What follows belongs to an exercise in optimizing a design on an open flow for small area; a production flow would make more cautious choices. Where RTL was checked, it was by simulation tests only, not by an equivalence proof against the original. The series may have gaps, and a smaller design here may also do less where the tests do not look. Only the layout flow was run in runs 13 to 15; the RTL was not checked for function there.

===== design.v =====
module regmap #(
    parameter ADDR_W = 32,
    parameter DATA_W = 32,
    parameter STRB_W = DATA_W / 8
)(
    input clk,
    input rst,
    output [31:0] csr_sampl_num_val_out,
    output [15:0] csr_area0_start_val_out,
    output [15:0] csr_area1_start_val_out,
    output [15:0] csr_area2_start_val_out,
    output [15:0] csr_area0_end_val_out,
    output [15:0] csr_area1_end_val_out,
    output [15:0] csr_area2_end_val_out,
    output  csr_buf_ctrl_spec_req_out,
    output  csr_buf_ctrl_area_req_out,
    output [7:0] csr_acc_start_val_out,
    output [7:0] csr_acc_stop_val_out,
    output [15:0] csr_adc_th_val_out,
    output [2:0] csr_adc_filter_window_size_out,
    output  csr_adc_filter_bypass_out,
    output [3:0] csr_bline_ctrl_averagings_out,
    output  csr_bline_ctrl_auto_baseline_out,
    output [15:0] csr_bline_manual_val_out,
    output [15:0] csr_bline_acc_val_out,
    output [5:0] csr_bline_trend_delay_val_out,
    input csr_bline_actual_val_en,
    input [14:0] csr_bline_actual_val_in,
    output  csr_gate_ctrl_hysteresis_en_out,
    output  csr_gate_ctrl_pileup_reject_out,
    output [5:0] csr_gate_ctrl_pre_trigger_out,
    output  csr_dump_ctrl_enable_out,
    output [10:0] csr_dump_ctrl_samples_out,
    output [15:0] csr_pileup_acc_val_out,
    output [5:0] csr_pileup_trend_delay_val_out,
    input csr_pileup_actual_val_en,
    input  csr_pileup_actual_val_in,
    output  csr_pileup_cnt_ctrl_frame_rst_out,
    output  csr_pileup_cnt_ctrl_pileup_cnt_rst_out,
    input [31:0] csr_pileup_cnt_val_in,
    output [15:0] csr_count_th_0_val_out,
    input csr_count_val_0_val_en,
    input [31:0] csr_count_val_0_val_in,
    output [15:0] csr_count_th_1_val_out,
    input csr_count_val_1_val_en,
    input [31:0] csr_count_val_1_val_in,
    input [7:0] csr_ver_val_in,
    input [7:0] csr_sub_val_in,
    input [7:0] csr_rev_val_in,
    input  [ADDR_W-1:0] axil_awaddr,
    input  [2:0]        axil_awprot,
    input               axil_awvalid,
    output              axil_awready,
    input  [DATA_W-1:0] axil_wdata,
    input  [STRB_W-1:0] axil_wstrb,
    input               axil_wvalid,
    output              axil_wready,
    output [1:0]        axil_bresp,
    output              axil_bvalid,
    input               axil_bready,
    input  [ADDR_W-1:0] axil_araddr,
    input  [2:0]        axil_arprot,
    input               axil_arvalid,
    output              axil_arready,
    output [DATA_W-1:0] axil_rdata,
    output [1:0]        axil_rresp,
    output              axil_rvalid,
    input               axil_rready
);
reg        awflag, wflag, bvalid_q;
reg  [4:0] widx;
reg [31:0] sdat;
reg  [3:0] sstrb;
wire       wen = awflag & wflag;
assign axil_awready = ~awflag;
assign axil_wready  = ~wflag;
assign axil_bvalid  = bvalid_q;
assign axil_bresp   = 2'd0;
always @(posedge clk) begin
    awflag   <= ~rst & (awflag ? ~wflag : axil_awvalid);
    wflag    <= ~rst & (wflag ? ~awflag : axil_wvalid);
    bvalid_q <= ~rst & ~(bvalid_q & axil_bready) &
                (bvalid_q | (axil_wvalid & awflag) | (axil_awvalid & wflag) | wen);
    if (!awflag)
        widx <= (axil_awaddr[31:7] == 25'd0 && axil_awaddr[1:0] == 2'd0) ? axil_awaddr[6:2] : 5'h1f;
    if (!wflag) begin
        sdat  <= axil_wdata;
        sstrb <= axil_wstrb;
    end
end
wire [31:0] d_lo = sdat & {32{~rst}};
wire [31:0] d_hi = sdat | {32{rst}};
reg  [1:0] rstate;    
reg [31:0] rdata_q;
reg        rkeep;    
wire       r_idle = (rstate == 2'b00);
assign axil_arready = r_idle;
assign axil_rvalid  = (rstate == 2'b10);
assign axil_rdata   = rdata_q;
assign axil_rresp   = 2'd0;
always @(posedge clk) begin
    rstate[0] <= ~rst & ~rstate[1] & (rstate[0] | axil_arvalid);
    rstate[1] <= ~rst & (rstate[0] | (rstate[1] & ~axil_rready));
end
wire r_p1   = (rstate == 2'b01);
wire ra_lo = (axil_araddr[31:7] == 25'd0) && (axil_araddr[1:0] == 2'd0);
wire ra_hi = (axil_araddr[31:11] == 21'd0) && axil_araddr[10] && (axil_araddr[9:4] == 6'd0)
             && (axil_araddr[1:0] == 2'd0);
wire sampl_num_hit = wen && (widx == 5'd0);
wire [3:0] sampl_num_be = {4{rst}} | ({4{sampl_num_hit}} & sstrb[3:0]);
wire [31:0] sampl_num_rd;
reg  [31:0] sampl_num_val_q;
always @(posedge clk) begin
    if (sampl_num_be[0]) sampl_num_val_q[0] <= d_lo[0];
    if (sampl_num_be[0]) sampl_num_val_q[1] <= d_lo[1];
    if (sampl_num_be[0]) sampl_num_val_q[2] <= d_lo[2];
    if (sampl_num_be[0]) sampl_num_val_q[3] <= d_lo[3];
    if (sampl_num_be[0]) sampl_num_val_q[4] <= d_lo[4];
    if (sampl_num_be[0]) sampl_num_val_q[5] <= d_lo[5];
    if (sampl_num_be[0]) sampl_num_val_q[6] <= d_hi[6];
    if (sampl_num_be[0]) sampl_num_val_q[7] <= d_lo[7];
    if (sampl_num_be[1]) sampl_num_val_q[8] <= d_hi[8];
    if (sampl_num_be[1]) sampl_num_val_q[9] <= d_lo[9];
    if (sampl_num_be[1]) sampl_num_val_q[10] <= d_lo[10];
    if (sampl_num_be[1]) sampl_num_val_q[11] <= d_hi[11];
    if (sampl_num_be[1]) sampl_num_val_q[12] <= d_hi[12];
    if (sampl_num_be[1]) sampl_num_val_q[13] <= d_lo[13];
    if (sampl_num_be[1]) sampl_num_val_q[14] <= d_hi[14];
    if (sampl_num_be[1]) sampl_num_val_q[15] <= d_lo[15];
    if (sampl_num_be[2]) sampl_num_val_q[16] <= d_hi[16];
    if (sampl_num_be[2]) sampl_num_val_q[17] <= d_hi[17];
    if (sampl_num_be[2]) sampl_num_val_q[18] <= d_lo[18];
    if (sampl_num_be[2]) sampl_num_val_q[19] <= d_lo[19];
    if (sampl_num_be[2]) sampl_num_val_q[20] <= d_hi[20];
    if (sampl_num_be[2]) sampl_num_val_q[21] <= d_hi[21];
    if (sampl_num_be[2]) sampl_num_val_q[22] <= d_hi[22];
    if (sampl_num_be[2]) sampl_num_val_q[23] <= d_lo[23];
    if (sampl_num_be[3]) sampl_num_val_q[24] <= d_hi[24];
    if (sampl_num_be[3]) sampl_num_val_q[25] <= d_hi[25];
    if (sampl_num_be[3]) sampl_num_val_q[26] <= d_hi[26];
    if (sampl_num_be[3]) sampl_num_val_q[27] <= d_lo[27];
    if (sampl_num_be[3]) sampl_num_val_q[28] <= d_lo[28];
    if (sampl_num_be[3]) sampl_num_val_q[29] <= d_lo[29];
    if (sampl_num_be[3]) sampl_num_val_q[30] <= d_lo[30];
    if (sampl_num_be[3]) sampl_num_val_q[31] <= d_lo[31];
end
assign csr_sampl_num_val_out = sampl_num_val_q;
assign sampl_num_rd[31:0] = sampl_num_val_q;
wire area0_start_hit = wen && (widx == 5'd1);
wire [1:0] area0_start_be = {2{rst}} | ({2{area0_start_hit}} & sstrb[1:0]);
wire [31:0] area0_start_rd;
reg  [15:0] area0_start_val_q;
always @(posedge clk) begin
    if (area0_start_be[0]) area0_start_val_q[0] <= d_lo[0];
    if (area0_start_be[0]) area0_start_val_q[1] <= d_lo[1];
    if (area0_start_be[0]) area0_start_val_q[2] <= d_lo[2];
    if (area0_start_be[0]) area0_start_val_q[3] <= d_lo[3];
    if (area0_start_be[0]) area0_start_val_q[4] <= d_lo[4];
    if (area0_start_be[0]) area0_start_val_q[5] <= d_lo[5];
    if (area0_start_be[0]) area0_start_val_q[6] <= d_lo[6];
    if (area0_start_be[0]) area0_start_val_q[7] <= d_lo[7];
    if (area0_start_be[1]) area0_start_val_q[8] <= d_lo[8];
    if (area0_start_be[1]) area0_start_val_q[9] <= d_lo[9];
    if (area0_start_be[1]) area0_start_val_q[10] <= d_lo[10];
    if (area0_start_be[1]) area0_start_val_q[11] <= d_lo[11];
    if (area0_start_be[1]) area0_start_val_q[12] <= d_lo[12];
    if (area0_start_be[1]) area0_start_val_q[13] <= d_lo[13];
    if (area0_start_be[1]) area0_start_val_q[14] <= d_lo[14];
    if (area0_start_be[1]) area0_start_val_q[15] <= d_lo[15];
end
assign csr_area0_start_val_out = area0_start_val_q;
assign area0_start_rd[15:0] = area0_start_val_q;
assign area0_start_rd[31:16] = 16'd0;
wire area1_start_hit = wen && (widx == 5'd2);
wire [1:0] area1_start_be = {2{rst}} | ({2{area1_start_hit}} & sstrb[1:0]);
wire [31:0] area1_start_rd;
reg  [15:0] area1_start_val_q;
always @(posedge clk) begin
    if (area1_start_be[0]) area1_start_val_q[0] <= d_lo[0];
    if (area1_start_be[0]) area1_start_val_q[1] <= d_lo[1];
    if (area1_start_be[0]) area1_start_val_q[2] <= d_lo[2];
    if (area1_start_be[0]) area1_start_val_q[3] <= d_lo[3];
    if (area1_start_be[0]) area1_start_val_q[4] <= d_lo[4];
    if (area1_start_be[0]) area1_start_val_q[5] <= d_lo[5];
    if (area1_start_be[0]) area1_start_val_q[6] <= d_lo[6];
    if (area1_start_be[0]) area1_start_val_q[7] <= d_lo[7];
    if (area1_start_be[1]) area1_start_val_q[8] <= d_lo[8];
    if (area1_start_be[1]) area1_start_val_q[9] <= d_lo[9];
    if (area1_start_be[1]) area1_start_val_q[10] <= d_lo[10];
    if (area1_start_be[1]) area1_start_val_q[11] <= d_lo[11];
    if (area1_start_be[1]) area1_start_val_q[12] <= d_lo[12];
    if (area1_start_be[1]) area1_start_val_q[13] <= d_lo[13];
    if (area1_start_be[1]) area1_start_val_q[14] <= d_lo[14];
    if (area1_start_be[1]) area1_start_val_q[15] <= d_lo[15];
end
assign csr_area1_start_val_out = area1_start_val_q;
assign area1_start_rd[15:0] = area1_start_val_q;
assign area1_start_rd[31:16] = 16'd0;
wire area2_start_hit = wen && (widx == 5'd3);
wire [1:0] area2_start_be = {2{rst}} | ({2{area2_start_hit}} & sstrb[1:0]);
wire [31:0] area2_start_rd;
reg  [15:0] area2_start_val_q;
always @(posedge clk) begin
    if (area2_start_be[0]) area2_start_val_q[0] <= d_lo[0];
    if (area2_start_be[0]) area2_start_val_q[1] <= d_lo[1];
    if (area2_start_be[0]) area2_start_val_q[2] <= d_lo[2];
    if (area2_start_be[0]) area2_start_val_q[3] <= d_lo[3];
    if (area2_start_be[0]) area2_start_val_q[4] <= d_lo[4];
    if (area2_start_be[0]) area2_start_val_q[5] <= d_lo[5];
    if (area2_start_be[0]) area2_start_val_q[6] <= d_lo[6];
    if (area2_start_be[0]) area2_start_val_q[7] <= d_lo[7];
    if (area2_start_be[1]) area2_start_val_q[8] <= d_lo[8];
    if (area2_start_be[1]) area2_start_val_q[9] <= d_lo[9];
    if (area2_start_be[1]) area2_start_val_q[10] <= d_lo[10];
    if (area2_start_be[1]) area2_start_val_q[11] <= d_lo[11];
    if (area2_start_be[1]) area2_start_val_q[12] <= d_lo[12];
    if (area2_start_be[1]) area2_start_val_q[13] <= d_lo[13];
    if (area2_start_be[1]) area2_start_val_q[14] <= d_lo[14];
    if (area2_start_be[1]) area2_start_val_q[15] <= d_lo[15];
end
assign csr_area2_start_val_out = area2_start_val_q;
assign area2_start_rd[15:0] = area2_start_val_q;
assign area2_start_rd[31:16] = 16'd0;
wire area0_end_hit = wen && (widx == 5'd4);
wire [1:0] area0_end_be = {2{rst}} | ({2{area0_end_hit}} & sstrb[1:0]);
wire [31:0] area0_end_rd;
reg  [15:0] area0_end_val_q;
always @(posedge clk) begin
    if (area0_end_be[0]) area0_end_val_q[0] <= d_hi[0];
    if (area0_end_be[0]) area0_end_val_q[1] <= d_hi[1];
    if (area0_end_be[0]) area0_end_val_q[2] <= d_hi[2];
    if (area0_end_be[0]) area0_end_val_q[3] <= d_hi[3];
    if (area0_end_be[0]) area0_end_val_q[4] <= d_hi[4];
    if (area0_end_be[0]) area0_end_val_q[5] <= d_hi[5];
    if (area0_end_be[0]) area0_end_val_q[6] <= d_hi[6];
    if (area0_end_be[0]) area0_end_val_q[7] <= d_hi[7];
    if (area0_end_be[1]) area0_end_val_q[8] <= d_hi[8];
    if (area0_end_be[1]) area0_end_val_q[9] <= d_hi[9];
    if (area0_end_be[1]) area0_end_val_q[10] <= d_lo[10];
    if (area0_end_be[1]) area0_end_val_q[11] <= d_lo[11];
    if (area0_end_be[1]) area0_end_val_q[12] <= d_lo[12];
    if (area0_end_be[1]) area0_end_val_q[13] <= d_lo[13];
    if (area0_end_be[1]) area0_end_val_q[14] <= d_lo[14];
    if (area0_end_be[1]) area0_end_val_q[15] <= d_lo[15];
end
assign csr_area0_end_val_out = area0_end_val_q;
assign area0_end_rd[15:0] = area0_end_val_q;
assign area0_end_rd[31:16] = 16'd0;
wire area1_end_hit = wen && (widx == 5'd5);
wire [1:0] area1_end_be = {2{rst}} | ({2{area1_end_hit}} & sstrb[1:0]);
wire [31:0] area1_end_rd;
reg  [15:0] area1_end_val_q;
always @(posedge clk) begin
    if (area1_end_be[0]) area1_end_val_q[0] <= d_lo[0];
    if (area1_end_be[0]) area1_end_val_q[1] <= d_lo[1];
    if (area1_end_be[0]) area1_end_val_q[2] <= d_lo[2];
    if (area1_end_be[0]) area1_end_val_q[3] <= d_lo[3];
    if (area1_end_be[0]) area1_end_val_q[4] <= d_lo[4];
    if (area1_end_be[0]) area1_end_val_q[5] <= d_lo[5];
    if (area1_end_be[0]) area1_end_val_q[6] <= d_lo[6];
    if (area1_end_be[0]) area1_end_val_q[7] <= d_lo[7];
    if (area1_end_be[1]) area1_end_val_q[8] <= d_lo[8];
    if (area1_end_be[1]) area1_end_val_q[9] <= d_lo[9];
    if (area1_end_be[1]) area1_end_val_q[10] <= d_lo[10];
    if (area1_end_be[1]) area1_end_val_q[11] <= d_lo[11];
    if (area1_end_be[1]) area1_end_val_q[12] <= d_lo[12];
    if (area1_end_be[1]) area1_end_val_q[13] <= d_lo[13];
    if (area1_end_be[1]) area1_end_val_q[14] <= d_lo[14];
    if (area1_end_be[1]) area1_end_val_q[15] <= d_lo[15];
end
assign csr_area1_end_val_out = area1_end_val_q;
assign area1_end_rd[15:0] = area1_end_val_q;
assign area1_end_rd[31:16] = 16'd0;
wire area2_end_hit = wen && (widx == 5'd6);
wire [1:0] area2_end_be = {2{rst}} | ({2{area2_end_hit}} & sstrb[1:0]);
wire [31:0] area2_end_rd;
reg  [15:0] area2_end_val_q;
always @(posedge clk) begin
    if (area2_end_be[0]) area2_end_val_q[0] <= d_lo[0];
    if (area2_end_be[0]) area2_end_val_q[1] <= d_lo[1];
    if (area2_end_be[0]) area2_end_val_q[2] <= d_lo[2];
    if (area2_end_be[0]) area2_end_val_q[3] <= d_lo[3];
    if (area2_end_be[0]) area2_end_val_q[4] <= d_lo[4];
    if (area2_end_be[0]) area2_end_val_q[5] <= d_lo[5];
    if (area2_end_be[0]) area2_end_val_q[6] <= d_lo[6];
    if (area2_end_be[0]) area2_end_val_q[7] <= d_lo[7];
    if (area2_end_be[1]) area2_end_val_q[8] <= d_lo[8];
    if (area2_end_be[1]) area2_end_val_q[9] <= d_lo[9];
    if (area2_end_be[1]) area2_end_val_q[10] <= d_lo[10];
    if (area2_end_be[1]) area2_end_val_q[11] <= d_lo[11];
    if (area2_end_be[1]) area2_end_val_q[12] <= d_lo[12];
    if (area2_end_be[1]) area2_end_val_q[13] <= d_lo[13];
    if (area2_end_be[1]) area2_end_val_q[14] <= d_lo[14];
    if (area2_end_be[1]) area2_end_val_q[15] <= d_lo[15];
end
assign csr_area2_end_val_out = area2_end_val_q;
assign area2_end_rd[15:0] = area2_end_val_q;
assign area2_end_rd[31:16] = 16'd0;
wire buf_ctrl_hit = wen && (widx == 5'd7);
wire [0:0] buf_ctrl_be = {1{rst}} | ({1{buf_ctrl_hit}} & sstrb[0:0]);
reg  [0:0] buf_ctrl_spec_req_q;
always @(posedge clk) begin
    if (buf_ctrl_be[0]) buf_ctrl_spec_req_q[0] <= d_lo[0];
end
assign csr_buf_ctrl_spec_req_out = buf_ctrl_spec_req_q;
reg  [0:0] buf_ctrl_area_req_q;
always @(posedge clk) begin
    if (buf_ctrl_be[0]) buf_ctrl_area_req_q[0] <= d_lo[1];
end
assign csr_buf_ctrl_area_req_out = buf_ctrl_area_req_q;
wire acc_start_hit = wen && (widx == 5'd8);
wire [0:0] acc_start_be = {1{rst}} | ({1{acc_start_hit}} & sstrb[0:0]);
wire [31:0] acc_start_rd;
reg  [7:0] acc_start_val_q;
always @(posedge clk) begin
    if (acc_start_be[0]) acc_start_val_q[0] <= d_lo[0];
    if (acc_start_be[0]) acc_start_val_q[1] <= d_lo[1];
    if (acc_start_be[0]) acc_start_val_q[2] <= d_lo[2];
    if (acc_start_be[0]) acc_start_val_q[3] <= d_lo[3];
    if (acc_start_be[0]) acc_start_val_q[4] <= d_lo[4];
    if (acc_start_be[0]) acc_start_val_q[5] <= d_lo[5];
    if (acc_start_be[0]) acc_start_val_q[6] <= d_lo[6];
    if (acc_start_be[0]) acc_start_val_q[7] <= d_lo[7];
end
assign csr_acc_start_val_out = acc_start_val_q;
assign acc_start_rd[7:0] = acc_start_val_q;
assign acc_start_rd[31:8] = 24'd0;
wire acc_stop_hit = wen && (widx == 5'd9);
wire [0:0] acc_stop_be = {1{rst}} | ({1{acc_stop_hit}} & sstrb[0:0]);
wire [31:0] acc_stop_rd;
reg  [7:0] acc_stop_val_q;
always @(posedge clk) begin
    if (acc_stop_be[0]) acc_stop_val_q[0] <= d_lo[0];
    if (acc_stop_be[0]) acc_stop_val_q[1] <= d_lo[1];
    if (acc_stop_be[0]) acc_stop_val_q[2] <= d_lo[2];
    if (acc_stop_be[0]) acc_stop_val_q[3] <= d_lo[3];
    if (acc_stop_be[0]) acc_stop_val_q[4] <= d_lo[4];
    if (acc_stop_be[0]) acc_stop_val_q[5] <= d_lo[5];
    if (acc_stop_be[0]) acc_stop_val_q[6] <= d_lo[6];
    if (acc_stop_be[0]) acc_stop_val_q[7] <= d_hi[7];
end
assign csr_acc_stop_val_out = acc_stop_val_q;
assign acc_stop_rd[7:0] = acc_stop_val_q;
assign acc_stop_rd[31:8] = 24'd0;
wire adc_th_hit = wen && (widx == 5'd10);
wire [1:0] adc_th_be = {2{rst}} | ({2{adc_th_hit}} & sstrb[1:0]);
wire [31:0] adc_th_rd;
reg  [15:0] adc_th_val_q;
always @(posedge clk) begin
    if (adc_th_be[0]) adc_th_val_q[0] <= d_lo[0];
    if (adc_th_be[0]) adc_th_val_q[1] <= d_hi[1];
    if (adc_th_be[0]) adc_th_val_q[2] <= d_lo[2];
    if (adc_th_be[0]) adc_th_val_q[3] <= d_hi[3];
    if (adc_th_be[0]) adc_th_val_q[4] <= d_hi[4];
    if (adc_th_be[0]) adc_th_val_q[5] <= d_hi[5];
    if (adc_th_be[0]) adc_th_val_q[6] <= d_hi[6];
    if (adc_th_be[0]) adc_th_val_q[7] <= d_hi[7];
    if (adc_th_be[1]) adc_th_val_q[8] <= d_lo[8];
    if (adc_th_be[1]) adc_th_val_q[9] <= d_lo[9];
    if (adc_th_be[1]) adc_th_val_q[10] <= d_lo[10];
    if (adc_th_be[1]) adc_th_val_q[11] <= d_lo[11];
    if (adc_th_be[1]) adc_th_val_q[12] <= d_lo[12];
    if (adc_th_be[1]) adc_th_val_q[13] <= d_lo[13];
    if (adc_th_be[1]) adc_th_val_q[14] <= d_lo[14];
    if (adc_th_be[1]) adc_th_val_q[15] <= d_lo[15];
end
assign csr_adc_th_val_out = adc_th_val_q;
assign adc_th_rd[15:0] = adc_th_val_q;
assign adc_th_rd[31:16] = 16'd0;
wire adc_filter_hit = wen && (widx == 5'd11);
wire [0:0] adc_filter_be = {1{rst}} | ({1{adc_filter_hit}} & sstrb[0:0]);
wire [31:0] adc_filter_rd;
reg  [2:0] adc_filter_window_size_q;
always @(posedge clk) begin
    if (adc_filter_be[0]) adc_filter_window_size_q[0] <= d_lo[0];
    if (adc_filter_be[0]) adc_filter_window_size_q[1] <= d_hi[1];
    if (adc_filter_be[0]) adc_filter_window_size_q[2] <= d_lo[2];
end
assign csr_adc_filter_window_size_out = adc_filter_window_size_q;
assign adc_filter_rd[2:0] = adc_filter_window_size_q;
reg  [0:0] adc_filter_bypass_q;
always @(posedge clk) begin
    if (adc_filter_be[0]) adc_filter_bypass_q[0] <= d_hi[7];
end
assign csr_adc_filter_bypass_out = adc_filter_bypass_q;
assign adc_filter_rd[7:7] = adc_filter_bypass_q;
assign adc_filter_rd[6:3] = 4'd0;
assign adc_filter_rd[31:8] = 24'd0;
wire bline_ctrl_hit = wen && (widx == 5'd12);
wire [0:0] bline_ctrl_be = {1{rst}} | ({1{bline_ctrl_hit}} & sstrb[0:0]);
wire [31:0] bline_ctrl_rd;
reg  [3:0] bline_ctrl_averagings_q;
always @(posedge clk) begin
    if (bline_ctrl_be[0]) bline_ctrl_averagings_q[0] <= d_lo[0];
    if (bline_ctrl_be[0]) bline_ctrl_averagings_q[1] <= d_hi[1];
    if (bline_ctrl_be[0]) bline_ctrl_averagings_q[2] <= d_hi[2];
    if (bline_ctrl_be[0]) bline_ctrl_averagings_q[3] <= d_lo[3];
end
assign csr_bline_ctrl_averagings_out = bline_ctrl_averagings_q;
assign bline_ctrl_rd[3:0] = bline_ctrl_averagings_q;
reg  [0:0] bline_ctrl_auto_baseline_q;
always @(posedge clk) begin
    if (bline_ctrl_be[0]) bline_ctrl_auto_baseline_q[0] <= d_lo[7];
end
assign csr_bline_ctrl_auto_baseline_out = bline_ctrl_auto_baseline_q;
assign bline_ctrl_rd[7:7] = bline_ctrl_auto_baseline_q;
assign bline_ctrl_rd[6:4] = 3'd0;
assign bline_ctrl_rd[31:8] = 24'd0;
wire bline_manual_hit = wen && (widx == 5'd13);
wire [1:0] bline_manual_be = {2{rst}} | ({2{bline_manual_hit}} & sstrb[1:0]);
wire [31:0] bline_manual_rd;
reg  [15:0] bline_manual_val_q;
always @(posedge clk) begin
    if (bline_manual_be[0]) bline_manual_val_q[0] <= d_lo[0];
    if (bline_manual_be[0]) bline_manual_val_q[1] <= d_lo[1];
    if (bline_manual_be[0]) bline_manual_val_q[2] <= d_lo[2];
    if (bline_manual_be[0]) bline_manual_val_q[3] <= d_lo[3];
    if (bline_manual_be[0]) bline_manual_val_q[4] <= d_lo[4];
    if (bline_manual_be[0]) bline_manual_val_q[5] <= d_lo[5];
    if (bline_manual_be[0]) bline_manual_val_q[6] <= d_lo[6];
    if (bline_manual_be[0]) bline_manual_val_q[7] <= d_lo[7];
    if (bline_manual_be[1]) bline_manual_val_q[8] <= d_lo[8];
    if (bline_manual_be[1]) bline_manual_val_q[9] <= d_lo[9];
    if (bline_manual_be[1]) bline_manual_val_q[10] <= d_lo[10];
    if (bline_manual_be[1]) bline_manual_val_q[11] <= d_lo[11];
    if (bline_manual_be[1]) bline_manual_val_q[12] <= d_lo[12];
    if (bline_manual_be[1]) bline_manual_val_q[13] <= d_lo[13];
    if (bline_manual_be[1]) bline_manual_val_q[14] <= d_lo[14];
    if (bline_manual_be[1]) bline_manual_val_q[15] <= d_lo[15];
end
assign csr_bline_manual_val_out = bline_manual_val_q;
assign bline_manual_rd[15:0] = bline_manual_val_q;
assign bline_manual_rd[31:16] = 16'd0;
wire bline_acc_hit = wen && (widx == 5'd14);
wire [1:0] bline_acc_be = {2{rst}} | ({2{bline_acc_hit}} & sstrb[1:0]);
wire [31:0] bline_acc_rd;
reg  [15:0] bline_acc_val_q;
always @(posedge clk) begin
    if (bline_acc_be[0]) bline_acc_val_q[0] <= d_lo[0];
    if (bline_acc_be[0]) bline_acc_val_q[1] <= d_lo[1];
    if (bline_acc_be[0]) bline_acc_val_q[2] <= d_hi[2];
    if (bline_acc_be[0]) bline_acc_val_q[3] <= d_lo[3];
    if (bline_acc_be[0]) bline_acc_val_q[4] <= d_hi[4];
    if (bline_acc_be[0]) bline_acc_val_q[5] <= d_lo[5];
    if (bline_acc_be[0]) bline_acc_val_q[6] <= d_lo[6];
    if (bline_acc_be[0]) bline_acc_val_q[7] <= d_lo[7];
    if (bline_acc_be[1]) bline_acc_val_q[8] <= d_lo[8];
    if (bline_acc_be[1]) bline_acc_val_q[9] <= d_lo[9];
    if (bline_acc_be[1]) bline_acc_val_q[10] <= d_lo[10];
    if (bline_acc_be[1]) bline_acc_val_q[11] <= d_lo[11];
    if (bline_acc_be[1]) bline_acc_val_q[12] <= d_lo[12];
    if (bline_acc_be[1]) bline_acc_val_q[13] <= d_lo[13];
    if (bline_acc_be[1]) bline_acc_val_q[14] <= d_lo[14];
    if (bline_acc_be[1]) bline_acc_val_q[15] <= d_lo[15];
end
assign csr_bline_acc_val_out = bline_acc_val_q;
assign bline_acc_rd[15:0] = bline_acc_val_q;
assign bline_acc_rd[31:16] = 16'd0;
wire bline_trend_delay_hit = wen && (widx == 5'd15);
wire [0:0] bline_trend_delay_be = {1{rst}} | ({1{bline_trend_delay_hit}} & sstrb[0:0]);
wire [31:0] bline_trend_delay_rd;
reg  [5:0] bline_trend_delay_val_q;
always @(posedge clk) begin
    if (bline_trend_delay_be[0]) bline_trend_delay_val_q[0] <= d_hi[0];
    if (bline_trend_delay_be[0]) bline_trend_delay_val_q[1] <= d_hi[1];
    if (bline_trend_delay_be[0]) bline_trend_delay_val_q[2] <= d_hi[2];
    if (bline_trend_delay_be[0]) bline_trend_delay_val_q[3] <= d_hi[3];
    if (bline_trend_delay_be[0]) bline_trend_delay_val_q[4] <= d_lo[4];
    if (bline_trend_delay_be[0]) bline_trend_delay_val_q[5] <= d_lo[5];
end
assign csr_bline_trend_delay_val_out = bline_trend_delay_val_q;
assign bline_trend_delay_rd[5:0] = bline_trend_delay_val_q;
assign bline_trend_delay_rd[31:6] = 26'd0;
wire [31:0] bline_actual_rd;
reg  [14:0] bline_actual_val_q;
reg bline_actual_val_q_v;
always @(posedge clk) begin
    if (csr_bline_actual_val_en) bline_actual_val_q <= csr_bline_actual_val_in;
    bline_actual_val_q_v <= ~rst & (bline_actual_val_q_v | csr_bline_actual_val_en);
end
assign bline_actual_rd[14:0] = bline_actual_val_q & {15{bline_actual_val_q_v}};
assign bline_actual_rd[31:15] = 17'd0;
wire gate_ctrl_hit = wen && (widx == 5'd17);
wire [0:0] gate_ctrl_be = {1{rst}} | ({1{gate_ctrl_hit}} & sstrb[0:0]);
wire [31:0] gate_ctrl_rd;
reg  [0:0] gate_ctrl_hysteresis_en_q;
always @(posedge clk) begin
    if (gate_ctrl_be[0]) gate_ctrl_hysteresis_en_q[0] <= d_lo[0];
end
assign csr_gate_ctrl_hysteresis_en_out = gate_ctrl_hysteresis_en_q;
assign gate_ctrl_rd[0:0] = gate_ctrl_hysteresis_en_q;
reg  [0:0] gate_ctrl_pileup_reject_q;
always @(posedge clk) begin
    if (gate_ctrl_be[0]) gate_ctrl_pileup_reject_q[0] <= d_lo[1];
end
assign csr_gate_ctrl_pileup_reject_out = gate_ctrl_pileup_reject_q;
assign gate_ctrl_rd[1:1] = gate_ctrl_pileup_reject_q;
reg  [5:0] gate_ctrl_pre_trigger_q;
always @(posedge clk) begin
    if (gate_ctrl_be[0]) gate_ctrl_pre_trigger_q[0] <= d_lo[2];
    if (gate_ctrl_be[0]) gate_ctrl_pre_trigger_q[1] <= d_lo[3];
    if (gate_ctrl_be[0]) gate_ctrl_pre_trigger_q[2] <= d_lo[4];
    if (gate_ctrl_be[0]) gate_ctrl_pre_trigger_q[3] <= d_lo[5];
    if (gate_ctrl_be[0]) gate_ctrl_pre_trigger_q[4] <= d_lo[6];
    if (gate_ctrl_be[0]) gate_ctrl_pre_trigger_q[5] <= d_lo[7];
end
assign csr_gate_ctrl_pre_trigger_out = gate_ctrl_pre_trigger_q;
assign gate_ctrl_rd[7:2] = gate_ctrl_pre_trigger_q;
assign gate_ctrl_rd[31:8] = 24'd0;
wire dump_ctrl_hit = wen && (widx == 5'd18);
wire [1:0] dump_ctrl_be = {2{rst}} | ({2{dump_ctrl_hit}} & sstrb[1:0]);
wire [31:0] dump_ctrl_rd;
reg dump_ctrl_enable_q;
always @(posedge clk) dump_ctrl_enable_q <= ~rst & dump_ctrl_hit & sstrb[0] & sdat[0];
assign csr_dump_ctrl_enable_out = dump_ctrl_enable_q;
reg  [10:0] dump_ctrl_samples_q;
always @(posedge clk) begin
    if (dump_ctrl_be[0]) dump_ctrl_samples_q[0] <= d_lo[1];
    if (dump_ctrl_be[0]) dump_ctrl_samples_q[1] <= d_lo[2];
    if (dump_ctrl_be[0]) dump_ctrl_samples_q[2] <= d_lo[3];
    if (dump_ctrl_be[0]) dump_ctrl_samples_q[3] <= d_lo[4];
    if (dump_ctrl_be[0]) dump_ctrl_samples_q[4] <= d_lo[5];
    if (dump_ctrl_be[0]) dump_ctrl_samples_q[5] <= d_lo[6];
    if (dump_ctrl_be[0]) dump_ctrl_samples_q[6] <= d_lo[7];
    if (dump_ctrl_be[1]) dump_ctrl_samples_q[7] <= d_lo[8];
    if (dump_ctrl_be[1]) dump_ctrl_samples_q[8] <= d_lo[9];
    if (dump_ctrl_be[1]) dump_ctrl_samples_q[9] <= d_lo[10];
    if (dump_ctrl_be[1]) dump_ctrl_samples_q[10] <= d_lo[11];
end
assign csr_dump_ctrl_samples_out = dump_ctrl_samples_q;
assign dump_ctrl_rd[11:1] = dump_ctrl_samples_q;
assign dump_ctrl_rd[0:0] = 1'd0;
assign dump_ctrl_rd[31:12] = 20'd0;
wire pileup_acc_hit = wen && (widx == 5'd19);
wire [1:0] pileup_acc_be = {2{rst}} | ({2{pileup_acc_hit}} & sstrb[1:0]);
wire [31:0] pileup_acc_rd;
reg  [15:0] pileup_acc_val_q;
always @(posedge clk) begin
    if (pileup_acc_be[0]) pileup_acc_val_q[0] <= d_lo[0];
    if (pileup_acc_be[0]) pileup_acc_val_q[1] <= d_lo[1];
    if (pileup_acc_be[0]) pileup_acc_val_q[2] <= d_hi[2];
    if (pileup_acc_be[0]) pileup_acc_val_q[3] <= d_lo[3];
    if (pileup_acc_be[0]) pileup_acc_val_q[4] <= d_hi[4];
    if (pileup_acc_be[0]) pileup_acc_val_q[5] <= d_lo[5];
    if (pileup_acc_be[0]) pileup_acc_val_q[6] <= d_lo[6];
    if (pileup_acc_be[0]) pileup_acc_val_q[7] <= d_lo[7];
    if (pileup_acc_be[1]) pileup_acc_val_q[8] <= d_lo[8];
    if (pileup_acc_be[1]) pileup_acc_val_q[9] <= d_lo[9];
    if (pileup_acc_be[1]) pileup_acc_val_q[10] <= d_lo[10];
    if (pileup_acc_be[1]) pileup_acc_val_q[11] <= d_lo[11];
    if (pileup_acc_be[1]) pileup_acc_val_q[12] <= d_lo[12];
    if (pileup_acc_be[1]) pileup_acc_val_q[13] <= d_lo[13];
    if (pileup_acc_be[1]) pileup_acc_val_q[14] <= d_lo[14];
    if (pileup_acc_be[1]) pileup_acc_val_q[15] <= d_lo[15];
end
assign csr_pileup_acc_val_out = pileup_acc_val_q;
assign pileup_acc_rd[15:0] = pileup_acc_val_q;
assign pileup_acc_rd[31:16] = 16'd0;
wire pileup_trend_delay_hit = wen && (widx == 5'd20);
wire [0:0] pileup_trend_delay_be = {1{rst}} | ({1{pileup_trend_delay_hit}} & sstrb[0:0]);
wire [31:0] pileup_trend_delay_rd;
reg  [5:0] pileup_trend_delay_val_q;
always @(posedge clk) begin
    if (pileup_trend_delay_be[0]) pileup_trend_delay_val_q[0] <= d_lo[0];
    if (pileup_trend_delay_be[0]) pileup_trend_delay_val_q[1] <= d_lo[1];
    if (pileup_trend_delay_be[0]) pileup_trend_delay_val_q[2] <= d_lo[2];
    if (pileup_trend_delay_be[0]) pileup_trend_delay_val_q[3] <= d_lo[3];
    if (pileup_trend_delay_be[0]) pileup_trend_delay_val_q[4] <= d_lo[4];
    if (pileup_trend_delay_be[0]) pileup_trend_delay_val_q[5] <= d_lo[5];
end
assign csr_pileup_trend_delay_val_out = pileup_trend_delay_val_q;
assign pileup_trend_delay_rd[5:0] = pileup_trend_delay_val_q;
assign pileup_trend_delay_rd[31:6] = 26'd0;
wire [31:0] pileup_actual_rd;
reg  [0:0] pileup_actual_val_q;
reg pileup_actual_val_q_v;
always @(posedge clk) begin
    if (csr_pileup_actual_val_en) pileup_actual_val_q <= csr_pileup_actual_val_in;
    pileup_actual_val_q_v <= ~rst & (pileup_actual_val_q_v | csr_pileup_actual_val_en);
end
assign pileup_actual_rd[0:0] = pileup_actual_val_q & {1{pileup_actual_val_q_v}};
assign pileup_actual_rd[31:1] = 31'd0;
wire pileup_cnt_ctrl_hit = wen && (widx == 5'd22);
wire [0:0] pileup_cnt_ctrl_be = {1{rst}} | ({1{pileup_cnt_ctrl_hit}} & sstrb[0:0]);
wire [31:0] pileup_cnt_ctrl_rd;
reg  [0:0] pileup_cnt_ctrl_frame_rst_q;
always @(posedge clk) begin
    if (pileup_cnt_ctrl_be[0]) pileup_cnt_ctrl_frame_rst_q[0] <= d_lo[0];
end
assign csr_pileup_cnt_ctrl_frame_rst_out = pileup_cnt_ctrl_frame_rst_q;
assign pileup_cnt_ctrl_rd[0:0] = pileup_cnt_ctrl_frame_rst_q;
reg pileup_cnt_ctrl_pileup_cnt_rst_q;
always @(posedge clk) pileup_cnt_ctrl_pileup_cnt_rst_q <= ~rst & pileup_cnt_ctrl_hit & sstrb[0] & sdat[1];
assign csr_pileup_cnt_ctrl_pileup_cnt_rst_out = pileup_cnt_ctrl_pileup_cnt_rst_q;
assign pileup_cnt_ctrl_rd[31:1] = 31'd0;
wire count_th_0_hit = wen && (widx == 5'd24);
wire [1:0] count_th_0_be = {2{rst}} | ({2{count_th_0_hit}} & sstrb[1:0]);
wire [31:0] count_th_0_rd;
reg  [15:0] count_th_0_val_q;
always @(posedge clk) begin
    if (count_th_0_be[0]) count_th_0_val_q[0] <= d_lo[0];
    if (count_th_0_be[0]) count_th_0_val_q[1] <= d_hi[1];
    if (count_th_0_be[0]) count_th_0_val_q[2] <= d_lo[2];
    if (count_th_0_be[0]) count_th_0_val_q[3] <= d_hi[3];
    if (count_th_0_be[0]) count_th_0_val_q[4] <= d_hi[4];
    if (count_th_0_be[0]) count_th_0_val_q[5] <= d_hi[5];
    if (count_th_0_be[0]) count_th_0_val_q[6] <= d_hi[6];
    if (count_th_0_be[0]) count_th_0_val_q[7] <= d_hi[7];
    if (count_th_0_be[1]) count_th_0_val_q[8] <= d_lo[8];
    if (count_th_0_be[1]) count_th_0_val_q[9] <= d_lo[9];
    if (count_th_0_be[1]) count_th_0_val_q[10] <= d_lo[10];
    if (count_th_0_be[1]) count_th_0_val_q[11] <= d_lo[11];
    if (count_th_0_be[1]) count_th_0_val_q[12] <= d_lo[12];
    if (count_th_0_be[1]) count_th_0_val_q[13] <= d_lo[13];
    if (count_th_0_be[1]) count_th_0_val_q[14] <= d_lo[14];
    if (count_th_0_be[1]) count_th_0_val_q[15] <= d_lo[15];
end
assign csr_count_th_0_val_out = count_th_0_val_q;
assign count_th_0_rd[15:0] = count_th_0_val_q;
assign count_th_0_rd[31:16] = 16'd0;
wire [31:0] count_val_0_rd;
reg  [31:0] count_val_0_val_q;
reg count_val_0_val_q_v;
always @(posedge clk) begin
    if (csr_count_val_0_val_en) count_val_0_val_q <= csr_count_val_0_val_in;
    count_val_0_val_q_v <= ~rst & (count_val_0_val_q_v | csr_count_val_0_val_en);
end
assign count_val_0_rd[31:0] = count_val_0_val_q & {32{count_val_0_val_q_v}};
wire count_th_1_hit = wen && (widx == 5'd26);
wire [1:0] count_th_1_be = {2{rst}} | ({2{count_th_1_hit}} & sstrb[1:0]);
wire [31:0] count_th_1_rd;
reg  [15:0] count_th_1_val_q;
always @(posedge clk) begin
    if (count_th_1_be[0]) count_th_1_val_q[0] <= d_lo[0];
    if (count_th_1_be[0]) count_th_1_val_q[1] <= d_lo[1];
    if (count_th_1_be[0]) count_th_1_val_q[2] <= d_hi[2];
    if (count_th_1_be[0]) count_th_1_val_q[3] <= d_lo[3];
    if (count_th_1_be[0]) count_th_1_val_q[4] <= d_hi[4];
    if (count_th_1_be[0]) count_th_1_val_q[5] <= d_hi[5];
    if (count_th_1_be[0]) count_th_1_val_q[6] <= d_hi[6];
    if (count_th_1_be[0]) count_th_1_val_q[7] <= d_hi[7];
    if (count_th_1_be[1]) count_th_1_val_q[8] <= d_hi[8];
    if (count_th_1_be[1]) count_th_1_val_q[9] <= d_lo[9];
    if (count_th_1_be[1]) count_th_1_val_q[10] <= d_lo[10];
    if (count_th_1_be[1]) count_th_1_val_q[11] <= d_lo[11];
    if (count_th_1_be[1]) count_th_1_val_q[12] <= d_lo[12];
    if (count_th_1_be[1]) count_th_1_val_q[13] <= d_lo[13];
    if (count_th_1_be[1]) count_th_1_val_q[14] <= d_lo[14];
    if (count_th_1_be[1]) count_th_1_val_q[15] <= d_lo[15];
end
assign csr_count_th_1_val_out = count_th_1_val_q;
assign count_th_1_rd[15:0] = count_th_1_val_q;
assign count_th_1_rd[31:16] = 16'd0;
wire [31:0] count_val_1_rd;
reg  [31:0] count_val_1_val_q;
reg count_val_1_val_q_v;
always @(posedge clk) begin
    if (csr_count_val_1_val_en) count_val_1_val_q <= csr_count_val_1_val_in;
    count_val_1_val_q_v <= ~rst & (count_val_1_val_q_v | csr_count_val_1_val_en);
end
assign count_val_1_rd[31:0] = count_val_1_val_q & {32{count_val_1_val_q_v}};
wire [31:0] rq =
    ({32{rdata_q[4:0] == 5'd0}} & sampl_num_rd)  |
    ({32{rdata_q[4:0] == 5'd1}} & area0_start_rd)  |
    ({32{rdata_q[4:0] == 5'd2}} & area1_start_rd)  |
    ({32{rdata_q[4:0] == 5'd3}} & area2_start_rd)  |
    ({32{rdata_q[4:0] == 5'd4}} & area0_end_rd)  |
    ({32{rdata_q[4:0] == 5'd5}} & area1_end_rd)  |
    ({32{rdata_q[4:0] == 5'd6}} & area2_end_rd)  |
    ({32{rdata_q[4:0] == 5'd8}} & acc_start_rd)  |
    ({32{rdata_q[4:0] == 5'd9}} & acc_stop_rd)  |
    ({32{rdata_q[4:0] == 5'd10}} & adc_th_rd)  |
    ({32{rdata_q[4:0] == 5'd11}} & adc_filter_rd)  |
    ({32{rdata_q[4:0] == 5'd12}} & bline_ctrl_rd)  |
    ({32{rdata_q[4:0] == 5'd13}} & bline_manual_rd)  |
    ({32{rdata_q[4:0] == 5'd14}} & bline_acc_rd)  |
    ({32{rdata_q[4:0] == 5'd15}} & bline_trend_delay_rd)  |
    ({32{rdata_q[4:0] == 5'd16}} & bline_actual_rd)  |
    ({32{rdata_q[4:0] == 5'd17}} & gate_ctrl_rd)  |
    ({32{rdata_q[4:0] == 5'd18}} & dump_ctrl_rd)  |
    ({32{rdata_q[4:0] == 5'd19}} & pileup_acc_rd)  |
    ({32{rdata_q[4:0] == 5'd20}} & pileup_trend_delay_rd)  |
    ({32{rdata_q[4:0] == 5'd21}} & pileup_actual_rd)  |
    ({32{rdata_q[4:0] == 5'd22}} & pileup_cnt_ctrl_rd)  |
    ({32{rdata_q[4:0] == 5'd24}} & count_th_0_rd)  |
    ({32{rdata_q[4:0] == 5'd25}} & count_val_0_rd)  |
    ({32{rdata_q[4:0] == 5'd26}} & count_th_1_rd)  |
    ({32{rdata_q[4:0] == 5'd27}} & count_val_1_rd);
wire ra_idx = ra_lo && (axil_araddr[6:2] == 5'd0 || axil_araddr[6:2] == 5'd1 || axil_araddr[6:2] == 5'd2 || axil_araddr[6:2] == 5'd3 || axil_araddr[6:2] == 5'd4 || axil_araddr[6:2] == 5'd5 || axil_araddr[6:2] == 5'd6 || axil_araddr[6:2] == 5'd8 || axil_araddr[6:2] == 5'd9 || axil_araddr[6:2] == 5'd10 || axil_araddr[6:2] == 5'd11 || axil_araddr[6:2] == 5'd12 || axil_araddr[6:2] == 5'd13 || axil_araddr[6:2] == 5'd14 || axil_araddr[6:2] == 5'd15 || axil_araddr[6:2] == 5'd16 || axil_araddr[6:2] == 5'd17 || axil_araddr[6:2] == 5'd18 || axil_araddr[6:2] == 5'd19 || axil_araddr[6:2] == 5'd20 || axil_araddr[6:2] == 5'd21 || axil_araddr[6:2] == 5'd22 || axil_araddr[6:2] == 5'd24 || axil_araddr[6:2] == 5'd25 || axil_araddr[6:2] == 5'd26 || axil_araddr[6:2] == 5'd27);
wire [31:0] ra_word =
    ({32{(ra_lo && axil_araddr[6:2] == 5'd23)}} & csr_pileup_cnt_val_in)  |
    ({32{(ra_hi && axil_araddr[3:2] == 2'd0)}} & {{24{1'b0}}, csr_ver_val_in})  |
    ({32{(ra_hi && axil_araddr[3:2] == 2'd1)}} & {{24{1'b0}}, csr_sub_val_in})  |
    ({32{(ra_hi && axil_araddr[3:2] == 2'd2)}} & {{24{1'b0}}, csr_rev_val_in})  |
    {27'd0, {5{ra_idx}} & axil_araddr[6:2]};
always @(posedge clk) begin
    if (r_idle) begin
        rdata_q <= ra_word;
        rkeep   <= ~ra_idx;
    end else if (r_p1 && !rkeep) begin
        rdata_q <= rq;
    end
end
endmodule

===== flow/run.sh =====
#!/bin/bash
# Layout flow: the standard ORFS flow (standard.sh) with these changes:
#  - after the standard synthesis, the combinational logic between the (unchanged)
#    flip-flops is re-mapped by ABC for area; the result must be proven equivalent
#    to the standard netlist, else the standard netlist is kept;
#  - synthesis buffers are removed before global placement (as the timing-driven mode does);
#  - port buffers are sky130_fd_sc_hd__buf_1 instead of the default buffer_ports choice;
#  - CTS uses clkbuf_8 with its own sink clustering, and no dummy loads.
set -euo pipefail
W=$PWD
F=$W/flow
export PRE_GLOBAL_PLACE_TCL="$F/pre_gpl.tcl"
export BUFFER_PORTS_ARGS="-buffer_cell sky130_fd_sc_hd__buf_1"
export CTS_ARGS="-sink_clustering_enable -repair_clock_nets -dont_use_dummy_load -buf_list sky130_fd_sc_hd__clkbuf_8 -sink_clustering_size 15 -sink_clustering_max_diameter 50"

bash standard.sh synth > standard_synth.log 2>&1

R=$W/orfs/results/${FLOW_PLATFORM}/regmap/base
LIB=$(ls $FLOW_HOME/platforms/${FLOW_PLATFORM}/lib/sky130_fd_sc_hd__tt_025C_1v80.lib)
mkdir -p $W/resynth
cp $R/1_2_yosys.v $W/resynth/standard.v
yosys -q -p "read_liberty -ignore_miss_func $LIB; write_verilog -noattr $W/resynth/allcells.v" > yosys_cells.log 2>&1
python3 $F/combcells.py $W/resynth/allcells.v $W/resynth/combcells.v
DONT_USE=$(grep -o -- "-dont_use [A-Za-z0-9_]*" $W/orfs/logs/${FLOW_PLATFORM}/regmap/base/1_2_yosys.log | sort -u | tr '\n' ' ')
export LIB_FILE=$LIB DESIGN_NAME=$FLOW_TOP RS_IN=$W/resynth/standard.v RS_OUT=$W/resynth/area.v \
       RS_COMB=$W/resynth/combcells.v RS_CELLS=$W/resynth/allcells.v RS_ABC=$F/area.abc RS_DONT_USE="$DONT_USE"
if yosys -c $F/resynth.tcl > yosys_resynth.log 2>&1 && yosys -c $F/equiv.tcl > yosys_equiv.log 2>&1; then
  cp $W/resynth/area.v $R/1_2_yosys.v
  echo "re-mapped netlist used" > resynth_result.log
else
  echo "re-mapping failed or not proven: standard netlist kept" > resynth_result.log
fi
rm -f $R/1_synth.odb $R/1_synth.sdc
bash standard.sh > standard_flow.log 2>&1

===== flow/area.abc =====
strash
&get -n
&deepsyn -T 30
&dch -f
&nf -R 1000
&put
topo

===== flow/combcells.py =====
#!/usr/bin/env python3
"""Keep only the combinational cell models of a Yosys-written liberty model file."""
import re, sys
s = open(sys.argv[1]).read()
out = []
for body in re.findall(r'module\s+\S+\s*\(.*?endmodule', s, re.S):
    if re.search(r'\breg\b|always|\$_DFF|\$_DLATCH|\$_SR', body) or 'assign' not in body:
        continue
    out.append(body)
open(sys.argv[2], 'w').write("\n".join(out) + "\n")

===== flow/equiv.tcl =====
# Prove the re-mapped netlist equivalent to the standard one (registers paired by name).
yosys -import
read_verilog $::env(RS_CELLS)
read_verilog $::env(RS_IN); yosys rename $::env(DESIGN_NAME) gold
read_verilog $::env(RS_OUT); yosys rename $::env(DESIGN_NAME) gate
hierarchy -check
yosys rename -hide gold/w:_* gold/c:_* gate/w:_* gate/c:_*
flatten gold gate
yosys proc; yosys opt_clean
equiv_make gold gate equiv
hierarchy -top equiv
equiv_simple
equiv_induct
equiv_status -assert

===== flow/pre_gpl.tcl =====
remove_buffers

===== flow/resynth.tcl =====
# Re-map the combinational logic of the standard synthesis netlist for area.
yosys -import
# The flip-flop cells (and so the registers, their names and cell types) are kept
# as they are: they stay black boxes while ABC re-maps the logic between them.
read_liberty -lib $::env(LIB_FILE)
read_verilog $::env(RS_IN)
hierarchy -top $::env(DESIGN_NAME)
techmap -map $::env(RS_COMB)
techmap
opt -fast -purge
abc -script $::env(RS_ABC) -liberty $::env(LIB_FILE) {*}$::env(RS_DONT_USE)
opt_clean -purge
hilomap -singleton -hicell sky130_fd_sc_hd__conb_1 HI -locell sky130_fd_sc_hd__conb_1 LO
insbuf -buf sky130_fd_sc_hd__buf_4 A X
splitnets
opt_clean -purge
write_verilog -noattr -noexpr -nohex -nodec $::env(RS_OUT)

===== standard.sh =====
#!/bin/bash
# synth_recipe.tcl (not shown) runs the flow's synth.tcl, then flattens the netlist and writes it again
# the make line also repeats each setting of config.mk as NAME=value (left out here)
make -C /OpenROAD-flow-scripts/flow DESIGN_CONFIG=/design/flow/config.mk WORK_HOME=/design/flow/orfs CLKGATE_MAP_FILE= SYNTH_SCRIPT=/design/flow/synth_recipe.tcl "${@:-finish}"

===== config.mk =====
export PLATFORM = sky130hd
export DESIGN_NAME = regmap
export DESIGN_NICKNAME = regmap
export VERILOG_FILES = /design/flow/design.v
export SDC_FILE = /design/flow/constraint.sdc
export NUM_CORES = 4
export LEC_CHECK = 0
export CAP_MARGIN = 20
export CORE_MARGIN = 2
export CORE_UTILIZATION = 60
export GPL_TIMING_DRIVEN = 0
export SLEW_MARGIN = 20

===== constraint.sdc =====
create_clock -name core_clock -period 5.0 [get_ports {clk}]
set_input_delay 1.0000 -clock core_clock [delete_from_list [all_inputs] [get_ports {clk}]]
set_output_delay 1.0000 -clock core_clock [all_outputs]
set_load 0.01 [all_outputs]

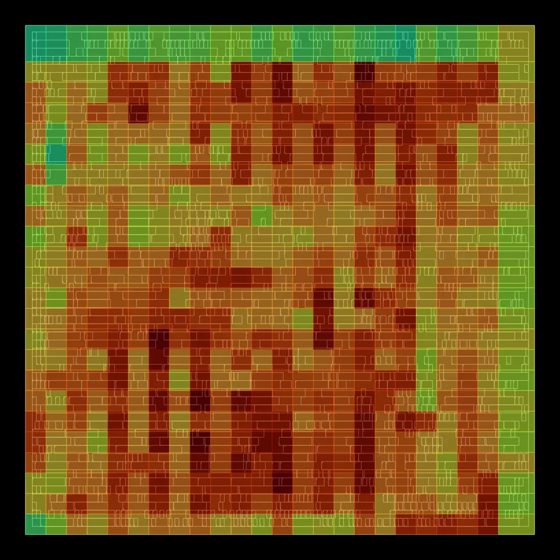
Run 1: track usage over the die
layer with the highest usage after global routing: met2
met2 Usage GRT: 67.2%
share of the core filled with cells: 73.1%
global-route track usage on met3: 12.0%

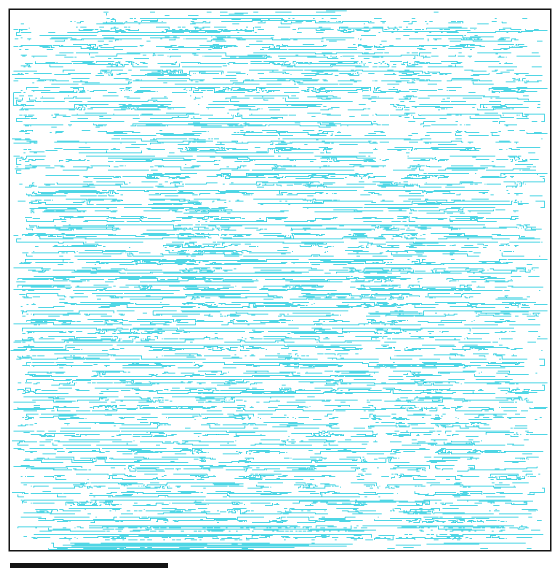
Run 1: met1 routing
Scale bar: 50 um.
nets with wire on the layer: 1641
wire length on this layer: 21.5 mm
Routed WL: 65000 um
number of vias in the routed layout: 13285
GR Util met1: 56.1%

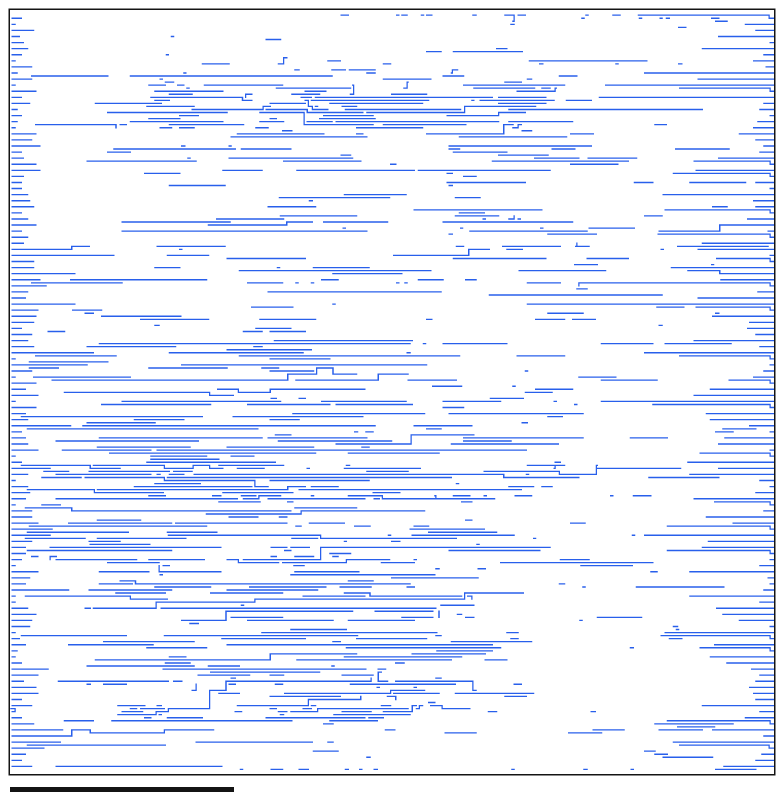
Run 1: signal wires on met3
Scale bar: 50 um.
longest straight run: 82.6 um
wire length on this layer: 9530 um
share of all routed wire: 15%

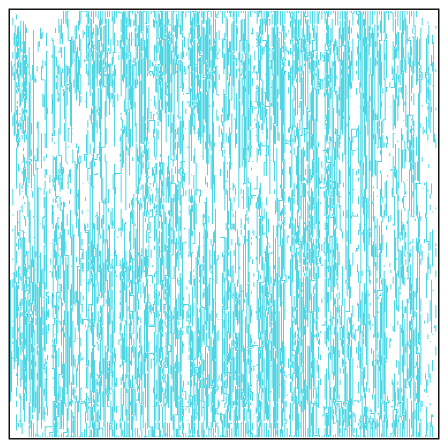
Run 1: M2 wires
wire length on this layer: 30.3 mm
main direction: vertical
share of all routed wire: 47%
longest straight run: 103 um
nets with wire on the layer: 1673

==> metrics list, run 1 <==
- Clock-pin slew was measured on the worst setup and hold paths at around 0.08 ns.
- Sink count of the clock tree: about 450
* Number of synthesis warnings: 1
* Clock buffer cells: 40
* Dominant kind of cell: sequential cells
- Period Utilization, post-route: a little over four fifths
* Top Ports: roughly 580
- Global routing used 43.1% of the available tracks across all layers.
- Req. time, crit path: ~4.0 ns
- Upper clock frequency limit: between 200 and 250 MHz
- Count of placed standard cells including taps: between 1500 and 2000
- Measured along the y axis, the die boundary spans between 150 and 200 um.
* Remaining global-route overflow: 0
* RR Startpoint: rstate[0]
- Last weighted congestion value of the routability-driven placer: 0.985
- For the final database, setup skew stands at between 0.07 and 0.08 ns.
* Non-clock buffer total of the final layout: between 500 and 600
- Commonest cells after routing, fill and taps aside: 564 x sky130_fd_sc_hd__buf_1, 437 x sky130_fd_sc_hd__edfxtp_1, 72 x sky130_fd_sc_hd__a222oi_1, 71 x sky130_fd_sc_hd__nand2_1, 44 x sky130_fd_sc_hd__a22oi_1
* Count of buffers from port buffering: between 500 and 600
- Post-detailed-route count of antenna-violating nets: 0
- Slowest cell on the critical path: sky130_fd_sc_hd__clkinv_1
* Last element of the critical path: axil_arready
* Crit path depth: 3
- Fraction of standard cell area in multi-input logic: 16.9%
* Hold slack: around 0.47 ns
- Final hold violations: 0
- The first detailed-routing pass ran for 9 iterations.
- Summed over all nets, wire length on met2 after detailed routing comes to approximately 30000 um.
- The H-tree generated during clock tree synthesis spans 2 levels.
- Detailed-placement wirelength estimate: ~47000 um
* Standard cell core area: about 28000 um2
- Min-Delay Startpoint: bvalid_q
* FFs & Latches: 448
- A synthesized cell averages ~17 um2.
- Of all the cell area in the finished design, non-clock buffers hold a little under an eighth.
- Using the TritonRoute via totals, the vias-per-cell ratio works out to just under 7.
- The multi-input combinational cells in the finished layout cover a total of ~3400 um2.
- The floorplan step defined a die boundary enclosing a little under 30000 um2.
- The highest metal layer carrying signal wires in the routed design is met5.
- In this run the worst path has a maximum fanout of 17.
- Buffer count from post-CTS setup fixing: 0
- Sequential cells make up between 60% and 70% of the cell area.
* Number of tapcells: roughly 380
- Setup repair after global routing left no endpoint under its margin.
- The detailed router finished its first iteration with about 2300 violations.
* Run status: finished clean
- Horizontal die dimension: between 150 and 200 um
* TritonCTS clock tree: built
- Summing all flip-flop and latch instances after layout gives between 10000 and 15000 um2.
- Multi-input combinational cell count: around 500
- Arrival time of data at the critical path endpoint: 3.24 ns
- Quantity of hold-fixing buffers added after cts: 0
* Post-place instance area: just under 20000 um2
- Wl on met1: ~22000 um
* Cts repair resizes: 0
- At the pin with the least slew margin, the transition time is around 1.2 ns.
- Delay of the slowest cell on the worst path: a little over 1 ns
* Critical Path Start: rstate[0]
* Met3 wirelength from detailed routing: roughly 9500 um
Run 1, final layout:
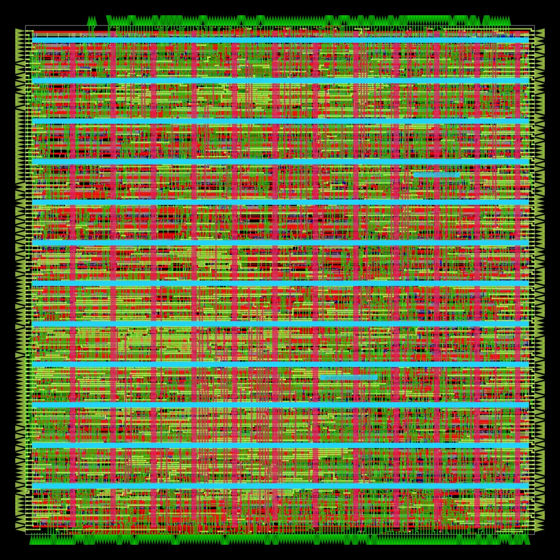

==> run 2, diff against run 1 <==
--- a/config.mk
+++ b/config.mk
@@ -9,4 +9,5 @@
 export CORE_MARGIN = 2
 export CORE_UTILIZATION = 60
 export GPL_TIMING_DRIVEN = 0
+export PLACE_DENSITY = 0.85
 export SLEW_MARGIN = 20
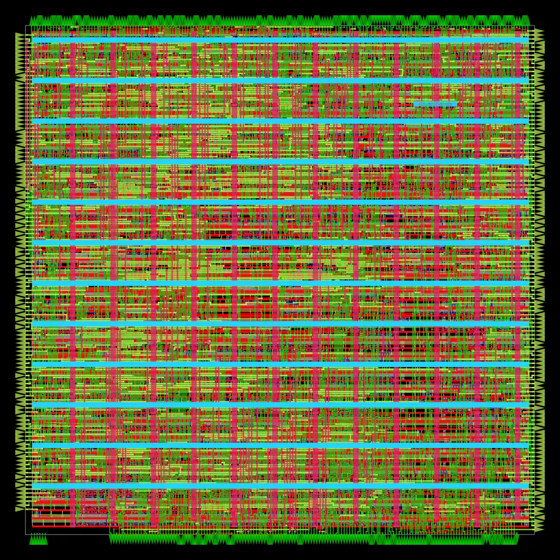
Run 2: final layout
non-filler instance count after layout: 1978
share of the core filled with cells: 73.3%

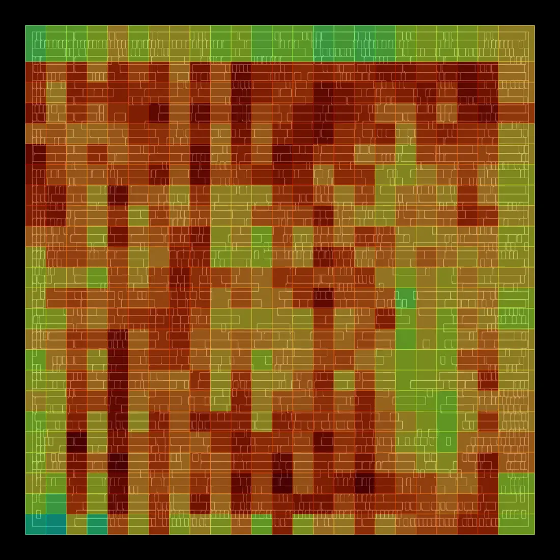
Run 2: track usage over the die
Wirelength per Cell: 33.7 um
GRT Overall Usage: 44.4%
GR Util met1: 54.0%
global-route track usage on met3: 14.3%
met2 Usage GRT: 69.5%

==> run 2 against run 1 <==
Effect of this change: worst hold slack improved by 0.011 ns; critical path type is now flop to flop; sequential share of layout area fell by 0.11 points; sequential cell count unchanged.
==> metrics list, run 2 <==
* Run status: finished clean (unchanged)
* Class of the most critical hold timing path: flop to flop (unchanged)
- The average size of a mapped cell came to 17.3 um2 (unchanged).
- The headroom to the max-slew limit was 16.5% (was 19.5%).
- Sink count of the clock tree: 448 (unchanged)
- Clock latency on the worst-skew pair: 0.60 ns (about the same)
- Number of max-slew violations in the final report: 0 (unchanged)
* Number of buffers created by CTS: 40 (unchanged)
* CTS max path bufs: 3 (unchanged)
- The clock period minus final worst setup slack is 4.18 ns (was 4.24 ns).
* Inverter count of the layout excluding clock inverters: 7 (unchanged)
* Clock-pin slew of the registers on the worst-case setup and hold paths: 0.09 ns (was 0.08 ns)
- The critical path endpoint was rdata_q[4] (was axil_arready).
* Setup violations, final: 0 (unchanged)
* Total iterations of the first detailed-routing run: 9 (unchanged)
* Drt initial violations: 2408 (was 2349)
- Upper clock frequency limit: 239 MHz (was 236 MHz)
- Chip Height: 171 um (unchanged)
- The worst-margin pin slew was 1.25 ns (was 1.20 ns).
- The type of the worst setup path is flop to flop (was flop to output pin).
- Detailed-placement wirelength estimate: 47700 um (was 46500 um)
* Worst Setup End Kind: flop (was output pin)
- Clock root buffer: sky130_fd_sc_hd__clkbuf_8 (unchanged)
- Number of synthesis warnings: 1 (unchanged)
- Detailed route wirelength on metal2: 30800 um (was 30300 um)
* Area share of buffers outside the clock network: 11.9% (was 11.7%)
- The delay of the slowest critical-path stage was 0.98 ns (was 1.03 ns).
- Req. time, crit path: 5.22 ns (was 4.00 ns)
- The endpoint of the lowest-slack register-to-register path was rdata_q[4] (was rdata_q[1]).
* Worst reg-to-reg setup slack: 0.82 ns (was 1.01 ns)
* Area of the multi-input gates: 3400 um2 (was 3420 um2)
- Worst Hold Path EP: pileup_actual_val_q_v (was bvalid_q)
- Cells along the critical path: or2_1 -> clkinv_1 -> a221oi_1 -> nand4_1 -> a2111oi_0 -> a21oi_1 (was or2_0 -> clkinv_1 -> buf_1).
- The post-synthesis instance area was 16700 um2 (unchanged).
- The final antenna diode count was 14 (was 9).
- Kind of launch point of the worst setup path: flop (unchanged)
- Post-place instance area: 19700 um2 (was 19600 um2)
* Remaining global-route overflow: 0 (unchanged)
* Commonest cells after routing, fill and taps aside: 564 x sky130_fd_sc_hd__buf_1, 437 x sky130_fd_sc_hd__edfxtp_1, 72 x sky130_fd_sc_hd__a222oi_1, 71 x sky130_fd_sc_hd__nand2_1, 44 x sky130_fd_sc_hd__a22oi_1 (unchanged)
- Fraction of standard cell area in multi-input logic: 16.8% (was 16.9%)
* Period Utilization, post-route: 83.6% (was 84.8%)
* Non-clock buffer total of the final layout: 588 (was 584)
- The initial antenna violation count is 11 (unchanged).
- Quantity of hold-fixing buffers added after cts: 0 (unchanged)
* Storage element area: 13300 um2 (unchanged)
- The arrival time reported for the critical path endpoint came to 4.40 ns (was 3.24 ns).
* Number of global-route vias before repair: 12795 (was 12128)
- Sum of negative setup slack: 0 ns (unchanged)
* Filler instances: 1847 (was 1906)
* Largest driver fanout on the critical path: 17 (unchanged)
* Design area: 20200 um2 (about the same)
- Post-detailed-route count of antenna-violating nets: 0 (unchanged)
- Worst hold path depth: 2 (was 1)
* Post-detailed-route DRC marker count: 0 (unchanged)
- Multi-input combinational cell count: 503 (unchanged)
* Starting Density: 60.4% (unchanged)
* Critical Path Start: rstate[1] (was rstate[0])
- RR Startpoint: rstate[1] (was rstate[0])
* Top Ports: 579 (unchanged)
- Last weighted congestion value of the routability-driven placer: 0.997 (was 0.985)
- Cts repair resizes: 0 (unchanged)
* Post-route clock skew: 0.0788 ns (was 0.0799 ns)
* Clock buffer cells: 40 (unchanged)
- The path depth of the worst reg2reg path came to 6 (unchanged).
- Min-Delay Startpoint: pileup_actual_val_q_v (was bvalid_q)
- Layout Nets: 1841 (was 1837)
* FFs & Latches: 448 (unchanged)
- Number of levels the H-tree was split into: 2 (unchanged)
- The die footprint was 29200 um2 (unchanged).
- Most common library cell in the layout ignoring fill and taps: sky130_fd_sc_hd__buf_1 (unchanged)
- The worst-path cell with the longest stage delay was sky130_fd_sc_hd__clkinv_1 (unchanged).
- The via-per-instance ratio is 6.82 (was 6.75).
- The core outline area is 27600 um2 (unchanged).
* Clock network contribution to total cell area: 2.72% (about the same)
- The post-route worst setup slack came to 0.820 ns (was 0.759 ns).
- The first-pass GRT wire length was 88600 um (was 86100 um).
- The detailed-route wire length on metal 1 came to 20400 um (was 21500 um).
- Setup repair after global routing missed its margin: false (unchanged)
- The biggest area consumer among cell classes is sequential cells (unchanged).
* Layout overhead on the synthesized area: 21.2% (was 21.0%)
* Buffer count from post-CTS setup fixing: 0 (unchanged)
* WP buf/inv: 1 (was 2)
- Layer with the highest usage after global routing: met2 (unchanged)
- The number of placement rows was 61 (unchanged).
- Final hold violations: 0 (unchanged)
* Post-place setup slack: 0.662 ns (was 1.08 ns)
* Hold slack: 0.481 ns (was 0.471 ns)
- # Max-Cap Violations: 0 (unchanged)
- The critical path depth in cells was 6 (was 3).
- Delay-heaviest family, CP: compound AO/OA/AOI/OAI gates (was buffers and inverters)
* TritonCTS clock tree: built (unchanged)
- The detailed-routed wire length on met3 is 10500 um (was 9530 um).
* Top layer reached by signal wires: met5 (unchanged)
* Share of post-route cells with drive strength above 1: 5.99% (was 5.69%)
- The fraction of area in registers came to 65.9% (was 66.0%).
- The number of tap cells added at floorplan was 378 (unchanged).
- The maximum number of pins on one net before global-route repair is 46 (was 43).
* Synthesized instance count: 965 (unchanged)
- The number of placed instances, taps included came to 1924 (was 1920).
* Count of buffers from port buffering: 568 (unchanged)
* Horizontal die dimension: 171 um (unchanged)
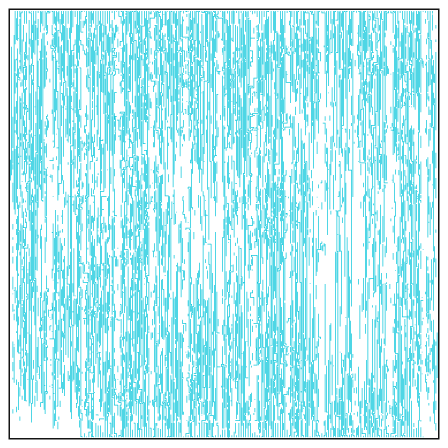
Run 2: M2 wires
number of vias in the routed layout: 13499
Routed WL: 66700 um

Run 2, signal wires on met3:
Scale bar: 50 um.
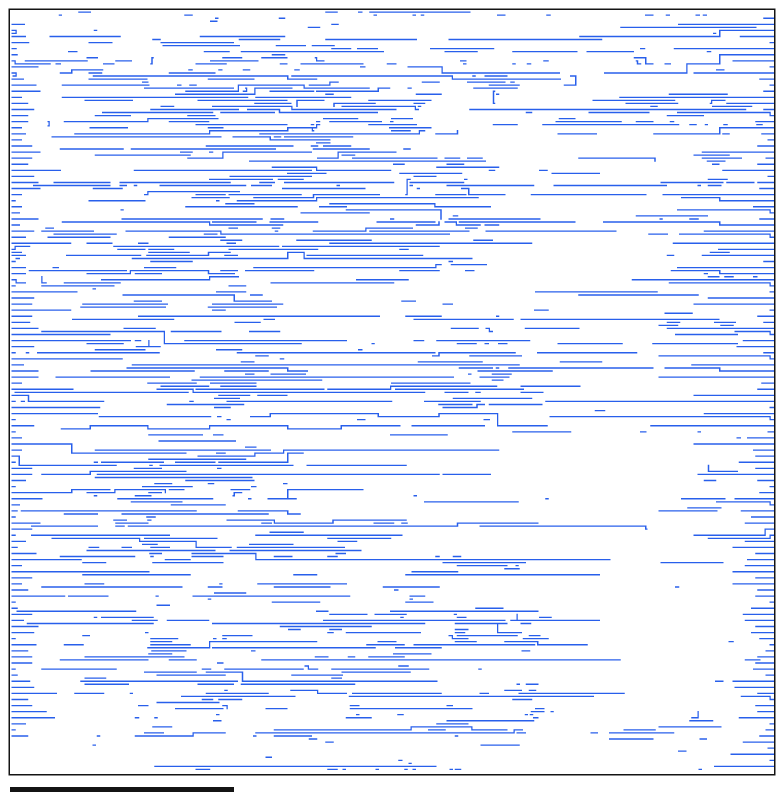

==> run 3, diff against run 2 <==
--- a/config.mk
+++ b/config.mk
@@ -9,5 +9,5 @@
 export CORE_MARGIN = 2
 export CORE_UTILIZATION = 60
 export GPL_TIMING_DRIVEN = 0
-export PLACE_DENSITY = 0.85
+export PLACE_DENSITY = 0.75
 export SLEW_MARGIN = 20
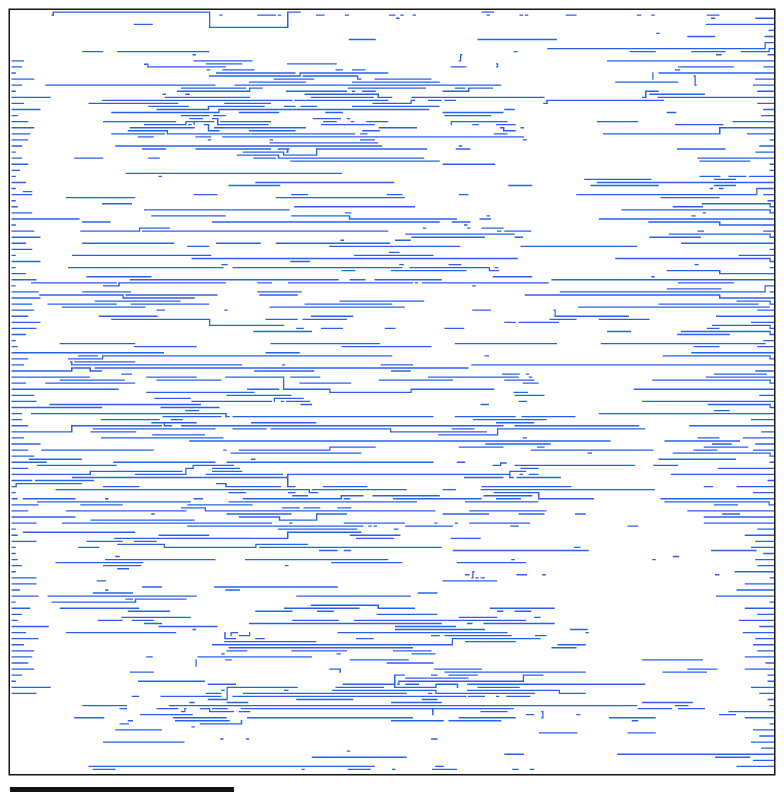
Run 3: signal wires on met3
Scale bar: 50 um.
nets with wire on the layer: 546
main direction: horizontal
longest straight run: 104 um
wire length on this layer: 10000 um
share of all routed wire: 16%
global-route track usage on met3: 13.7%
Routed WL: 64300 um
number of vias in the routed layout: 13153

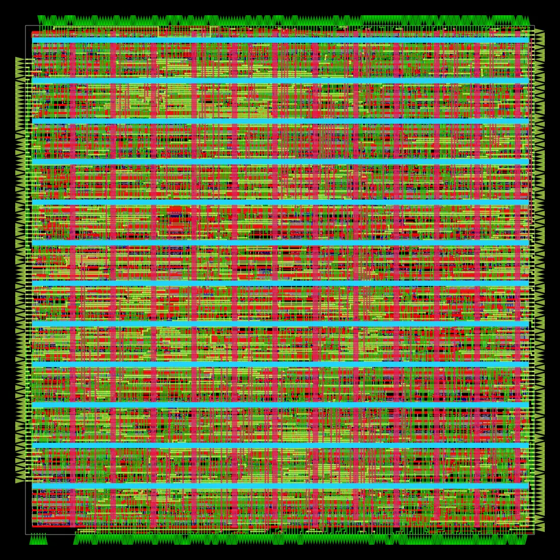
Run 3: final layout
Top Ports: 579
Chip Height: 171 um
horizontal die dimension: 171 um

==> run 3 against run 2 <==
Effect of this change: non-clock buffer count shrank 3; via count down 2.6%; die area is the same; synthesized cell count unchanged; critical path depth stayed put; register-to-register slack better by 0.24 ns; sequential cell count is the same; cell area about the same.
==> metrics list, run 3 <==
* First-pass GRT wire length: 85500 um (was 88600 um)
- Dominant kind of cell: sequential cells (unchanged)
- Reg2reg path depth: 6 (unchanged)
- Multi-input combinational cell count: 503 (unchanged)
* Netlist Area Pre-Place: 16700 um2 (unchanged)
* Remaining global-route overflow: 0 (unchanged)
- The finished layout cell area was 20200 um2 (about the same).
- Run status: finished clean (unchanged)
- The count of maximum capacitance violations was 0 (unchanged).
- Die ar.: 29200 um2 (unchanged)
- Most common library cell in the layout ignoring fill and taps: sky130_fd_sc_hd__buf_1 (unchanged)
- Non-filler instance count after layout: 1975 (was 1978)
* Detailed route wirelength on metal2: 30000 um (was 30800 um)
- Arrival time of data at the critical path endpoint: 4.18 ns (was 4.40 ns)
- The worst path buffer plus inverter count is 1 (unchanged).
* Kind of launch point of the worst setup path: flop (unchanged)
- CTS max path bufs: 3 (unchanged)
- The total negative slack for setup checks was 0 ns (unchanged).
- Post-place instance area: 19600 um2 (was 19700 um2)
* Storage element area: 13300 um2 (unchanged)
* Area share of buffers outside the clock network: 11.8% (was 11.9%)
* Ant. Diodes: 13 (was 14)
- End of the worst register-to-register path: rdata_q[4] (unchanged)
- Setup violations, final: 0 (unchanged)
- Layout Nets: 1839 (was 1841)
* Detailed-placement wirelength estimate: 45800 um (was 47700 um)
* Average cell area after synthesis: 17.3 um2 (unchanged)
- Number of max-slew violations in the final report: 0 (unchanged)
* Clock latency on the worst-skew pair: 0.59 ns (was 0.60 ns)
* Standard cell core area: 27600 um2 (unchanged)
* Number of synthesis warnings: 1 (unchanged)
- Type of the worst setup path: flop to flop (unchanged)
* Clock-pin slew of the registers on the worst-case setup and hold paths: 0.08 ns (was 0.09 ns)
- The top routing layer in use is met4 (was met5).
* Wirelength per Cell: 32.6 um (was 33.7 um)
- The detailed-route wire length on metal 1 is 20400 um (about the same).
- Cells along the critical path: or2_1 -> clkinv_1 -> a221oi_1 -> nand4_1 -> a2111oi_0 -> a21oi_1 (unchanged).
* Post-place setup slack: 0.621 ns (was 0.662 ns)
* Count of buffers from port buffering: 568 (unchanged)
- The initial antenna violation count is 11 (unchanged).
- The hold path startpoint was count_val_1_val_q_v (was pileup_actual_val_q_v).
* Setup repair after global routing missed its margin: false (unchanged)
* Largest driver fanout on the critical path: 17 (unchanged)
* Met3 wirelength from detailed routing: 10000 um (was 10500 um)
* Crit path depth: 6 (unchanged)
* Layer with the highest usage after global routing: met2 (unchanged)
* Worst Hold Path EP: count_val_1_val_q_v (was pileup_actual_val_q_v)
- The worst reg-to-reg setup slack is 1.06 ns (was 0.82 ns).
- The fill cell total of the finished layout was 1879 (was 1847).
- Starting Density: 60.4% (unchanged)
- Proportion of cell area occupied by registers: 65.9% (about the same)
- The launch point of the critical path is rstate[0] (was rstate[1]).
- The kind of cell adding the most delay to the critical path was compound AO/OA/AOI/OAI gates (unchanged).
- Synthesized instance count: 965 (unchanged)
- The clock buffer instance count of the final layout came to 41 (was 40).
- The number of buffers other than clock buffers in the final layout was 585 (was 588).
- Crit path time final: 3.94 ns (was 4.18 ns)
- The worst-path cell with the longest stage delay is sky130_fd_sc_hd__clkinv_1 (unchanged).
* Quantity of hold-fixing buffers added after cts: 0 (unchanged)
- Post-detailed-route DRC marker count: 0 (unchanged)
- The number of violations reported at the end of detailed-routing iteration 0 came to 2509 (was 2408).
* Layout overhead on the synthesized area: 21.2% (about the same)
- Number of tapcells: 378 (unchanged)
- The class of the most critical hold timing path is flop to flop (unchanged).
- The number of cells upsized or downsized after cts was 0 (unchanged).
* Count of placed standard cells including taps: 1921 (was 1924)
- The met1 track demand over resource in global routing came to 54.2% (was 54.0%).
- The number of clock sinks seen by CTS was 448 (unchanged).
- GRT Overall Usage: 42.7% (was 44.4%)
* Last weighted congestion value of the routability-driven placer: 0.958 (was 0.997)
* Inverter count of the layout excluding clock inverters: 7 (unchanged)
- Number of global-route vias before repair: 12361 (was 12795)
- Number of vias per cell after detailed routing: 6.66 (was 6.82)
- The area of the multi-input gates is 3410 um2 (was 3400 um2).
- The fraction of area in multi-input gates was 16.9% (was 16.8%).
* Post-detailed-route count of antenna-violating nets: 0 (unchanged)
* Clock root buffer: sky130_fd_sc_hd__clkbuf_8 (unchanged)
- The global-route track usage on met2 came to 66.3% (was 69.5%).
- The top achievable clock speed was 253 MHz (was 239 MHz).
* Number of levels the H-tree was split into: 2 (unchanged)
* Smallest setup slack after layout: 1.06 ns (was 0.820 ns)
- Last element of the critical path: rdata_q[4] (unchanged)
- The number of stages on the worst hold path came to 2 (unchanged).
* Delay of the slowest cell on the worst path: 0.96 ns (was 0.98 ns)
- FFs & Latches: 448 (unchanged)
- The CTS tree is built (unchanged).
- Clock network contribution to total cell area: 2.79% (was 2.72%)
- The worst hold margin is 0.472 ns (was 0.481 ns).
- # rows: 61 (unchanged)
- The worst clock skew came to 0.0647 ns (was 0.0788 ns).
- The data required time at the worst endpoint was 5.23 ns (was 5.22 ns).
* Worst slew pin tran: 1.11 ns (was 1.25 ns)
* Share of post-route cells with drive strength above 1: 5.87% (was 5.99%)
* Commonest cells after routing, fill and taps aside: 564 x sky130_fd_sc_hd__buf_1, 437 x sky130_fd_sc_hd__edfxtp_1, 72 x sky130_fd_sc_hd__a222oi_1, 71 x sky130_fd_sc_hd__nand2_1, 44 x sky130_fd_sc_hd__a22oi_1 (unchanged)
* Final hold violations: 0 (unchanged)
* Pin count of the biggest net entering global routing: 50 (was 46)
* Number of buffers created by CTS: 41 (was 40)
* RR Startpoint: rstate[0] (was rstate[1])
- Worst-case headroom to the max-slew limit: 25.4% (was 16.5%)
- Period Utilization, post-route: 78.9% (was 83.6%)
- Worst Setup End Kind: flop (unchanged)
- Total iterations of the first detailed-routing run: 9 (unchanged)
- Buffer count from post-CTS setup fixing: 0 (unchanged)
* Share of the core filled with cells: 73.3% (about the same)
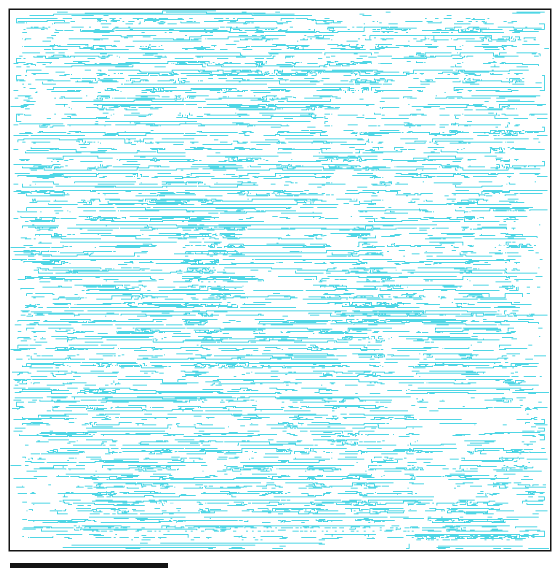
Run 3: met1 routing
Scale bar: 50 um.
nets with wire on the layer: 1632
share of all routed wire: 32%
main direction: horizontal

==> run 4, diff against run 3 <==
--- a/config.mk
+++ b/config.mk
@@ -7,7 +7,6 @@
 export LEC_CHECK = 0
 export CAP_MARGIN = 20
 export CORE_MARGIN = 2
-export CORE_UTILIZATION = 60
+export CORE_UTILIZATION = 75
 export GPL_TIMING_DRIVEN = 0
-export PLACE_DENSITY = 0.75
 export SLEW_MARGIN = 20
==> run 4 against run 3 <==
Effect of this change: area after synthesis did not move; synthesized cell count unchanged; the flow now stops in I/O pin placement (3_2_place_iop).
==> metrics list, run 4 <==
- Run status: stopped before the end (was finished clean)
- The flow stopped in I/O pin placement (3_2_place_iop).
- First error line in the log: [ERROR PPL-0024] Number of IO pins (579) exceeds maximum number of available positions (548). Increase the die perimeter from 612.82um to 787.44um.
* Average cell area after synthesis: 17.3 um2 (unchanged)
- The chip height came to 153 um (was 171 um).
- The number of placement rows came to 54 (was 61).
- Starting Density: 76.5% (was 60.4%)
- Netlist Area Pre-Place: 16700 um2 (unchanged)
- The horizontal die dimension was 153 um (was 171 um).
* Synthesized instance count: 965 (unchanged)
* Number of synthesis warnings: 1 (unchanged)
==> run 5, diff against run 4 <==
==> config.mk (replaced) <==
export PLATFORM = sky130hd
export DESIGN_NAME = regmap
export DESIGN_NICKNAME = regmap
export VERILOG_FILES = /design/flow/design.v
export SDC_FILE = /design/flow/constraint.sdc
export NUM_CORES = 4
export LEC_CHECK = 0
export CAP_MARGIN = 10
export CORE_MARGIN = 2
export CORE_UTILIZATION = 60
export GPL_TIMING_DRIVEN = 0
export SLEW_MARGIN = 10
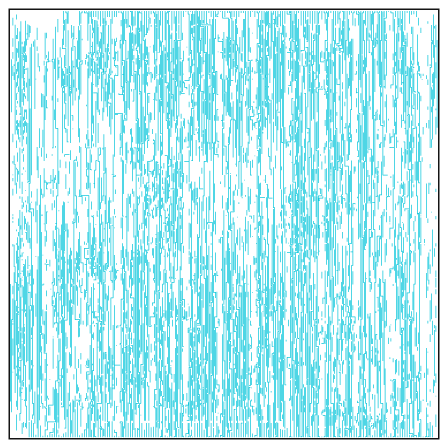
Run 5: M2 wires
main direction: vertical
wire length on this layer: 29.3 mm
number of vias in the routed layout: 13202
met2 Usage GRT: 65.1%

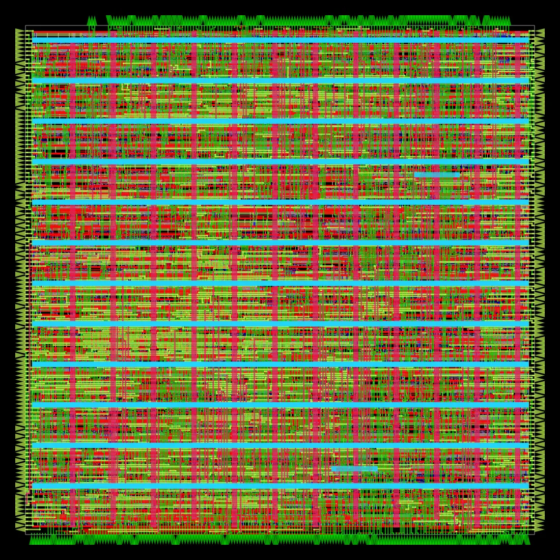
Run 5: final layout
design area: 20300 um2
Die ar.: 29200 um2
non-filler instance count after layout: 1981

==> run 5 against run 4 <==
Effect of this change: now clean on timing, DRC and antenna; area after synthesis did not move; synthesized cell count did not move.
==> metrics list, run 5 <==
- Run status: finished clean (was stopped before the end).
- Clock root buffer: sky130_fd_sc_hd__clkbuf_8
- Post-detailed-route DRC marker count: 0
- Setup repair after global routing left no endpoint under its margin.
- Number of global-route vias before repair: 12184
- The horizontal die dimension is 171 um (was 153 um).
- Buffers inserted during clock tree synthesis total 40.
- Upper clock frequency limit: about 230 MHz
- On the critical path the largest part of the delay comes from buffers and inverters.
- Global routing consumed, on the met1 layer, 55.8% of the routing resources.
* Non-clock buffer total of the final layout: between 500 and 600
- The H-tree generated during clock tree synthesis spans 2 levels.
- Last element of the critical path: axil_arready
- Of the cells placed in the final design, the portion with a size suffix greater than 1 is under 10%.
- Worst Setup End Kind: output pin
- Slowest cell on the critical path: sky130_fd_sc_hd__clkinv_1
- Netlist Area Pre-Place: 16700 um2 (unchanged)
- Number of vias per cell after detailed routing: about 6.7
- In the detailed route, the total length drawn on met2 is a little under 30000 um.
* Ant. Diodes: 11
- The number of placement rows came to 61 (was 54).
- In this run, post-CTS repair resized a total of 0 instances.
- Global-route track usage on met3: 13.9%
* Detailed-placement wirelength estimate: 47500 um
- Final hold violations: 0
* Starting Density: 60.4% (was 76.5%)
- For flop-to-flop paths, the worst setup slack is approximately 1.1 ns.
- Hold slack: about 0.47 ns
* Routed WL: between 60000 and 70000 um
- The signal on the critical path passes through or2_0 -> clkinv_1 -> buf_1.
- Initial antenna violation count: 12
- OpenSTA, run right after detailed placement, puts the worst setup slack at between 1 and 1.5 ns.
- Dominant kind of cell: sequential cells
* Fraction of standard cell area in multi-input logic: ~17%
* Synthesized instance count: 965 (unchanged)
* Pin count of the biggest net entering global routing: 43
- Of all the cell area in the finished design, non-clock buffers hold approximately 13%.
- Across the routed clock network, the largest skew measured is slightly below 0.05 ns.
- The detailed router used layers up to and including met5.
- For this design, the sink count on the clock tree is between 400 and 500.
- The fraction of final cell area spent on clock buffers and inverters in this run is between 2 and 3%.
* Number of max-slew violations in the final report: 0
- The routed design uses ~10000 um of met3 wire.
- Worst Hold Path EP: bvalid_q
* Clock buffer cells: 40
* Critical Path Start: rstate[0]
- WP buf/inv: 2
- between 500 and 600 I/O pins were placed.
- At the worst endpoint, the arrival time is around 3.3 ns.
* Proportion of cell area occupied by registers: 65.6%
- Setup violations remaining at the end of the flow were counted as 0.
* Drt initial violations: ~2300
- Sum of negative setup slack: 0 ns
- Count of placed standard cells including taps: around 1900
- Delay of the slowest cell on the worst path: 1.05 ns
- End of the worst register-to-register path: rdata_q[1]
- First-pass GRT wire length: about 86000 um
- Remaining global-route overflow: 0
* Wl on met1: 21400 um
- Along the worst hold path, the cell count comes to 1.
* Filler instances: ~1900
- Registers take 13300 um2.
* CTS max path bufs: 3
- The library cell used most frequently in the layout, excluding fill and tap cells, is sky130_fd_sc_hd__buf_1.
* Layout overhead on the synthesized area: 21.8%
- Worst slew pin tran: approximately 1.3 ns
- The chip height came to 171 um (was 153 um).
* Standard cell core area: between 20000 and 30000 um2
- In the final routed layout, each cell accounts on average for between 30 and 40 um.
* Smallest setup slack after layout: 0.742 ns
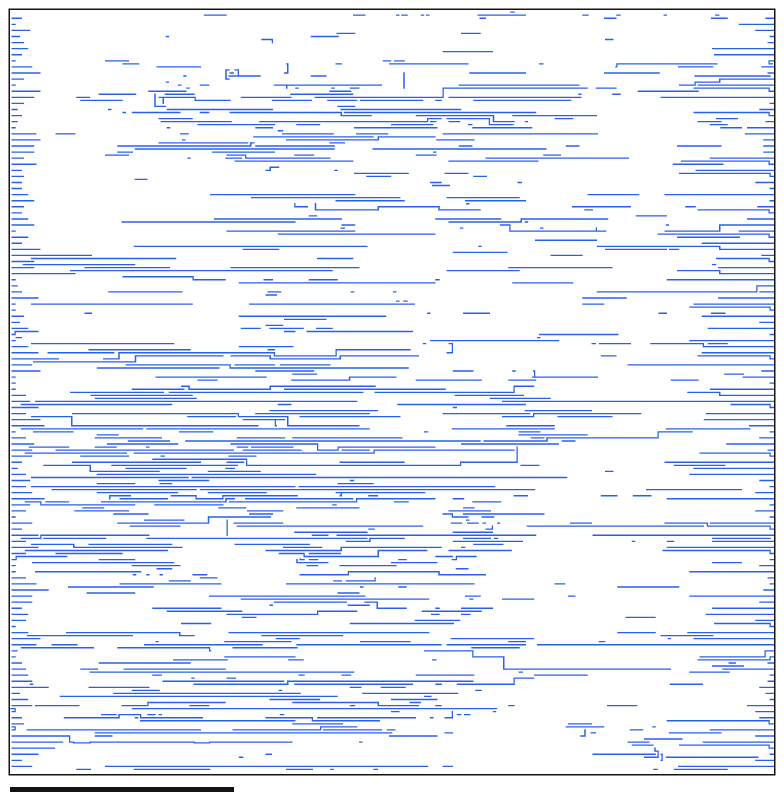
Run 5: signal wires on met3
Scale bar: 50 um.
nets with wire on the layer: 537
share of all routed wire: 15%
wire length on this layer: 10000 um
longest straight run: 83.7 um
main direction: horizontal

Run 5, metal 4:
Cells faint in the background.
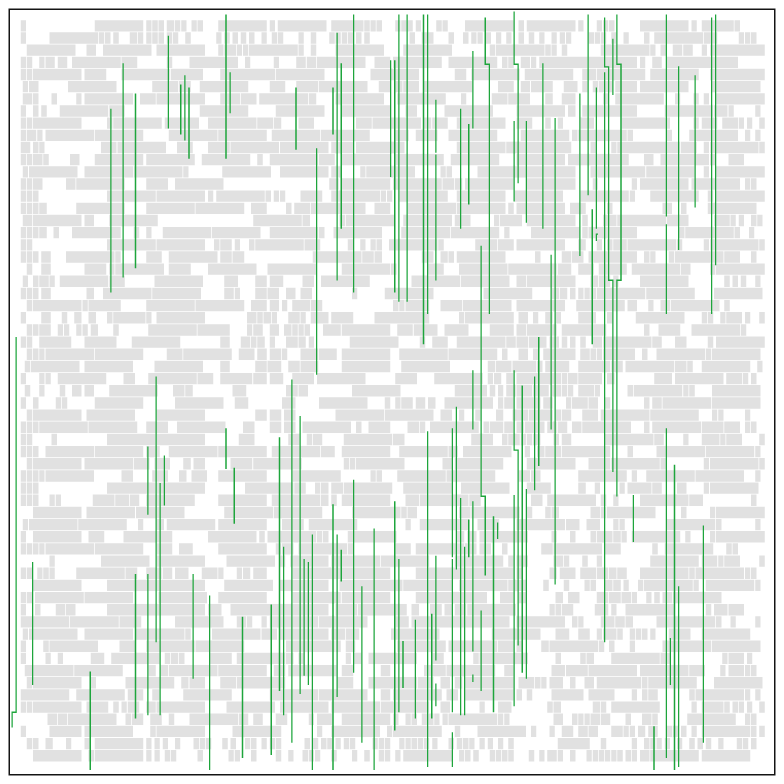

==> run 6, diff against run 5 <==
--- a/flow/run.sh
+++ b/flow/run.sh
@@ -11,7 +11,7 @@
 F=$W/flow
 export PRE_GLOBAL_PLACE_TCL="$F/pre_gpl.tcl"
 export BUFFER_PORTS_ARGS="-buffer_cell sky130_fd_sc_hd__buf_1"
-export CTS_ARGS="-sink_clustering_enable -repair_clock_nets -dont_use_dummy_load -buf_list sky130_fd_sc_hd__clkbuf_8 -sink_clustering_size 15 -sink_clustering_max_diameter 50"
+export CTS_ARGS="-sink_clustering_enable -repair_clock_nets -dont_use_dummy_load -buf_list sky130_fd_sc_hd__clkbuf_8 -sink_clustering_size 18 -sink_clustering_max_diameter 45"
 
 bash standard.sh synth > standard_synth.log 2>&1
 
--- a/config.mk
+++ b/config.mk
@@ -5,8 +5,8 @@
 export SDC_FILE = /design/flow/constraint.sdc
 export NUM_CORES = 4
 export LEC_CHECK = 0
-export CAP_MARGIN = 10
+export CAP_MARGIN = 20
 export CORE_MARGIN = 2
 export CORE_UTILIZATION = 60
 export GPL_TIMING_DRIVEN = 0
-export SLEW_MARGIN = 10
+export SLEW_MARGIN = 20
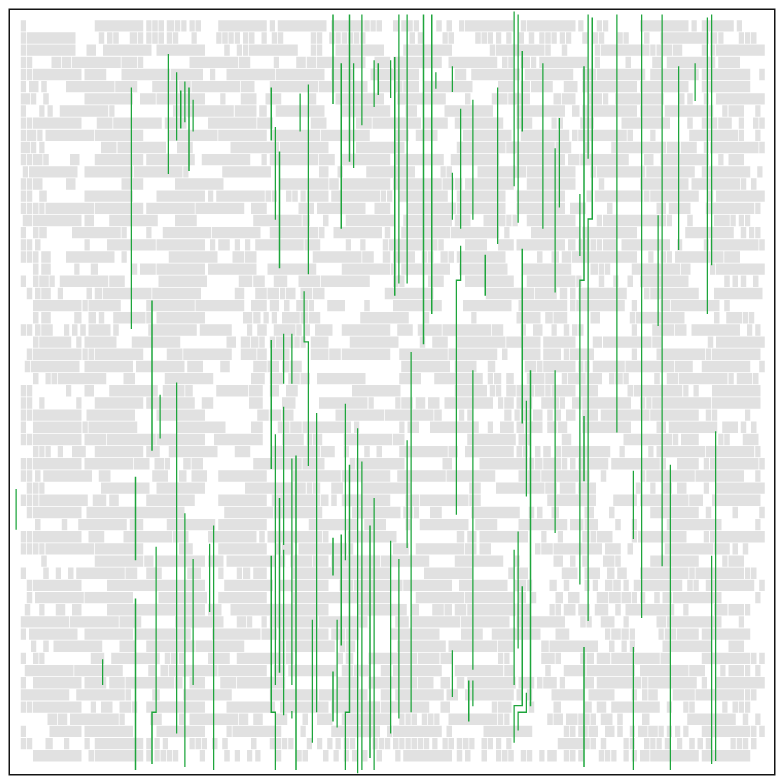
Run 6: metal 4
Cells faint in the background.
share of all routed wire: 6.3%
wire length on this layer: 4090 um
longest straight run: 135 um
main direction: vertical
Routed WL: 64800 um
number of vias in the routed layout: 13159

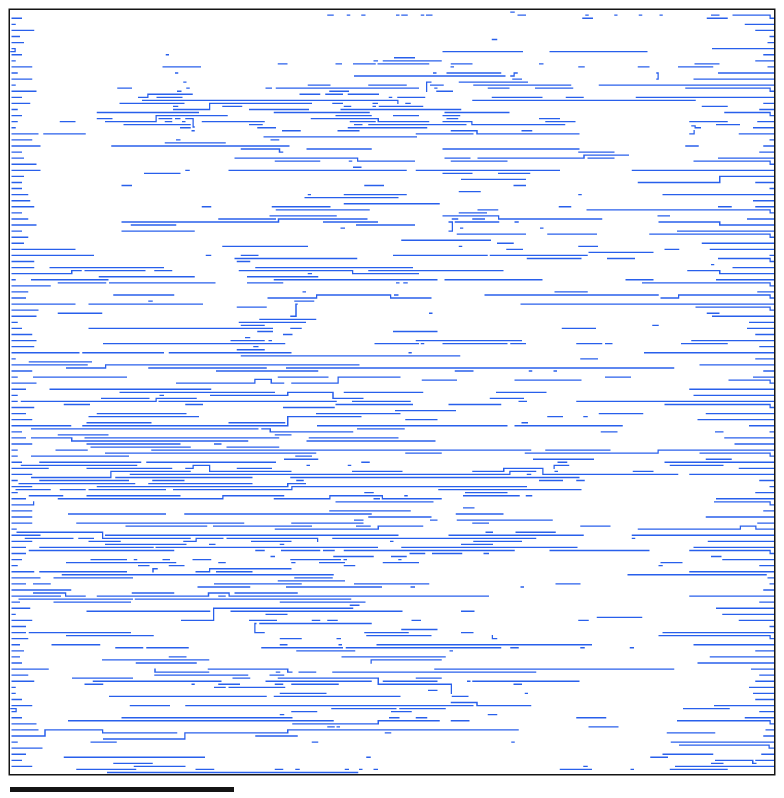
Run 6: signal wires on met3
Scale bar: 50 um.
global-route track usage on met3: 13.8%

==> run 6 against run 5 <==
Effect of this change: still clean; routed wire length down 0.14%; die area is the same; fmax fell by 0.28%; count of clock-buffer cells in the layout stayed put; cell count decreased by 0.71%; register-to-register slack got worse by 0.09 ns; sequential share of layout area up 0.45 points; non-clock buffer count is 10 lower; critical endpoint unchanged.
==> metrics list, run 6 <==
- Post-place setup slack: 1.08 ns (was 1.05 ns)
- The effective utilization at floorplan is 60.4% (unchanged).
- The detailed-routed wire length on met2 is 29800 um (was 29300 um).
- The clock latency of the later-clocked register in the worst-skew pair came to 0.59 ns (about the same).
- The final-report hold violation count came to 0 (unchanged).
- The number of stages on the worst hold path is 2 (was 1).
- Multi-input combinational cell count: 503 (unchanged)
- The biggest area consumer among cell classes is sequential cells (unchanged).
- Share of post-route cells with drive strength above 1: 5.63% (was 6.09%)
- Req. time, crit path: 4.00 ns (about the same)
- The die footprint came to 29200 um2 (unchanged).
- Clock-pin slew of the registers on the worst-case setup and hold paths: 0.10 ns (was 0.09 ns)
* Count of placed standard cells including taps: 1920 (was 1930)
- The routability congestion estimate from global placement is 0.985 (unchanged).
- The kind of cell adding the most delay to the critical path is buffers and inverters (unchanged).
- Layer with the highest usage after global routing: met2 (unchanged)
- Count of buffers from port buffering: 568 (unchanged)
* # Max-Cap Violations: 0 (unchanged)
* Filler instances: 1926 (was 1915)
- The final antenna-violating net count came to 0 (unchanged).
- The critical path endpoint was axil_arready (unchanged).
- Worst slew pin tran: 1.20 ns (was 1.25 ns)
* Crit path depth: 3 (unchanged)
- Area of the multi-input gates: 3410 um2 (was 3360 um2)
- TritonCTS clock tree: built (unchanged)
- The number of tap cells added at floorplan came to 378 (unchanged).
* Layout overhead on the synthesized area: 21.0% (was 21.8%)
* Buffer count from post-CTS setup fixing: 0 (unchanged)
- The arrival time reported for the critical path endpoint came to 3.27 ns (was 3.26 ns).
- The worst reg-to-reg setup slack is 0.99 ns (was 1.08 ns).
* Number of levels the H-tree was split into: 2 (unchanged)
- The number of cells upsized or downsized after cts was 0 (unchanged).
* Layout Nets: 1837 (was 1847)
- The headroom to the max-slew limit came to 19.3% (was 15.9%).
- Design area: 20200 um2 (was 20300 um2)
* Netlist Area Pre-Place: 16700 um2 (unchanged)
- The horizontal die dimension is 171 um (unchanged).
* Class of the most critical hold timing path: flop to flop (unchanged)
* First-pass GRT wire length: 86200 um (about the same)
* Wl on met1: 21100 um (was 21400 um)
- Synthesized instance count: 965 (unchanged)
- Number of buffers created by CTS: 40 (unchanged)
* Cells along the critical path: or2_0 -> clkinv_1 -> buf_1 (unchanged)
- Post-detailed-route DRC marker count: 0 (unchanged)
* Smallest setup slack after layout: 0.730 ns (was 0.742 ns)
* Share of the core filled with cells: 73.1% (was 73.6%)
- The path depth of the worst reg2reg path is 6 (unchanged).
* Pin count of the biggest net entering global routing: 43 (unchanged)
* Drt initial violations: 2230 (was 2341)
- The endpoint of the lowest-slack register-to-register path is rdata_q[1] (unchanged).
* Quantity of hold-fixing buffers added after cts: 0 (unchanged)
- FFs & Latches: 448 (unchanged)
- Clock buffer cells: 40 (unchanged)
* Storage element area: 13300 um2 (unchanged)
* Run status: finished clean (unchanged)
- The total negative slack for setup checks was 0 ns (unchanged).
* Chip Height: 171 um (unchanged)
- The destination of the worst hold path is rdata_q[27] (was bvalid_q).
- The non-clock inverter instance count of the final layout came to 7 (unchanged).
- Non-filler instance count after layout: 1967 (was 1981)
* Average cell area after synthesis: 17.3 um2 (unchanged)
* Number of max-slew violations in the final report: 0 (unchanged)
* Period Utilization, post-route: 85.4% (was 85.2%)
* Met3 wirelength from detailed routing: 9820 um (was 10000 um)
- RR Startpoint: rstate[0] (unchanged)
* CTS max path bufs: 3 (unchanged)
- # rows: 61 (unchanged)
- The type of the worst setup path is flop to output pin (unchanged).
* Upper clock frequency limit: 234 MHz (was 235 MHz)
- The fraction of area in multi-input gates is 16.9% (was 16.5%).
* Worst Setup End Kind: output pin (unchanged)
* Top layer reached by signal wires: met5 (unchanged)
- Critical Path Start: rstate[0] (unchanged)
- Number of vias per cell after detailed routing: 6.69 (was 6.66)
* WP buf/inv: 2 (unchanged)
* Crit path time final: 4.27 ns (was 4.26 ns)
* Proportion of cell area occupied by registers: 66.1% (was 65.6%)
- Min-Delay Startpoint: count_val_0_val_q[27] (was bvalid_q)
- Hold slack: 0.469 ns (was 0.470 ns)
* Clock root buffer: sky130_fd_sc_hd__clkbuf_8 (unchanged)
* Standard cell core area: 27600 um2 (unchanged)
- The largest fanout on the critical path is 17 (unchanged).
- Setup violations, final: 0 (unchanged)
* Slowest cell on the critical path: sky130_fd_sc_hd__clkinv_1 (unchanged)
* Delay of the slowest cell on the worst path: 1.06 ns (was 1.05 ns)
* Number of synthesis warnings: 1 (unchanged)
* Commonest cells after routing, fill and taps aside: 564 x sky130_fd_sc_hd__buf_1, 437 x sky130_fd_sc_hd__edfxtp_1, 72 x sky130_fd_sc_hd__a222oi_1, 71 x sky130_fd_sc_hd__nand2_1, 44 x sky130_fd_sc_hd__a22oi_1 (unchanged)
- The leading cell type in the layout, fill and taps excluded is sky130_fd_sc_hd__buf_1 (unchanged).
- Number of global-route vias before repair: 12157 (was 12184)
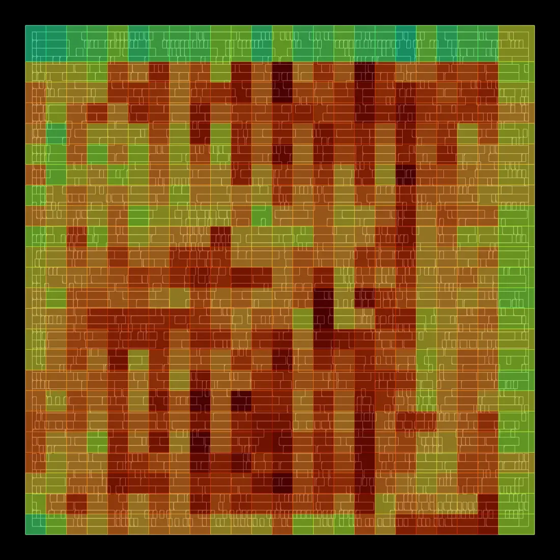
Run 6: track usage over the die
met2 Usage GRT: 66.6%
GR Util met1: 54.7%
Wirelength per Cell: 33.0 um
GRT Overall Usage: 43.1%

Run 6, final layout:
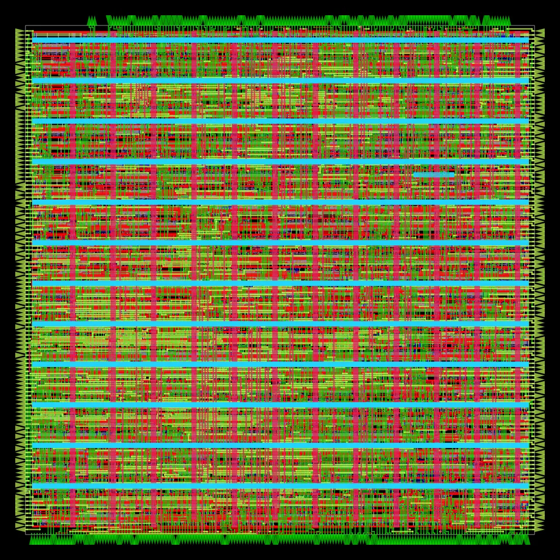

==> run 7, diff against run 6 <==
--- a/flow/run.sh
+++ b/flow/run.sh
@@ -11,7 +11,7 @@
 F=$W/flow
 export PRE_GLOBAL_PLACE_TCL="$F/pre_gpl.tcl"
 export BUFFER_PORTS_ARGS="-buffer_cell sky130_fd_sc_hd__buf_1"
-export CTS_ARGS="-sink_clustering_enable -repair_clock_nets -dont_use_dummy_load -buf_list sky130_fd_sc_hd__clkbuf_8 -sink_clustering_size 18 -sink_clustering_max_diameter 45"
+export CTS_ARGS="-sink_clustering_enable -repair_clock_nets -dont_use_dummy_load -buf_list sky130_fd_sc_hd__clkbuf_8 -sink_clustering_size 20 -sink_clustering_max_diameter 50"
 
 bash standard.sh synth > standard_synth.log 2>&1
 
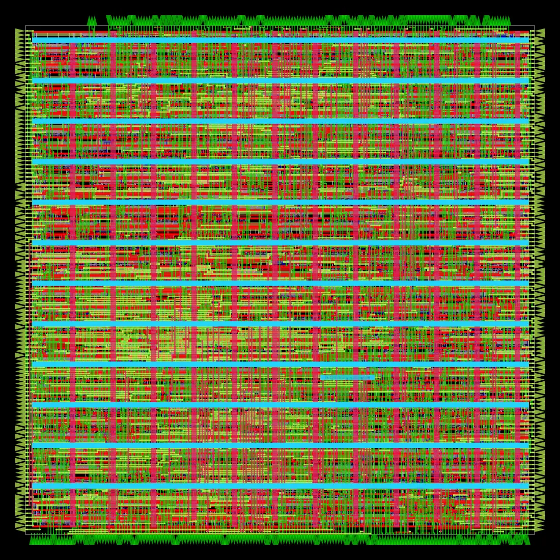
Run 7: final layout
# rows: 61
Routed WL: 64500 um

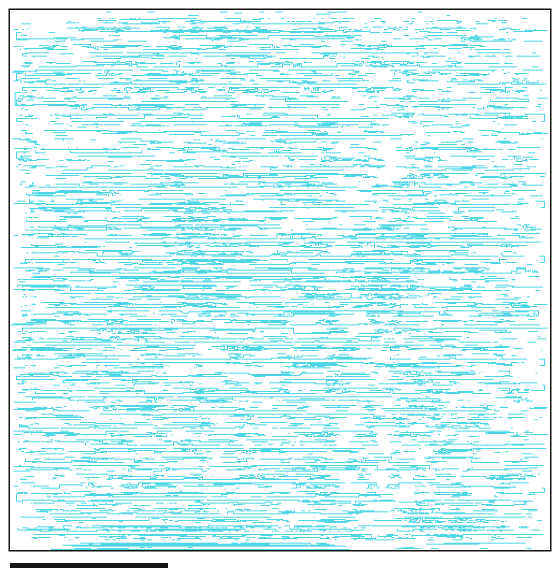
Run 7: met1 routing
Scale bar: 50 um.
nets with wire on the layer: 1632
share of all routed wire: 33%
main direction: horizontal
wire length on this layer: 21.1 mm
number of vias in the routed layout: 13122
GR Util met1: 56.2%

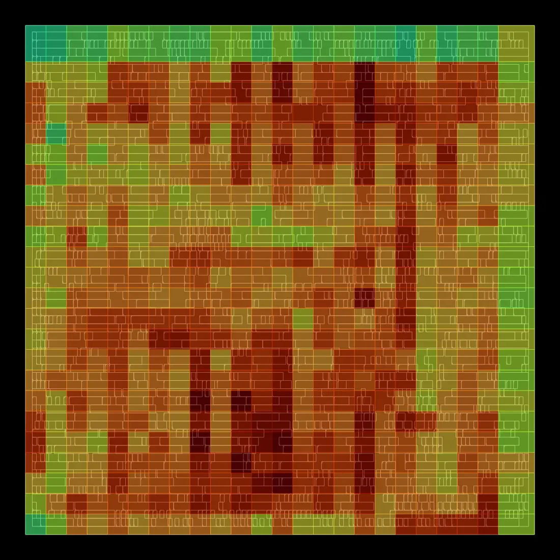
Run 7: track usage over the die
share of the core filled with cells: 73.0%
global-route track usage on met3: 11.5%
Wirelength per Cell: 32.8 um
GRT Overall Usage: 43.0%
met2 Usage GRT: 67.4%

==> run 7 against run 6 <==
Effect of this change: routed wire length fell by 0.49%; cell count hardly changed; global-route usage is 0.14 points lower; synthesized cell count unchanged; non-clock buffer count unchanged; worst setup slack gained 0.018 ns; core utilization shrank 0.13 points; fmax is 0.41% higher; critical endpoint unchanged; highest routed layer unchanged.
==> metrics list, run 7 <==
- The number of global-route vias before repair is 12033 (was 12157).
- Clock buffer cells: 37 (was 40)
* First-pass GRT wire length: 85900 um (was 86200 um)
- Slowest cell on the critical path: sky130_fd_sc_hd__clkinv_1 (unchanged)
* End of the worst register-to-register path: rdata_q[1] (unchanged)
- Area share of buffers outside the clock network: 11.8% (about the same)
- Post-route clock skew: 0.0918 ns (was 0.0509 ns)
- The number of clock sinks seen by CTS was 448 (unchanged).
- The path depth of the worst reg2reg path is 6 (unchanged).
* Number of levels the H-tree was split into: 2 (unchanged)
- The final-report hold violation count came to 0 (unchanged).
- The number of instances in the synthesized netlist was 965 (unchanged).
- The via-per-instance ratio is 6.67 (was 6.69).
- Post-detailed-route DRC marker count: 0 (unchanged)
* Run status: finished clean (unchanged)
- Number of buffers created by CTS: 37 (was 40)
* Worst slew pin tran: 1.21 ns (was 1.20 ns)
* Number of synthesis warnings: 1 (unchanged)
- Commonest cells after routing, fill and taps aside: 564 x sky130_fd_sc_hd__buf_1, 437 x sky130_fd_sc_hd__edfxtp_1, 72 x sky130_fd_sc_hd__a222oi_1, 71 x sky130_fd_sc_hd__nand2_1, 44 x sky130_fd_sc_hd__a22oi_1 (unchanged).
- Layer with the highest usage after global routing: met2 (unchanged)
- The share of the cycle needed by the critical path after routing came to 85.1% (was 85.4%).
* Req. time, crit path: 4.00 ns (about the same)
- Setup repair after global routing missed its margin: false (unchanged).
- The headroom to the max-slew limit was 18.8% (was 19.3%).
- The number of violations reported at the end of detailed-routing iteration 0 is 2278 (was 2230).
- The leftover overflow at the end of global routing is 0 (unchanged).
- Kind of launch point of the worst setup path: flop (unchanged)
- The post-CTS clock slew at the launch and capture registers of the worst setup and hold paths came to 0.08 ns (was 0.10 ns).
* Total iterations of the first detailed-routing run: 8 (was 7)
- Sum of negative setup slack: 0 ns (unchanged)
- The worst hold margin is 0.474 ns (was 0.469 ns).
* Upper clock frequency limit: 235 MHz (was 234 MHz)
* Detailed-placement wirelength estimate: 46500 um (unchanged)
* Critical Path Start: rstate[0] (unchanged)
* Last weighted congestion value of the routability-driven placer: 0.985 (unchanged)
* Worst reg-to-reg setup slack: 0.95 ns (was 0.99 ns)
* TritonCTS clock tree: built (unchanged)
- Worst Setup End Kind: output pin (unchanged)
- Number of max-slew violations in the final report: 0 (unchanged)
- Layout overhead on the synthesized area: 20.8% (was 21.0%)
* Storage element area: 13300 um2 (unchanged)
* Delay-heaviest family, CP: buffers and inverters (unchanged)
- Min-Delay Startpoint: bvalid_q (was count_val_0_val_q[27])
* Count of placed standard cells including taps: 1920 (unchanged)
- Met3 wirelength from detailed routing: 9790 um (was 9820 um)
- Top Ports: 579 (unchanged)
- The post-synthesis instance area is 16700 um2 (unchanged).
- Setup violations, final: 0 (unchanged)
* Standard cell core area: 27600 um2 (unchanged)
- Fraction of standard cell area in multi-input logic: 16.9% (about the same)
- The top routing layer in use is met5 (unchanged).
- Class of the most critical hold timing path: flop to flop (unchanged)
* Average cell area after synthesis: 17.3 um2 (unchanged)
- The worst path buffer plus inverter count was 2 (unchanged).
* FFs & Latches: 448 (unchanged)
- The critical path depth in cells was 3 (unchanged).
- The final layout net count came to 1834 (was 1837).
- The die footprint came to 29200 um2 (unchanged).
- The post-route worst setup slack came to 0.747 ns (was 0.730 ns).
- Proportion of cell area occupied by registers: 66.2% (was 66.1%)
- Non-clock buffer total of the final layout: 584 (unchanged)
- Share of post-route cells with drive strength above 1: 5.45% (was 5.63%)
- The critical path endpoint is axil_arready (unchanged).
- Wl on met1: 21100 um (about the same)
* Post-place setup slack: 1.08 ns (unchanged)
- Cells along the critical path: or2_0 -> clkinv_1 -> buf_1 (unchanged).
* Worst Hold Path EP: bvalid_q (was rdata_q[27])
* Clock network contribution to total cell area: 2.53% (was 2.73%)
- The area of the multi-input gates is 3410 um2 (unchanged).
* Inverter count of the layout excluding clock inverters: 7 (unchanged)
- The delay of the slowest critical-path stage was 1.04 ns (was 1.06 ns).
- Largest driver fanout on the critical path: 17 (unchanged)
* Multi-input combinational cell count: 503 (unchanged)
* Ant. Diodes: 9 (was 7)
- Count of buffers from port buffering: 568 (unchanged)
- The number of stages on the worst hold path is 1 (was 2).
- The detailed-routed wire length on met2 was 29700 um (was 29800 um).
- Pin count of the biggest net entering global routing: 43 (unchanged)
- Crit path time final: 4.25 ns (was 4.27 ns)
- The initial antenna violation count is 8 (was 7).
- The leading cell type in the layout, fill and taps excluded was sky130_fd_sc_hd__buf_1 (unchanged).
- Starting Density: 60.4% (unchanged)
- The maximum root-to-sink buffer count was 3 (unchanged).
- The count of maximum capacitance violations was 0 (unchanged).
- Type of the worst setup path: flop to output pin (unchanged)
* Clock latency on the worst-skew pair: 0.61 ns (was 0.59 ns)
- The number of cells upsized or downsized after cts was 0 (unchanged).
- Dominant kind of cell: sequential cells (unchanged)
- Post-place instance area: 19600 um2 (unchanged)
- The final antenna-violating net count came to 0 (unchanged).
* Horizontal die dimension: 171 um (unchanged)
- Arrival time of data at the critical path endpoint: 3.25 ns (was 3.27 ns)
- Quantity of hold-fixing buffers added after cts: 0 (unchanged)
* Filler instances: 1904 (was 1926)
- Buffer count from post-CTS setup fixing: 0 (unchanged)
* Clock root buffer: sky130_fd_sc_hd__clkbuf_8 (unchanged)
* Chip Height: 171 um (unchanged)
- Design area: 20200 um2 (about the same)
- RR Startpoint: rstate[0] (unchanged)
* Number of tapcells: 378 (unchanged)
- Non-filler instance count after layout: 1966 (was 1967)
Run 7, metal 4:
Cells faint in the background.
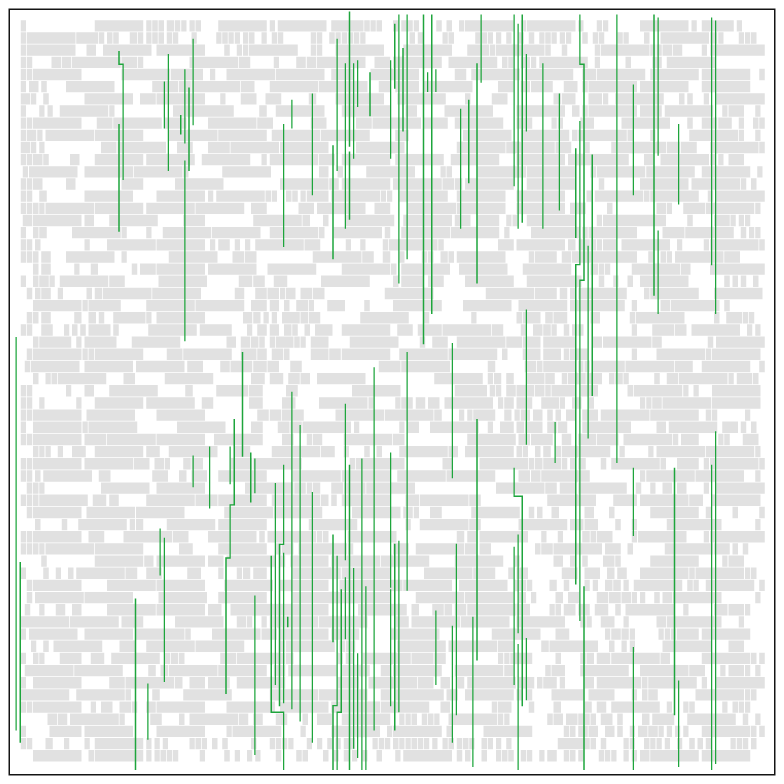

==> run 8, diff against run 7 <==
--- a/flow/run.sh
+++ b/flow/run.sh
@@ -11,7 +11,7 @@
 F=$W/flow
 export PRE_GLOBAL_PLACE_TCL="$F/pre_gpl.tcl"
 export BUFFER_PORTS_ARGS="-buffer_cell sky130_fd_sc_hd__buf_1"
-export CTS_ARGS="-sink_clustering_enable -repair_clock_nets -dont_use_dummy_load -buf_list sky130_fd_sc_hd__clkbuf_8 -sink_clustering_size 20 -sink_clustering_max_diameter 50"
+export CTS_ARGS="-sink_clustering_enable -repair_clock_nets -dont_use_dummy_load -buf_list {sky130_fd_sc_hd__clkbuf_4 sky130_fd_sc_hd__clkbuf_8} -sink_clustering_size 10 -sink_clustering_max_diameter 40"
 
 bash standard.sh synth > standard_synth.log 2>&1
 
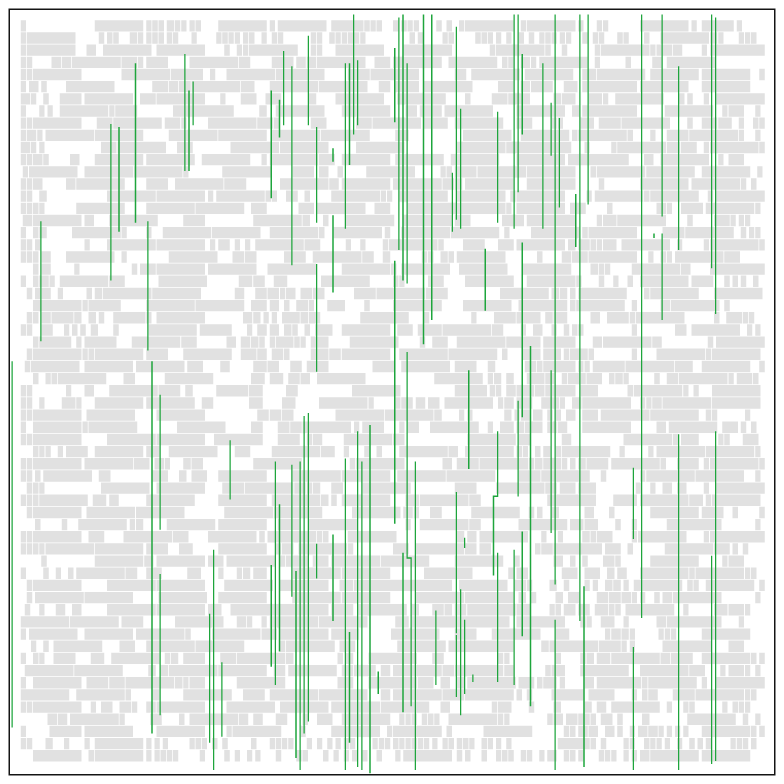
Run 8: metal 4
Cells faint in the background.
nets with wire on the layer: 83
longest straight run: 135 um
share of all routed wire: 5.9%
wire length on this layer: 3800 um

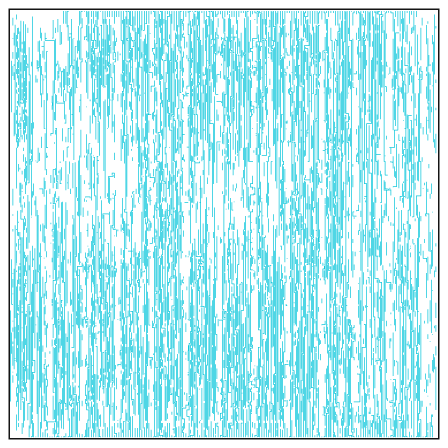
Run 8: M2 wires
nets with wire on the layer: 1685
share of all routed wire: 46%
wire length on this layer: 29.9 mm
number of vias in the routed layout: 13289
met2 Usage GRT: 66.9%

==> run 8 against run 7 <==
Effect of this change: fmax increased by 0.22%; worst hold slack got worse by 0.0051 ns; sequential share of layout area decreased by 0.75 points; cell count increased by 0.81%; routed wire length increased by 0.44%; worst setup slack improved by 0.0092 ns; clock skew decreased by 0.046 ns; critical path depth unchanged; still clean on timing, DRC and antenna.
==> metrics list, run 8 <==
* Post-place setup slack: 1.08 ns (unchanged)
* Layer with the highest usage after global routing: met2 (unchanged)
* Critical Path Start: rstate[0] (unchanged)
- Arrival time of data at the critical path endpoint: 3.24 ns (was 3.25 ns)
* Post-route clock skew: 0.0460 ns (was 0.0918 ns)
- Post-place instance area: 19600 um2 (unchanged)
* Count of buffers from port buffering: 568 (unchanged)
- The top achievable clock speed came to 236 MHz (was 235 MHz).
- The count of final setup violators came to 0 (unchanged).
- The endpoint type of the worst setup path is an output pin (unchanged).
* First-pass GRT wire length: 86300 um (was 85900 um)
- Synthesized instance count: 965 (unchanged)
- Largest driver fanout on the critical path: 17 (unchanged)
- The clock latency of the later-clocked register in the worst-skew pair came to 0.60 ns (was 0.61 ns).
- Area of the multi-input gates: 3410 um2 (unchanged)
- Horizontal die dimension: 171 um (unchanged)
* Share of post-route cells with drive strength above 1: 6.45% (was 5.45%)
* CTS max path bufs: 3 (unchanged)
- Reg2reg path depth: 6 (unchanged)
- The number of placement rows is 61 (unchanged).
* Hold slack: 0.469 ns (was 0.474 ns)
- RR Startpoint: rstate[0] (unchanged)
- The final antenna diode count was 8 (was 9).
* Final hold violations: 0 (unchanged)
- The final antenna-violating net count was 0 (unchanged).
- Initial antenna violation count: 10 (was 8)
- Wl on met1: 21400 um (was 21100 um)
* FFs & Latches: 448 (unchanged)
- The worst reg-to-reg setup slack was 1.03 ns (was 0.95 ns).
- Buffer count from post-CTS setup fixing: 0 (unchanged)
- Kind of launch point of the worst setup path: flop (unchanged)
* Setup repair after global routing missed its margin: false (unchanged)
* TritonCTS clock tree: built (unchanged)
- Commonest cells after routing, fill and taps aside: 564 x sky130_fd_sc_hd__buf_1, 437 x sky130_fd_sc_hd__edfxtp_1, 72 x sky130_fd_sc_hd__a222oi_1, 71 x sky130_fd_sc_hd__nand2_1, 54 x sky130_fd_sc_hd__clkbuf_8 (was 564 x sky130_fd_sc_hd__buf_1, 437 x sky130_fd_sc_hd__edfxtp_1, 72 x sky130_fd_sc_hd__a222oi_1, 71 x sky130_fd_sc_hd__nand2_1, 44 x sky130_fd_sc_hd__a22oi_1)
* Last element of the critical path: axil_arready (unchanged)
- The average wire length per cell after detail routing came to 32.7 um (was 32.8 um).
- The area added between synthesis and finish came to 22.1% (was 20.8%).
* Worst hold path depth: 1 (unchanged)
- Run status: finished clean (unchanged).
- Post-detailed-route DRC marker count: 0 (unchanged)
* Netlist Area Pre-Place: 16700 um2 (unchanged)
- Average cell area after synthesis: 17.3 um2 (unchanged)
- The number of tap cells added at floorplan is 378 (unchanged).
- The endpoint of the lowest-slack register-to-register path was rdata_q[1] (unchanged).
* Remaining global-route overflow: 0 (unchanged)
- The leading cell type in the layout, fill and taps excluded is sky130_fd_sc_hd__buf_1 (unchanged).
- Smallest setup slack after layout: 0.757 ns (was 0.747 ns)
- The destination of the worst hold path is bvalid_q (unchanged).
- The clock network area share is 3.64% (was 2.53%).
- Dominant kind of cell: sequential cells (unchanged)
- The fraction of area in registers came to 65.4% (was 66.2%).
- Total iterations of the first detailed-routing run: 8 (unchanged)
- Type of the worst setup path: flop to output pin (unchanged)
* Number of vias per cell after detailed routing: 6.70 (was 6.67)
* Standard cell core area: 27600 um2 (unchanged)
- The global-route usage over all layers was 43.1% (was 43.0%).
* Inverter count of the layout excluding clock inverters: 7 (unchanged)
- Starting Density: 60.4% (unchanged)
- Non-clock buffer total of the final layout: 584 (unchanged)
* Min-Delay Startpoint: bvalid_q (unchanged)
- Count of placed standard cells including taps: 1920 (unchanged)
* Crit path depth: 3 (unchanged)
- Detailed-placement wirelength estimate: 46500 um (unchanged)
- The detailed-routed wire length on met2 came to 29900 um (was 29700 um).
* Clock-pin slew of the registers on the worst-case setup and hold paths: 0.06 ns (was 0.08 ns)
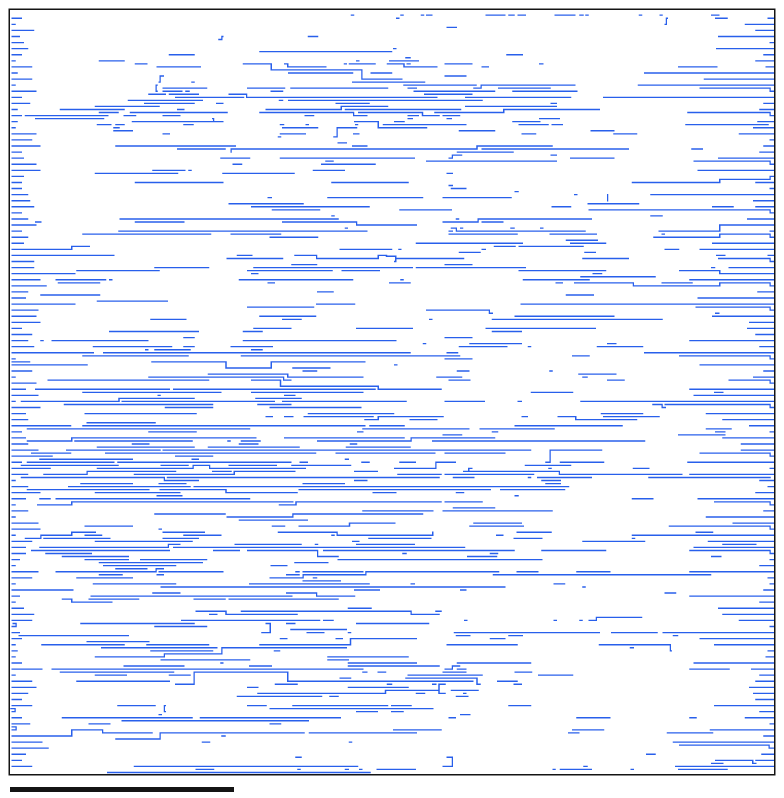
Run 8: signal wires on met3
Scale bar: 50 um.
Routed WL: 64800 um
global-route track usage on met3: 12.5%

Run 8, met1 routing:
Scale bar: 50 um.
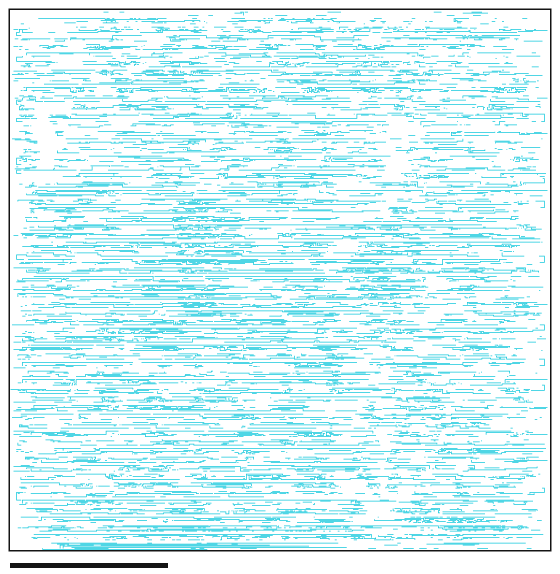

==> run 9, diff against run 8 <==
==> flow/run.sh (replaced) <==
#!/bin/bash
# Standard ORFS layout, with two changes:
#  - port buffers are sky130_fd_sc_hd__buf_1 instead of the default buffer_ports choice;
#  - CTS does not insert dummy loads.
set -euo pipefail
export BUFFER_PORTS_ARGS="-buffer_cell sky130_fd_sc_hd__buf_1"
export CTS_ARGS="-sink_clustering_enable -repair_clock_nets -dont_use_dummy_load"
bash standard.sh > standard_flow.log 2>&1
--- a/config.mk
+++ b/config.mk
@@ -7,6 +7,6 @@
 export LEC_CHECK = 0
 export CAP_MARGIN = 20
 export CORE_MARGIN = 2
-export CORE_UTILIZATION = 60
+export CORE_UTILIZATION = 40
 export GPL_TIMING_DRIVEN = 0
 export SLEW_MARGIN = 20
removed: flow/area.abc
removed: flow/combcells.py
removed: flow/equiv.tcl
removed: flow/pre_gpl.tcl
removed: flow/resynth.tcl
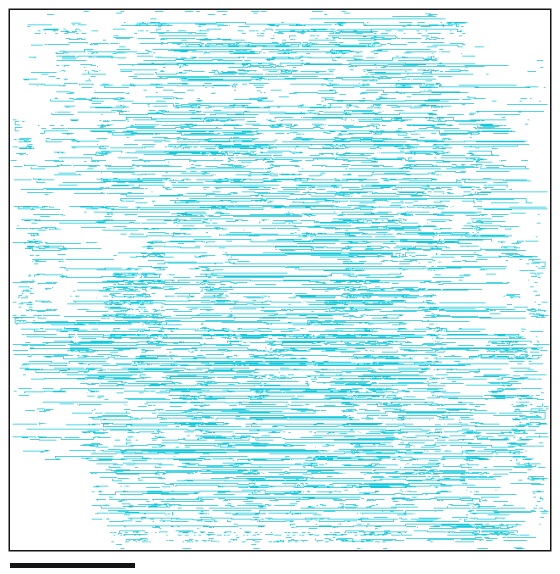
Run 9: met1 routing
Scale bar: 50 um.
longest straight run: 82.3 um
nets with wire on the layer: 1783
share of all routed wire: 37%
main direction: horizontal

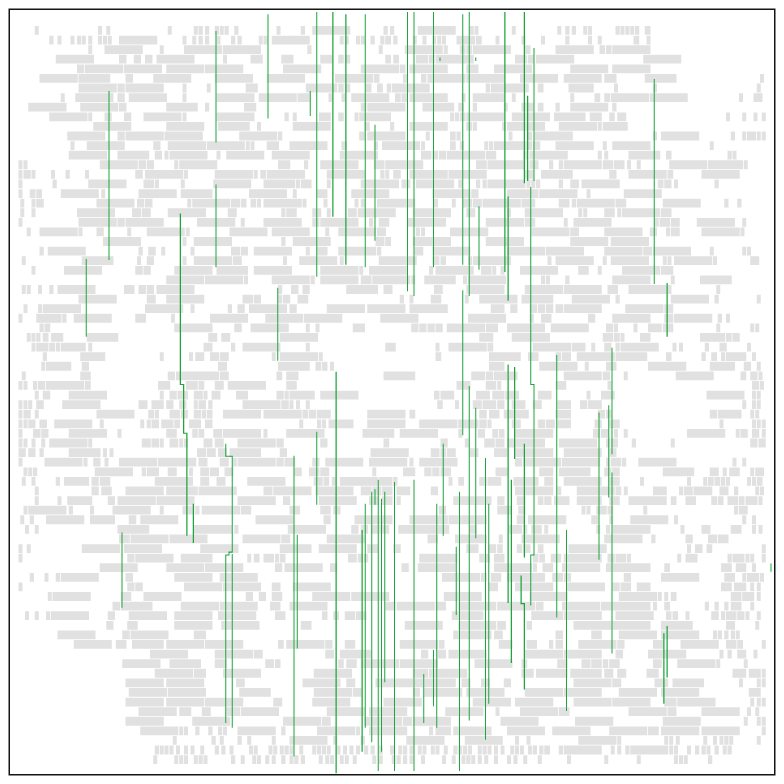
Run 9: metal 4
Cells faint in the background.
wire length on this layer: 3420 um
nets with wire on the layer: 56
share of all routed wire: 4.1%
main direction: vertical

==> run 9 against run 8 <==
Effect of this change: count of clock-buffer cells in the layout shrank 6; global-route usage down 8.6 points; core utilization fell by 24 points; worst setup slack improved by 0.44 ns; register-to-register slack better by 0.63 ns; first-iteration DRC count down 5.6%; cell area is 9.4% higher; critical path type unchanged; largest cell class unchanged.
==> metrics list, run 9 <==
* Clock buffer cells: 48 (was 54)
* Detailed-placement wirelength estimate: 64000 um (was 46500 um)
- Met2 Usage GRT: 55.6% (was 66.9%)
- The count of vias placed by the detailed router is 14364 (was 13289).
- WP buf/inv: 3 (was 2)
- The startpoint type of the worst setup path was a flop (unchanged).
- Worst Setup End Kind: output pin (unchanged)
* Pin count of the biggest net entering global routing: 31 (was 43)
- Number of tapcells: 592 (was 378)
- RR Startpoint: rdata_q[3] (was rstate[0])
* Synthesized instance count: 1137 (was 965)
* Starting Density: 40.7% (was 60.4%)
- The I/O pin total is 579 (unchanged).
* Number of levels the H-tree was split into: 2 (unchanged)
- The number of placement rows came to 77 (was 61).
- The number of remaining DRC errors came to 0 (unchanged).
- Cells along the critical path: or2_2 -> clkinv_1 -> clkbuf_1 -> buf_1 (was or2_0 -> clkinv_1 -> buf_1)
* Min-Delay Startpoint: sdat[26] (was bvalid_q)
- Proportion of cell area occupied by registers: 59.8% (was 65.4%)
- The number of global-route vias before repair came to 13572 (was 12262).
- The critical path endpoint is axil_arready (unchanged).
- Inverter count of the layout excluding clock inverters: 11 (was 7)
- Number of vias per cell after detailed routing: 6.11 (was 6.70)
* Met3 wirelength from detailed routing: 9620 um (was 9730 um)
- Number of synthesis warnings: 1 (unchanged)
- FFs & Latches: 448 (unchanged)
* Total iterations of the first detailed-routing run: 8 (unchanged)
- The buffering overhead is 12.0% (was 11.6%).
* Chip Height: 217 um (was 171 um)
- Class of the most critical hold timing path: flop to flop (unchanged)
- The worst-path cell with the longest stage delay was sky130_fd_sc_hd__clkbuf_1 (was sky130_fd_sc_hd__clkinv_1).
* Count of placed standard cells including taps: 2304 (was 1920)
- Standard cell core area: 44400 um2 (was 27600 um2)
- The arrival time reported for the critical path endpoint came to 2.80 ns (was 3.24 ns).
* Delay of the slowest cell on the worst path: 0.97 ns (was 1.03 ns)
* Layout Nets: 2015 (was 1851)
- Drt initial violations: 2130 (was 2256)
- Share of post-route cells with drive strength above 1: 9.49% (was 6.45%)
- The detailed-route wire length on metal 1 came to 31200 um (was 21400 um).
* Storage element area: 13300 um2 (unchanged)
- Netlist Area Pre-Place: 18100 um2 (was 16700 um2)
- The endpoint of the lowest-slack register-to-register path is rdata_q[6] (was rdata_q[1]).
- Critical Path Start: rstate[0] (unchanged)
- Average cell area after synthesis: 15.9 um2 (was 17.3 um2)
* Req. time, crit path: 4.00 ns (about the same)
* Wirelength per Cell: 35.6 um (was 32.7 um)
- The maximum root-to-sink buffer count came to 3 (unchanged).
- The top achievable clock speed is 263 MHz (was 236 MHz).
- The path depth of the worst reg2reg path was 7 (was 6).
- # Max-Cap Violations: 0 (unchanged)
- The multi-input logic cell count came to 608 (was 503).
- Worst hold path depth: 1 (unchanged)
- The worst setup slack before clock tree synthesis is 1.81 ns (was 1.08 ns).
- The area of the multi-input gates was 4310 um2 (was 3410 um2).
- The first-pass GRT wire length is 110000 um (was 86300 um).
- Design area: 22300 um2 (was 20400 um2)
- The worst clock skew came to 0.0362 ns (was 0.0460 ns).
- Hold slack: 0.504 ns (was 0.469 ns)
* Post-place instance area: 21100 um2 (was 19600 um2)
- Non-filler instance count after layout: 2352 (was 1982)
- Run status: finished clean (unchanged)
- Number of buffers created by CTS: 48 (was 54)
* Sum of negative setup slack: 0 ns (unchanged)
* Largest driver fanout on the critical path: 11 (was 17)
- Worst reg-to-reg setup slack: 1.66 ns (was 1.03 ns)
- The post-CTS clock slew at the launch and capture registers of the worst setup and hold paths is 0.06 ns (about the same).
- Post-detailed-route count of antenna-violating nets: 0 (unchanged)
- The initial antenna violation count is 2 (was 10).
* Sink count of the clock tree: 448 (unchanged)
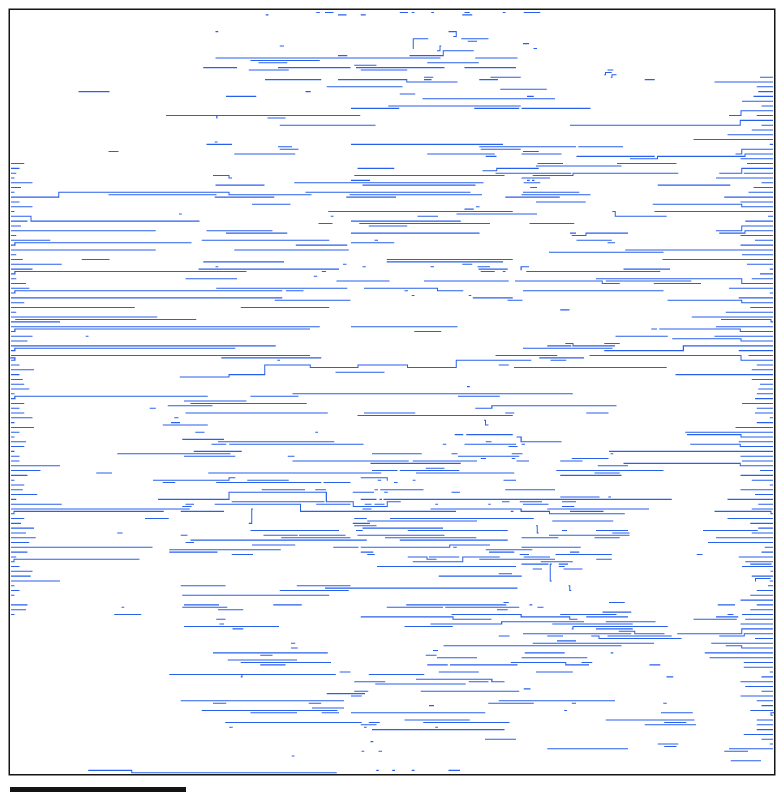
Run 9: signal wires on met3
Scale bar: 50 um.
wire length on this layer: 9620 um
nets with wire on the layer: 496

Run 9, track usage over the die:
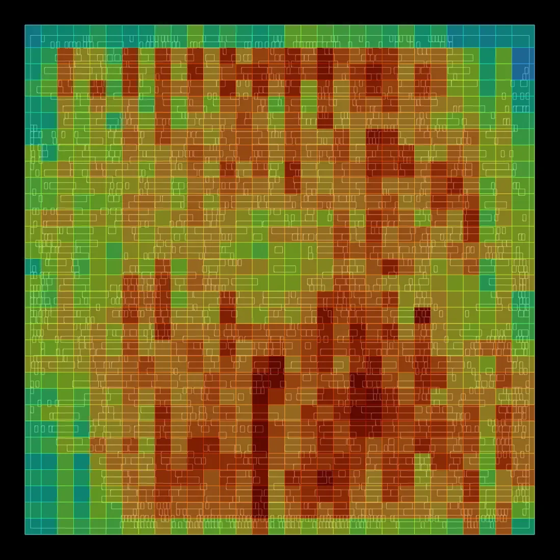

==> run 10, diff against run 9 <==
--- a/flow/run.sh
+++ b/flow/run.sh
@@ -4,5 +4,5 @@
 #  - CTS does not insert dummy loads.
 set -euo pipefail
 export BUFFER_PORTS_ARGS="-buffer_cell sky130_fd_sc_hd__buf_1"
-export CTS_ARGS="-sink_clustering_enable -repair_clock_nets -dont_use_dummy_load"
+export CTS_ARGS="-sink_clustering_enable -repair_clock_nets -dont_use_dummy_load -buf_list {sky130_fd_sc_hd__clkbuf_4 sky130_fd_sc_hd__clkbuf_8}"
 bash standard.sh > standard_flow.log 2>&1
--- a/config.mk
+++ b/config.mk
@@ -7,6 +7,6 @@
 export LEC_CHECK = 0
 export CAP_MARGIN = 20
 export CORE_MARGIN = 2
-export CORE_UTILIZATION = 40
+export CORE_UTILIZATION = 60
 export GPL_TIMING_DRIVEN = 0
 export SLEW_MARGIN = 20
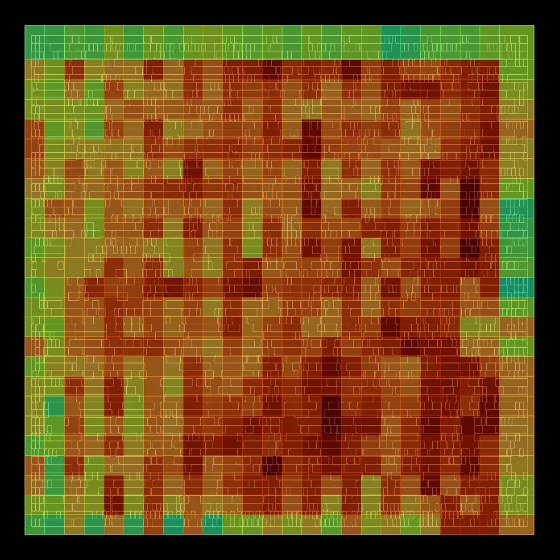
Run 10: track usage over the die
share of the core filled with cells: 73.7%
global-route track usage on met3: 18.7%

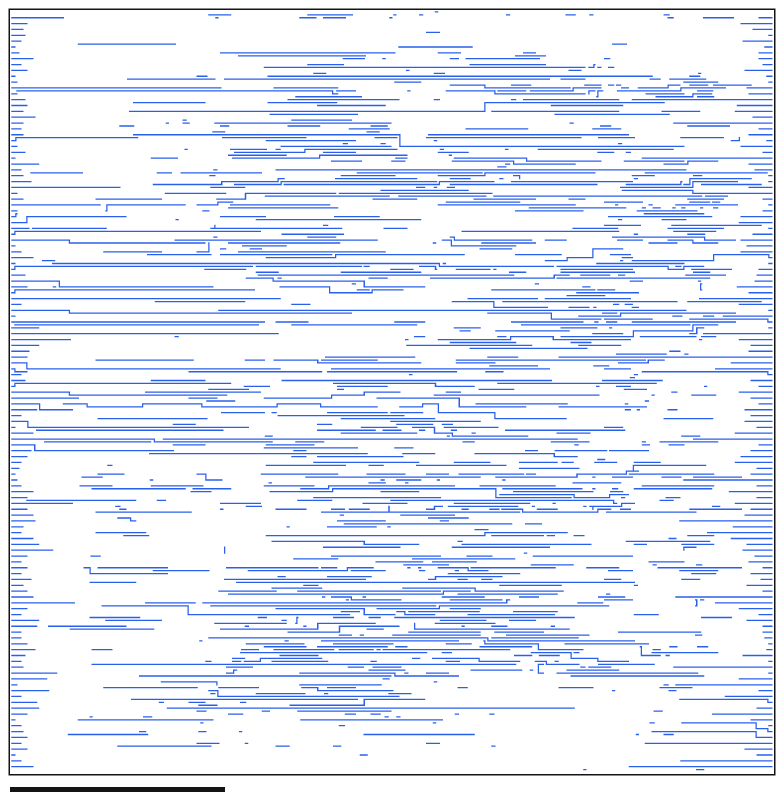
Run 10: signal wires on met3
Scale bar: 50 um.
wire length on this layer: 13200 um
main direction: horizontal
nets with wire on the layer: 661
longest straight run: 109 um
share of all routed wire: 17%

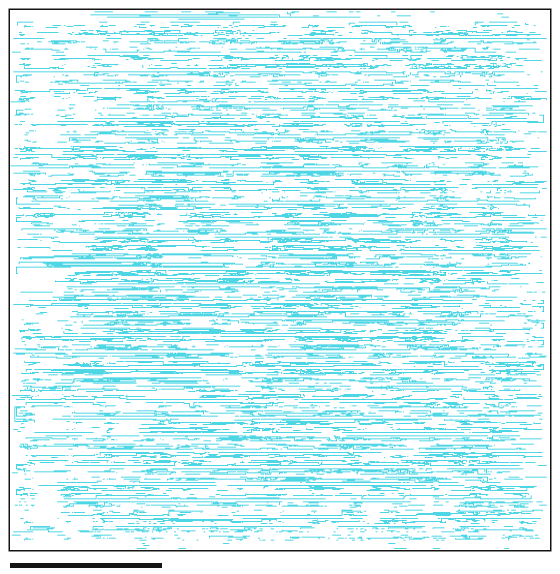
Run 10: met1 routing
Scale bar: 50 um.
share of all routed wire: 32%
wire length on this layer: 24.1 mm
nets with wire on the layer: 1789

==> run 10 against run 9 <==
Effect of this change: still clean on timing, DRC and antenna; register-to-register slack improved by 0.22 ns; first-iteration DRC count increased by 30%.
==> metrics list, run 10 <==
- Run status: finished clean (unchanged)
* Wl on met1: 24100 um (was 31200 um)
- The count of TritonRoute iterations in the first routing pass came to 7 (was 8).
- The total placed instance area was 20800 um2 (was 21100 um2).
* Cts repair resizes: 0 (unchanged)
- The worst setup slack before clock tree synthesis came to 1.83 ns (was 1.81 ns).
* Layout Nets: 2038 (was 2015)
- Clock root buffer: sky130_fd_sc_hd__clkbuf_8 (was sky130_fd_sc_hd__clkbuf_16)
- The post-CTS clock slew at the launch and capture registers of the worst setup and hold paths was 0.06 ns (about the same).
- The non-clock inverter instance count of the final layout is 11 (unchanged).
- The leading cell type in the layout, fill and taps excluded is sky130_fd_sc_hd__buf_1 (unchanged).
- The path depth of the worst reg2reg path is 5 (was 7).
- Commonest cells after routing, fill and taps aside: 565 x sky130_fd_sc_hd__buf_1, 437 x sky130_fd_sc_hd__edfxtp_1, 72 x sky130_fd_sc_hd__clkbuf_8, 64 x sky130_fd_sc_hd__a21oi_1, 50 x sky130_fd_sc_hd__a22oi_1 (was 565 x sky130_fd_sc_hd__buf_1, 437 x sky130_fd_sc_hd__edfxtp_1, 64 x sky130_fd_sc_hd__a21oi_1, 50 x sky130_fd_sc_hd__a22oi_1, 49 x sky130_fd_sc_hd__and3_1).
- Pin count of the biggest net entering global routing: 30 (was 31)
- Top layer reached by signal wires: met4 (was met5)
- The number of buffers other than clock buffers in the final layout was 644 (was 645).
* Crit path time final: 3.91 ns (was 3.80 ns)
- Count of placed standard cells including taps: 2101 (was 2304)
* Final hold violations: 0 (unchanged)
* Last weighted congestion value of the routability-driven placer: 1.01 (was 0.971)
- The layout cell share with drive strength beyond 1 is 10.4% (was 9.49%).
- Setup repair after global routing missed its margin: false (unchanged).
* Area of the multi-input gates: 4310 um2 (about the same)
- Min-Delay Startpoint: sdat[26] (unchanged)
* Post-detailed-route count of antenna-violating nets: 0 (unchanged)
- The routing layer with the top usage in global route is met2 (unchanged).
* Delay of the slowest cell on the worst path: 1.03 ns (was 0.97 ns)
* Number of vias in the routed layout: 15090 (was 14364)
- The initial antenna violation count came to 1 (was 2).
- Kind of launch point of the worst setup path: flop (unchanged)
- The global-route track usage on met2 is 70.1% (was 55.6%).
- The finished layout cell area was 21800 um2 (was 22300 um2).
- The final sequential cell count came to 448 (unchanged).
- Clock latency on the worst-skew pair: 0.60 ns (about the same)
- Post-route clock skew: 0.0420 ns (was 0.0362 ns)
- The number of buffers added to fix hold violations after cts is 0 (unchanged).
- GR Util met1: 60.2% (was 44.9%)
* Slowest cell on the critical path: sky130_fd_sc_hd__clkbuf_1 (unchanged)
- The global-route usage over all layers came to 47.0% (was 34.5%).
- The number of port buffers came to 567 (unchanged).
* Detailed route wirelength on metal2: 33800 um (was 39500 um)
- Filler instances: 2031 (was 4013)
* Area share of buffers outside the clock network: 12.2% (was 12.0%)
- The yosys synthesis warning count is 1 (unchanged).
- Die ar.: 31500 um2 (was 46900 um2)
- The CTS tree is built (unchanged).
- Worst Hold Path EP: sampl_num_val_q[26] (unchanged)
* Crit path depth: 4 (unchanged)
- CTS max path bufs: 3 (unchanged)
- Standard cell core area: 29600 um2 (was 44400 um2)
- Setup violations, final: 0 (unchanged)
* Worst-case headroom to the max-slew limit: 10.7% (was 15.8%)
- Hold slack: 0.490 ns (was 0.504 ns)
* Layout overhead on the synthesized area: 20.8% (was 23.4%)
* Buffer count from post-CTS setup fixing: 0 (unchanged)
- Dominant kind of cell: sequential cells (unchanged)
- Multi-input combinational cell count: 608 (unchanged)
- Fraction of standard cell area in multi-input logic: 19.7% (was 19.3%)
- Arrival time of data at the critical path endpoint: 2.91 ns (was 2.80 ns)
- Wirelength per Cell: 34.7 um (was 35.6 um)
- Number of levels the H-tree was split into: 3 (was 2)
* First-pass GRT wire length: 100000 um (was 110000 um)
- The max-slew violation count was 0 (unchanged).
- Chip Height: 178 um (was 217 um)
- Upper clock frequency limit: 256 MHz (was 263 MHz)
- Cells along the critical path: or2_2 -> clkinv_1 -> clkbuf_1 -> buf_1 (unchanged).
* Non-filler instance count after layout: 2176 (was 2352)
- The detailed-routed wire length on met3 was 13200 um (was 9620 um).
* Smallest setup slack after layout: 1.09 ns (was 1.20 ns)
Run 10, M2 wires:
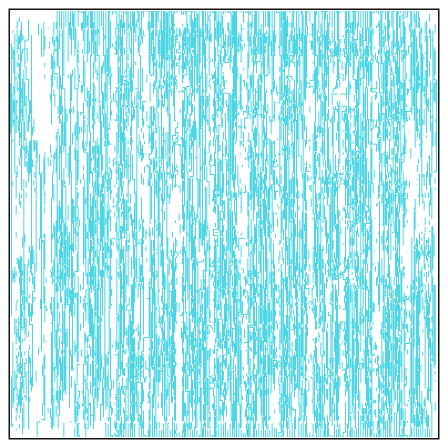

==> run 11, diff against run 10 <==
==> flow/run.sh (replaced) <==
#!/bin/bash
# Standard ORFS layout (bash standard.sh), with these changes:
#  - synthesis buffers are removed before global placement (as the timing-driven mode does);
#  - port buffers are sky130_fd_sc_hd__buf_1 instead of the default buffer_ports choice;
#  - CTS uses its own buffer list and sink clustering, and no dummy loads.
set -euo pipefail
export PRE_GLOBAL_PLACE_TCL="$PWD/flow/pre_gpl.tcl"
export BUFFER_PORTS_ARGS="-buffer_cell sky130_fd_sc_hd__buf_1"
export CTS_ARGS="-sink_clustering_enable -repair_clock_nets -dont_use_dummy_load -buf_list sky130_fd_sc_hd__clkbuf_8 -sink_clustering_size 15 -sink_clustering_max_diameter 50"
bash standard.sh > standard_flow.log 2>&1
==> flow/pre_gpl.tcl (new file) <==
remove_buffers
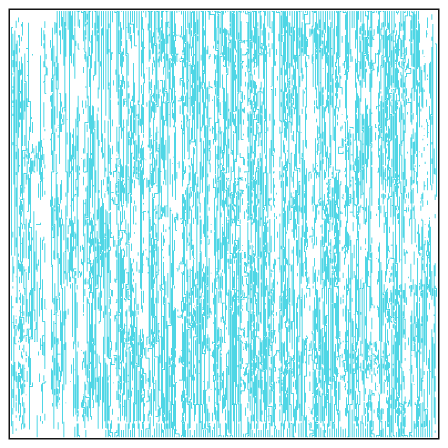
Run 11: M2 wires
nets with wire on the layer: 1762
share of all routed wire: 46%
wire length on this layer: 32.2 mm
main direction: vertical
longest straight run: 109 um
Routed WL: 70600 um
met2 Usage GRT: 67.0%
number of vias in the routed layout: 14203

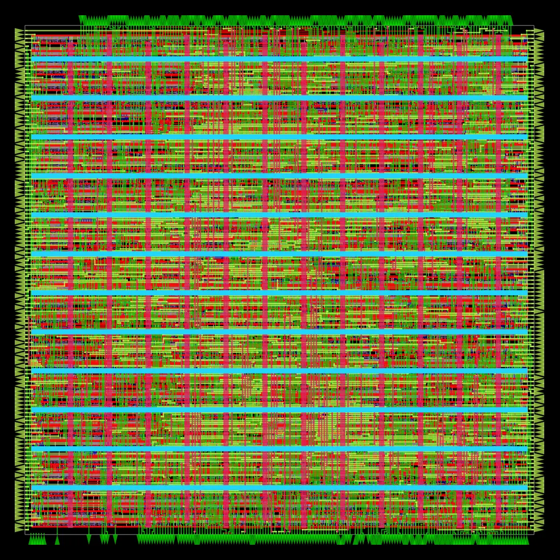
Run 11: final layout
Die ar.: 31500 um2
# rows: 63
horizontal die dimension: 178 um

==> run 11 against run 10 <==
Effect of this change: non-clock buffer count down 58; global-route usage down 3.4 points; routed wire length down 6.6%; critical path type unchanged; critical endpoint unchanged; largest cell class unchanged; highest routed layer unchanged.
==> metrics list, run 11 <==
* Run status: finished clean (unchanged)
- Netlist Area Pre-Place: 18100 um2 (unchanged)
- The arrival time reported for the critical path endpoint came to 3.44 ns (was 2.91 ns).
- The headroom to the max-slew limit came to 16.7% (was 10.7%).
- The fraction of area in registers came to 62.8% (was 61.1%).
* Detailed route wirelength on metal2: 32200 um (was 33800 um)
- The area added between synthesis and finish is 17.4% (was 20.8%).
- The final-report hold violation count was 0 (unchanged).
* Clock buffer cells: 41 (was 72)
* Ant. Diodes: 4 (was 3)
- The total CTS buffers is 41 (was 72).
- Number of tapcells: 390 (unchanged)
* Number of levels the H-tree was split into: 2 (was 3)
- Clock-pin slew of the registers on the worst-case setup and hold paths: 0.09 ns (was 0.06 ns)
* Number of global-route vias before repair: 13063 (was 14134)
- Storage element area: 13300 um2 (unchanged)
- Initial antenna violation count: 5 (was 1)
* Last element of the critical path: axil_arready (unchanged)
- The global routing usage on met3 was 14.6% (was 18.7%).
- Standard cell core area: 29600 um2 (unchanged)
- Fraction of the mapped netlist area in simple logic gates: 9.79% (unchanged)
- The final antenna-violating net count was 0 (unchanged).
- Setup repair after global routing missed its margin: false (unchanged)
- Req. time, crit path: 4.00 ns (about the same)
- The non-clock inverter instance count of the final layout is 11 (unchanged).
- Smallest setup slack after layout: 0.563 ns (was 1.09 ns)
- The detailed-route wire length on metal 1 came to 23300 um (was 24100 um).
* Fraction of standard cell area in multi-input logic: 20.3% (was 19.7%)
- The number of buffers added to fix hold violations after cts was 0 (unchanged).
- The total placed instance area is 20600 um2 (was 20800 um2).
* Main flop type after synthesis: sky130_fd_sc_hd__edfxtp_1 (unchanged)
* Sum of negative setup slack: 0 ns (unchanged)
- The path depth of the worst reg2reg path was 6 (was 5).
- Synthesized instance count: 1137 (unchanged)
- The top routing layer in use was met4 (unchanged).
- The count of TritonRoute iterations in the first routing pass is 7 (unchanged).
* Worst Hold Path EP: pileup_actual_val_q_v (was sampl_num_val_q[26])
* Worst reg-to-reg setup slack: 0.63 ns (was 1.88 ns)
* Worst Setup End Kind: output pin (unchanged)
- Area of the multi-input gates: 4320 um2 (was 4310 um2)
- The clock period minus final worst setup slack is 4.44 ns (was 3.91 ns).
- The number of violations reported at the end of detailed-routing iteration 0 was 2594 (was 2769).
* Crit path depth: 3 (was 4)
- Worst hold path depth: 2 (was 1)
- The launch point of the critical path is rstate[0] (unchanged).
- Clock latency on the worst-skew pair: 0.58 ns (was 0.60 ns)
- The detailed-routed wire length on met3 came to 11800 um (was 13200 um).
- The final sequential cell count came to 448 (unchanged).
- The number of standard cells in the final layout excluding fillers came to 2088 (was 2176).
- The average wire length per cell after detail routing was 33.8 um (was 34.7 um).
* Post-detailed-route DRC marker count: 0 (unchanged)
* Largest driver fanout on the critical path: 48 (was 11)
- Clock root buffer: sky130_fd_sc_hd__clkbuf_8 (unchanged)
* Last weighted congestion value of the routability-driven placer: 0.996 (was 1.01)
- Type of the worst setup path: flop to output pin (unchanged)
- The hold path startpoint is pileup_actual_val_q_v (was sdat[26]).
- Delay-heaviest family, CP: buffers and inverters (unchanged)
- The worst clock skew came to 0.0594 ns (was 0.0420 ns).
* Cells along the critical path: or2_2 -> clkinv_1 -> buf_1 (was or2_2 -> clkinv_1 -> clkbuf_1 -> buf_1)
- The worst-path cell with the longest stage delay was sky130_fd_sc_hd__clkinv_1 (was sky130_fd_sc_hd__clkbuf_1).
- The effective utilization at floorplan was 61.0% (unchanged).
* Upper clock frequency limit: 225 MHz (was 256 MHz)
- Worst slew pin tran: 1.25 ns (was 1.34 ns)
- The post-layout utilization of the core came to 71.6% (was 73.7%).
- Most common library cell in the layout ignoring fill and taps: sky130_fd_sc_hd__buf_1 (unchanged)
- Design area: 21200 um2 (was 21800 um2)
- The leftover overflow at the end of global routing was 0 (unchanged).
* Average cell area after synthesis: 15.9 um2 (unchanged)
- Post-place setup slack: 0.922 ns (was 1.83 ns)
- Pin count of the biggest net entering global routing: 49 (was 30)
- The final layout net count is 1949 (was 2038).
- The fill cell total of the finished layout came to 2105 (was 2031).
- The share of the cycle needed by the critical path after routing was 88.7% (was 78.1%).
- The met1 track demand over resource in global routing came to 58.0% (was 60.2%).
- The fraction of the mapped netlist area in adder cells came to 0% (unchanged).
- The worst hold margin is 0.496 ns (was 0.490 ns).
- Buffer count from post-CTS setup fixing: 0 (unchanged)
* Number of vias per cell after detailed routing: 6.80 (was 6.93)
- Area share of buffers outside the clock network: 11.6% (was 12.2%)
- The number of clock sinks seen by CTS came to 448 (unchanged).
- # Max-Cap Violations: 0 (unchanged)
- Cts repair resizes: 0 (unchanged)
- Share of post-route cells with drive strength above 1: 7.73% (was 10.4%)
- The routing layer with the top usage in global route is met2 (unchanged).
- Dominant kind of cell: sequential cells (unchanged)
* TritonCTS clock tree: built (unchanged)
- Commonest cells after routing, fill and taps aside: 564 x sky130_fd_sc_hd__buf_1, 437 x sky130_fd_sc_hd__edfxtp_1, 64 x sky130_fd_sc_hd__a21oi_1, 50 x sky130_fd_sc_hd__a22oi_1, 48 x sky130_fd_sc_hd__and3_1 (was 565 x sky130_fd_sc_hd__buf_1, 437 x sky130_fd_sc_hd__edfxtp_1, 72 x sky130_fd_sc_hd__clkbuf_8, 64 x sky130_fd_sc_hd__a21oi_1, 50 x sky130_fd_sc_hd__a22oi_1).
- Count of buffers from port buffering: 568 (was 567)
- Non-clock buffer total of the final layout: 586 (was 644)
- Detailed-placement wirelength estimate: 51400 um (was 55300 um)
* Count of placed standard cells including taps: 2042 (was 2101)
- The count of final setup violators came to 0 (unchanged).
* First-pass GRT wire length: 93900 um (was 100000 um)
- The startpoint type of the worst setup path is a flop (unchanged).
- Delay of the slowest cell on the worst path: 1.19 ns (was 1.03 ns)
* Multi-input combinational cell count: 608 (unchanged)
- Class of the most critical hold timing path: flop to flop (unchanged)
* Clock network contribution to total cell area: 2.66% (was 4.54%)
- End of the worst register-to-register path: rdata_q[5] (was rdata_q[6])
- GRT Overall Usage: 43.6% (was 47.0%)
* Number of synthesis warnings: 1 (unchanged)
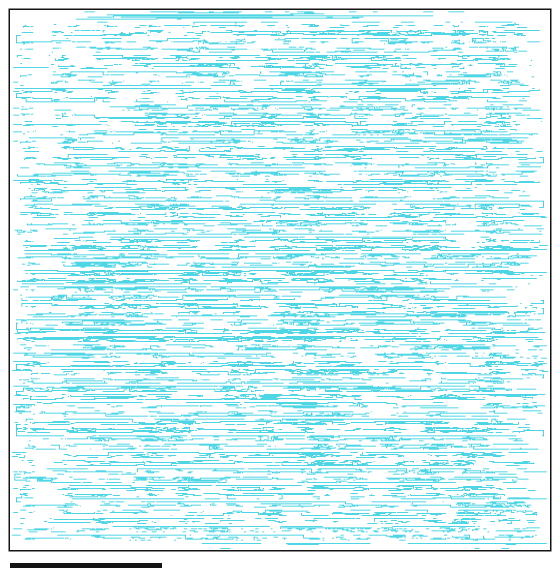
Run 11: met1 routing
Scale bar: 50 um.
wire length on this layer: 23.3 mm
share of all routed wire: 33%

Run 11, signal wires on met3:
Scale bar: 50 um.
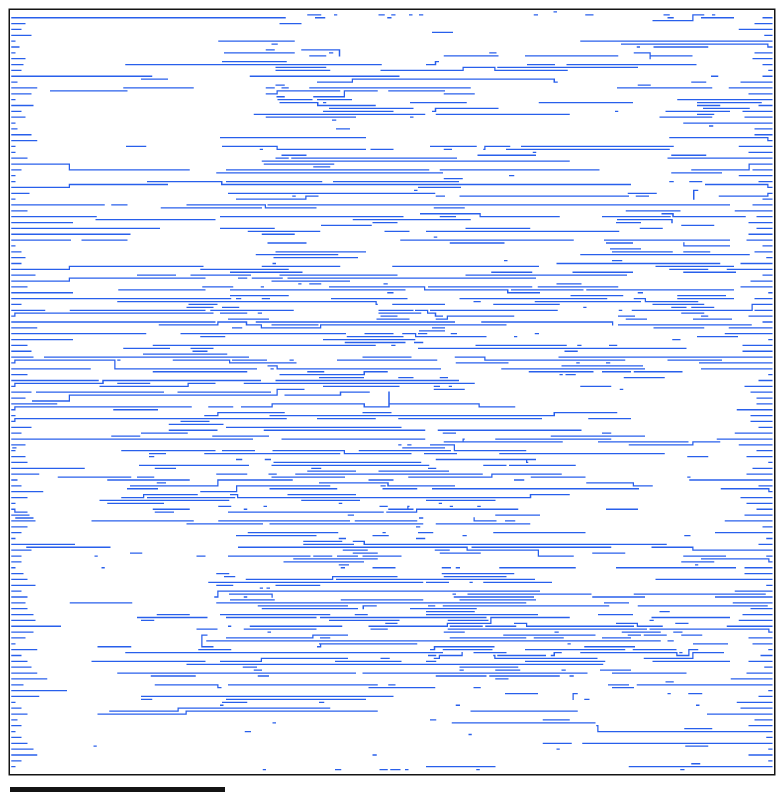

==> run 12, diff against run 11 <==
--- a/flow/run.sh
+++ b/flow/run.sh
@@ -6,5 +6,5 @@
 set -euo pipefail
 export PRE_GLOBAL_PLACE_TCL="$PWD/flow/pre_gpl.tcl"
 export BUFFER_PORTS_ARGS="-buffer_cell sky130_fd_sc_hd__buf_1"
-export CTS_ARGS="-sink_clustering_enable -repair_clock_nets -dont_use_dummy_load -buf_list sky130_fd_sc_hd__clkbuf_8 -sink_clustering_size 15 -sink_clustering_max_diameter 50"
+export CTS_ARGS="-sink_clustering_enable -repair_clock_nets -dont_use_dummy_load -buf_list sky130_fd_sc_hd__clkbuf_16 -sink_clustering_size 25 -sink_clustering_max_diameter 60"
 bash standard.sh > standard_flow.log 2>&1
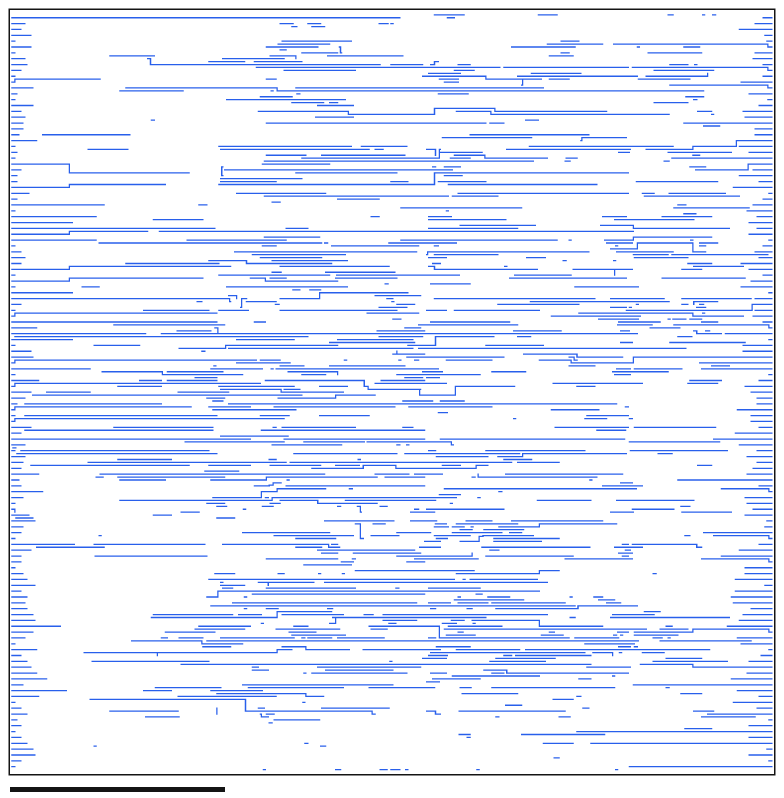
Run 12: signal wires on met3
Scale bar: 50 um.
nets with wire on the layer: 586
longest straight run: 111 um
main direction: horizontal

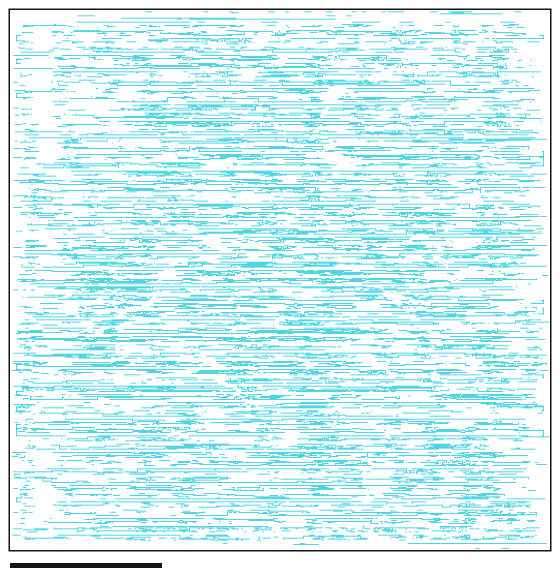
Run 12: met1 routing
Scale bar: 50 um.
main direction: horizontal
wire length on this layer: 23.4 mm
share of all routed wire: 33%
longest straight run: 109 um

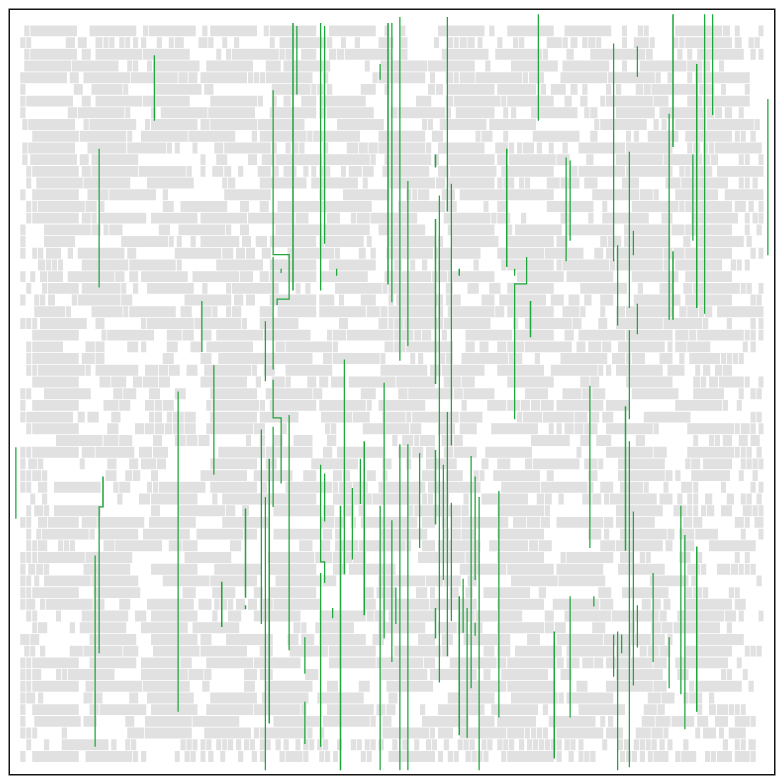
Run 12: metal 4
Cells faint in the background.
wire length on this layer: 3410 um
main direction: vertical
share of all routed wire: 4.8%

==> run 12 against run 11 <==
Effect of this change: via count is 0.89% higher; sequential cell count stayed put; synthesized cell count stayed put; routed wire length is 0.41% higher; global-route usage is 0.080 points higher; clock skew is 0.0080 ns lower; sequential share of layout area is 0.83 points lower; non-clock buffer count stayed put; first-iteration DRC count is 6.1% higher; count of clock-buffer cells in the layout is 7 lower.
==> metrics list, run 12 <==
* Dominant kind of cell: sequential cells (unchanged)
* Clock buffer cells: 34 (was 41)
- Buffer count from post-CTS setup fixing: 0 (unchanged)
- The final-report hold violation count is 0 (unchanged).
* Netlist Area Pre-Place: 18100 um2 (unchanged)
- The hold path startpoint is pileup_actual_val_q_v (unchanged).
* Worst Setup End Kind: output pin (unchanged)
- Commonest cells after routing, fill and taps aside: 564 x sky130_fd_sc_hd__buf_1, 437 x sky130_fd_sc_hd__edfxtp_1, 64 x sky130_fd_sc_hd__a21oi_1, 50 x sky130_fd_sc_hd__a22oi_1, 48 x sky130_fd_sc_hd__and3_1 (unchanged)
- Kind of launch point of the worst setup path: flop (unchanged)
- Non-clock buffer total of the final layout: 586 (unchanged)
- Wl on met1: 23400 um (was 23300 um)
- FFs & Latches: 448 (unchanged)
- Most common library cell in the layout ignoring fill and taps: sky130_fd_sc_hd__buf_1 (unchanged)
- The worst-path cell with the longest stage delay was sky130_fd_sc_hd__clkinv_1 (unchanged).
- TritonCTS clock tree: built (unchanged)
- Detailed route wirelength on metal2: 32300 um (was 32200 um)
- Proportion of cell area occupied by registers: 62.0% (was 62.8%)
* Total iterations of the first detailed-routing run: 8 (was 7)
- Share of post-route cells with drive strength above 1: 7.35% (was 7.73%)
- Filler instances: 2036 (was 2105)
- Quantity of hold-fixing buffers added after cts: 0 (unchanged)
* Post-route clock skew: 0.0514 ns (was 0.0594 ns)
- The number of cells upsized or downsized after cts is 0 (unchanged).
- The class of the most critical hold timing path is flop to flop (unchanged).
- Post-detailed-route count of antenna-violating nets: 0 (unchanged)
- The number of global-route vias before repair came to 13079 (was 13063).
- Clock network contribution to total cell area: 3.95% (was 2.66%)
* End of the worst register-to-register path: rdata_q[5] (unchanged)
- Last element of the critical path: axil_arready (unchanged)
- Run status: finished clean (unchanged).
- Top layer reached by signal wires: met5 (was met4)
- The top achievable clock speed is 226 MHz (was 225 MHz).
- The maximum number of pins on one net before global-route repair was 49 (unchanged).
* Fraction of the mapped netlist area in simple logic gates: 9.79% (unchanged)
- The multi-input logic cell count came to 608 (unchanged).
- Starting Density: 61.0% (unchanged)
- Post-place instance area: 20600 um2 (unchanged)
- The count of maximum capacitance violations was 0 (unchanged).
- Sum of negative setup slack: 0 ns (unchanged)
- The die footprint was 31500 um2 (unchanged).
- Cells along the critical path: or2_2 -> clkinv_1 -> buf_1 (unchanged)
* Main flop type after synthesis: sky130_fd_sc_hd__edfxtp_1 (unchanged)
- Post-place setup slack: 0.922 ns (unchanged)
- Storage element area: 13300 um2 (unchanged)
* Share of synthesized cell area in full adder, half adder and majority cells: 0% (unchanged)
- The fraction of area in multi-input gates was 20.1% (was 20.3%).
* Global-route track usage on met3: 13.4% (was 14.6%)
* Wirelength per Cell: 34.1 um (was 33.8 um)
- Number of levels the H-tree was split into: 2 (unchanged)
- Inverter count of the layout excluding clock inverters: 11 (unchanged)
* Drt initial violations: 2752 (was 2594)
- Non-filler instance count after layout: 2080 (was 2088)
- The number of remaining DRC errors was 0 (unchanged).
- Number of vias per cell after detailed routing: 6.89 (was 6.80)
- The global-route usage over all layers was 43.7% (was 43.6%).
- Worst reg-to-reg setup slack: 0.59 ns (was 0.63 ns)
- Delay of the slowest cell on the worst path: 1.22 ns (was 1.19 ns)
* Layout overhead on the synthesized area: 19.0% (was 17.4%)
- Arrival time of data at the critical path endpoint: 3.43 ns (was 3.44 ns)
* Worst Hold Path EP: pileup_actual_val_q_v (unchanged)
- The yosys synthesis warning count was 1 (unchanged).
- The path depth of the worst reg2reg path was 6 (unchanged).
- Clock latency on the worst-skew pair: 0.53 ns (was 0.58 ns)
* WP buf/inv: 2 (unchanged)
- The met1 track demand over resource in global routing is 58.7% (was 58.0%).
- The post-CTS clock slew at the launch and capture registers of the worst setup and hold paths is 0.07 ns (was 0.09 ns).
* First-pass GRT wire length: 94000 um (was 93900 um)
Run 12, final layout:
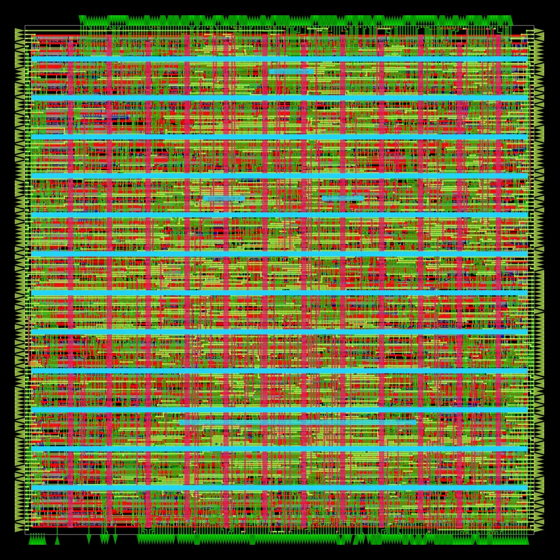

--- run 13 (changed files replaced; the others as in run 12) ---
removed: flow/run.sh
removed: flow/pre_gpl.tcl
removed: standard.sh
==> design.v <==
module regmap #(
    parameter ADDR_W = 32,
    parameter DATA_W = 32,
    parameter STRB_W = DATA_W / 8
)(
    input clk,
    input rst,
    output [31:0] csr_sampl_num_val_out,
    output [15:0] csr_area0_start_val_out,
    output [15:0] csr_area1_start_val_out,
    output [15:0] csr_area2_start_val_out,
    output [15:0] csr_area0_end_val_out,
    output [15:0] csr_area1_end_val_out,
    output [15:0] csr_area2_end_val_out,
    output  csr_buf_ctrl_spec_req_out,
    output  csr_buf_ctrl_area_req_out,
    output [7:0] csr_acc_start_val_out,
    output [7:0] csr_acc_stop_val_out,
    output [15:0] csr_adc_th_val_out,
    output [2:0] csr_adc_filter_window_size_out,
    output  csr_adc_filter_bypass_out,
    output [3:0] csr_bline_ctrl_averagings_out,
    output  csr_bline_ctrl_auto_baseline_out,
    output [15:0] csr_bline_manual_val_out,
    output [15:0] csr_bline_acc_val_out,
    output [5:0] csr_bline_trend_delay_val_out,
    input csr_bline_actual_val_en,
    input [14:0] csr_bline_actual_val_in,
    output  csr_gate_ctrl_hysteresis_en_out,
    output  csr_gate_ctrl_pileup_reject_out,
    output [5:0] csr_gate_ctrl_pre_trigger_out,
    output  csr_dump_ctrl_enable_out,
    output [10:0] csr_dump_ctrl_samples_out,
    output [15:0] csr_pileup_acc_val_out,
    output [5:0] csr_pileup_trend_delay_val_out,
    input csr_pileup_actual_val_en,
    input  csr_pileup_actual_val_in,
    output  csr_pileup_cnt_ctrl_frame_rst_out,
    output  csr_pileup_cnt_ctrl_pileup_cnt_rst_out,
    input [31:0] csr_pileup_cnt_val_in,
    output [15:0] csr_count_th_0_val_out,
    input csr_count_val_0_val_en,
    input [31:0] csr_count_val_0_val_in,
    output [15:0] csr_count_th_1_val_out,
    input csr_count_val_1_val_en,
    input [31:0] csr_count_val_1_val_in,
    input [7:0] csr_ver_val_in,
    input [7:0] csr_sub_val_in,
    input [7:0] csr_rev_val_in,
    input  [ADDR_W-1:0] axil_awaddr,
    input  [2:0]        axil_awprot,
    input               axil_awvalid,
    output              axil_awready,
    input  [DATA_W-1:0] axil_wdata,
    input  [STRB_W-1:0] axil_wstrb,
    input               axil_wvalid,
    output              axil_wready,
    output [1:0]        axil_bresp,
    output              axil_bvalid,
    input               axil_bready,
    input  [ADDR_W-1:0] axil_araddr,
    input  [2:0]        axil_arprot,
    input               axil_arvalid,
    output              axil_arready,
    output [DATA_W-1:0] axil_rdata,
    output [1:0]        axil_rresp,
    output              axil_rvalid,
    input               axil_rready
);
wire              wready;
wire [ADDR_W-1:0] waddr;
wire [DATA_W-1:0] wdata;
wire              wen;
wire [STRB_W-1:0] wstrb;
wire [DATA_W-1:0] rdata;
wire              rvalid;
wire [ADDR_W-1:0] raddr;
wire              ren;
    reg [ADDR_W-1:0] waddr_int;
    reg [ADDR_W-1:0] raddr_int;
    reg [DATA_W-1:0] wdata_int;
    reg [STRB_W-1:0] strb_int;
    reg              awflag;
    reg              wflag;
    reg              arflag;
    reg              rflag;
    reg              axil_bvalid_int;
    reg [DATA_W-1:0] axil_rdata_int;
    reg              axil_rvalid_int;
    assign axil_awready = ~awflag;
    assign axil_wready  = ~wflag;
    assign axil_bvalid  = axil_bvalid_int;
    assign waddr        = waddr_int;
    assign wdata        = wdata_int;
    assign wstrb        = strb_int;
    assign wen          = awflag && wflag;
    assign axil_bresp   = 'd0;  
    always @(posedge clk) begin
        if (rst == 1'b1) begin
            waddr_int       <= 'd0;
            wdata_int       <= 'd0;
            strb_int        <= 'd0;
            awflag          <= 1'b0;
            wflag           <= 1'b0;
            axil_bvalid_int <= 1'b0;
        end else begin
            if (axil_awvalid == 1'b1 && awflag == 1'b0) begin
                awflag    <= 1'b1;
                waddr_int <= axil_awaddr;
            end else if (wen == 1'b1 && wready == 1'b1) begin
                awflag    <= 1'b0;
            end
            if (axil_wvalid == 1'b1 && wflag == 1'b0) begin
                wflag     <= 1'b1;
                wdata_int <= axil_wdata;
                strb_int  <= axil_wstrb;
            end else if (wen == 1'b1 && wready == 1'b1) begin
                wflag     <= 1'b0;
            end
            if (axil_bvalid_int == 1'b1 && axil_bready == 1'b1) begin
                axil_bvalid_int <= 1'b0;
            end else if ((axil_wvalid == 1'b1 && awflag == 1'b1) || (axil_awvalid == 1'b1 && wflag == 1'b1) || (wflag == 1'b1 && awflag == 1'b1)) begin
                axil_bvalid_int <= wready;
            end
        end
    end
    assign axil_arready = ~arflag;
    assign axil_rdata   = axil_rdata_int;
    assign axil_rvalid  = axil_rvalid_int;
    assign raddr        = raddr_int;
    assign ren          = arflag && ~rflag;
    assign axil_rresp   = 'd0;  
    always @(posedge clk) begin
        if (rst == 1'b1) begin
            raddr_int       <= 'd0;
            arflag          <= 1'b0;
            rflag           <= 1'b0;
            axil_rdata_int  <= 'd0;
            axil_rvalid_int <= 1'b0;
        end else begin
            if (axil_arvalid == 1'b1 && arflag == 1'b0) begin
                arflag    <= 1'b1;
                raddr_int <= axil_araddr;
            end else if (axil_rvalid_int == 1'b1 && axil_rready == 1'b1) begin
                arflag    <= 1'b0;
            end
            if (rvalid == 1'b1 && ren == 1'b1 && rflag == 1'b0) begin
                rflag <= 1'b1;
            end else if (axil_rvalid_int == 1'b1 && axil_rready == 1'b1) begin
                rflag <= 1'b0;
            end
            if (rvalid == 1'b1 && axil_rvalid_int == 1'b0) begin
                axil_rdata_int  <= rdata;
                axil_rvalid_int <= 1'b1;
            end else if (axil_rvalid_int == 1'b1 && axil_rready == 1'b1) begin
                axil_rvalid_int <= 1'b0;
            end
        end
    end
wire [31:0] csr_sampl_num_rdata;
wire csr_sampl_num_wen;
assign csr_sampl_num_wen = wen && (waddr == 32'h0);
wire csr_sampl_num_ren;
assign csr_sampl_num_ren = ren && (raddr == 32'h0);
reg csr_sampl_num_ren_ff;
always @(posedge clk) begin
    if (rst) begin
        csr_sampl_num_ren_ff <= 1'b0;
    end else begin
        csr_sampl_num_ren_ff <= csr_sampl_num_ren;
    end
end
reg [31:0] csr_sampl_num_val_ff;
assign csr_sampl_num_rdata[31:0] = csr_sampl_num_val_ff;
assign csr_sampl_num_val_out = csr_sampl_num_val_ff;
always @(posedge clk) begin
    if (rst) begin
        csr_sampl_num_val_ff <= 32'h7735940;
    end else  begin
     if (csr_sampl_num_wen) begin
            if (wstrb[0]) begin
                csr_sampl_num_val_ff[7:0] <= wdata[7:0];
            end
            if (wstrb[1]) begin
                csr_sampl_num_val_ff[15:8] <= wdata[15:8];
            end
            if (wstrb[2]) begin
                csr_sampl_num_val_ff[23:16] <= wdata[23:16];
            end
            if (wstrb[3]) begin
                csr_sampl_num_val_ff[31:24] <= wdata[31:24];
            end
        end else begin
            csr_sampl_num_val_ff <= csr_sampl_num_val_ff;
        end
    end
end
wire [31:0] csr_area0_start_rdata;
assign csr_area0_start_rdata[31:16] = 16'h0;
wire csr_area0_start_wen;
assign csr_area0_start_wen = wen && (waddr == 32'h4);
wire csr_area0_start_ren;
assign csr_area0_start_ren = ren && (raddr == 32'h4);
reg csr_area0_start_ren_ff;
always @(posedge clk) begin
    if (rst) begin
        csr_area0_start_ren_ff <= 1'b0;
    end else begin
        csr_area0_start_ren_ff <= csr_area0_start_ren;
    end
end
reg [15:0] csr_area0_start_val_ff;
assign csr_area0_start_rdata[15:0] = csr_area0_start_val_ff;
assign csr_area0_start_val_out = csr_area0_start_val_ff;
always @(posedge clk) begin
    if (rst) begin
        csr_area0_start_val_ff <= 16'h0;
    end else  begin
     if (csr_area0_start_wen) begin
            if (wstrb[0]) begin
                csr_area0_start_val_ff[7:0] <= wdata[7:0];
            end
            if (wstrb[1]) begin
                csr_area0_start_val_ff[15:8] <= wdata[15:8];
            end
        end else begin
            csr_area0_start_val_ff <= csr_area0_start_val_ff;
        end
    end
end
wire [31:0] csr_area1_start_rdata;
assign csr_area1_start_rdata[31:16] = 16'h0;
wire csr_area1_start_wen;
assign csr_area1_start_wen = wen && (waddr == 32'h8);
wire csr_area1_start_ren;
assign csr_area1_start_ren = ren && (raddr == 32'h8);
reg csr_area1_start_ren_ff;
always @(posedge clk) begin
    if (rst) begin
        csr_area1_start_ren_ff <= 1'b0;
    end else begin
        csr_area1_start_ren_ff <= csr_area1_start_ren;
    end
end
reg [15:0] csr_area1_start_val_ff;
assign csr_area1_start_rdata[15:0] = csr_area1_start_val_ff;
assign csr_area1_start_val_out = csr_area1_start_val_ff;
always @(posedge clk) begin
    if (rst) begin
        csr_area1_start_val_ff <= 16'h0;
    end else  begin
     if (csr_area1_start_wen) begin
            if (wstrb[0]) begin
                csr_area1_start_val_ff[7:0] <= wdata[7:0];
            end
            if (wstrb[1]) begin
                csr_area1_start_val_ff[15:8] <= wdata[15:8];
            end
        end else begin
            csr_area1_start_val_ff <= csr_area1_start_val_ff;
        end
    end
end
wire [31:0] csr_area2_start_rdata;
assign csr_area2_start_rdata[31:16] = 16'h0;
wire csr_area2_start_wen;
assign csr_area2_start_wen = wen && (waddr == 32'hc);
wire csr_area2_start_ren;
assign csr_area2_start_ren = ren && (raddr == 32'hc);
reg csr_area2_start_ren_ff;
always @(posedge clk) begin
    if (rst) begin
        csr_area2_start_ren_ff <= 1'b0;
    end else begin
        csr_area2_start_ren_ff <= csr_area2_start_ren;
    end
end
reg [15:0] csr_area2_start_val_ff;
assign csr_area2_start_rdata[15:0] = csr_area2_start_val_ff;
assign csr_area2_start_val_out = csr_area2_start_val_ff;
always @(posedge clk) begin
    if (rst) begin
        csr_area2_start_val_ff <= 16'h0;
    end else  begin
     if (csr_area2_start_wen) begin
            if (wstrb[0]) begin
                csr_area2_start_val_ff[7:0] <= wdata[7:0];
            end
            if (wstrb[1]) begin
                csr_area2_start_val_ff[15:8] <= wdata[15:8];
            end
        end else begin
            csr_area2_start_val_ff <= csr_area2_start_val_ff;
        end
    end
end
wire [31:0] csr_area0_end_rdata;
assign csr_area0_end_rdata[31:16] = 16'h0;
wire csr_area0_end_wen;
assign csr_area0_end_wen = wen && (waddr == 32'h10);
wire csr_area0_end_ren;
assign csr_area0_end_ren = ren && (raddr == 32'h10);
reg csr_area0_end_ren_ff;
always @(posedge clk) begin
    if (rst) begin
        csr_area0_end_ren_ff <= 1'b0;
    end else begin
        csr_area0_end_ren_ff <= csr_area0_end_ren;
    end
end
reg [15:0] csr_area0_end_val_ff;
assign csr_area0_end_rdata[15:0] = csr_area0_end_val_ff;
assign csr_area0_end_val_out = csr_area0_end_val_ff;
always @(posedge clk) begin
    if (rst) begin
        csr_area0_end_val_ff <= 16'h3ff;
    end else  begin
     if (csr_area0_end_wen) begin
            if (wstrb[0]) begin
                csr_area0_end_val_ff[7:0] <= wdata[7:0];
            end
            if (wstrb[1]) begin
                csr_area0_end_val_ff[15:8] <= wdata[15:8];
            end
        end else begin
            csr_area0_end_val_ff <= csr_area0_end_val_ff;
        end
    end
end
wire [31:0] csr_area1_end_rdata;
assign csr_area1_end_rdata[31:16] = 16'h0;
wire csr_area1_end_wen;
assign csr_area1_end_wen = wen && (waddr == 32'h14);
wire csr_area1_end_ren;
assign csr_area1_end_ren = ren && (raddr == 32'h14);
reg csr_area1_end_ren_ff;
always @(posedge clk) begin
    if (rst) begin
        csr_area1_end_ren_ff <= 1'b0;
    end else begin
        csr_area1_end_ren_ff <= csr_area1_end_ren;
    end
end
reg [15:0] csr_area1_end_val_ff;
assign csr_area1_end_rdata[15:0] = csr_area1_end_val_ff;
assign csr_area1_end_val_out = csr_area1_end_val_ff;
always @(posedge clk) begin
    if (rst) begin
        csr_area1_end_val_ff <= 16'h0;
    end else  begin
     if (csr_area1_end_wen) begin
            if (wstrb[0]) begin
                csr_area1_end_val_ff[7:0] <= wdata[7:0];
            end
            if (wstrb[1]) begin
                csr_area1_end_val_ff[15:8] <= wdata[15:8];
            end
        end else begin
            csr_area1_end_val_ff <= csr_area1_end_val_ff;
        end
    end
end
wire [31:0] csr_area2_end_rdata;
assign csr_area2_end_rdata[31:16] = 16'h0;
wire csr_area2_end_wen;
assign csr_area2_end_wen = wen && (waddr == 32'h18);
wire csr_area2_end_ren;
assign csr_area2_end_ren = ren && (raddr == 32'h18);
reg csr_area2_end_ren_ff;
always @(posedge clk) begin
    if (rst) begin
        csr_area2_end_ren_ff <= 1'b0;
    end else begin
        csr_area2_end_ren_ff <= csr_area2_end_ren;
    end
end
reg [15:0] csr_area2_end_val_ff;
assign csr_area2_end_rdata[15:0] = csr_area2_end_val_ff;
assign csr_area2_end_val_out = csr_area2_end_val_ff;
always @(posedge clk) begin
    if (rst) begin
        csr_area2_end_val_ff <= 16'h0;
    end else  begin
     if (csr_area2_end_wen) begin
            if (wstrb[0]) begin
                csr_area2_end_val_ff[7:0] <= wdata[7:0];
            end
            if (wstrb[1]) begin
                csr_area2_end_val_ff[15:8] <= wdata[15:8];
            end
        end else begin
            csr_area2_end_val_ff <= csr_area2_end_val_ff;
        end
    end
end
wire [31:0] csr_buf_ctrl_rdata;
assign csr_buf_ctrl_rdata[31:2] = 30'h0;
wire csr_buf_ctrl_wen;
assign csr_buf_ctrl_wen = wen && (waddr == 32'h1c);
reg  csr_buf_ctrl_spec_req_ff;
assign csr_buf_ctrl_rdata[0] = 1'b0;
assign csr_buf_ctrl_spec_req_out = csr_buf_ctrl_spec_req_ff;
always @(posedge clk) begin
    if (rst) begin
        csr_buf_ctrl_spec_req_ff <= 1'b0;
    end else  begin
     if (csr_buf_ctrl_wen) begin
            if (wstrb[0]) begin
                csr_buf_ctrl_spec_req_ff <= wdata[0];
            end
        end else begin
            csr_buf_ctrl_spec_req_ff <= csr_buf_ctrl_spec_req_ff;
        end
    end
end
reg  csr_buf_ctrl_area_req_ff;
assign csr_buf_ctrl_rdata[1] = 1'b0;
assign csr_buf_ctrl_area_req_out = csr_buf_ctrl_area_req_ff;
always @(posedge clk) begin
    if (rst) begin
        csr_buf_ctrl_area_req_ff <= 1'b0;
    end else  begin
     if (csr_buf_ctrl_wen) begin
            if (wstrb[0]) begin
                csr_buf_ctrl_area_req_ff <= wdata[1];
            end
        end else begin
            csr_buf_ctrl_area_req_ff <= csr_buf_ctrl_area_req_ff;
        end
    end
end
wire [31:0] csr_acc_start_rdata;
assign csr_acc_start_rdata[31:8] = 24'h0;
wire csr_acc_start_wen;
assign csr_acc_start_wen = wen && (waddr == 32'h20);
wire csr_acc_start_ren;
assign csr_acc_start_ren = ren && (raddr == 32'h20);
reg csr_acc_start_ren_ff;
always @(posedge clk) begin
    if (rst) begin
        csr_acc_start_ren_ff <= 1'b0;
    end else begin
        csr_acc_start_ren_ff <= csr_acc_start_ren;
    end
end
reg [7:0] csr_acc_start_val_ff;
assign csr_acc_start_rdata[7:0] = csr_acc_start_val_ff;
assign csr_acc_start_val_out = csr_acc_start_val_ff;
always @(posedge clk) begin
    if (rst) begin
        csr_acc_start_val_ff <= 8'h0;
    end else  begin
     if (csr_acc_start_wen) begin
            if (wstrb[0]) begin
                csr_acc_start_val_ff[7:0] <= wdata[7:0];
            end
        end else begin
            csr_acc_start_val_ff <= csr_acc_start_val_ff;
        end
    end
end
wire [31:0] csr_acc_stop_rdata;
assign csr_acc_stop_rdata[31:8] = 24'h0;
wire csr_acc_stop_wen;
assign csr_acc_stop_wen = wen && (waddr == 32'h24);
wire csr_acc_stop_ren;
assign csr_acc_stop_ren = ren && (raddr == 32'h24);
reg csr_acc_stop_ren_ff;
always @(posedge clk) begin
    if (rst) begin
        csr_acc_stop_ren_ff <= 1'b0;
    end else begin
        csr_acc_stop_ren_ff <= csr_acc_stop_ren;
    end
end
reg [7:0] csr_acc_stop_val_ff;
assign csr_acc_stop_rdata[7:0] = csr_acc_stop_val_ff;
assign csr_acc_stop_val_out = csr_acc_stop_val_ff;
always @(posedge clk) begin
    if (rst) begin
        csr_acc_stop_val_ff <= 8'h80;
    end else  begin
     if (csr_acc_stop_wen) begin
            if (wstrb[0]) begin
                csr_acc_stop_val_ff[7:0] <= wdata[7:0];
            end
        end else begin
            csr_acc_stop_val_ff <= csr_acc_stop_val_ff;
        end
    end
end
wire [31:0] csr_adc_th_rdata;
assign csr_adc_th_rdata[31:16] = 16'h0;
wire csr_adc_th_wen;
assign csr_adc_th_wen = wen && (waddr == 32'h28);
wire csr_adc_th_ren;
assign csr_adc_th_ren = ren && (raddr == 32'h28);
reg csr_adc_th_ren_ff;
always @(posedge clk) begin
    if (rst) begin
        csr_adc_th_ren_ff <= 1'b0;
    end else begin
        csr_adc_th_ren_ff <= csr_adc_th_ren;
    end
end
reg [15:0] csr_adc_th_val_ff;
assign csr_adc_th_rdata[15:0] = csr_adc_th_val_ff;
assign csr_adc_th_val_out = csr_adc_th_val_ff;
always @(posedge clk) begin
    if (rst) begin
        csr_adc_th_val_ff <= 16'hfa;
    end else  begin
     if (csr_adc_th_wen) begin
            if (wstrb[0]) begin
                csr_adc_th_val_ff[7:0] <= wdata[7:0];
            end
            if (wstrb[1]) begin
                csr_adc_th_val_ff[15:8] <= wdata[15:8];
            end
        end else begin
            csr_adc_th_val_ff <= csr_adc_th_val_ff;
        end
    end
end
wire [31:0] csr_adc_filter_rdata;
assign csr_adc_filter_rdata[6:3] = 4'h0;
assign csr_adc_filter_rdata[31:8] = 24'h0;
wire csr_adc_filter_wen;
assign csr_adc_filter_wen = wen && (waddr == 32'h2c);
wire csr_adc_filter_ren;
assign csr_adc_filter_ren = ren && (raddr == 32'h2c);
reg csr_adc_filter_ren_ff;
always @(posedge clk) begin
    if (rst) begin
        csr_adc_filter_ren_ff <= 1'b0;
    end else begin
        csr_adc_filter_ren_ff <= csr_adc_filter_ren;
    end
end
reg [2:0] csr_adc_filter_window_size_ff;
assign csr_adc_filter_rdata[2:0] = csr_adc_filter_window_size_ff;
assign csr_adc_filter_window_size_out = csr_adc_filter_window_size_ff;
always @(posedge clk) begin
    if (rst) begin
        csr_adc_filter_window_size_ff <= 3'h2;
    end else  begin
     if (csr_adc_filter_wen) begin
            if (wstrb[0]) begin
                csr_adc_filter_window_size_ff[2:0] <= wdata[2:0];
            end
        end else begin
            csr_adc_filter_window_size_ff <= csr_adc_filter_window_size_ff;
        end
    end
end
reg  csr_adc_filter_bypass_ff;
assign csr_adc_filter_rdata[7] = csr_adc_filter_bypass_ff;
assign csr_adc_filter_bypass_out = csr_adc_filter_bypass_ff;
always @(posedge clk) begin
    if (rst) begin
        csr_adc_filter_bypass_ff <= 1'b1;
    end else  begin
     if (csr_adc_filter_wen) begin
            if (wstrb[0]) begin
                csr_adc_filter_bypass_ff <= wdata[7];
            end
        end else begin
            csr_adc_filter_bypass_ff <= csr_adc_filter_bypass_ff;
        end
    end
end
wire [31:0] csr_bline_ctrl_rdata;
assign csr_bline_ctrl_rdata[6:4] = 3'h0;
assign csr_bline_ctrl_rdata[31:8] = 24'h0;
wire csr_bline_ctrl_wen;
assign csr_bline_ctrl_wen = wen && (waddr == 32'h30);
wire csr_bline_ctrl_ren;
assign csr_bline_ctrl_ren = ren && (raddr == 32'h30);
reg csr_bline_ctrl_ren_ff;
always @(posedge clk) begin
    if (rst) begin
        csr_bline_ctrl_ren_ff <= 1'b0;
    end else begin
        csr_bline_ctrl_ren_ff <= csr_bline_ctrl_ren;
    end
end
reg [3:0] csr_bline_ctrl_averagings_ff;
assign csr_bline_ctrl_rdata[3:0] = csr_bline_ctrl_averagings_ff;
assign csr_bline_ctrl_averagings_out = csr_bline_ctrl_averagings_ff;
always @(posedge clk) begin
    if (rst) begin
        csr_bline_ctrl_averagings_ff <= 4'h6;
    end else  begin
     if (csr_bline_ctrl_wen) begin
            if (wstrb[0]) begin
                csr_bline_ctrl_averagings_ff[3:0] <= wdata[3:0];
            end
        end else begin
            csr_bline_ctrl_averagings_ff <= csr_bline_ctrl_averagings_ff;
        end
    end
end
reg  csr_bline_ctrl_auto_baseline_ff;
assign csr_bline_ctrl_rdata[7] = csr_bline_ctrl_auto_baseline_ff;
assign csr_bline_ctrl_auto_baseline_out = csr_bline_ctrl_auto_baseline_ff;
always @(posedge clk) begin
    if (rst) begin
        csr_bline_ctrl_auto_baseline_ff <= 1'b0;
    end else  begin
     if (csr_bline_ctrl_wen) begin
            if (wstrb[0]) begin
                csr_bline_ctrl_auto_baseline_ff <= wdata[7];
            end
        end else begin
            csr_bline_ctrl_auto_baseline_ff <= csr_bline_ctrl_auto_baseline_ff;
        end
    end
end
wire [31:0] csr_bline_manual_rdata;
assign csr_bline_manual_rdata[31:16] = 16'h0;
wire csr_bline_manual_wen;
assign csr_bline_manual_wen = wen && (waddr == 32'h34);
wire csr_bline_manual_ren;
assign csr_bline_manual_ren = ren && (raddr == 32'h34);
reg csr_bline_manual_ren_ff;
always @(posedge clk) begin
    if (rst) begin
        csr_bline_manual_ren_ff <= 1'b0;
    end else begin
        csr_bline_manual_ren_ff <= csr_bline_manual_ren;
    end
end
reg [15:0] csr_bline_manual_val_ff;
assign csr_bline_manual_rdata[15:0] = csr_bline_manual_val_ff;
assign csr_bline_manual_val_out = csr_bline_manual_val_ff;
always @(posedge clk) begin
    if (rst) begin
        csr_bline_manual_val_ff <= 16'h0;
    end else  begin
     if (csr_bline_manual_wen) begin
            if (wstrb[0]) begin
                csr_bline_manual_val_ff[7:0] <= wdata[7:0];
            end
            if (wstrb[1]) begin
                csr_bline_manual_val_ff[15:8] <= wdata[15:8];
            end
        end else begin
            csr_bline_manual_val_ff <= csr_bline_manual_val_ff;
        end
    end
end
wire [31:0] csr_bline_acc_rdata;
assign csr_bline_acc_rdata[31:16] = 16'h0;
wire csr_bline_acc_wen;
assign csr_bline_acc_wen = wen && (waddr == 32'h38);
wire csr_bline_acc_ren;
assign csr_bline_acc_ren = ren && (raddr == 32'h38);
reg csr_bline_acc_ren_ff;
always @(posedge clk) begin
    if (rst) begin
        csr_bline_acc_ren_ff <= 1'b0;
    end else begin
        csr_bline_acc_ren_ff <= csr_bline_acc_ren;
    end
end
reg [15:0] csr_bline_acc_val_ff;
assign csr_bline_acc_rdata[15:0] = csr_bline_acc_val_ff;
assign csr_bline_acc_val_out = csr_bline_acc_val_ff;
always @(posedge clk) begin
    if (rst) begin
        csr_bline_acc_val_ff <= 16'h14;
    end else  begin
     if (csr_bline_acc_wen) begin
            if (wstrb[0]) begin
                csr_bline_acc_val_ff[7:0] <= wdata[7:0];
            end
            if (wstrb[1]) begin
                csr_bline_acc_val_ff[15:8] <= wdata[15:8];
            end
        end else begin
            csr_bline_acc_val_ff <= csr_bline_acc_val_ff;
        end
    end
end
wire [31:0] csr_bline_trend_delay_rdata;
assign csr_bline_trend_delay_rdata[31:6] = 26'h0;
wire csr_bline_trend_delay_wen;
assign csr_bline_trend_delay_wen = wen && (waddr == 32'h3c);
wire csr_bline_trend_delay_ren;
assign csr_bline_trend_delay_ren = ren && (raddr == 32'h3c);
reg csr_bline_trend_delay_ren_ff;
always @(posedge clk) begin
    if (rst) begin
        csr_bline_trend_delay_ren_ff <= 1'b0;
    end else begin
        csr_bline_trend_delay_ren_ff <= csr_bline_trend_delay_ren;
    end
end
reg [5:0] csr_bline_trend_delay_val_ff;
assign csr_bline_trend_delay_rdata[5:0] = csr_bline_trend_delay_val_ff;
assign csr_bline_trend_delay_val_out = csr_bline_trend_delay_val_ff;
always @(posedge clk) begin
    if (rst) begin
        csr_bline_trend_delay_val_ff <= 6'hf;
    end else  begin
     if (csr_bline_trend_delay_wen) begin
            if (wstrb[0]) begin
                csr_bline_trend_delay_val_ff[5:0] <= wdata[5:0];
            end
        end else begin
            csr_bline_trend_delay_val_ff <= csr_bline_trend_delay_val_ff;
        end
    end
end
wire [31:0] csr_bline_actual_rdata;
assign csr_bline_actual_rdata[31:15] = 17'h0;
wire csr_bline_actual_ren;
assign csr_bline_actual_ren = ren && (raddr == 32'h40);
reg csr_bline_actual_ren_ff;
always @(posedge clk) begin
    if (rst) begin
        csr_bline_actual_ren_ff <= 1'b0;
    end else begin
        csr_bline_actual_ren_ff <= csr_bline_actual_ren;
    end
end
reg [14:0] csr_bline_actual_val_ff;
assign csr_bline_actual_rdata[14:0] = csr_bline_actual_val_ff;
always @(posedge clk) begin
    if (rst) begin
        csr_bline_actual_val_ff <= 15'h0;
    end else  begin
      if (csr_bline_actual_val_en) begin
            csr_bline_actual_val_ff <= csr_bline_actual_val_in;
        end
    end
end
wire [31:0] csr_gate_ctrl_rdata;
assign csr_gate_ctrl_rdata[31:8] = 24'h0;
wire csr_gate_ctrl_wen;
assign csr_gate_ctrl_wen = wen && (waddr == 32'h44);
wire csr_gate_ctrl_ren;
assign csr_gate_ctrl_ren = ren && (raddr == 32'h44);
reg csr_gate_ctrl_ren_ff;
always @(posedge clk) begin
    if (rst) begin
        csr_gate_ctrl_ren_ff <= 1'b0;
    end else begin
        csr_gate_ctrl_ren_ff <= csr_gate_ctrl_ren;
    end
end
reg  csr_gate_ctrl_hysteresis_en_ff;
assign csr_gate_ctrl_rdata[0] = csr_gate_ctrl_hysteresis_en_ff;
assign csr_gate_ctrl_hysteresis_en_out = csr_gate_ctrl_hysteresis_en_ff;
always @(posedge clk) begin
    if (rst) begin
        csr_gate_ctrl_hysteresis_en_ff <= 1'b0;
    end else  begin
     if (csr_gate_ctrl_wen) begin
            if (wstrb[0]) begin
                csr_gate_ctrl_hysteresis_en_ff <= wdata[0];
            end
        end else begin
            csr_gate_ctrl_hysteresis_en_ff <= csr_gate_ctrl_hysteresis_en_ff;
        end
    end
end
reg  csr_gate_ctrl_pileup_reject_ff;
assign csr_gate_ctrl_rdata[1] = csr_gate_ctrl_pileup_reject_ff;
assign csr_gate_ctrl_pileup_reject_out = csr_gate_ctrl_pileup_reject_ff;
always @(posedge clk) begin
    if (rst) begin
        csr_gate_ctrl_pileup_reject_ff <= 1'b0;
    end else  begin
     if (csr_gate_ctrl_wen) begin
            if (wstrb[0]) begin
                csr_gate_ctrl_pileup_reject_ff <= wdata[1];
            end
        end else begin
            csr_gate_ctrl_pileup_reject_ff <= csr_gate_ctrl_pileup_reject_ff;
        end
    end
end
reg [5:0] csr_gate_ctrl_pre_trigger_ff;
assign csr_gate_ctrl_rdata[7:2] = csr_gate_ctrl_pre_trigger_ff;
assign csr_gate_ctrl_pre_trigger_out = csr_gate_ctrl_pre_trigger_ff;
always @(posedge clk) begin
    if (rst) begin
        csr_gate_ctrl_pre_trigger_ff <= 6'h0;
    end else  begin
     if (csr_gate_ctrl_wen) begin
            if (wstrb[0]) begin
                csr_gate_ctrl_pre_trigger_ff[5:0] <= wdata[7:2];
            end
        end else begin
            csr_gate_ctrl_pre_trigger_ff <= csr_gate_ctrl_pre_trigger_ff;
        end
    end
end
wire [31:0] csr_dump_ctrl_rdata;
assign csr_dump_ctrl_rdata[31:12] = 20'h0;
wire csr_dump_ctrl_wen;
assign csr_dump_ctrl_wen = wen && (waddr == 32'h48);
wire csr_dump_ctrl_ren;
assign csr_dump_ctrl_ren = ren && (raddr == 32'h48);
reg csr_dump_ctrl_ren_ff;
always @(posedge clk) begin
    if (rst) begin
        csr_dump_ctrl_ren_ff <= 1'b0;
    end else begin
        csr_dump_ctrl_ren_ff <= csr_dump_ctrl_ren;
    end
end
reg  csr_dump_ctrl_enable_ff;
assign csr_dump_ctrl_rdata[0] = 1'b0;
assign csr_dump_ctrl_enable_out = csr_dump_ctrl_enable_ff;
always @(posedge clk) begin
    if (rst) begin
        csr_dump_ctrl_enable_ff <= 1'b0;
    end else  begin
     if (csr_dump_ctrl_wen) begin
            if (wstrb[0]) begin
                csr_dump_ctrl_enable_ff <= wdata[0];
            end
        end else begin
            csr_dump_ctrl_enable_ff <= 1'b0;
        end
    end
end
reg [10:0] csr_dump_ctrl_samples_ff;
assign csr_dump_ctrl_rdata[11:1] = csr_dump_ctrl_samples_ff;
assign csr_dump_ctrl_samples_out = csr_dump_ctrl_samples_ff;
always @(posedge clk) begin
    if (rst) begin
        csr_dump_ctrl_samples_ff <= 11'h0;
    end else  begin
     if (csr_dump_ctrl_wen) begin
            if (wstrb[0]) begin
                csr_dump_ctrl_samples_ff[6:0] <= wdata[7:1];
            end
            if (wstrb[1]) begin
                csr_dump_ctrl_samples_ff[10:7] <= wdata[11:8];
            end
        end else begin
            csr_dump_ctrl_samples_ff <= csr_dump_ctrl_samples_ff;
        end
    end
end
wire [31:0] csr_pileup_acc_rdata;
assign csr_pileup_acc_rdata[31:16] = 16'h0;
wire csr_pileup_acc_wen;
assign csr_pileup_acc_wen = wen && (waddr == 32'h4c);
wire csr_pileup_acc_ren;
assign csr_pileup_acc_ren = ren && (raddr == 32'h4c);
reg csr_pileup_acc_ren_ff;
always @(posedge clk) begin
    if (rst) begin
        csr_pileup_acc_ren_ff <= 1'b0;
    end else begin
        csr_pileup_acc_ren_ff <= csr_pileup_acc_ren;
    end
end
reg [15:0] csr_pileup_acc_val_ff;
assign csr_pileup_acc_rdata[15:0] = csr_pileup_acc_val_ff;
assign csr_pileup_acc_val_out = csr_pileup_acc_val_ff;
always @(posedge clk) begin
    if (rst) begin
        csr_pileup_acc_val_ff <= 16'h14;
    end else  begin
     if (csr_pileup_acc_wen) begin
            if (wstrb[0]) begin
                csr_pileup_acc_val_ff[7:0] <= wdata[7:0];
            end
            if (wstrb[1]) begin
                csr_pileup_acc_val_ff[15:8] <= wdata[15:8];
            end
        end else begin
            csr_pileup_acc_val_ff <= csr_pileup_acc_val_ff;
        end
    end
end
wire [31:0] csr_pileup_trend_delay_rdata;
assign csr_pileup_trend_delay_rdata[31:6] = 26'h0;
wire csr_pileup_trend_delay_wen;
assign csr_pileup_trend_delay_wen = wen && (waddr == 32'h50);
wire csr_pileup_trend_delay_ren;
assign csr_pileup_trend_delay_ren = ren && (raddr == 32'h50);
reg csr_pileup_trend_delay_ren_ff;
always @(posedge clk) begin
    if (rst) begin
        csr_pileup_trend_delay_ren_ff <= 1'b0;
    end else begin
        csr_pileup_trend_delay_ren_ff <= csr_pileup_trend_delay_ren;
    end
end
reg [5:0] csr_pileup_trend_delay_val_ff;
assign csr_pileup_trend_delay_rdata[5:0] = csr_pileup_trend_delay_val_ff;
assign csr_pileup_trend_delay_val_out = csr_pileup_trend_delay_val_ff;
always @(posedge clk) begin
    if (rst) begin
        csr_pileup_trend_delay_val_ff <= 6'h0;
    end else  begin
     if (csr_pileup_trend_delay_wen) begin
            if (wstrb[0]) begin
                csr_pileup_trend_delay_val_ff[5:0] <= wdata[5:0];
            end
        end else begin
            csr_pileup_trend_delay_val_ff <= csr_pileup_trend_delay_val_ff;
        end
    end
end
wire [31:0] csr_pileup_actual_rdata;
assign csr_pileup_actual_rdata[31:1] = 31'h0;
wire csr_pileup_actual_ren;
assign csr_pileup_actual_ren = ren && (raddr == 32'h54);
reg csr_pileup_actual_ren_ff;
always @(posedge clk) begin
    if (rst) begin
        csr_pileup_actual_ren_ff <= 1'b0;
    end else begin
        csr_pileup_actual_ren_ff <= csr_pileup_actual_ren;
    end
end
reg  csr_pileup_actual_val_ff;
assign csr_pileup_actual_rdata[0] = csr_pileup_actual_val_ff;
always @(posedge clk) begin
    if (rst) begin
        csr_pileup_actual_val_ff <= 1'b0;
    end else  begin
      if (csr_pileup_actual_val_en) begin
            csr_pileup_actual_val_ff <= csr_pileup_actual_val_in;
        end
    end
end
wire [31:0] csr_pileup_cnt_ctrl_rdata;
assign csr_pileup_cnt_ctrl_rdata[31:2] = 30'h0;
wire csr_pileup_cnt_ctrl_wen;
assign csr_pileup_cnt_ctrl_wen = wen && (waddr == 32'h58);
wire csr_pileup_cnt_ctrl_ren;
assign csr_pileup_cnt_ctrl_ren = ren && (raddr == 32'h58);
reg csr_pileup_cnt_ctrl_ren_ff;
always @(posedge clk) begin
    if (rst) begin
        csr_pileup_cnt_ctrl_ren_ff <= 1'b0;
    end else begin
        csr_pileup_cnt_ctrl_ren_ff <= csr_pileup_cnt_ctrl_ren;
    end
end
reg  csr_pileup_cnt_ctrl_frame_rst_ff;
assign csr_pileup_cnt_ctrl_rdata[0] = csr_pileup_cnt_ctrl_frame_rst_ff;
assign csr_pileup_cnt_ctrl_frame_rst_out = csr_pileup_cnt_ctrl_frame_rst_ff;
always @(posedge clk) begin
    if (rst) begin
        csr_pileup_cnt_ctrl_frame_rst_ff <= 1'b0;
    end else  begin
     if (csr_pileup_cnt_ctrl_wen) begin
            if (wstrb[0]) begin
                csr_pileup_cnt_ctrl_frame_rst_ff <= wdata[0];
            end
        end else begin
            csr_pileup_cnt_ctrl_frame_rst_ff <= csr_pileup_cnt_ctrl_frame_rst_ff;
        end
    end
end
reg  csr_pileup_cnt_ctrl_pileup_cnt_rst_ff;
assign csr_pileup_cnt_ctrl_rdata[1] = 1'b0;
assign csr_pileup_cnt_ctrl_pileup_cnt_rst_out = csr_pileup_cnt_ctrl_pileup_cnt_rst_ff;
always @(posedge clk) begin
    if (rst) begin
        csr_pileup_cnt_ctrl_pileup_cnt_rst_ff <= 1'b0;
    end else  begin
     if (csr_pileup_cnt_ctrl_wen) begin
            if (wstrb[0]) begin
                csr_pileup_cnt_ctrl_pileup_cnt_rst_ff <= wdata[1];
            end
        end else begin
            csr_pileup_cnt_ctrl_pileup_cnt_rst_ff <= 1'b0;
        end
    end
end
wire [31:0] csr_pileup_cnt_rdata;
wire csr_pileup_cnt_ren;
assign csr_pileup_cnt_ren = ren && (raddr == 32'h5c);
reg csr_pileup_cnt_ren_ff;
always @(posedge clk) begin
    if (rst) begin
        csr_pileup_cnt_ren_ff <= 1'b0;
    end else begin
        csr_pileup_cnt_ren_ff <= csr_pileup_cnt_ren;
    end
end
reg [31:0] csr_pileup_cnt_val_ff;
assign csr_pileup_cnt_rdata[31:0] = csr_pileup_cnt_val_ff;
always @(posedge clk) begin
    if (rst) begin
        csr_pileup_cnt_val_ff <= 32'h0;
    end else  begin
              begin            csr_pileup_cnt_val_ff <= csr_pileup_cnt_val_in;
        end
    end
end
wire [31:0] csr_count_th_0_rdata;
assign csr_count_th_0_rdata[31:16] = 16'h0;
wire csr_count_th_0_wen;
assign csr_count_th_0_wen = wen && (waddr == 32'h60);
wire csr_count_th_0_ren;
assign csr_count_th_0_ren = ren && (raddr == 32'h60);
reg csr_count_th_0_ren_ff;
always @(posedge clk) begin
    if (rst) begin
        csr_count_th_0_ren_ff <= 1'b0;
    end else begin
        csr_count_th_0_ren_ff <= csr_count_th_0_ren;
    end
end
reg [15:0] csr_count_th_0_val_ff;
assign csr_count_th_0_rdata[15:0] = csr_count_th_0_val_ff;
assign csr_count_th_0_val_out = csr_count_th_0_val_ff;
always @(posedge clk) begin
    if (rst) begin
        csr_count_th_0_val_ff <= 16'hfa;
    end else  begin
     if (csr_count_th_0_wen) begin
            if (wstrb[0]) begin
                csr_count_th_0_val_ff[7:0] <= wdata[7:0];
            end
            if (wstrb[1]) begin
                csr_count_th_0_val_ff[15:8] <= wdata[15:8];
            end
        end else begin
            csr_count_th_0_val_ff <= csr_count_th_0_val_ff;
        end
    end
end
wire [31:0] csr_count_val_0_rdata;
wire csr_count_val_0_ren;
assign csr_count_val_0_ren = ren && (raddr == 32'h64);
reg csr_count_val_0_ren_ff;
always @(posedge clk) begin
    if (rst) begin
        csr_count_val_0_ren_ff <= 1'b0;
    end else begin
        csr_count_val_0_ren_ff <= csr_count_val_0_ren;
    end
end
reg [31:0] csr_count_val_0_val_ff;
assign csr_count_val_0_rdata[31:0] = csr_count_val_0_val_ff;
always @(posedge clk) begin
    if (rst) begin
        csr_count_val_0_val_ff <= 32'h0;
    end else  begin
      if (csr_count_val_0_val_en) begin
            csr_count_val_0_val_ff <= csr_count_val_0_val_in;
        end
    end
end
wire [31:0] csr_count_th_1_rdata;
assign csr_count_th_1_rdata[31:16] = 16'h0;
wire csr_count_th_1_wen;
assign csr_count_th_1_wen = wen && (waddr == 32'h68);
wire csr_count_th_1_ren;
assign csr_count_th_1_ren = ren && (raddr == 32'h68);
reg csr_count_th_1_ren_ff;
always @(posedge clk) begin
    if (rst) begin
        csr_count_th_1_ren_ff <= 1'b0;
    end else begin
        csr_count_th_1_ren_ff <= csr_count_th_1_ren;
    end
end
reg [15:0] csr_count_th_1_val_ff;
assign csr_count_th_1_rdata[15:0] = csr_count_th_1_val_ff;
assign csr_count_th_1_val_out = csr_count_th_1_val_ff;
always @(posedge clk) begin
    if (rst) begin
        csr_count_th_1_val_ff <= 16'h1f4;
    end else  begin
     if (csr_count_th_1_wen) begin
            if (wstrb[0]) begin
                csr_count_th_1_val_ff[7:0] <= wdata[7:0];
            end
            if (wstrb[1]) begin
                csr_count_th_1_val_ff[15:8] <= wdata[15:8];
            end
        end else begin
            csr_count_th_1_val_ff <= csr_count_th_1_val_ff;
        end
    end
end
wire [31:0] csr_count_val_1_rdata;
wire csr_count_val_1_ren;
assign csr_count_val_1_ren = ren && (raddr == 32'h6c);
reg csr_count_val_1_ren_ff;
always @(posedge clk) begin
    if (rst) begin
        csr_count_val_1_ren_ff <= 1'b0;
    end else begin
        csr_count_val_1_ren_ff <= csr_count_val_1_ren;
    end
end
reg [31:0] csr_count_val_1_val_ff;
assign csr_count_val_1_rdata[31:0] = csr_count_val_1_val_ff;
always @(posedge clk) begin
    if (rst) begin
        csr_count_val_1_val_ff <= 32'h0;
    end else  begin
      if (csr_count_val_1_val_en) begin
            csr_count_val_1_val_ff <= csr_count_val_1_val_in;
        end
    end
end
wire [31:0] csr_ver_rdata;
assign csr_ver_rdata[31:8] = 24'h0;
wire csr_ver_ren;
assign csr_ver_ren = ren && (raddr == 32'h400);
reg csr_ver_ren_ff;
always @(posedge clk) begin
    if (rst) begin
        csr_ver_ren_ff <= 1'b0;
    end else begin
        csr_ver_ren_ff <= csr_ver_ren;
    end
end
reg [7:0] csr_ver_val_ff;
assign csr_ver_rdata[7:0] = csr_ver_val_ff;
always @(posedge clk) begin
    if (rst) begin
        csr_ver_val_ff <= 8'h0;
    end else  begin
              begin            csr_ver_val_ff <= csr_ver_val_in;
        end
    end
end
wire [31:0] csr_sub_rdata;
assign csr_sub_rdata[31:8] = 24'h0;
wire csr_sub_ren;
assign csr_sub_ren = ren && (raddr == 32'h404);
reg csr_sub_ren_ff;
always @(posedge clk) begin
    if (rst) begin
        csr_sub_ren_ff <= 1'b0;
    end else begin
        csr_sub_ren_ff <= csr_sub_ren;
    end
end
reg [7:0] csr_sub_val_ff;
assign csr_sub_rdata[7:0] = csr_sub_val_ff;
always @(posedge clk) begin
    if (rst) begin
        csr_sub_val_ff <= 8'h0;
    end else  begin
              begin            csr_sub_val_ff <= csr_sub_val_in;
        end
    end
end
wire [31:0] csr_rev_rdata;
assign csr_rev_rdata[31:8] = 24'h0;
wire csr_rev_ren;
assign csr_rev_ren = ren && (raddr == 32'h408);
reg csr_rev_ren_ff;
always @(posedge clk) begin
    if (rst) begin
        csr_rev_ren_ff <= 1'b0;
    end else begin
        csr_rev_ren_ff <= csr_rev_ren;
    end
end
reg [7:0] csr_rev_val_ff;
assign csr_rev_rdata[7:0] = csr_rev_val_ff;
always @(posedge clk) begin
    if (rst) begin
        csr_rev_val_ff <= 8'h0;
    end else  begin
              begin            csr_rev_val_ff <= csr_rev_val_in;
        end
    end
end
assign wready = 1'b1;
reg [31:0] rdata_ff;
always @(posedge clk) begin
    if (rst) begin
        rdata_ff <= 32'h0;
    end else if (ren) begin
        case (raddr)
            32'h0: rdata_ff <= csr_sampl_num_rdata;
            32'h4: rdata_ff <= csr_area0_start_rdata;
            32'h8: rdata_ff <= csr_area1_start_rdata;
            32'hc: rdata_ff <= csr_area2_start_rdata;
            32'h10: rdata_ff <= csr_area0_end_rdata;
            32'h14: rdata_ff <= csr_area1_end_rdata;
            32'h18: rdata_ff <= csr_area2_end_rdata;
            32'h1c: rdata_ff <= csr_buf_ctrl_rdata;
            32'h20: rdata_ff <= csr_acc_start_rdata;
            32'h24: rdata_ff <= csr_acc_stop_rdata;
            32'h28: rdata_ff <= csr_adc_th_rdata;
            32'h2c: rdata_ff <= csr_adc_filter_rdata;
            32'h30: rdata_ff <= csr_bline_ctrl_rdata;
            32'h34: rdata_ff <= csr_bline_manual_rdata;
            32'h38: rdata_ff <= csr_bline_acc_rdata;
            32'h3c: rdata_ff <= csr_bline_trend_delay_rdata;
            32'h40: rdata_ff <= csr_bline_actual_rdata;
            32'h44: rdata_ff <= csr_gate_ctrl_rdata;
            32'h48: rdata_ff <= csr_dump_ctrl_rdata;
            32'h4c: rdata_ff <= csr_pileup_acc_rdata;
            32'h50: rdata_ff <= csr_pileup_trend_delay_rdata;
            32'h54: rdata_ff <= csr_pileup_actual_rdata;
            32'h58: rdata_ff <= csr_pileup_cnt_ctrl_rdata;
            32'h5c: rdata_ff <= csr_pileup_cnt_rdata;
            32'h60: rdata_ff <= csr_count_th_0_rdata;
            32'h64: rdata_ff <= csr_count_val_0_rdata;
            32'h68: rdata_ff <= csr_count_th_1_rdata;
            32'h6c: rdata_ff <= csr_count_val_1_rdata;
            32'h400: rdata_ff <= csr_ver_rdata;
            32'h404: rdata_ff <= csr_sub_rdata;
            32'h408: rdata_ff <= csr_rev_rdata;
            default: rdata_ff <= 32'h0;
        endcase
    end else begin
        rdata_ff <= 32'h0;
    end
end
assign rdata = rdata_ff;
reg rvalid_ff;
always @(posedge clk) begin
    if (rst) begin
        rvalid_ff <= 1'b0;
    end else if (ren && rvalid) begin
        rvalid_ff <= 1'b0;
    end else if (ren) begin
        rvalid_ff <= 1'b1;
    end
end
assign rvalid = rvalid_ff;
endmodule
==> run.sh <==
#!/bin/bash
# synth_recipe.tcl (not shown) runs the flow's synth.tcl, then flattens the netlist and writes it again
# the make line also repeats each setting of config.mk as NAME=value (left out here)
make -C /OpenROAD-flow-scripts/flow DESIGN_CONFIG=/design/flow/config.mk WORK_HOME=/design/flow/orfs CLKGATE_MAP_FILE= SYNTH_SCRIPT=/design/flow/synth_recipe.tcl finish
==> config.mk <==
export PLATFORM = sky130hd
export DESIGN_NAME = regmap
export DESIGN_NICKNAME = regmap
export VERILOG_FILES = /design/flow/design.v
export SDC_FILE = /design/flow/constraint.sdc
export NUM_CORES = 4
export LEC_CHECK = 0
export CAP_MARGIN = 20
export CORE_MARGIN = 2
export CORE_UTILIZATION = 40
export SLEW_MARGIN = 20
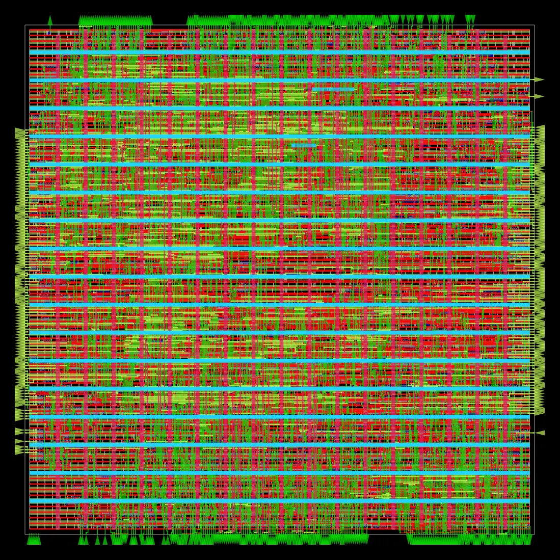
Run 13: final layout
non-filler instance count after layout: 3963
Die ar.: 61100 um2
Routed WL: 106000 um
Chip Height: 247 um
design area: 32000 um2

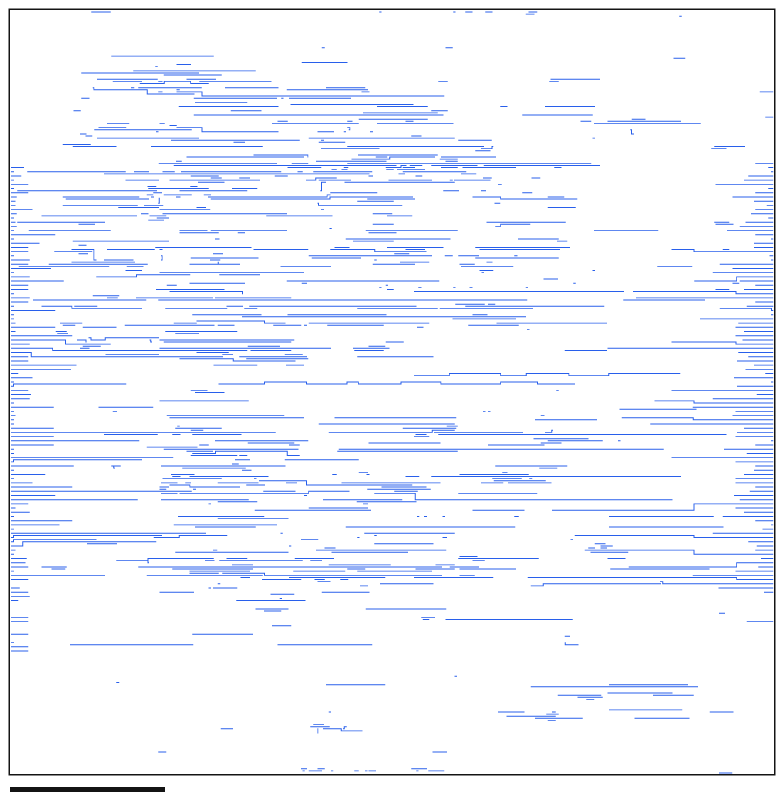
Run 13: signal wires on met3
Scale bar: 50 um.
longest straight run: 119 um
wire length on this layer: 11700 um
nets with wire on the layer: 527

==> run 13 against run 12 <==
Effect of this change: critical path depth rose by 6; core utilization fell by 18 points; sequential cell count rose by 144; routed wire length rose by 50%; synthesized cell count rose by 130%; die area rose by 94%; non-clock buffer count rose by 38; sequential share of layout area fell by 25 points; worst hold slack got worse by 0.056 ns.
==> metrics list, run 13 <==
* Run status: finished clean (unchanged)
- The endpoint of the lowest-slack register-to-register path is rdata_ff[6] (was rdata_q[5]).
* Cells along the critical path: or4_1 -> nand2b_2 -> buf_4 -> nor4_4 -> buf_4 -> a22o_1 -> a221oi_1 -> and4_1 -> a41oi_2 (was or2_2 -> clkinv_1 -> buf_1)
- The detailed-routed wire length on met3 is 11700 um (was 11600 um).
* Clock network contribution to total cell area: 6.62% (was 3.95%)
- The maximum number of pins on one net before global-route repair is 181 (was 49).
- Share of synthesized cell area in full adder, half adder and majority cells: 0% (unchanged)
* Number of vias per cell after detailed routing: 5.75 (was 6.89)
* Xor-xnor portion of the synthesized cell area: 0.0370% (was 0%)
- The area of the multi-input gates came to 10800 um2 (was 4320 um2).
- Layout overhead on the synthesized area: 35.2% (was 19.0%)
- Req. time, crit path: 5.56 ns (was 4.00 ns)
- The fill cell total of the finished layout came to 5394 (was 2036).
- Buffer count from post-CTS setup fixing: 0 (unchanged)
- Hold slack: 0.436 ns (was 0.491 ns)
- Number of buffers created by CTS: 61 (was 34)
* Main flop type after synthesis: sky130_fd_sc_hd__dfxtp_1 (was sky130_fd_sc_hd__edfxtp_1)
- GR Util met1: 45.7% (was 58.7%)
- FFs w/ async S/R, synth: 0% (unchanged)
- The worst path buffer plus inverter count came to 2 (unchanged).
- Critical Path Start: raddr_int[11] (was rstate[0])
- The number of remaining DRC errors came to 0 (unchanged).
* Number of synthesis warnings: 1 (unchanged)
- Proportion of cell area occupied by registers: 37.1% (was 62.0%)
- The core outline area is 58700 um2 (was 29600 um2).
* Sum of negative setup slack: 0 ns (unchanged)
* Wl on met1: 44000 um (was 23400 um)
* Count of buffers from port buffering: 568 (unchanged)
- The register area share after synthesis is 50.1% (was 73.8%).
* Area share of buffers outside the clock network: 19.2% (was 11.5%)
* Post-route clock skew: 0.0355 ns (was 0.0514 ns)
- The count of flip-flops with a built-in enable after synthesis is 0 (was 437).
- Synthesized instance count: 2666 (was 1137)
- The max-slew violation count came to 0 (unchanged).
- Crit path time final: 3.70 ns (was 4.43 ns)
- Mux cell area share after synthesis: 7.75% (was 1.67%)
* Fraction of standard cell area in multi-input logic: 33.8% (was 20.1%)
* Number of tapcells: 773 (was 390)
- Commonest cells after routing, fill and taps aside: 591 x sky130_fd_sc_hd__dfxtp_1, 565 x sky130_fd_sc_hd__clkdlybuf4s50_1, 474 x sky130_fd_sc_hd__nand2_1, 302 x sky130_fd_sc_hd__a21oi_1, 253 x sky130_fd_sc_hd__nor2_1 (was 564 x sky130_fd_sc_hd__buf_1, 437 x sky130_fd_sc_hd__edfxtp_1, 64 x sky130_fd_sc_hd__a21oi_1, 50 x sky130_fd_sc_hd__a22oi_1, 48 x sky130_fd_sc_hd__and3_1)
- Detailed route wirelength on metal2: 46400 um (was 32300 um)
- The number of buffers added to fix hold violations after cts was 0 (unchanged).
- Setup repair after global routing missed its margin: false (unchanged)
* Clock root buffer: sky130_fd_sc_hd__clkbuf_16 (unchanged)
- Layout Nets: 3391 (was 1942)
- The hold path startpoint is rdata_ff[17] (was pileup_actual_val_q_v).
* Delay-heaviest family, CP: simple AND/OR/NAND/NOR gates (was buffers and inverters)
* Worst hold path depth: 2 (unchanged)
- The average wire length per cell after detail routing was 26.8 um (was 34.1 um).
* Starting Density: 40.3% (was 61.0%)
- Upper clock frequency limit: 270 MHz (was 226 MHz)
* Clock-pin slew of the registers on the worst-case setup and hold paths: 0.06 ns (was 0.07 ns)
* Global-route track usage on met3: 8.19% (was 13.4%)
- The worst setup slack before clock tree synthesis came to 1.41 ns (was 0.922 ns).
- The critical path depth in cells is 9 (was 3).
* Number of global-route vias before repair: 21302 (was 13079)
* Last weighted congestion value of the routability-driven placer: 0.961 (was 0.996)
- Area share of the largest cell type after synthesis: 50.1% (was 72.6%)
- The number of violations reported at the end of detailed-routing iteration 0 is 2632 (was 2752).
- The number of unique standard cell types used by synthesis came to 67 (was 72).
* Last element of the critical path: rdata_ff[6] (was axil_arready)
- The number of cells upsized or downsized after cts was 0 (unchanged).
* Period Utilization, post-route: 74.0% (was 88.5%)
- Total iterations of the first detailed-routing run: 7 (was 8)
- # rows: 89 (was 63)
- The worst-margin pin slew was 1.19 ns (was 1.22 ns).
* Clock latency on the worst-skew pair: 0.66 ns (was 0.53 ns)
- CTS max path bufs: 3 (unchanged)
* Share of post-route cells with drive strength above 1: 6.65% (was 7.35%)
- The count of maximum capacitance violations is 0 (unchanged).
- The final sequential cell count is 592 (was 448).
- Inverter count of the layout excluding clock inverters: 20 (was 11)
- Delay of the slowest cell on the worst path: 0.58 ns (was 1.22 ns)
- Clock buffer cells: 95 (was 34)
- The class of the most critical hold timing path is flop to flop (unchanged).
- Layer with the highest usage after global routing: met2 (unchanged)
- The worst reg-to-reg setup slack was 1.30 ns (was 0.59 ns).
* Netlist Area Pre-Place: 23600 um2 (was 18100 um2)
* Sink count of the clock tree: 592 (was 448)
- Storage element area: 11900 um2 (was 13300 um2)
- GRT Overall Usage: 33.4% (was 43.7%)
* Multi-input combinational cell count: 1839 (was 608)
- Final hold violations: 0 (unchanged)
- Smallest setup slack after layout: 1.30 ns (was 0.573 ns)
* Share of the core filled with cells: 54.5% (was 72.6%)
* Worst Setup End Kind: flop (was output pin)
- The destination of the worst hold path is axil_rdata_int[17] (was pileup_actual_val_q_v).
- The deepest level of the CTS H-tree was 2 (unchanged).
- Average cell area after synthesis: 8.87 um2 (was 15.9 um2)
- Arrival time of data at the critical path endpoint: 4.26 ns (was 3.43 ns)
- Post-detailed-route count of antenna-violating nets: 0 (unchanged)
- Slowest cell on the critical path: sky130_fd_sc_hd__nand2b_2 (was sky130_fd_sc_hd__clkinv_1)
- The I/O pin total came to 579 (unchanged).
* Largest area contributor in the netlist: sky130_fd_sc_hd__dfxtp_1 (was sky130_fd_sc_hd__edfxtp_1)
- The final antenna diode count is 1 (was 3).
* Number of flip-flops and latches in the synthesized netlist: 592 (was 448)
- Detailed-placement wirelength estimate: 77700 um (was 51400 um)
- The leading cell type in the layout, fill and taps excluded was sky130_fd_sc_hd__dfxtp_1 (was sky130_fd_sc_hd__buf_1).
- The area share of and/or/nand/nor cells after synthesis came to 20.8% (was 9.79%).
- The main combinational cell family by area after synthesis was simple AND/OR/NAND/NOR gates (was compound AO/OA/AOI/OAI gates).
* Reg2reg path depth: 9 (was 6)
- Kind of launch point of the worst setup path: flop (unchanged)
- Horizontal die dimension: 247 um (was 178 um)
* Count of placed standard cells including taps: 3848 (was 2042)
- Post-place instance area: 29800 um2 (was 20600 um2)
- Type of the worst setup path: flop to flop (was flop to output pin)
* Setup violations, final: 0 (unchanged)
- Top cells by count, synth: 592 x sky130_fd_sc_hd__dfxtp_1, 474 x sky130_fd_sc_hd__nand2_1, 302 x sky130_fd_sc_hd__a21oi_1 (was 437 x sky130_fd_sc_hd__edfxtp_1, 65 x sky130_fd_sc_hd__a21oi_1, 50 x sky130_fd_sc_hd__a22oi_1)
- The first-pass GRT wire length came to 149000 um (was 94000 um).
- Compound-Gate Fraction of Synth Area: 16.9% (was 12.1%)
* Most common cell type on the critical path: sky130_fd_sc_hd__buf_4
* Count leader, synth: sky130_fd_sc_hd__dfxtp_1 (was sky130_fd_sc_hd__edfxtp_1)
- Met2 Usage GRT: 50.9% (was 67.4%)
* Dominant kind of cell: sequential cells (unchanged)
- Worst-case headroom to the max-slew limit: 20.5% (was 18.4%)
- Top post-synthesis cells by area: sky130_fd_sc_hd__dfxtp_1 50%, sky130_fd_sc_hd__mux2i_1 7.7%, sky130_fd_sc_hd__nand2_1 7.5%, sky130_fd_sc_hd__a21oi_1 6.4%, sky130_fd_sc_hd__nor2_1 4.0% (was sky130_fd_sc_hd__edfxtp_1 73%, sky130_fd_sc_hd__a22oi_1 2.1%, sky130_fd_sc_hd__a21oi_1 1.8%, sky130_fd_sc_hd__and3_1 1.7%, sky130_fd_sc_hd__nor2b_1 1.4%).
- TritonCTS clock tree: built (unchanged)
- Remaining global-route overflow: 0 (unchanged)
- The top routing layer in use was met5 (unchanged).
- Largest driver fanout on the critical path: 27 (was 48)
- The startpoint of the worst-slack reg-to-reg timing path was raddr_int[11] (was rstate[0]).
- The number of buffers other than clock buffers in the final layout is 624 (was 586).
- The initial antenna violation count was 3 (was 6).
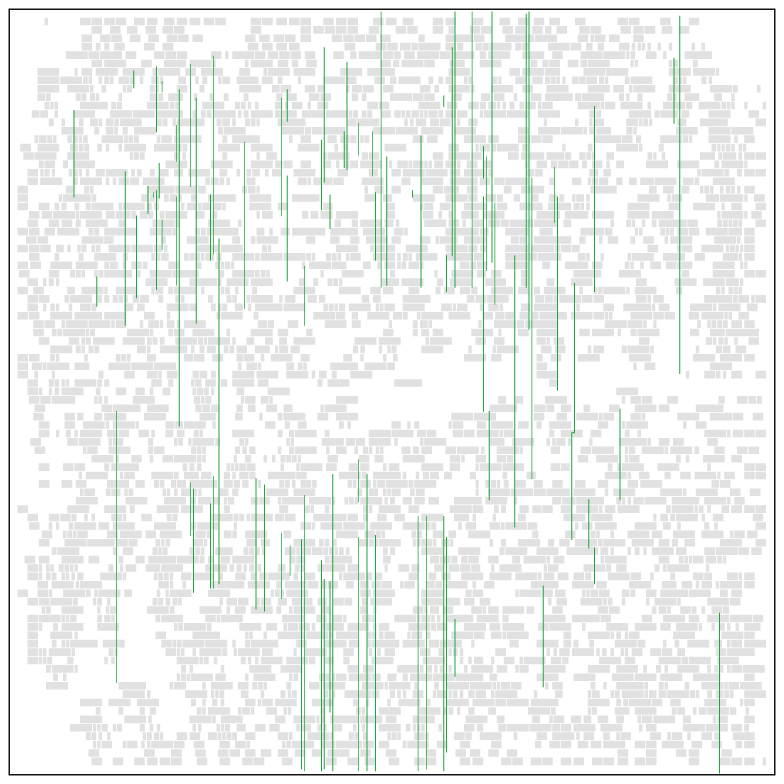
Run 13: metal 4
Cells faint in the background.
number of vias in the routed layout: 22768

Run 13, track usage over the die:
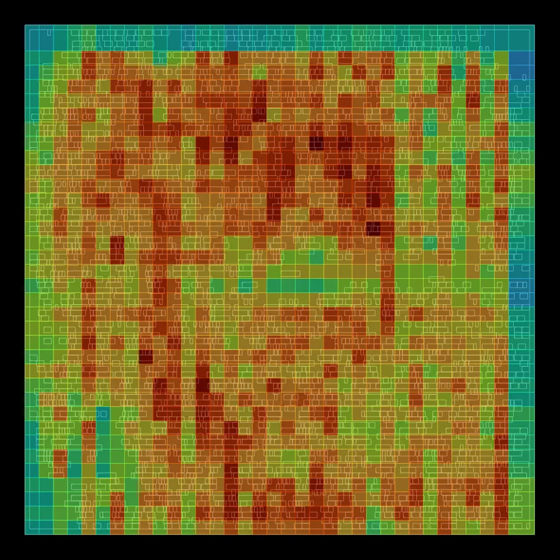

## Run 14: large edit since run 13, in outline
design.v: 1234 -> 701 lines; modules unchanged: 0
  regmap: edited, 1234 -> 701 lines
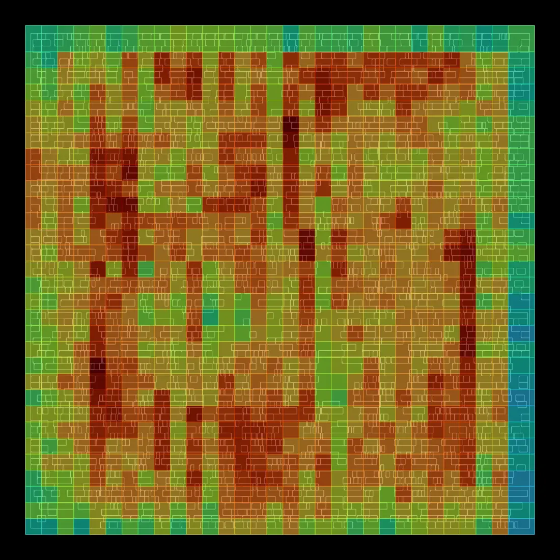
Run 14: track usage over the die
Wirelength per Cell: 28.1 um
GRT Overall Usage: 34.6%
GR Util met1: 45.0%
met2 Usage GRT: 55.4%

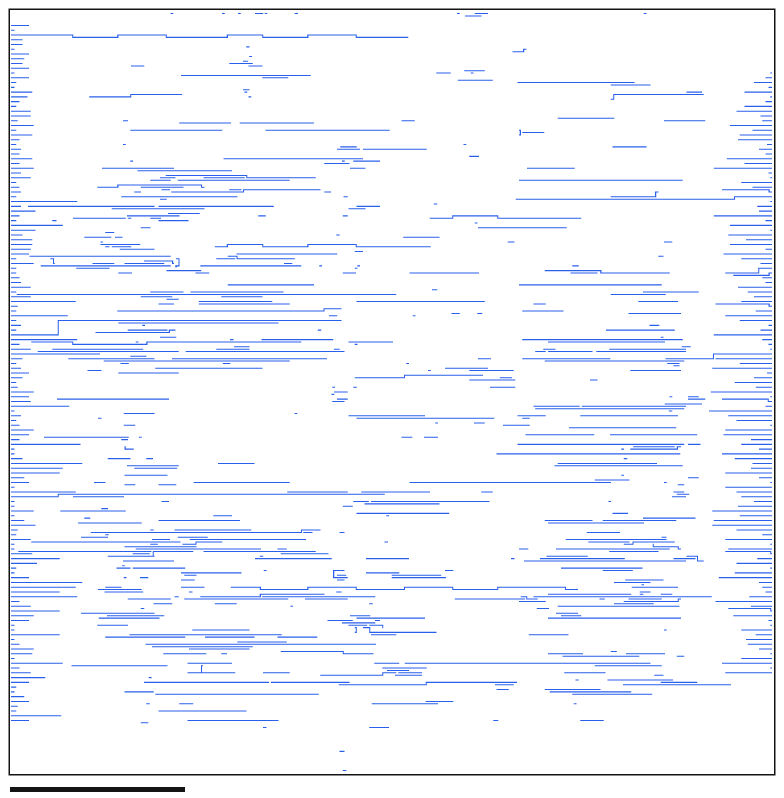
Run 14: signal wires on met3
Scale bar: 50 um.
wire length on this layer: 8260 um
longest straight run: 108 um

==> run 14 against run 13 <==
Effect of this change: die area is 22% lower; fmax is 6.6% lower; worst hold slack better by 0.021 ns; critical path depth is 1 lower; largest cell class unchanged.
==> metrics list, run 14 <==
- Clock network contribution to total cell area: 6.14% (was 6.62%)
- Min-Delay Startpoint: count_val_1_val_q[4] (was rdata_ff[17])
* Area of the multi-input gates: 8080 um2 (was 10800 um2)
- The number of tap cells added at floorplan was 600 (was 773).
- The post-route worst setup slack was 1.04 ns (was 1.30 ns).
* CTS max path bufs: 3 (unchanged)
- Largest driver fanout on the critical path: 20 (was 27)
- The headroom to the max-slew limit came to 30.6% (was 20.5%).
* Number of flip-flops and latches in the synthesized netlist: 447 (was 592)
- Post-place instance area: 24900 um2 (was 29800 um2)
* Number of vias per cell after detailed routing: 5.90 (was 5.75)
- The top achievable clock speed came to 252 MHz (was 270 MHz).
* Fraction of standard cell area in multi-input logic: 30.4% (was 33.8%)
- The fill cell total of the finished layout came to 3946 (was 5394).
- Last element of the critical path: rdata_q[2] (was rdata_ff[6])
* Kind of launch point of the worst setup path: flop (unchanged)
- Setup violations, final: 0 (unchanged)
- Period Utilization, post-route: 79.3% (was 74.0%)
- Number of vias in the routed layout: 18062 (was 22768)
- Number of global-route vias before repair: 17349 (was 21302)
- Post-route clock skew: 0.0197 ns (was 0.0355 ns)
- The number of unique standard cell types used by synthesis is 61 (was 67).
* Clock latency on the worst-skew pair: 0.60 ns (was 0.66 ns)
- Slowest cell on the critical path: sky130_fd_sc_hd__or4b_2 (was sky130_fd_sc_hd__nand2b_2)
- The number of cells upsized or downsized after cts was 0 (unchanged).
* Share of synthesized cell area in full adder, half adder and majority cells: 0% (unchanged)
- The data required time at the worst endpoint was 5.32 ns (was 5.56 ns).
* Netlist Area Pre-Place: 18400 um2 (was 23600 um2)
- The type of the worst setup path was flop to flop (unchanged).
- Count of buffers from port buffering: 568 (unchanged)
- The I/O pin total was 579 (unchanged).
- The number of instances in the synthesized netlist came to 1866 (was 2666).
- The global routing usage on met3 was 7.22% (was 8.19%).
- The arrival time reported for the critical path endpoint was 4.29 ns (was 4.26 ns).
- The half-perimeter wire length after placement was 63300 um (was 77700 um).
- The clock period minus final worst setup slack is 3.96 ns (was 3.70 ns).
- The most used flip-flop cell after synthesis is sky130_fd_sc_hd__dfxtp_1 (unchanged).
* Number of max-slew violations in the final report: 0 (unchanged)
* Fraction of the mapped netlist area in simple logic gates: 18.7% (was 20.8%)
- Average cell area after synthesis: 9.84 um2 (was 8.87 um2)
- Setup repair after global routing missed its margin: false (unchanged)
- Total iterations of the first detailed-routing run: 10 (was 7)
- The number of buffers added to fix hold violations after cts came to 0 (unchanged).
* Hold slack: 0.457 ns (was 0.436 ns)
- Storage element area: 9700 um2 (was 11900 um2)
- The post-synthesis mux area share came to 10.9% (was 7.75%).
- The number of remaining DRC errors came to 0 (unchanged).
- Standard cell core area: 45400 um2 (was 58700 um2)
* Delay-heaviest family, CP: simple AND/OR/NAND/NOR gates (unchanged)
- The detailed-routed wire length on met3 was 8260 um (was 11700 um).
- The total negative slack for setup checks came to 0 ns (unchanged).
* First-pass GRT wire length: 119000 um (was 149000 um)
* FFs & Latches: 447 (was 592)
* Worst slew pin tran: 1.04 ns (was 1.19 ns)
- The number of buffers other than clock buffers in the final layout was 646 (was 624).
- The startpoint of the worst-slack reg-to-reg timing path was widx[3] (was raddr_int[11]).
- The clock root buffer is sky130_fd_sc_hd__clkbuf_16 (unchanged).
- Layout overhead on the synthesized area: 44.6% (was 35.2%)
- The final-report hold violation count was 0 (unchanged).
- The xor/xnor share of the synthesized area came to 0% (was 0.0370%).
* Clock buffer cells: 76 (was 95)
- Run status: finished clean (unchanged)
- The post-synthesis compound-gate area fraction was 13.8% (was 16.9%).
* Clock-pin slew of the registers on the worst-case setup and hold paths: 0.06 ns (about the same)
* Post-detailed-route count of antenna-violating nets: 0 (unchanged)
- Sequential cell area fraction in the yosys report: 52.8% (was 50.1%)
- The main combinational cell family by area after synthesis was simple AND/OR/NAND/NOR gates (unchanged).
- The final layout net count is 2668 (was 3391).
- Critical Path Start: widx[3] (was raddr_int[11])
- Count of placed standard cells including taps: 2964 (was 3848)
- End of the worst register-to-register path: rdata_q[2] (was rdata_ff[6])
* Most common library cell in the layout ignoring fill and taps: sky130_fd_sc_hd__clkdlybuf4s50_1 (was sky130_fd_sc_hd__dfxtp_1)
- The endpoint type of the worst setup path was a flop (unchanged).
* Pin count of the biggest net entering global routing: 120 (was 181)
- Layer with the highest usage after global routing: met2 (unchanged)
- Worst reg-to-reg setup slack: 1.04 ns (was 1.30 ns)
- Top layer reached by signal wires: met4 (was met5)
* Area share of buffers outside the clock network: 23.9% (was 19.2%)
- The effective utilization at floorplan came to 40.5% (was 40.3%).
* Reg2reg path depth: 8 (was 9)
- Commonest cells after routing, fill and taps aside: 565 x sky130_fd_sc_hd__clkdlybuf4s50_1, 372 x sky130_fd_sc_hd__dfxtp_1, 251 x sky130_fd_sc_hd__nand2_1, 159 x sky130_fd_sc_hd__nand3_1, 150 x sky130_fd_sc_hd__a21oi_1 (was 591 x sky130_fd_sc_hd__dfxtp_1, 565 x sky130_fd_sc_hd__clkdlybuf4s50_1, 474 x sky130_fd_sc_hd__nand2_1, 302 x sky130_fd_sc_hd__a21oi_1, 253 x sky130_fd_sc_hd__nor2_1)
- The yosys synthesis warning count is 1 (unchanged).
- The worst path buffer plus inverter count is 1 (was 2).
- Number of levels the H-tree was split into: 2 (unchanged)
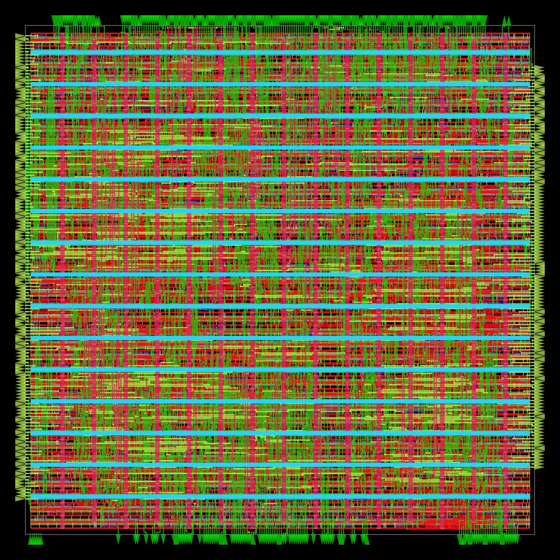
Run 14: final layout
# rows: 78
share of the core filled with cells: 58.5%
horizontal die dimension: 218 um
Routed WL: 86100 um
Die ar.: 47600 um2

Run 14, met1 routing:
Scale bar: 50 um.
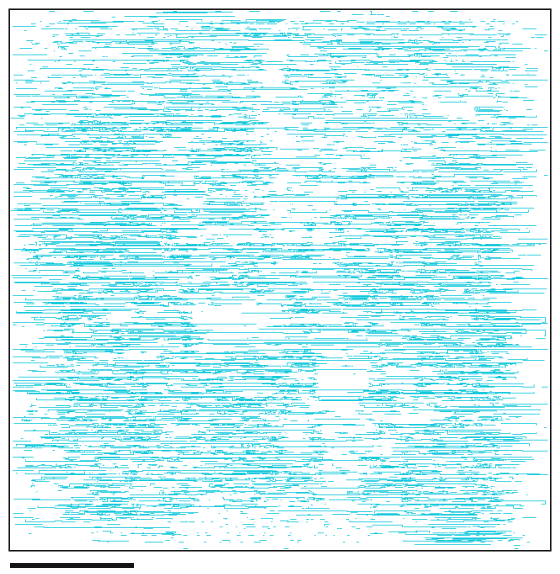

==> run 15, diff against run 14 <==
==> flow/run.sh (new file) <==
#!/bin/bash
# Standard ORFS layout, with two changes:
#  - port buffers are sky130_fd_sc_hd__buf_1 instead of the default buffer_ports choice;
#  - CTS does not insert dummy loads.
set -euo pipefail
export BUFFER_PORTS_ARGS="-buffer_cell sky130_fd_sc_hd__buf_1"
export CTS_ARGS="-sink_clustering_enable -repair_clock_nets -dont_use_dummy_load"
bash standard.sh > standard_flow.log 2>&1
==> standard.sh (new file) <==
#!/bin/bash
# synth_recipe.tcl (not shown) runs the flow's synth.tcl, then flattens the netlist and writes it again
# the make line also repeats each setting of config.mk as NAME=value (left out here)
make -C /OpenROAD-flow-scripts/flow DESIGN_CONFIG=/design/flow/config.mk WORK_HOME=/design/flow/orfs CLKGATE_MAP_FILE= SYNTH_SCRIPT=/design/flow/synth_recipe.tcl "${@:-finish}"
removed: run.sh
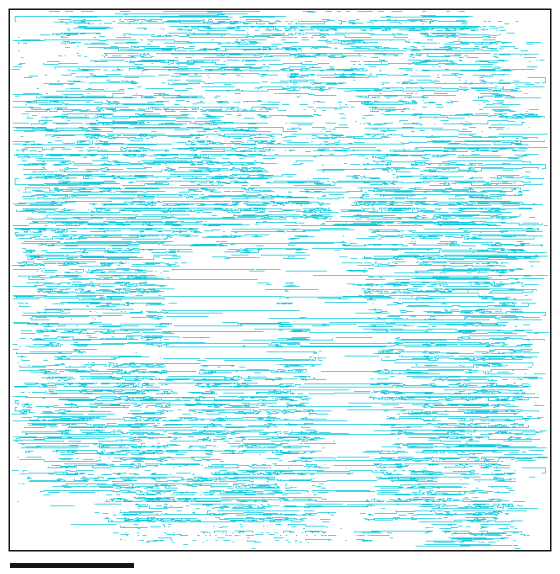
Run 15: met1 routing
Scale bar: 50 um.
GR Util met1: 44.1%
number of vias in the routed layout: 17854
Routed WL: 83800 um

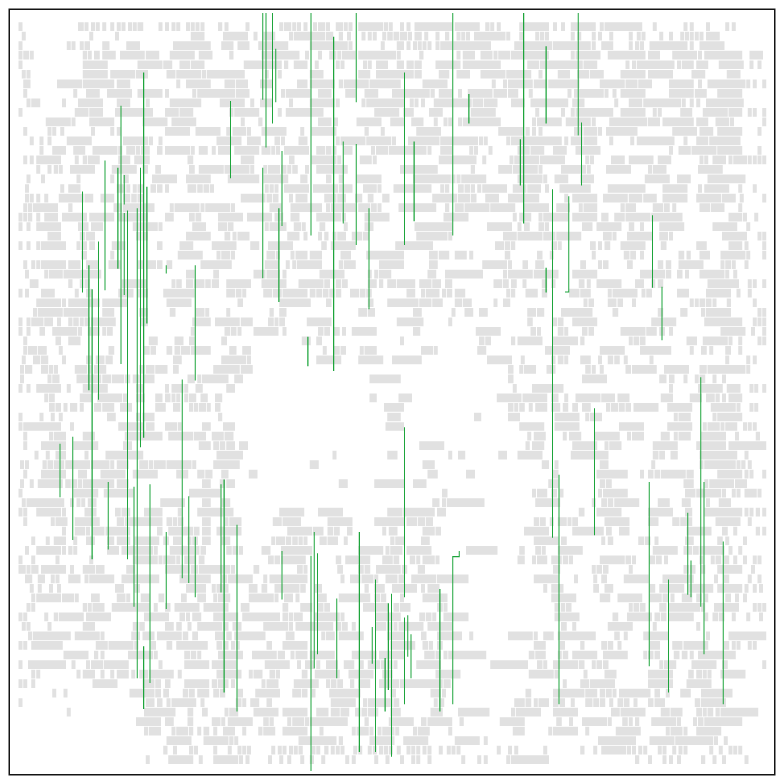
Run 15: metal 4
Cells faint in the background.
nets with wire on the layer: 61
longest straight run: 134 um
wire length on this layer: 3150 um
share of all routed wire: 3.8%
main direction: vertical

==> run 15 against run 14 <==
Effect of this change: count of clock-buffer cells in the layout is 26 lower; fmax is 3.2% lower; sequential share of layout area is 6.5 points higher; cell count is 1.7% lower; area after synthesis stayed put; first-iteration DRC count is 14% lower; clock skew is 0.025 ns higher; critical path depth is 1 lower; register-to-register slack worse by 0.13 ns; highest routed layer unchanged.
==> metrics list, run 15 <==
- Run status: finished clean (unchanged).
- The half-perimeter wire length after placement is 61100 um (was 63300 um).
- The worst-path cell with the longest stage delay was sky130_fd_sc_hd__and4_1 (was sky130_fd_sc_hd__or4b_2).
- The detailed-route wire length on metal 1 was 33700 um (was 33900 um).
- The I/O pin total came to 579 (unchanged).
* Cells along the critical path: and4_1 -> nand2_1 -> mux2i_1 -> nand2_1 -> a222oi_1 -> nand4_1 -> or4_1 (was buf_4 -> or4b_2 -> nor2_2 -> mux2i_1 -> nor2_1 -> a222oi_1 -> nand4_1 -> or4_1)
- The most frequently used cell type in the post-synthesis netlist was sky130_fd_sc_hd__dfxtp_1 (unchanged).
- Netlist Area Pre-Place: 18400 um2 (unchanged)
* Number of levels the H-tree was split into: 2 (unchanged)
- Synthesized instance count: 1866 (unchanged)
* Number of buffers created by CTS: 50 (was 49)
- The horizontal die dimension is 218 um (unchanged).
- The launch point of the critical path was awflag (was widx[3]).
* Largest area contributor in the netlist: sky130_fd_sc_hd__dfxtp_1 (unchanged)
* Post-detailed-route count of antenna-violating nets: 0 (unchanged)
- The final layout net count was 2662 (was 2668).
* Storage element area: 9700 um2 (unchanged)
- The area of the multi-input gates is 8080 um2 (unchanged).
* Hold slack: 0.454 ns (was 0.457 ns)
- Layer with the highest usage after global routing: met2 (unchanged)
* Type of the worst setup path: flop to flop (unchanged)
- FFs w/ async S/R, synth: 0% (unchanged)
- Clock network contribution to total cell area: 5.55% (was 6.14%)
* Smallest setup slack after layout: 0.906 ns (was 1.04 ns)
- Commonest cells after routing, fill and taps aside: 565 x sky130_fd_sc_hd__buf_1, 372 x sky130_fd_sc_hd__dfxtp_1, 251 x sky130_fd_sc_hd__nand2_1, 159 x sky130_fd_sc_hd__nand3_1, 150 x sky130_fd_sc_hd__a21oi_1 (was 565 x sky130_fd_sc_hd__clkdlybuf4s50_1, 372 x sky130_fd_sc_hd__dfxtp_1, 251 x sky130_fd_sc_hd__nand2_1, 159 x sky130_fd_sc_hd__nand3_1, 150 x sky130_fd_sc_hd__a21oi_1)
* Largest driver fanout on the critical path: 20 (unchanged)
* Sequential cell area fraction in the yosys report: 52.8% (unchanged)
- The count of final setup violators was 0 (unchanged).
- The endpoint of the lowest-slack register-to-register path is rdata_q[6] (was rdata_q[2]).
- CTS max path bufs: 3 (unchanged)
* Multi-input combinational cell count: 1263 (unchanged)
* Arrival time of data at the critical path endpoint: 4.41 ns (was 4.29 ns)
- First-pass GRT wire length: 116000 um (was 119000 um)
- Proportion of cell area occupied by registers: 43.1% (was 36.5%)
- Delay-heaviest family, CP: simple AND/OR/NAND/NOR gates (unchanged)
- Reg2reg path depth: 7 (was 8)
- Main flop type after synthesis: sky130_fd_sc_hd__dfxtp_1 (unchanged)
- The number of standard cells in the final layout excluding fillers is 3009 (was 3061).
- Setup repair after global routing missed its margin: false (unchanged).
- The startpoint type of the worst setup path is a flop (unchanged).
- The final sequential cell count is 447 (unchanged).
* Worst Hold Path EP: count_val_1_val_q_v (was count_val_1_val_q[4])
- The worst clock skew was 0.0444 ns (was 0.0197 ns).
- The fill cell total of the finished layout came to 4393 (was 3946).
- Count of placed standard cells including taps: 2957 (was 2964)
- Min-Delay Startpoint: count_val_1_val_q_v (was count_val_1_val_q[4])
- Buffer count from post-CTS setup fixing: 0 (unchanged)
- The CTS tree is built (unchanged).
- The via-per-instance ratio is 5.93 (was 5.90).
- Delay of the slowest cell on the worst path: 1.00 ns (was 0.78 ns)
- Quantity of hold-fixing buffers added after cts: 0 (unchanged)
- Crit path depth: 7 (was 8)
- The area added between synthesis and finish was 22.7% (was 44.6%).
* Total iterations of the first detailed-routing run: 6 (was 10)
- The post-synthesis compound-gate area fraction was 13.8% (unchanged).
- The layout cell share with drive strength beyond 1 is 10.3% (was 11.6%).
- The clock period minus final worst setup slack came to 4.09 ns (was 3.96 ns).
- The yosys synthesis warning count is 1 (unchanged).
* Last element of the critical path: rdata_q[6] (was rdata_q[2])
- The routability congestion estimate from global placement is 0.974 (was 0.938).
- Chip Height: 218 um (unchanged)
- Area share of the largest cell type after synthesis: 40.5% (unchanged)
- WP buf/inv: 0 (was 1)
- The number of port buffers was 568 (unchanged).
* Fraction of standard cell area in multi-input logic: 35.9% (was 30.4%)
* Starting Density: 40.5% (unchanged)
- Clock latency on the worst-skew pair: 0.59 ns (was 0.60 ns)
* Area share of buffers outside the clock network: 12.0% (was 23.9%)
* Wirelength per Cell: 27.8 um (was 28.1 um)
- Number of global-route vias before repair: 17077 (was 17349)
- The startpoint of the worst-slack reg-to-reg timing path is awflag (was widx[3]).
- Non-clock buffer total of the final layout: 639 (was 646)
- # Max-Cap Violations: 0 (unchanged)
- Sum of negative setup slack: 0 ns (unchanged)
- The share of the cycle needed by the critical path after routing was 81.9% (was 79.3%).
- The post-CTS clock slew at the launch and capture registers of the worst setup and hold paths came to 0.06 ns (about the same).
* Worst-case headroom to the max-slew limit: 25.1% (was 30.6%)
* Sink count of the clock tree: 447 (unchanged)
- The average size of a mapped cell was 9.84 um2 (unchanged).
- Upper clock frequency limit: 244 MHz (was 252 MHz)
- The area share of and/or/nand/nor cells after synthesis came to 18.7% (unchanged).
- Design area: 22500 um2 (was 26600 um2)
* Post-place setup slack: 0.962 ns (was 0.657 ns)
* Pin count of the biggest net entering global routing: 141 (was 120)
- Count of different cell masters after synthesis: 61 (unchanged)
- Most common cell type on the critical path: sky130_fd_sc_hd__nand2_1
- The number of cells upsized or downsized after cts was 0 (unchanged).
* Number of enable-type register cells in the synthesized netlist: 75 (unchanged)
- Worst hold path depth: 2 (unchanged)
- Clock root buffer: sky130_fd_sc_hd__clkbuf_16 (unchanged)
- The xor/xnor share of the synthesized area came to 0% (unchanged).
- The clock buffer instance count of the final layout came to 50 (was 76).
- Standard cell core area: 45400 um2 (unchanged)
- Die ar.: 47600 um2 (unchanged)
- Number of tapcells: 600 (unchanged)
- Top post-synthesis cells by area: sky130_fd_sc_hd__dfxtp_1 41%, sky130_fd_sc_hd__edfxtp_1 12%, sky130_fd_sc_hd__mux2i_1 6.0%, sky130_fd_sc_hd__nand2_1 5.1%, sky130_fd_sc_hd__mux2_2 4.9% (unchanged).
- Initial antenna violation count: 2 (was 5)
- The leftover overflow at the end of global routing was 0 (unchanged).
- The fraction of the mapped netlist area in adder cells was 0% (unchanged).
* Met3 wirelength from detailed routing: 7720 um (was 8260 um)
- The global-route usage over all layers is 33.6% (was 34.6%).
- Top layer reached by signal wires: met4 (unchanged)
* Inverter count of the layout excluding clock inverters: 8 (unchanged)
* Final hold violations: 0 (unchanged)
- Worst reg-to-reg setup slack: 0.91 ns (was 1.04 ns)
- The post-synthesis mux area share was 10.9% (unchanged).
* # rows: 78 (unchanged)
- Dominant kind of cell: sequential cells (unchanged)
- The number of violations reported at the end of detailed-routing iteration 0 came to 1935 (was 2262).
- Share of the core filled with cells: 49.6% (was 58.5%)
- The worst-margin pin slew is 1.12 ns (was 1.04 ns).
- Class of the most critical hold timing path: flop to flop (unchanged)
* Worst Setup End Kind: flop (unchanged)
- Main combinational cell family by area after synthesis: simple AND/OR/NAND/NOR gates (unchanged)
* Most common library cell in the layout ignoring fill and taps: sky130_fd_sc_hd__buf_1 (was sky130_fd_sc_hd__clkdlybuf4s50_1)
- Ant. Diodes: 2 (was 5)
* Number of max-slew violations in the final report: 0 (unchanged)
- Met2 Usage GRT: 54.6% (was 55.4%)
- The total placed instance area came to 21300 um2 (was 24900 um2).
* Number of flip-flops and latches in the synthesized netlist: 447 (unchanged)
- The detailed-routed wire length on met2 is 39200 um (was 40200 um).
- Top cells by count, synth: 372 x sky130_fd_sc_hd__dfxtp_1, 251 x sky130_fd_sc_hd__nand2_1, 159 x sky130_fd_sc_hd__nand3_1 (unchanged).
- The number of remaining DRC errors is 0 (unchanged).
- The data required time at the worst endpoint was 5.32 ns (about the same).
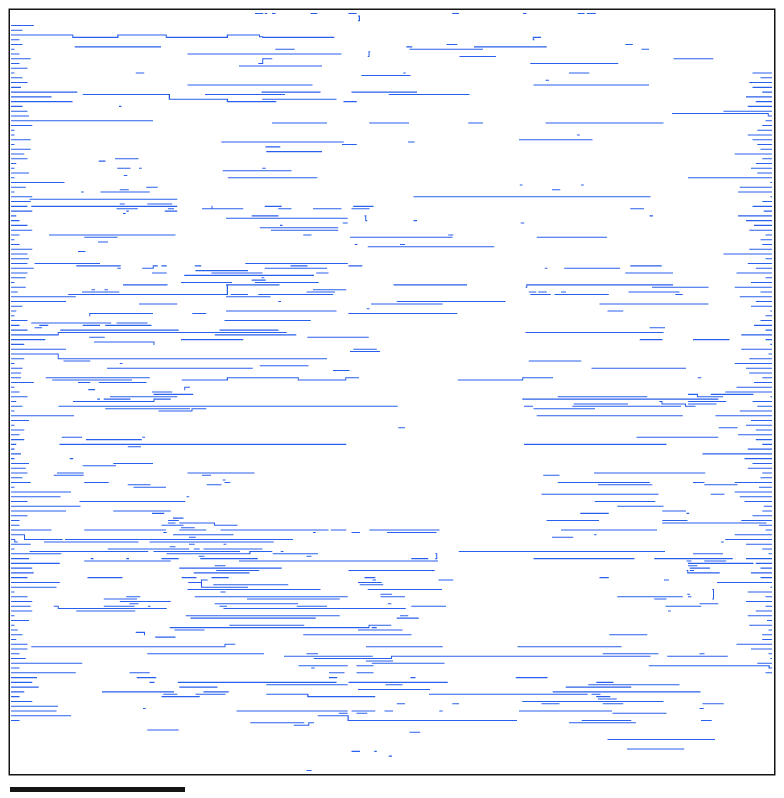
Run 15: signal wires on met3
Scale bar: 50 um.
global-route track usage on met3: 6.24%


==> screenshots <==
Track usage over the die.
image #1
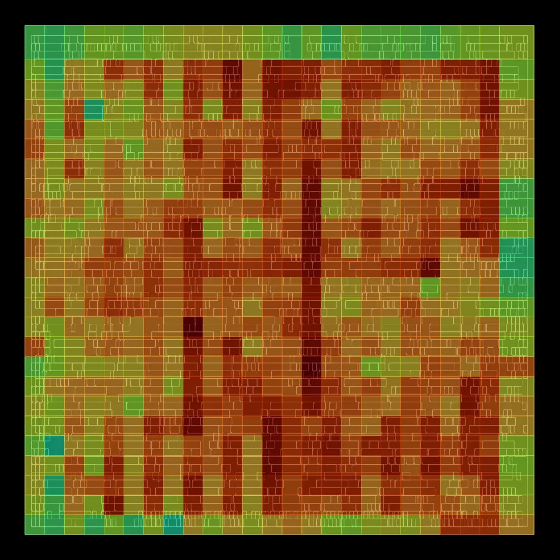
image #2
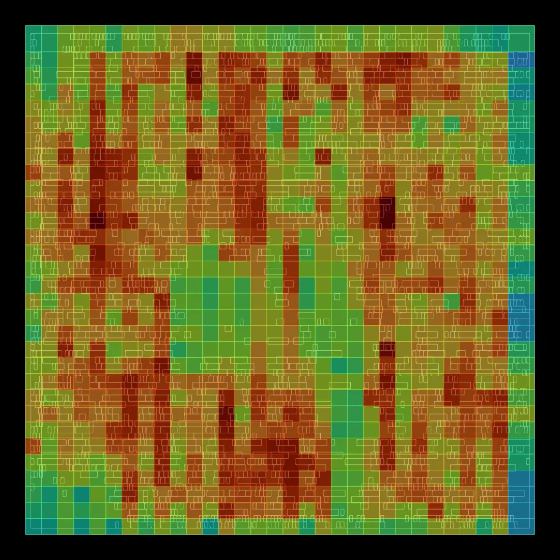
image #3
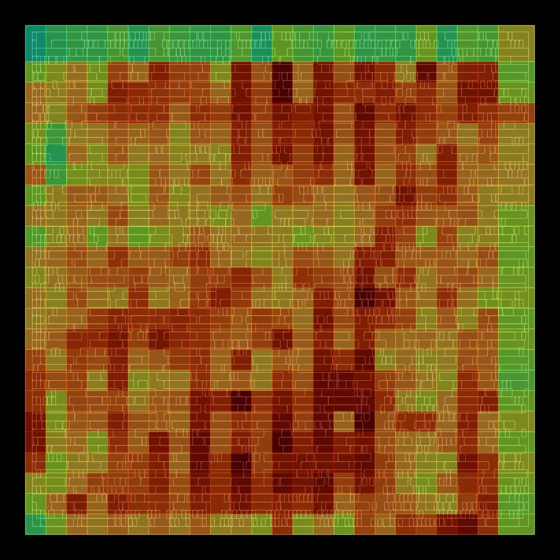
image #4
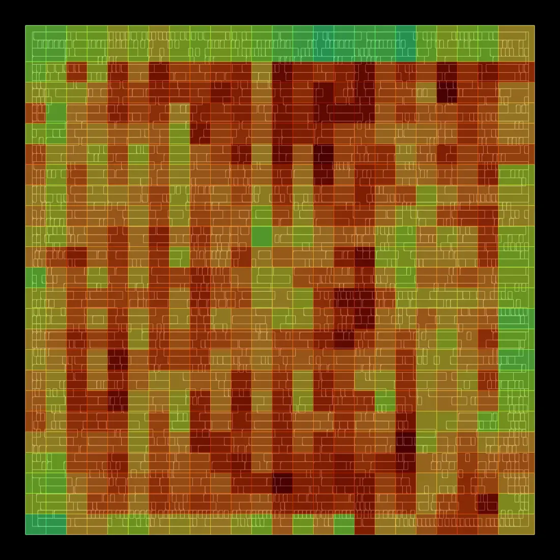
image #4: run 3
image #2: run 15
image #1: run 12
image #3: run 5
The one with the least wire per cell is image #2.
The one with the lowest track usage is image #2.


==> layout pictures side by side <==
Metal 4.
Cells faint in the background.
picture 1
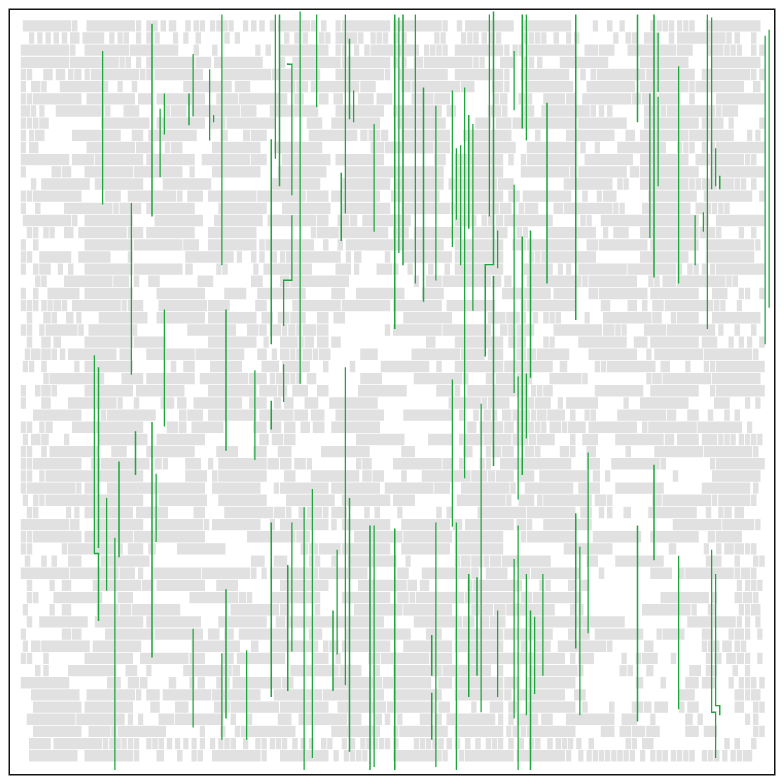
picture 2
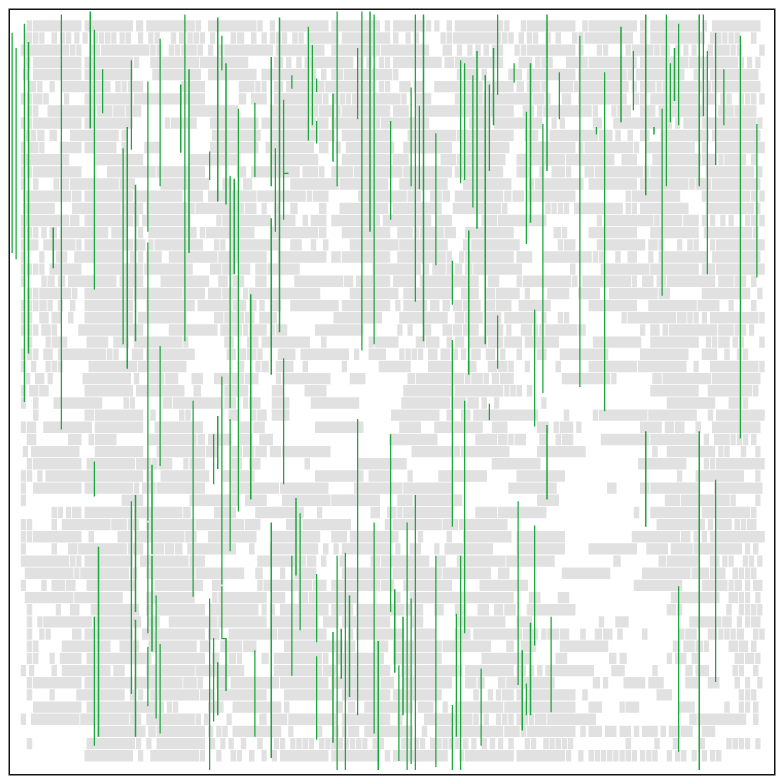
picture 3
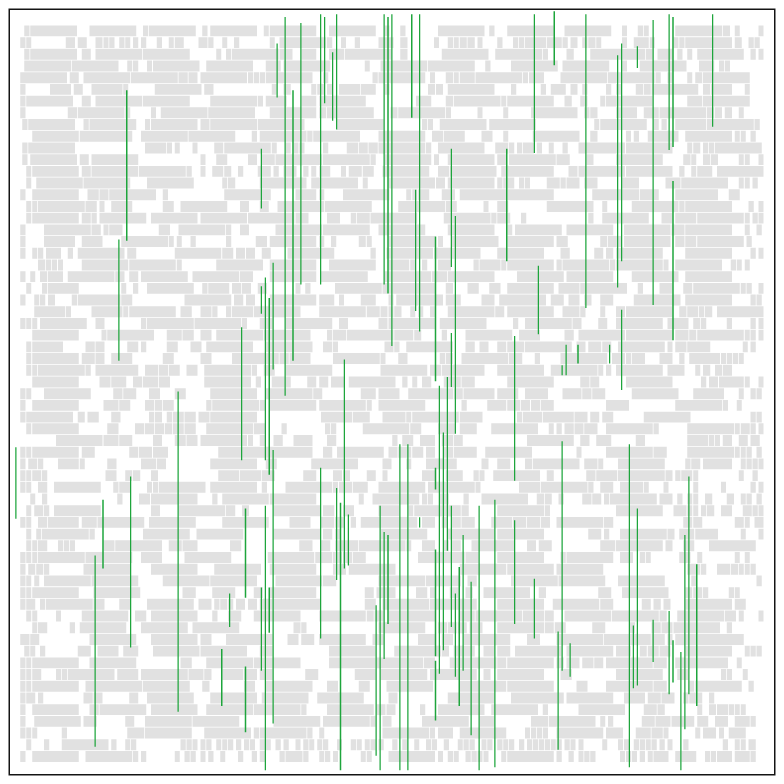
picture 4
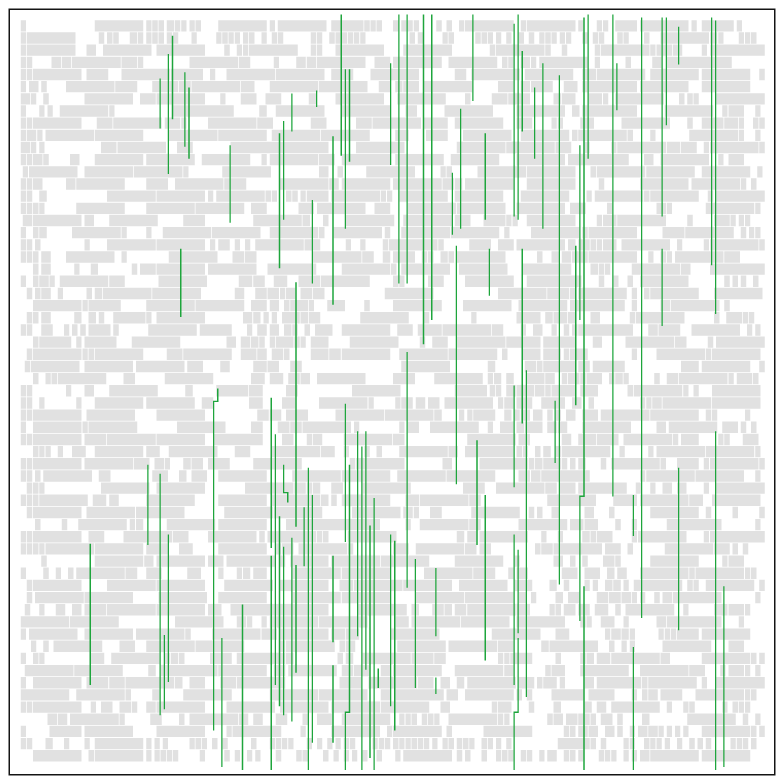
picture 5
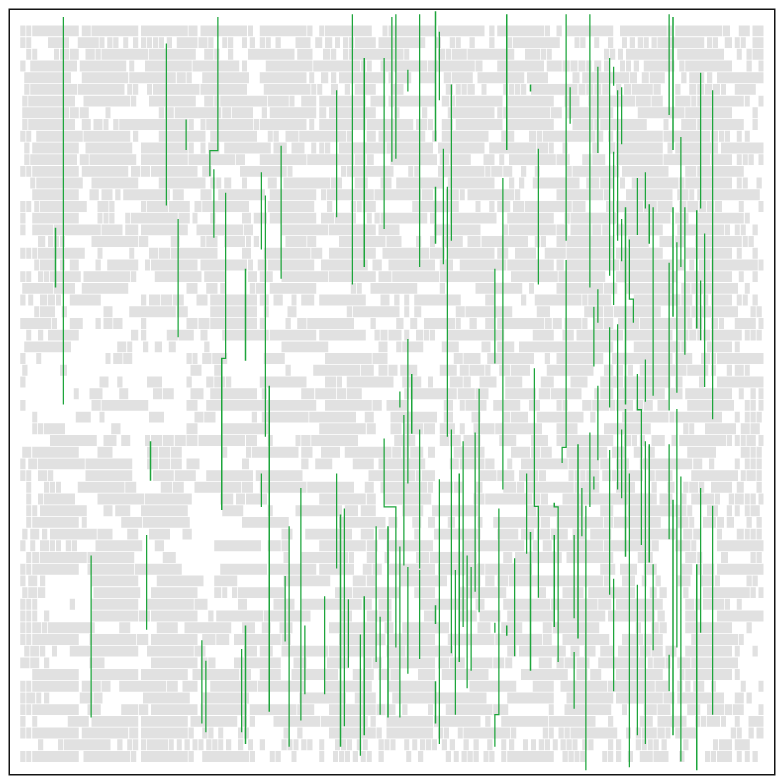
picture 6
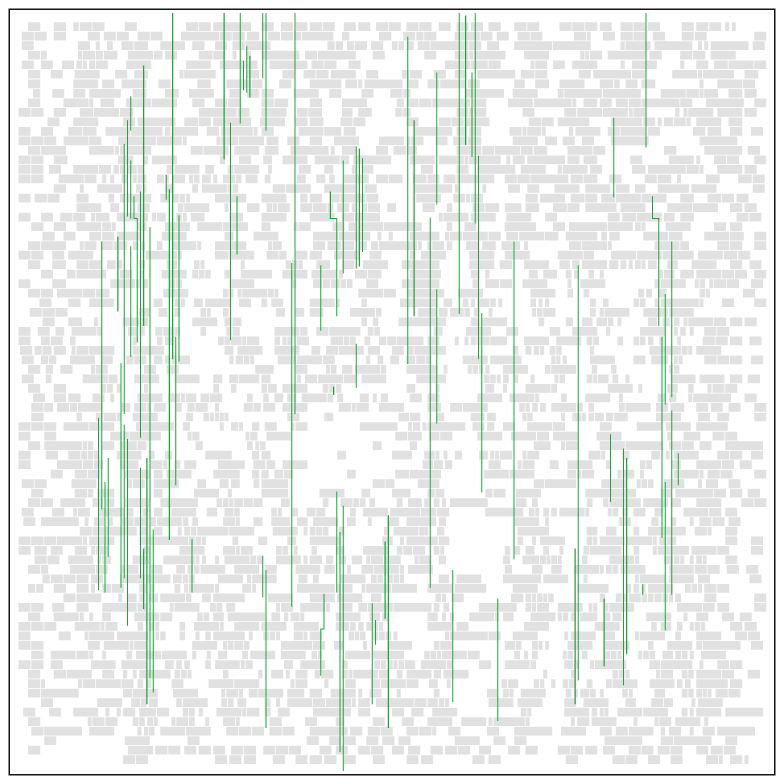
picture 4 -> run 1
picture 5 -> run 10
picture 2 -> run 2
picture 3 -> run 11
picture 1 -> run 3
picture 6 -> run 14

Key to picture 6:
share of all routed wire: 4.4%
nets with wire on the layer: 73
main direction: vertical

separate check: timing with driven ports:
In the flow no input, the clock included, has a driving cell. The finished layouts below were timed again as built, in two steps.
Step 1 (the two cells are an assumption about what drives the block):
set clk [get_ports {clk}]
set_driving_cell -lib_cell sky130_fd_sc_hd__clkbuf_16 $clk
set_driving_cell -lib_cell sky130_fd_sc_hd__buf_2 [delete_from_list [all_inputs] $clk]
Step 2 moves the port delays by t, midway between the first and last clock arrival at a register: inputs arrive t later, outputs are due t later. That takes back most of the time a late clock gives input paths.
a / b / c = ideal ports / drivers / drivers and shift; a / b = the first two.
| run | t, ns | setup WS [ns] | hold WS [ns] | worst data-port slew with drivers (ns) | cell pins on the clock port's net |
|---|---|---|---|---|---|
| run 1 | 0.614 | 0.759 / 0.707 / 0.945 | 0.471 / 0.471 / 0.471 | 0.17 | 1 |
| run 2 | 0.615 | 0.820 / 0.820 / 0.636 | 0.481 / 0.481 / 0.481 | 0.11 | 1 |
| run 3 | 0.611 | 1.055 / 1.015 / 0.555 | 0.472 / 0.472 / 0.472 | 0.12 | 1 |
| run 5 | 0.619 | 0.742 / 0.691 / 0.952 | 0.470 / 0.470 / 0.470 | 0.18 | 1 |
| run 6 | 0.616 | 0.730 / 0.676 / 0.977 | 0.469 / 0.469 / 0.469 | 0.18 | 1 |
| run 7 | 0.612 | 0.747 / 0.697 / 0.937 | 0.474 / 0.474 / 0.474 | 0.18 | 1 |
| run 8 | 0.629 | 0.757 / 0.705 / 0.948 | 0.469 / 0.469 / 0.469 | 0.18 | 1 |
| run 9 | 0.631 | 1.201 / 1.147 / 1.660 | 0.504 / 0.504 / 0.504 | 0.09 | 1 |
| run 10 | 0.632 | 1.094 / 1.044 / 1.676 | 0.490 / 0.490 / 0.490 | 0.13 | 1 |
| run 11 | 0.603 | 0.563 / 0.514 / 0.629 | 0.496 / 0.496 / 0.496 | 0.11 | 1 |
| run 12 | 0.566 | 0.573 / 0.520 / 0.586 | 0.491 / 0.491 / 0.491 | 0.13 | 1 |
| run 13 | 0.693 | 1.298 / 1.298 / 1.298 | 0.436 / 0.436 / 0.436 | 0.10 | 1 |
| run 14 | 0.646 | 1.037 / 1.037 / 0.516 | 0.457 / 0.457 / 0.457 | 0.16 | 1 |
| run 15 | 0.633 | 0.906 / 0.906 / 0.895 | 0.454 / 0.454 / 0.454 | 0.11 | 1 |
After both steps every run listed still meets setup and hold. The setup slack of run 14, which loses most, moves by 0.000 ns with the drivers and by -0.521 ns with both steps.
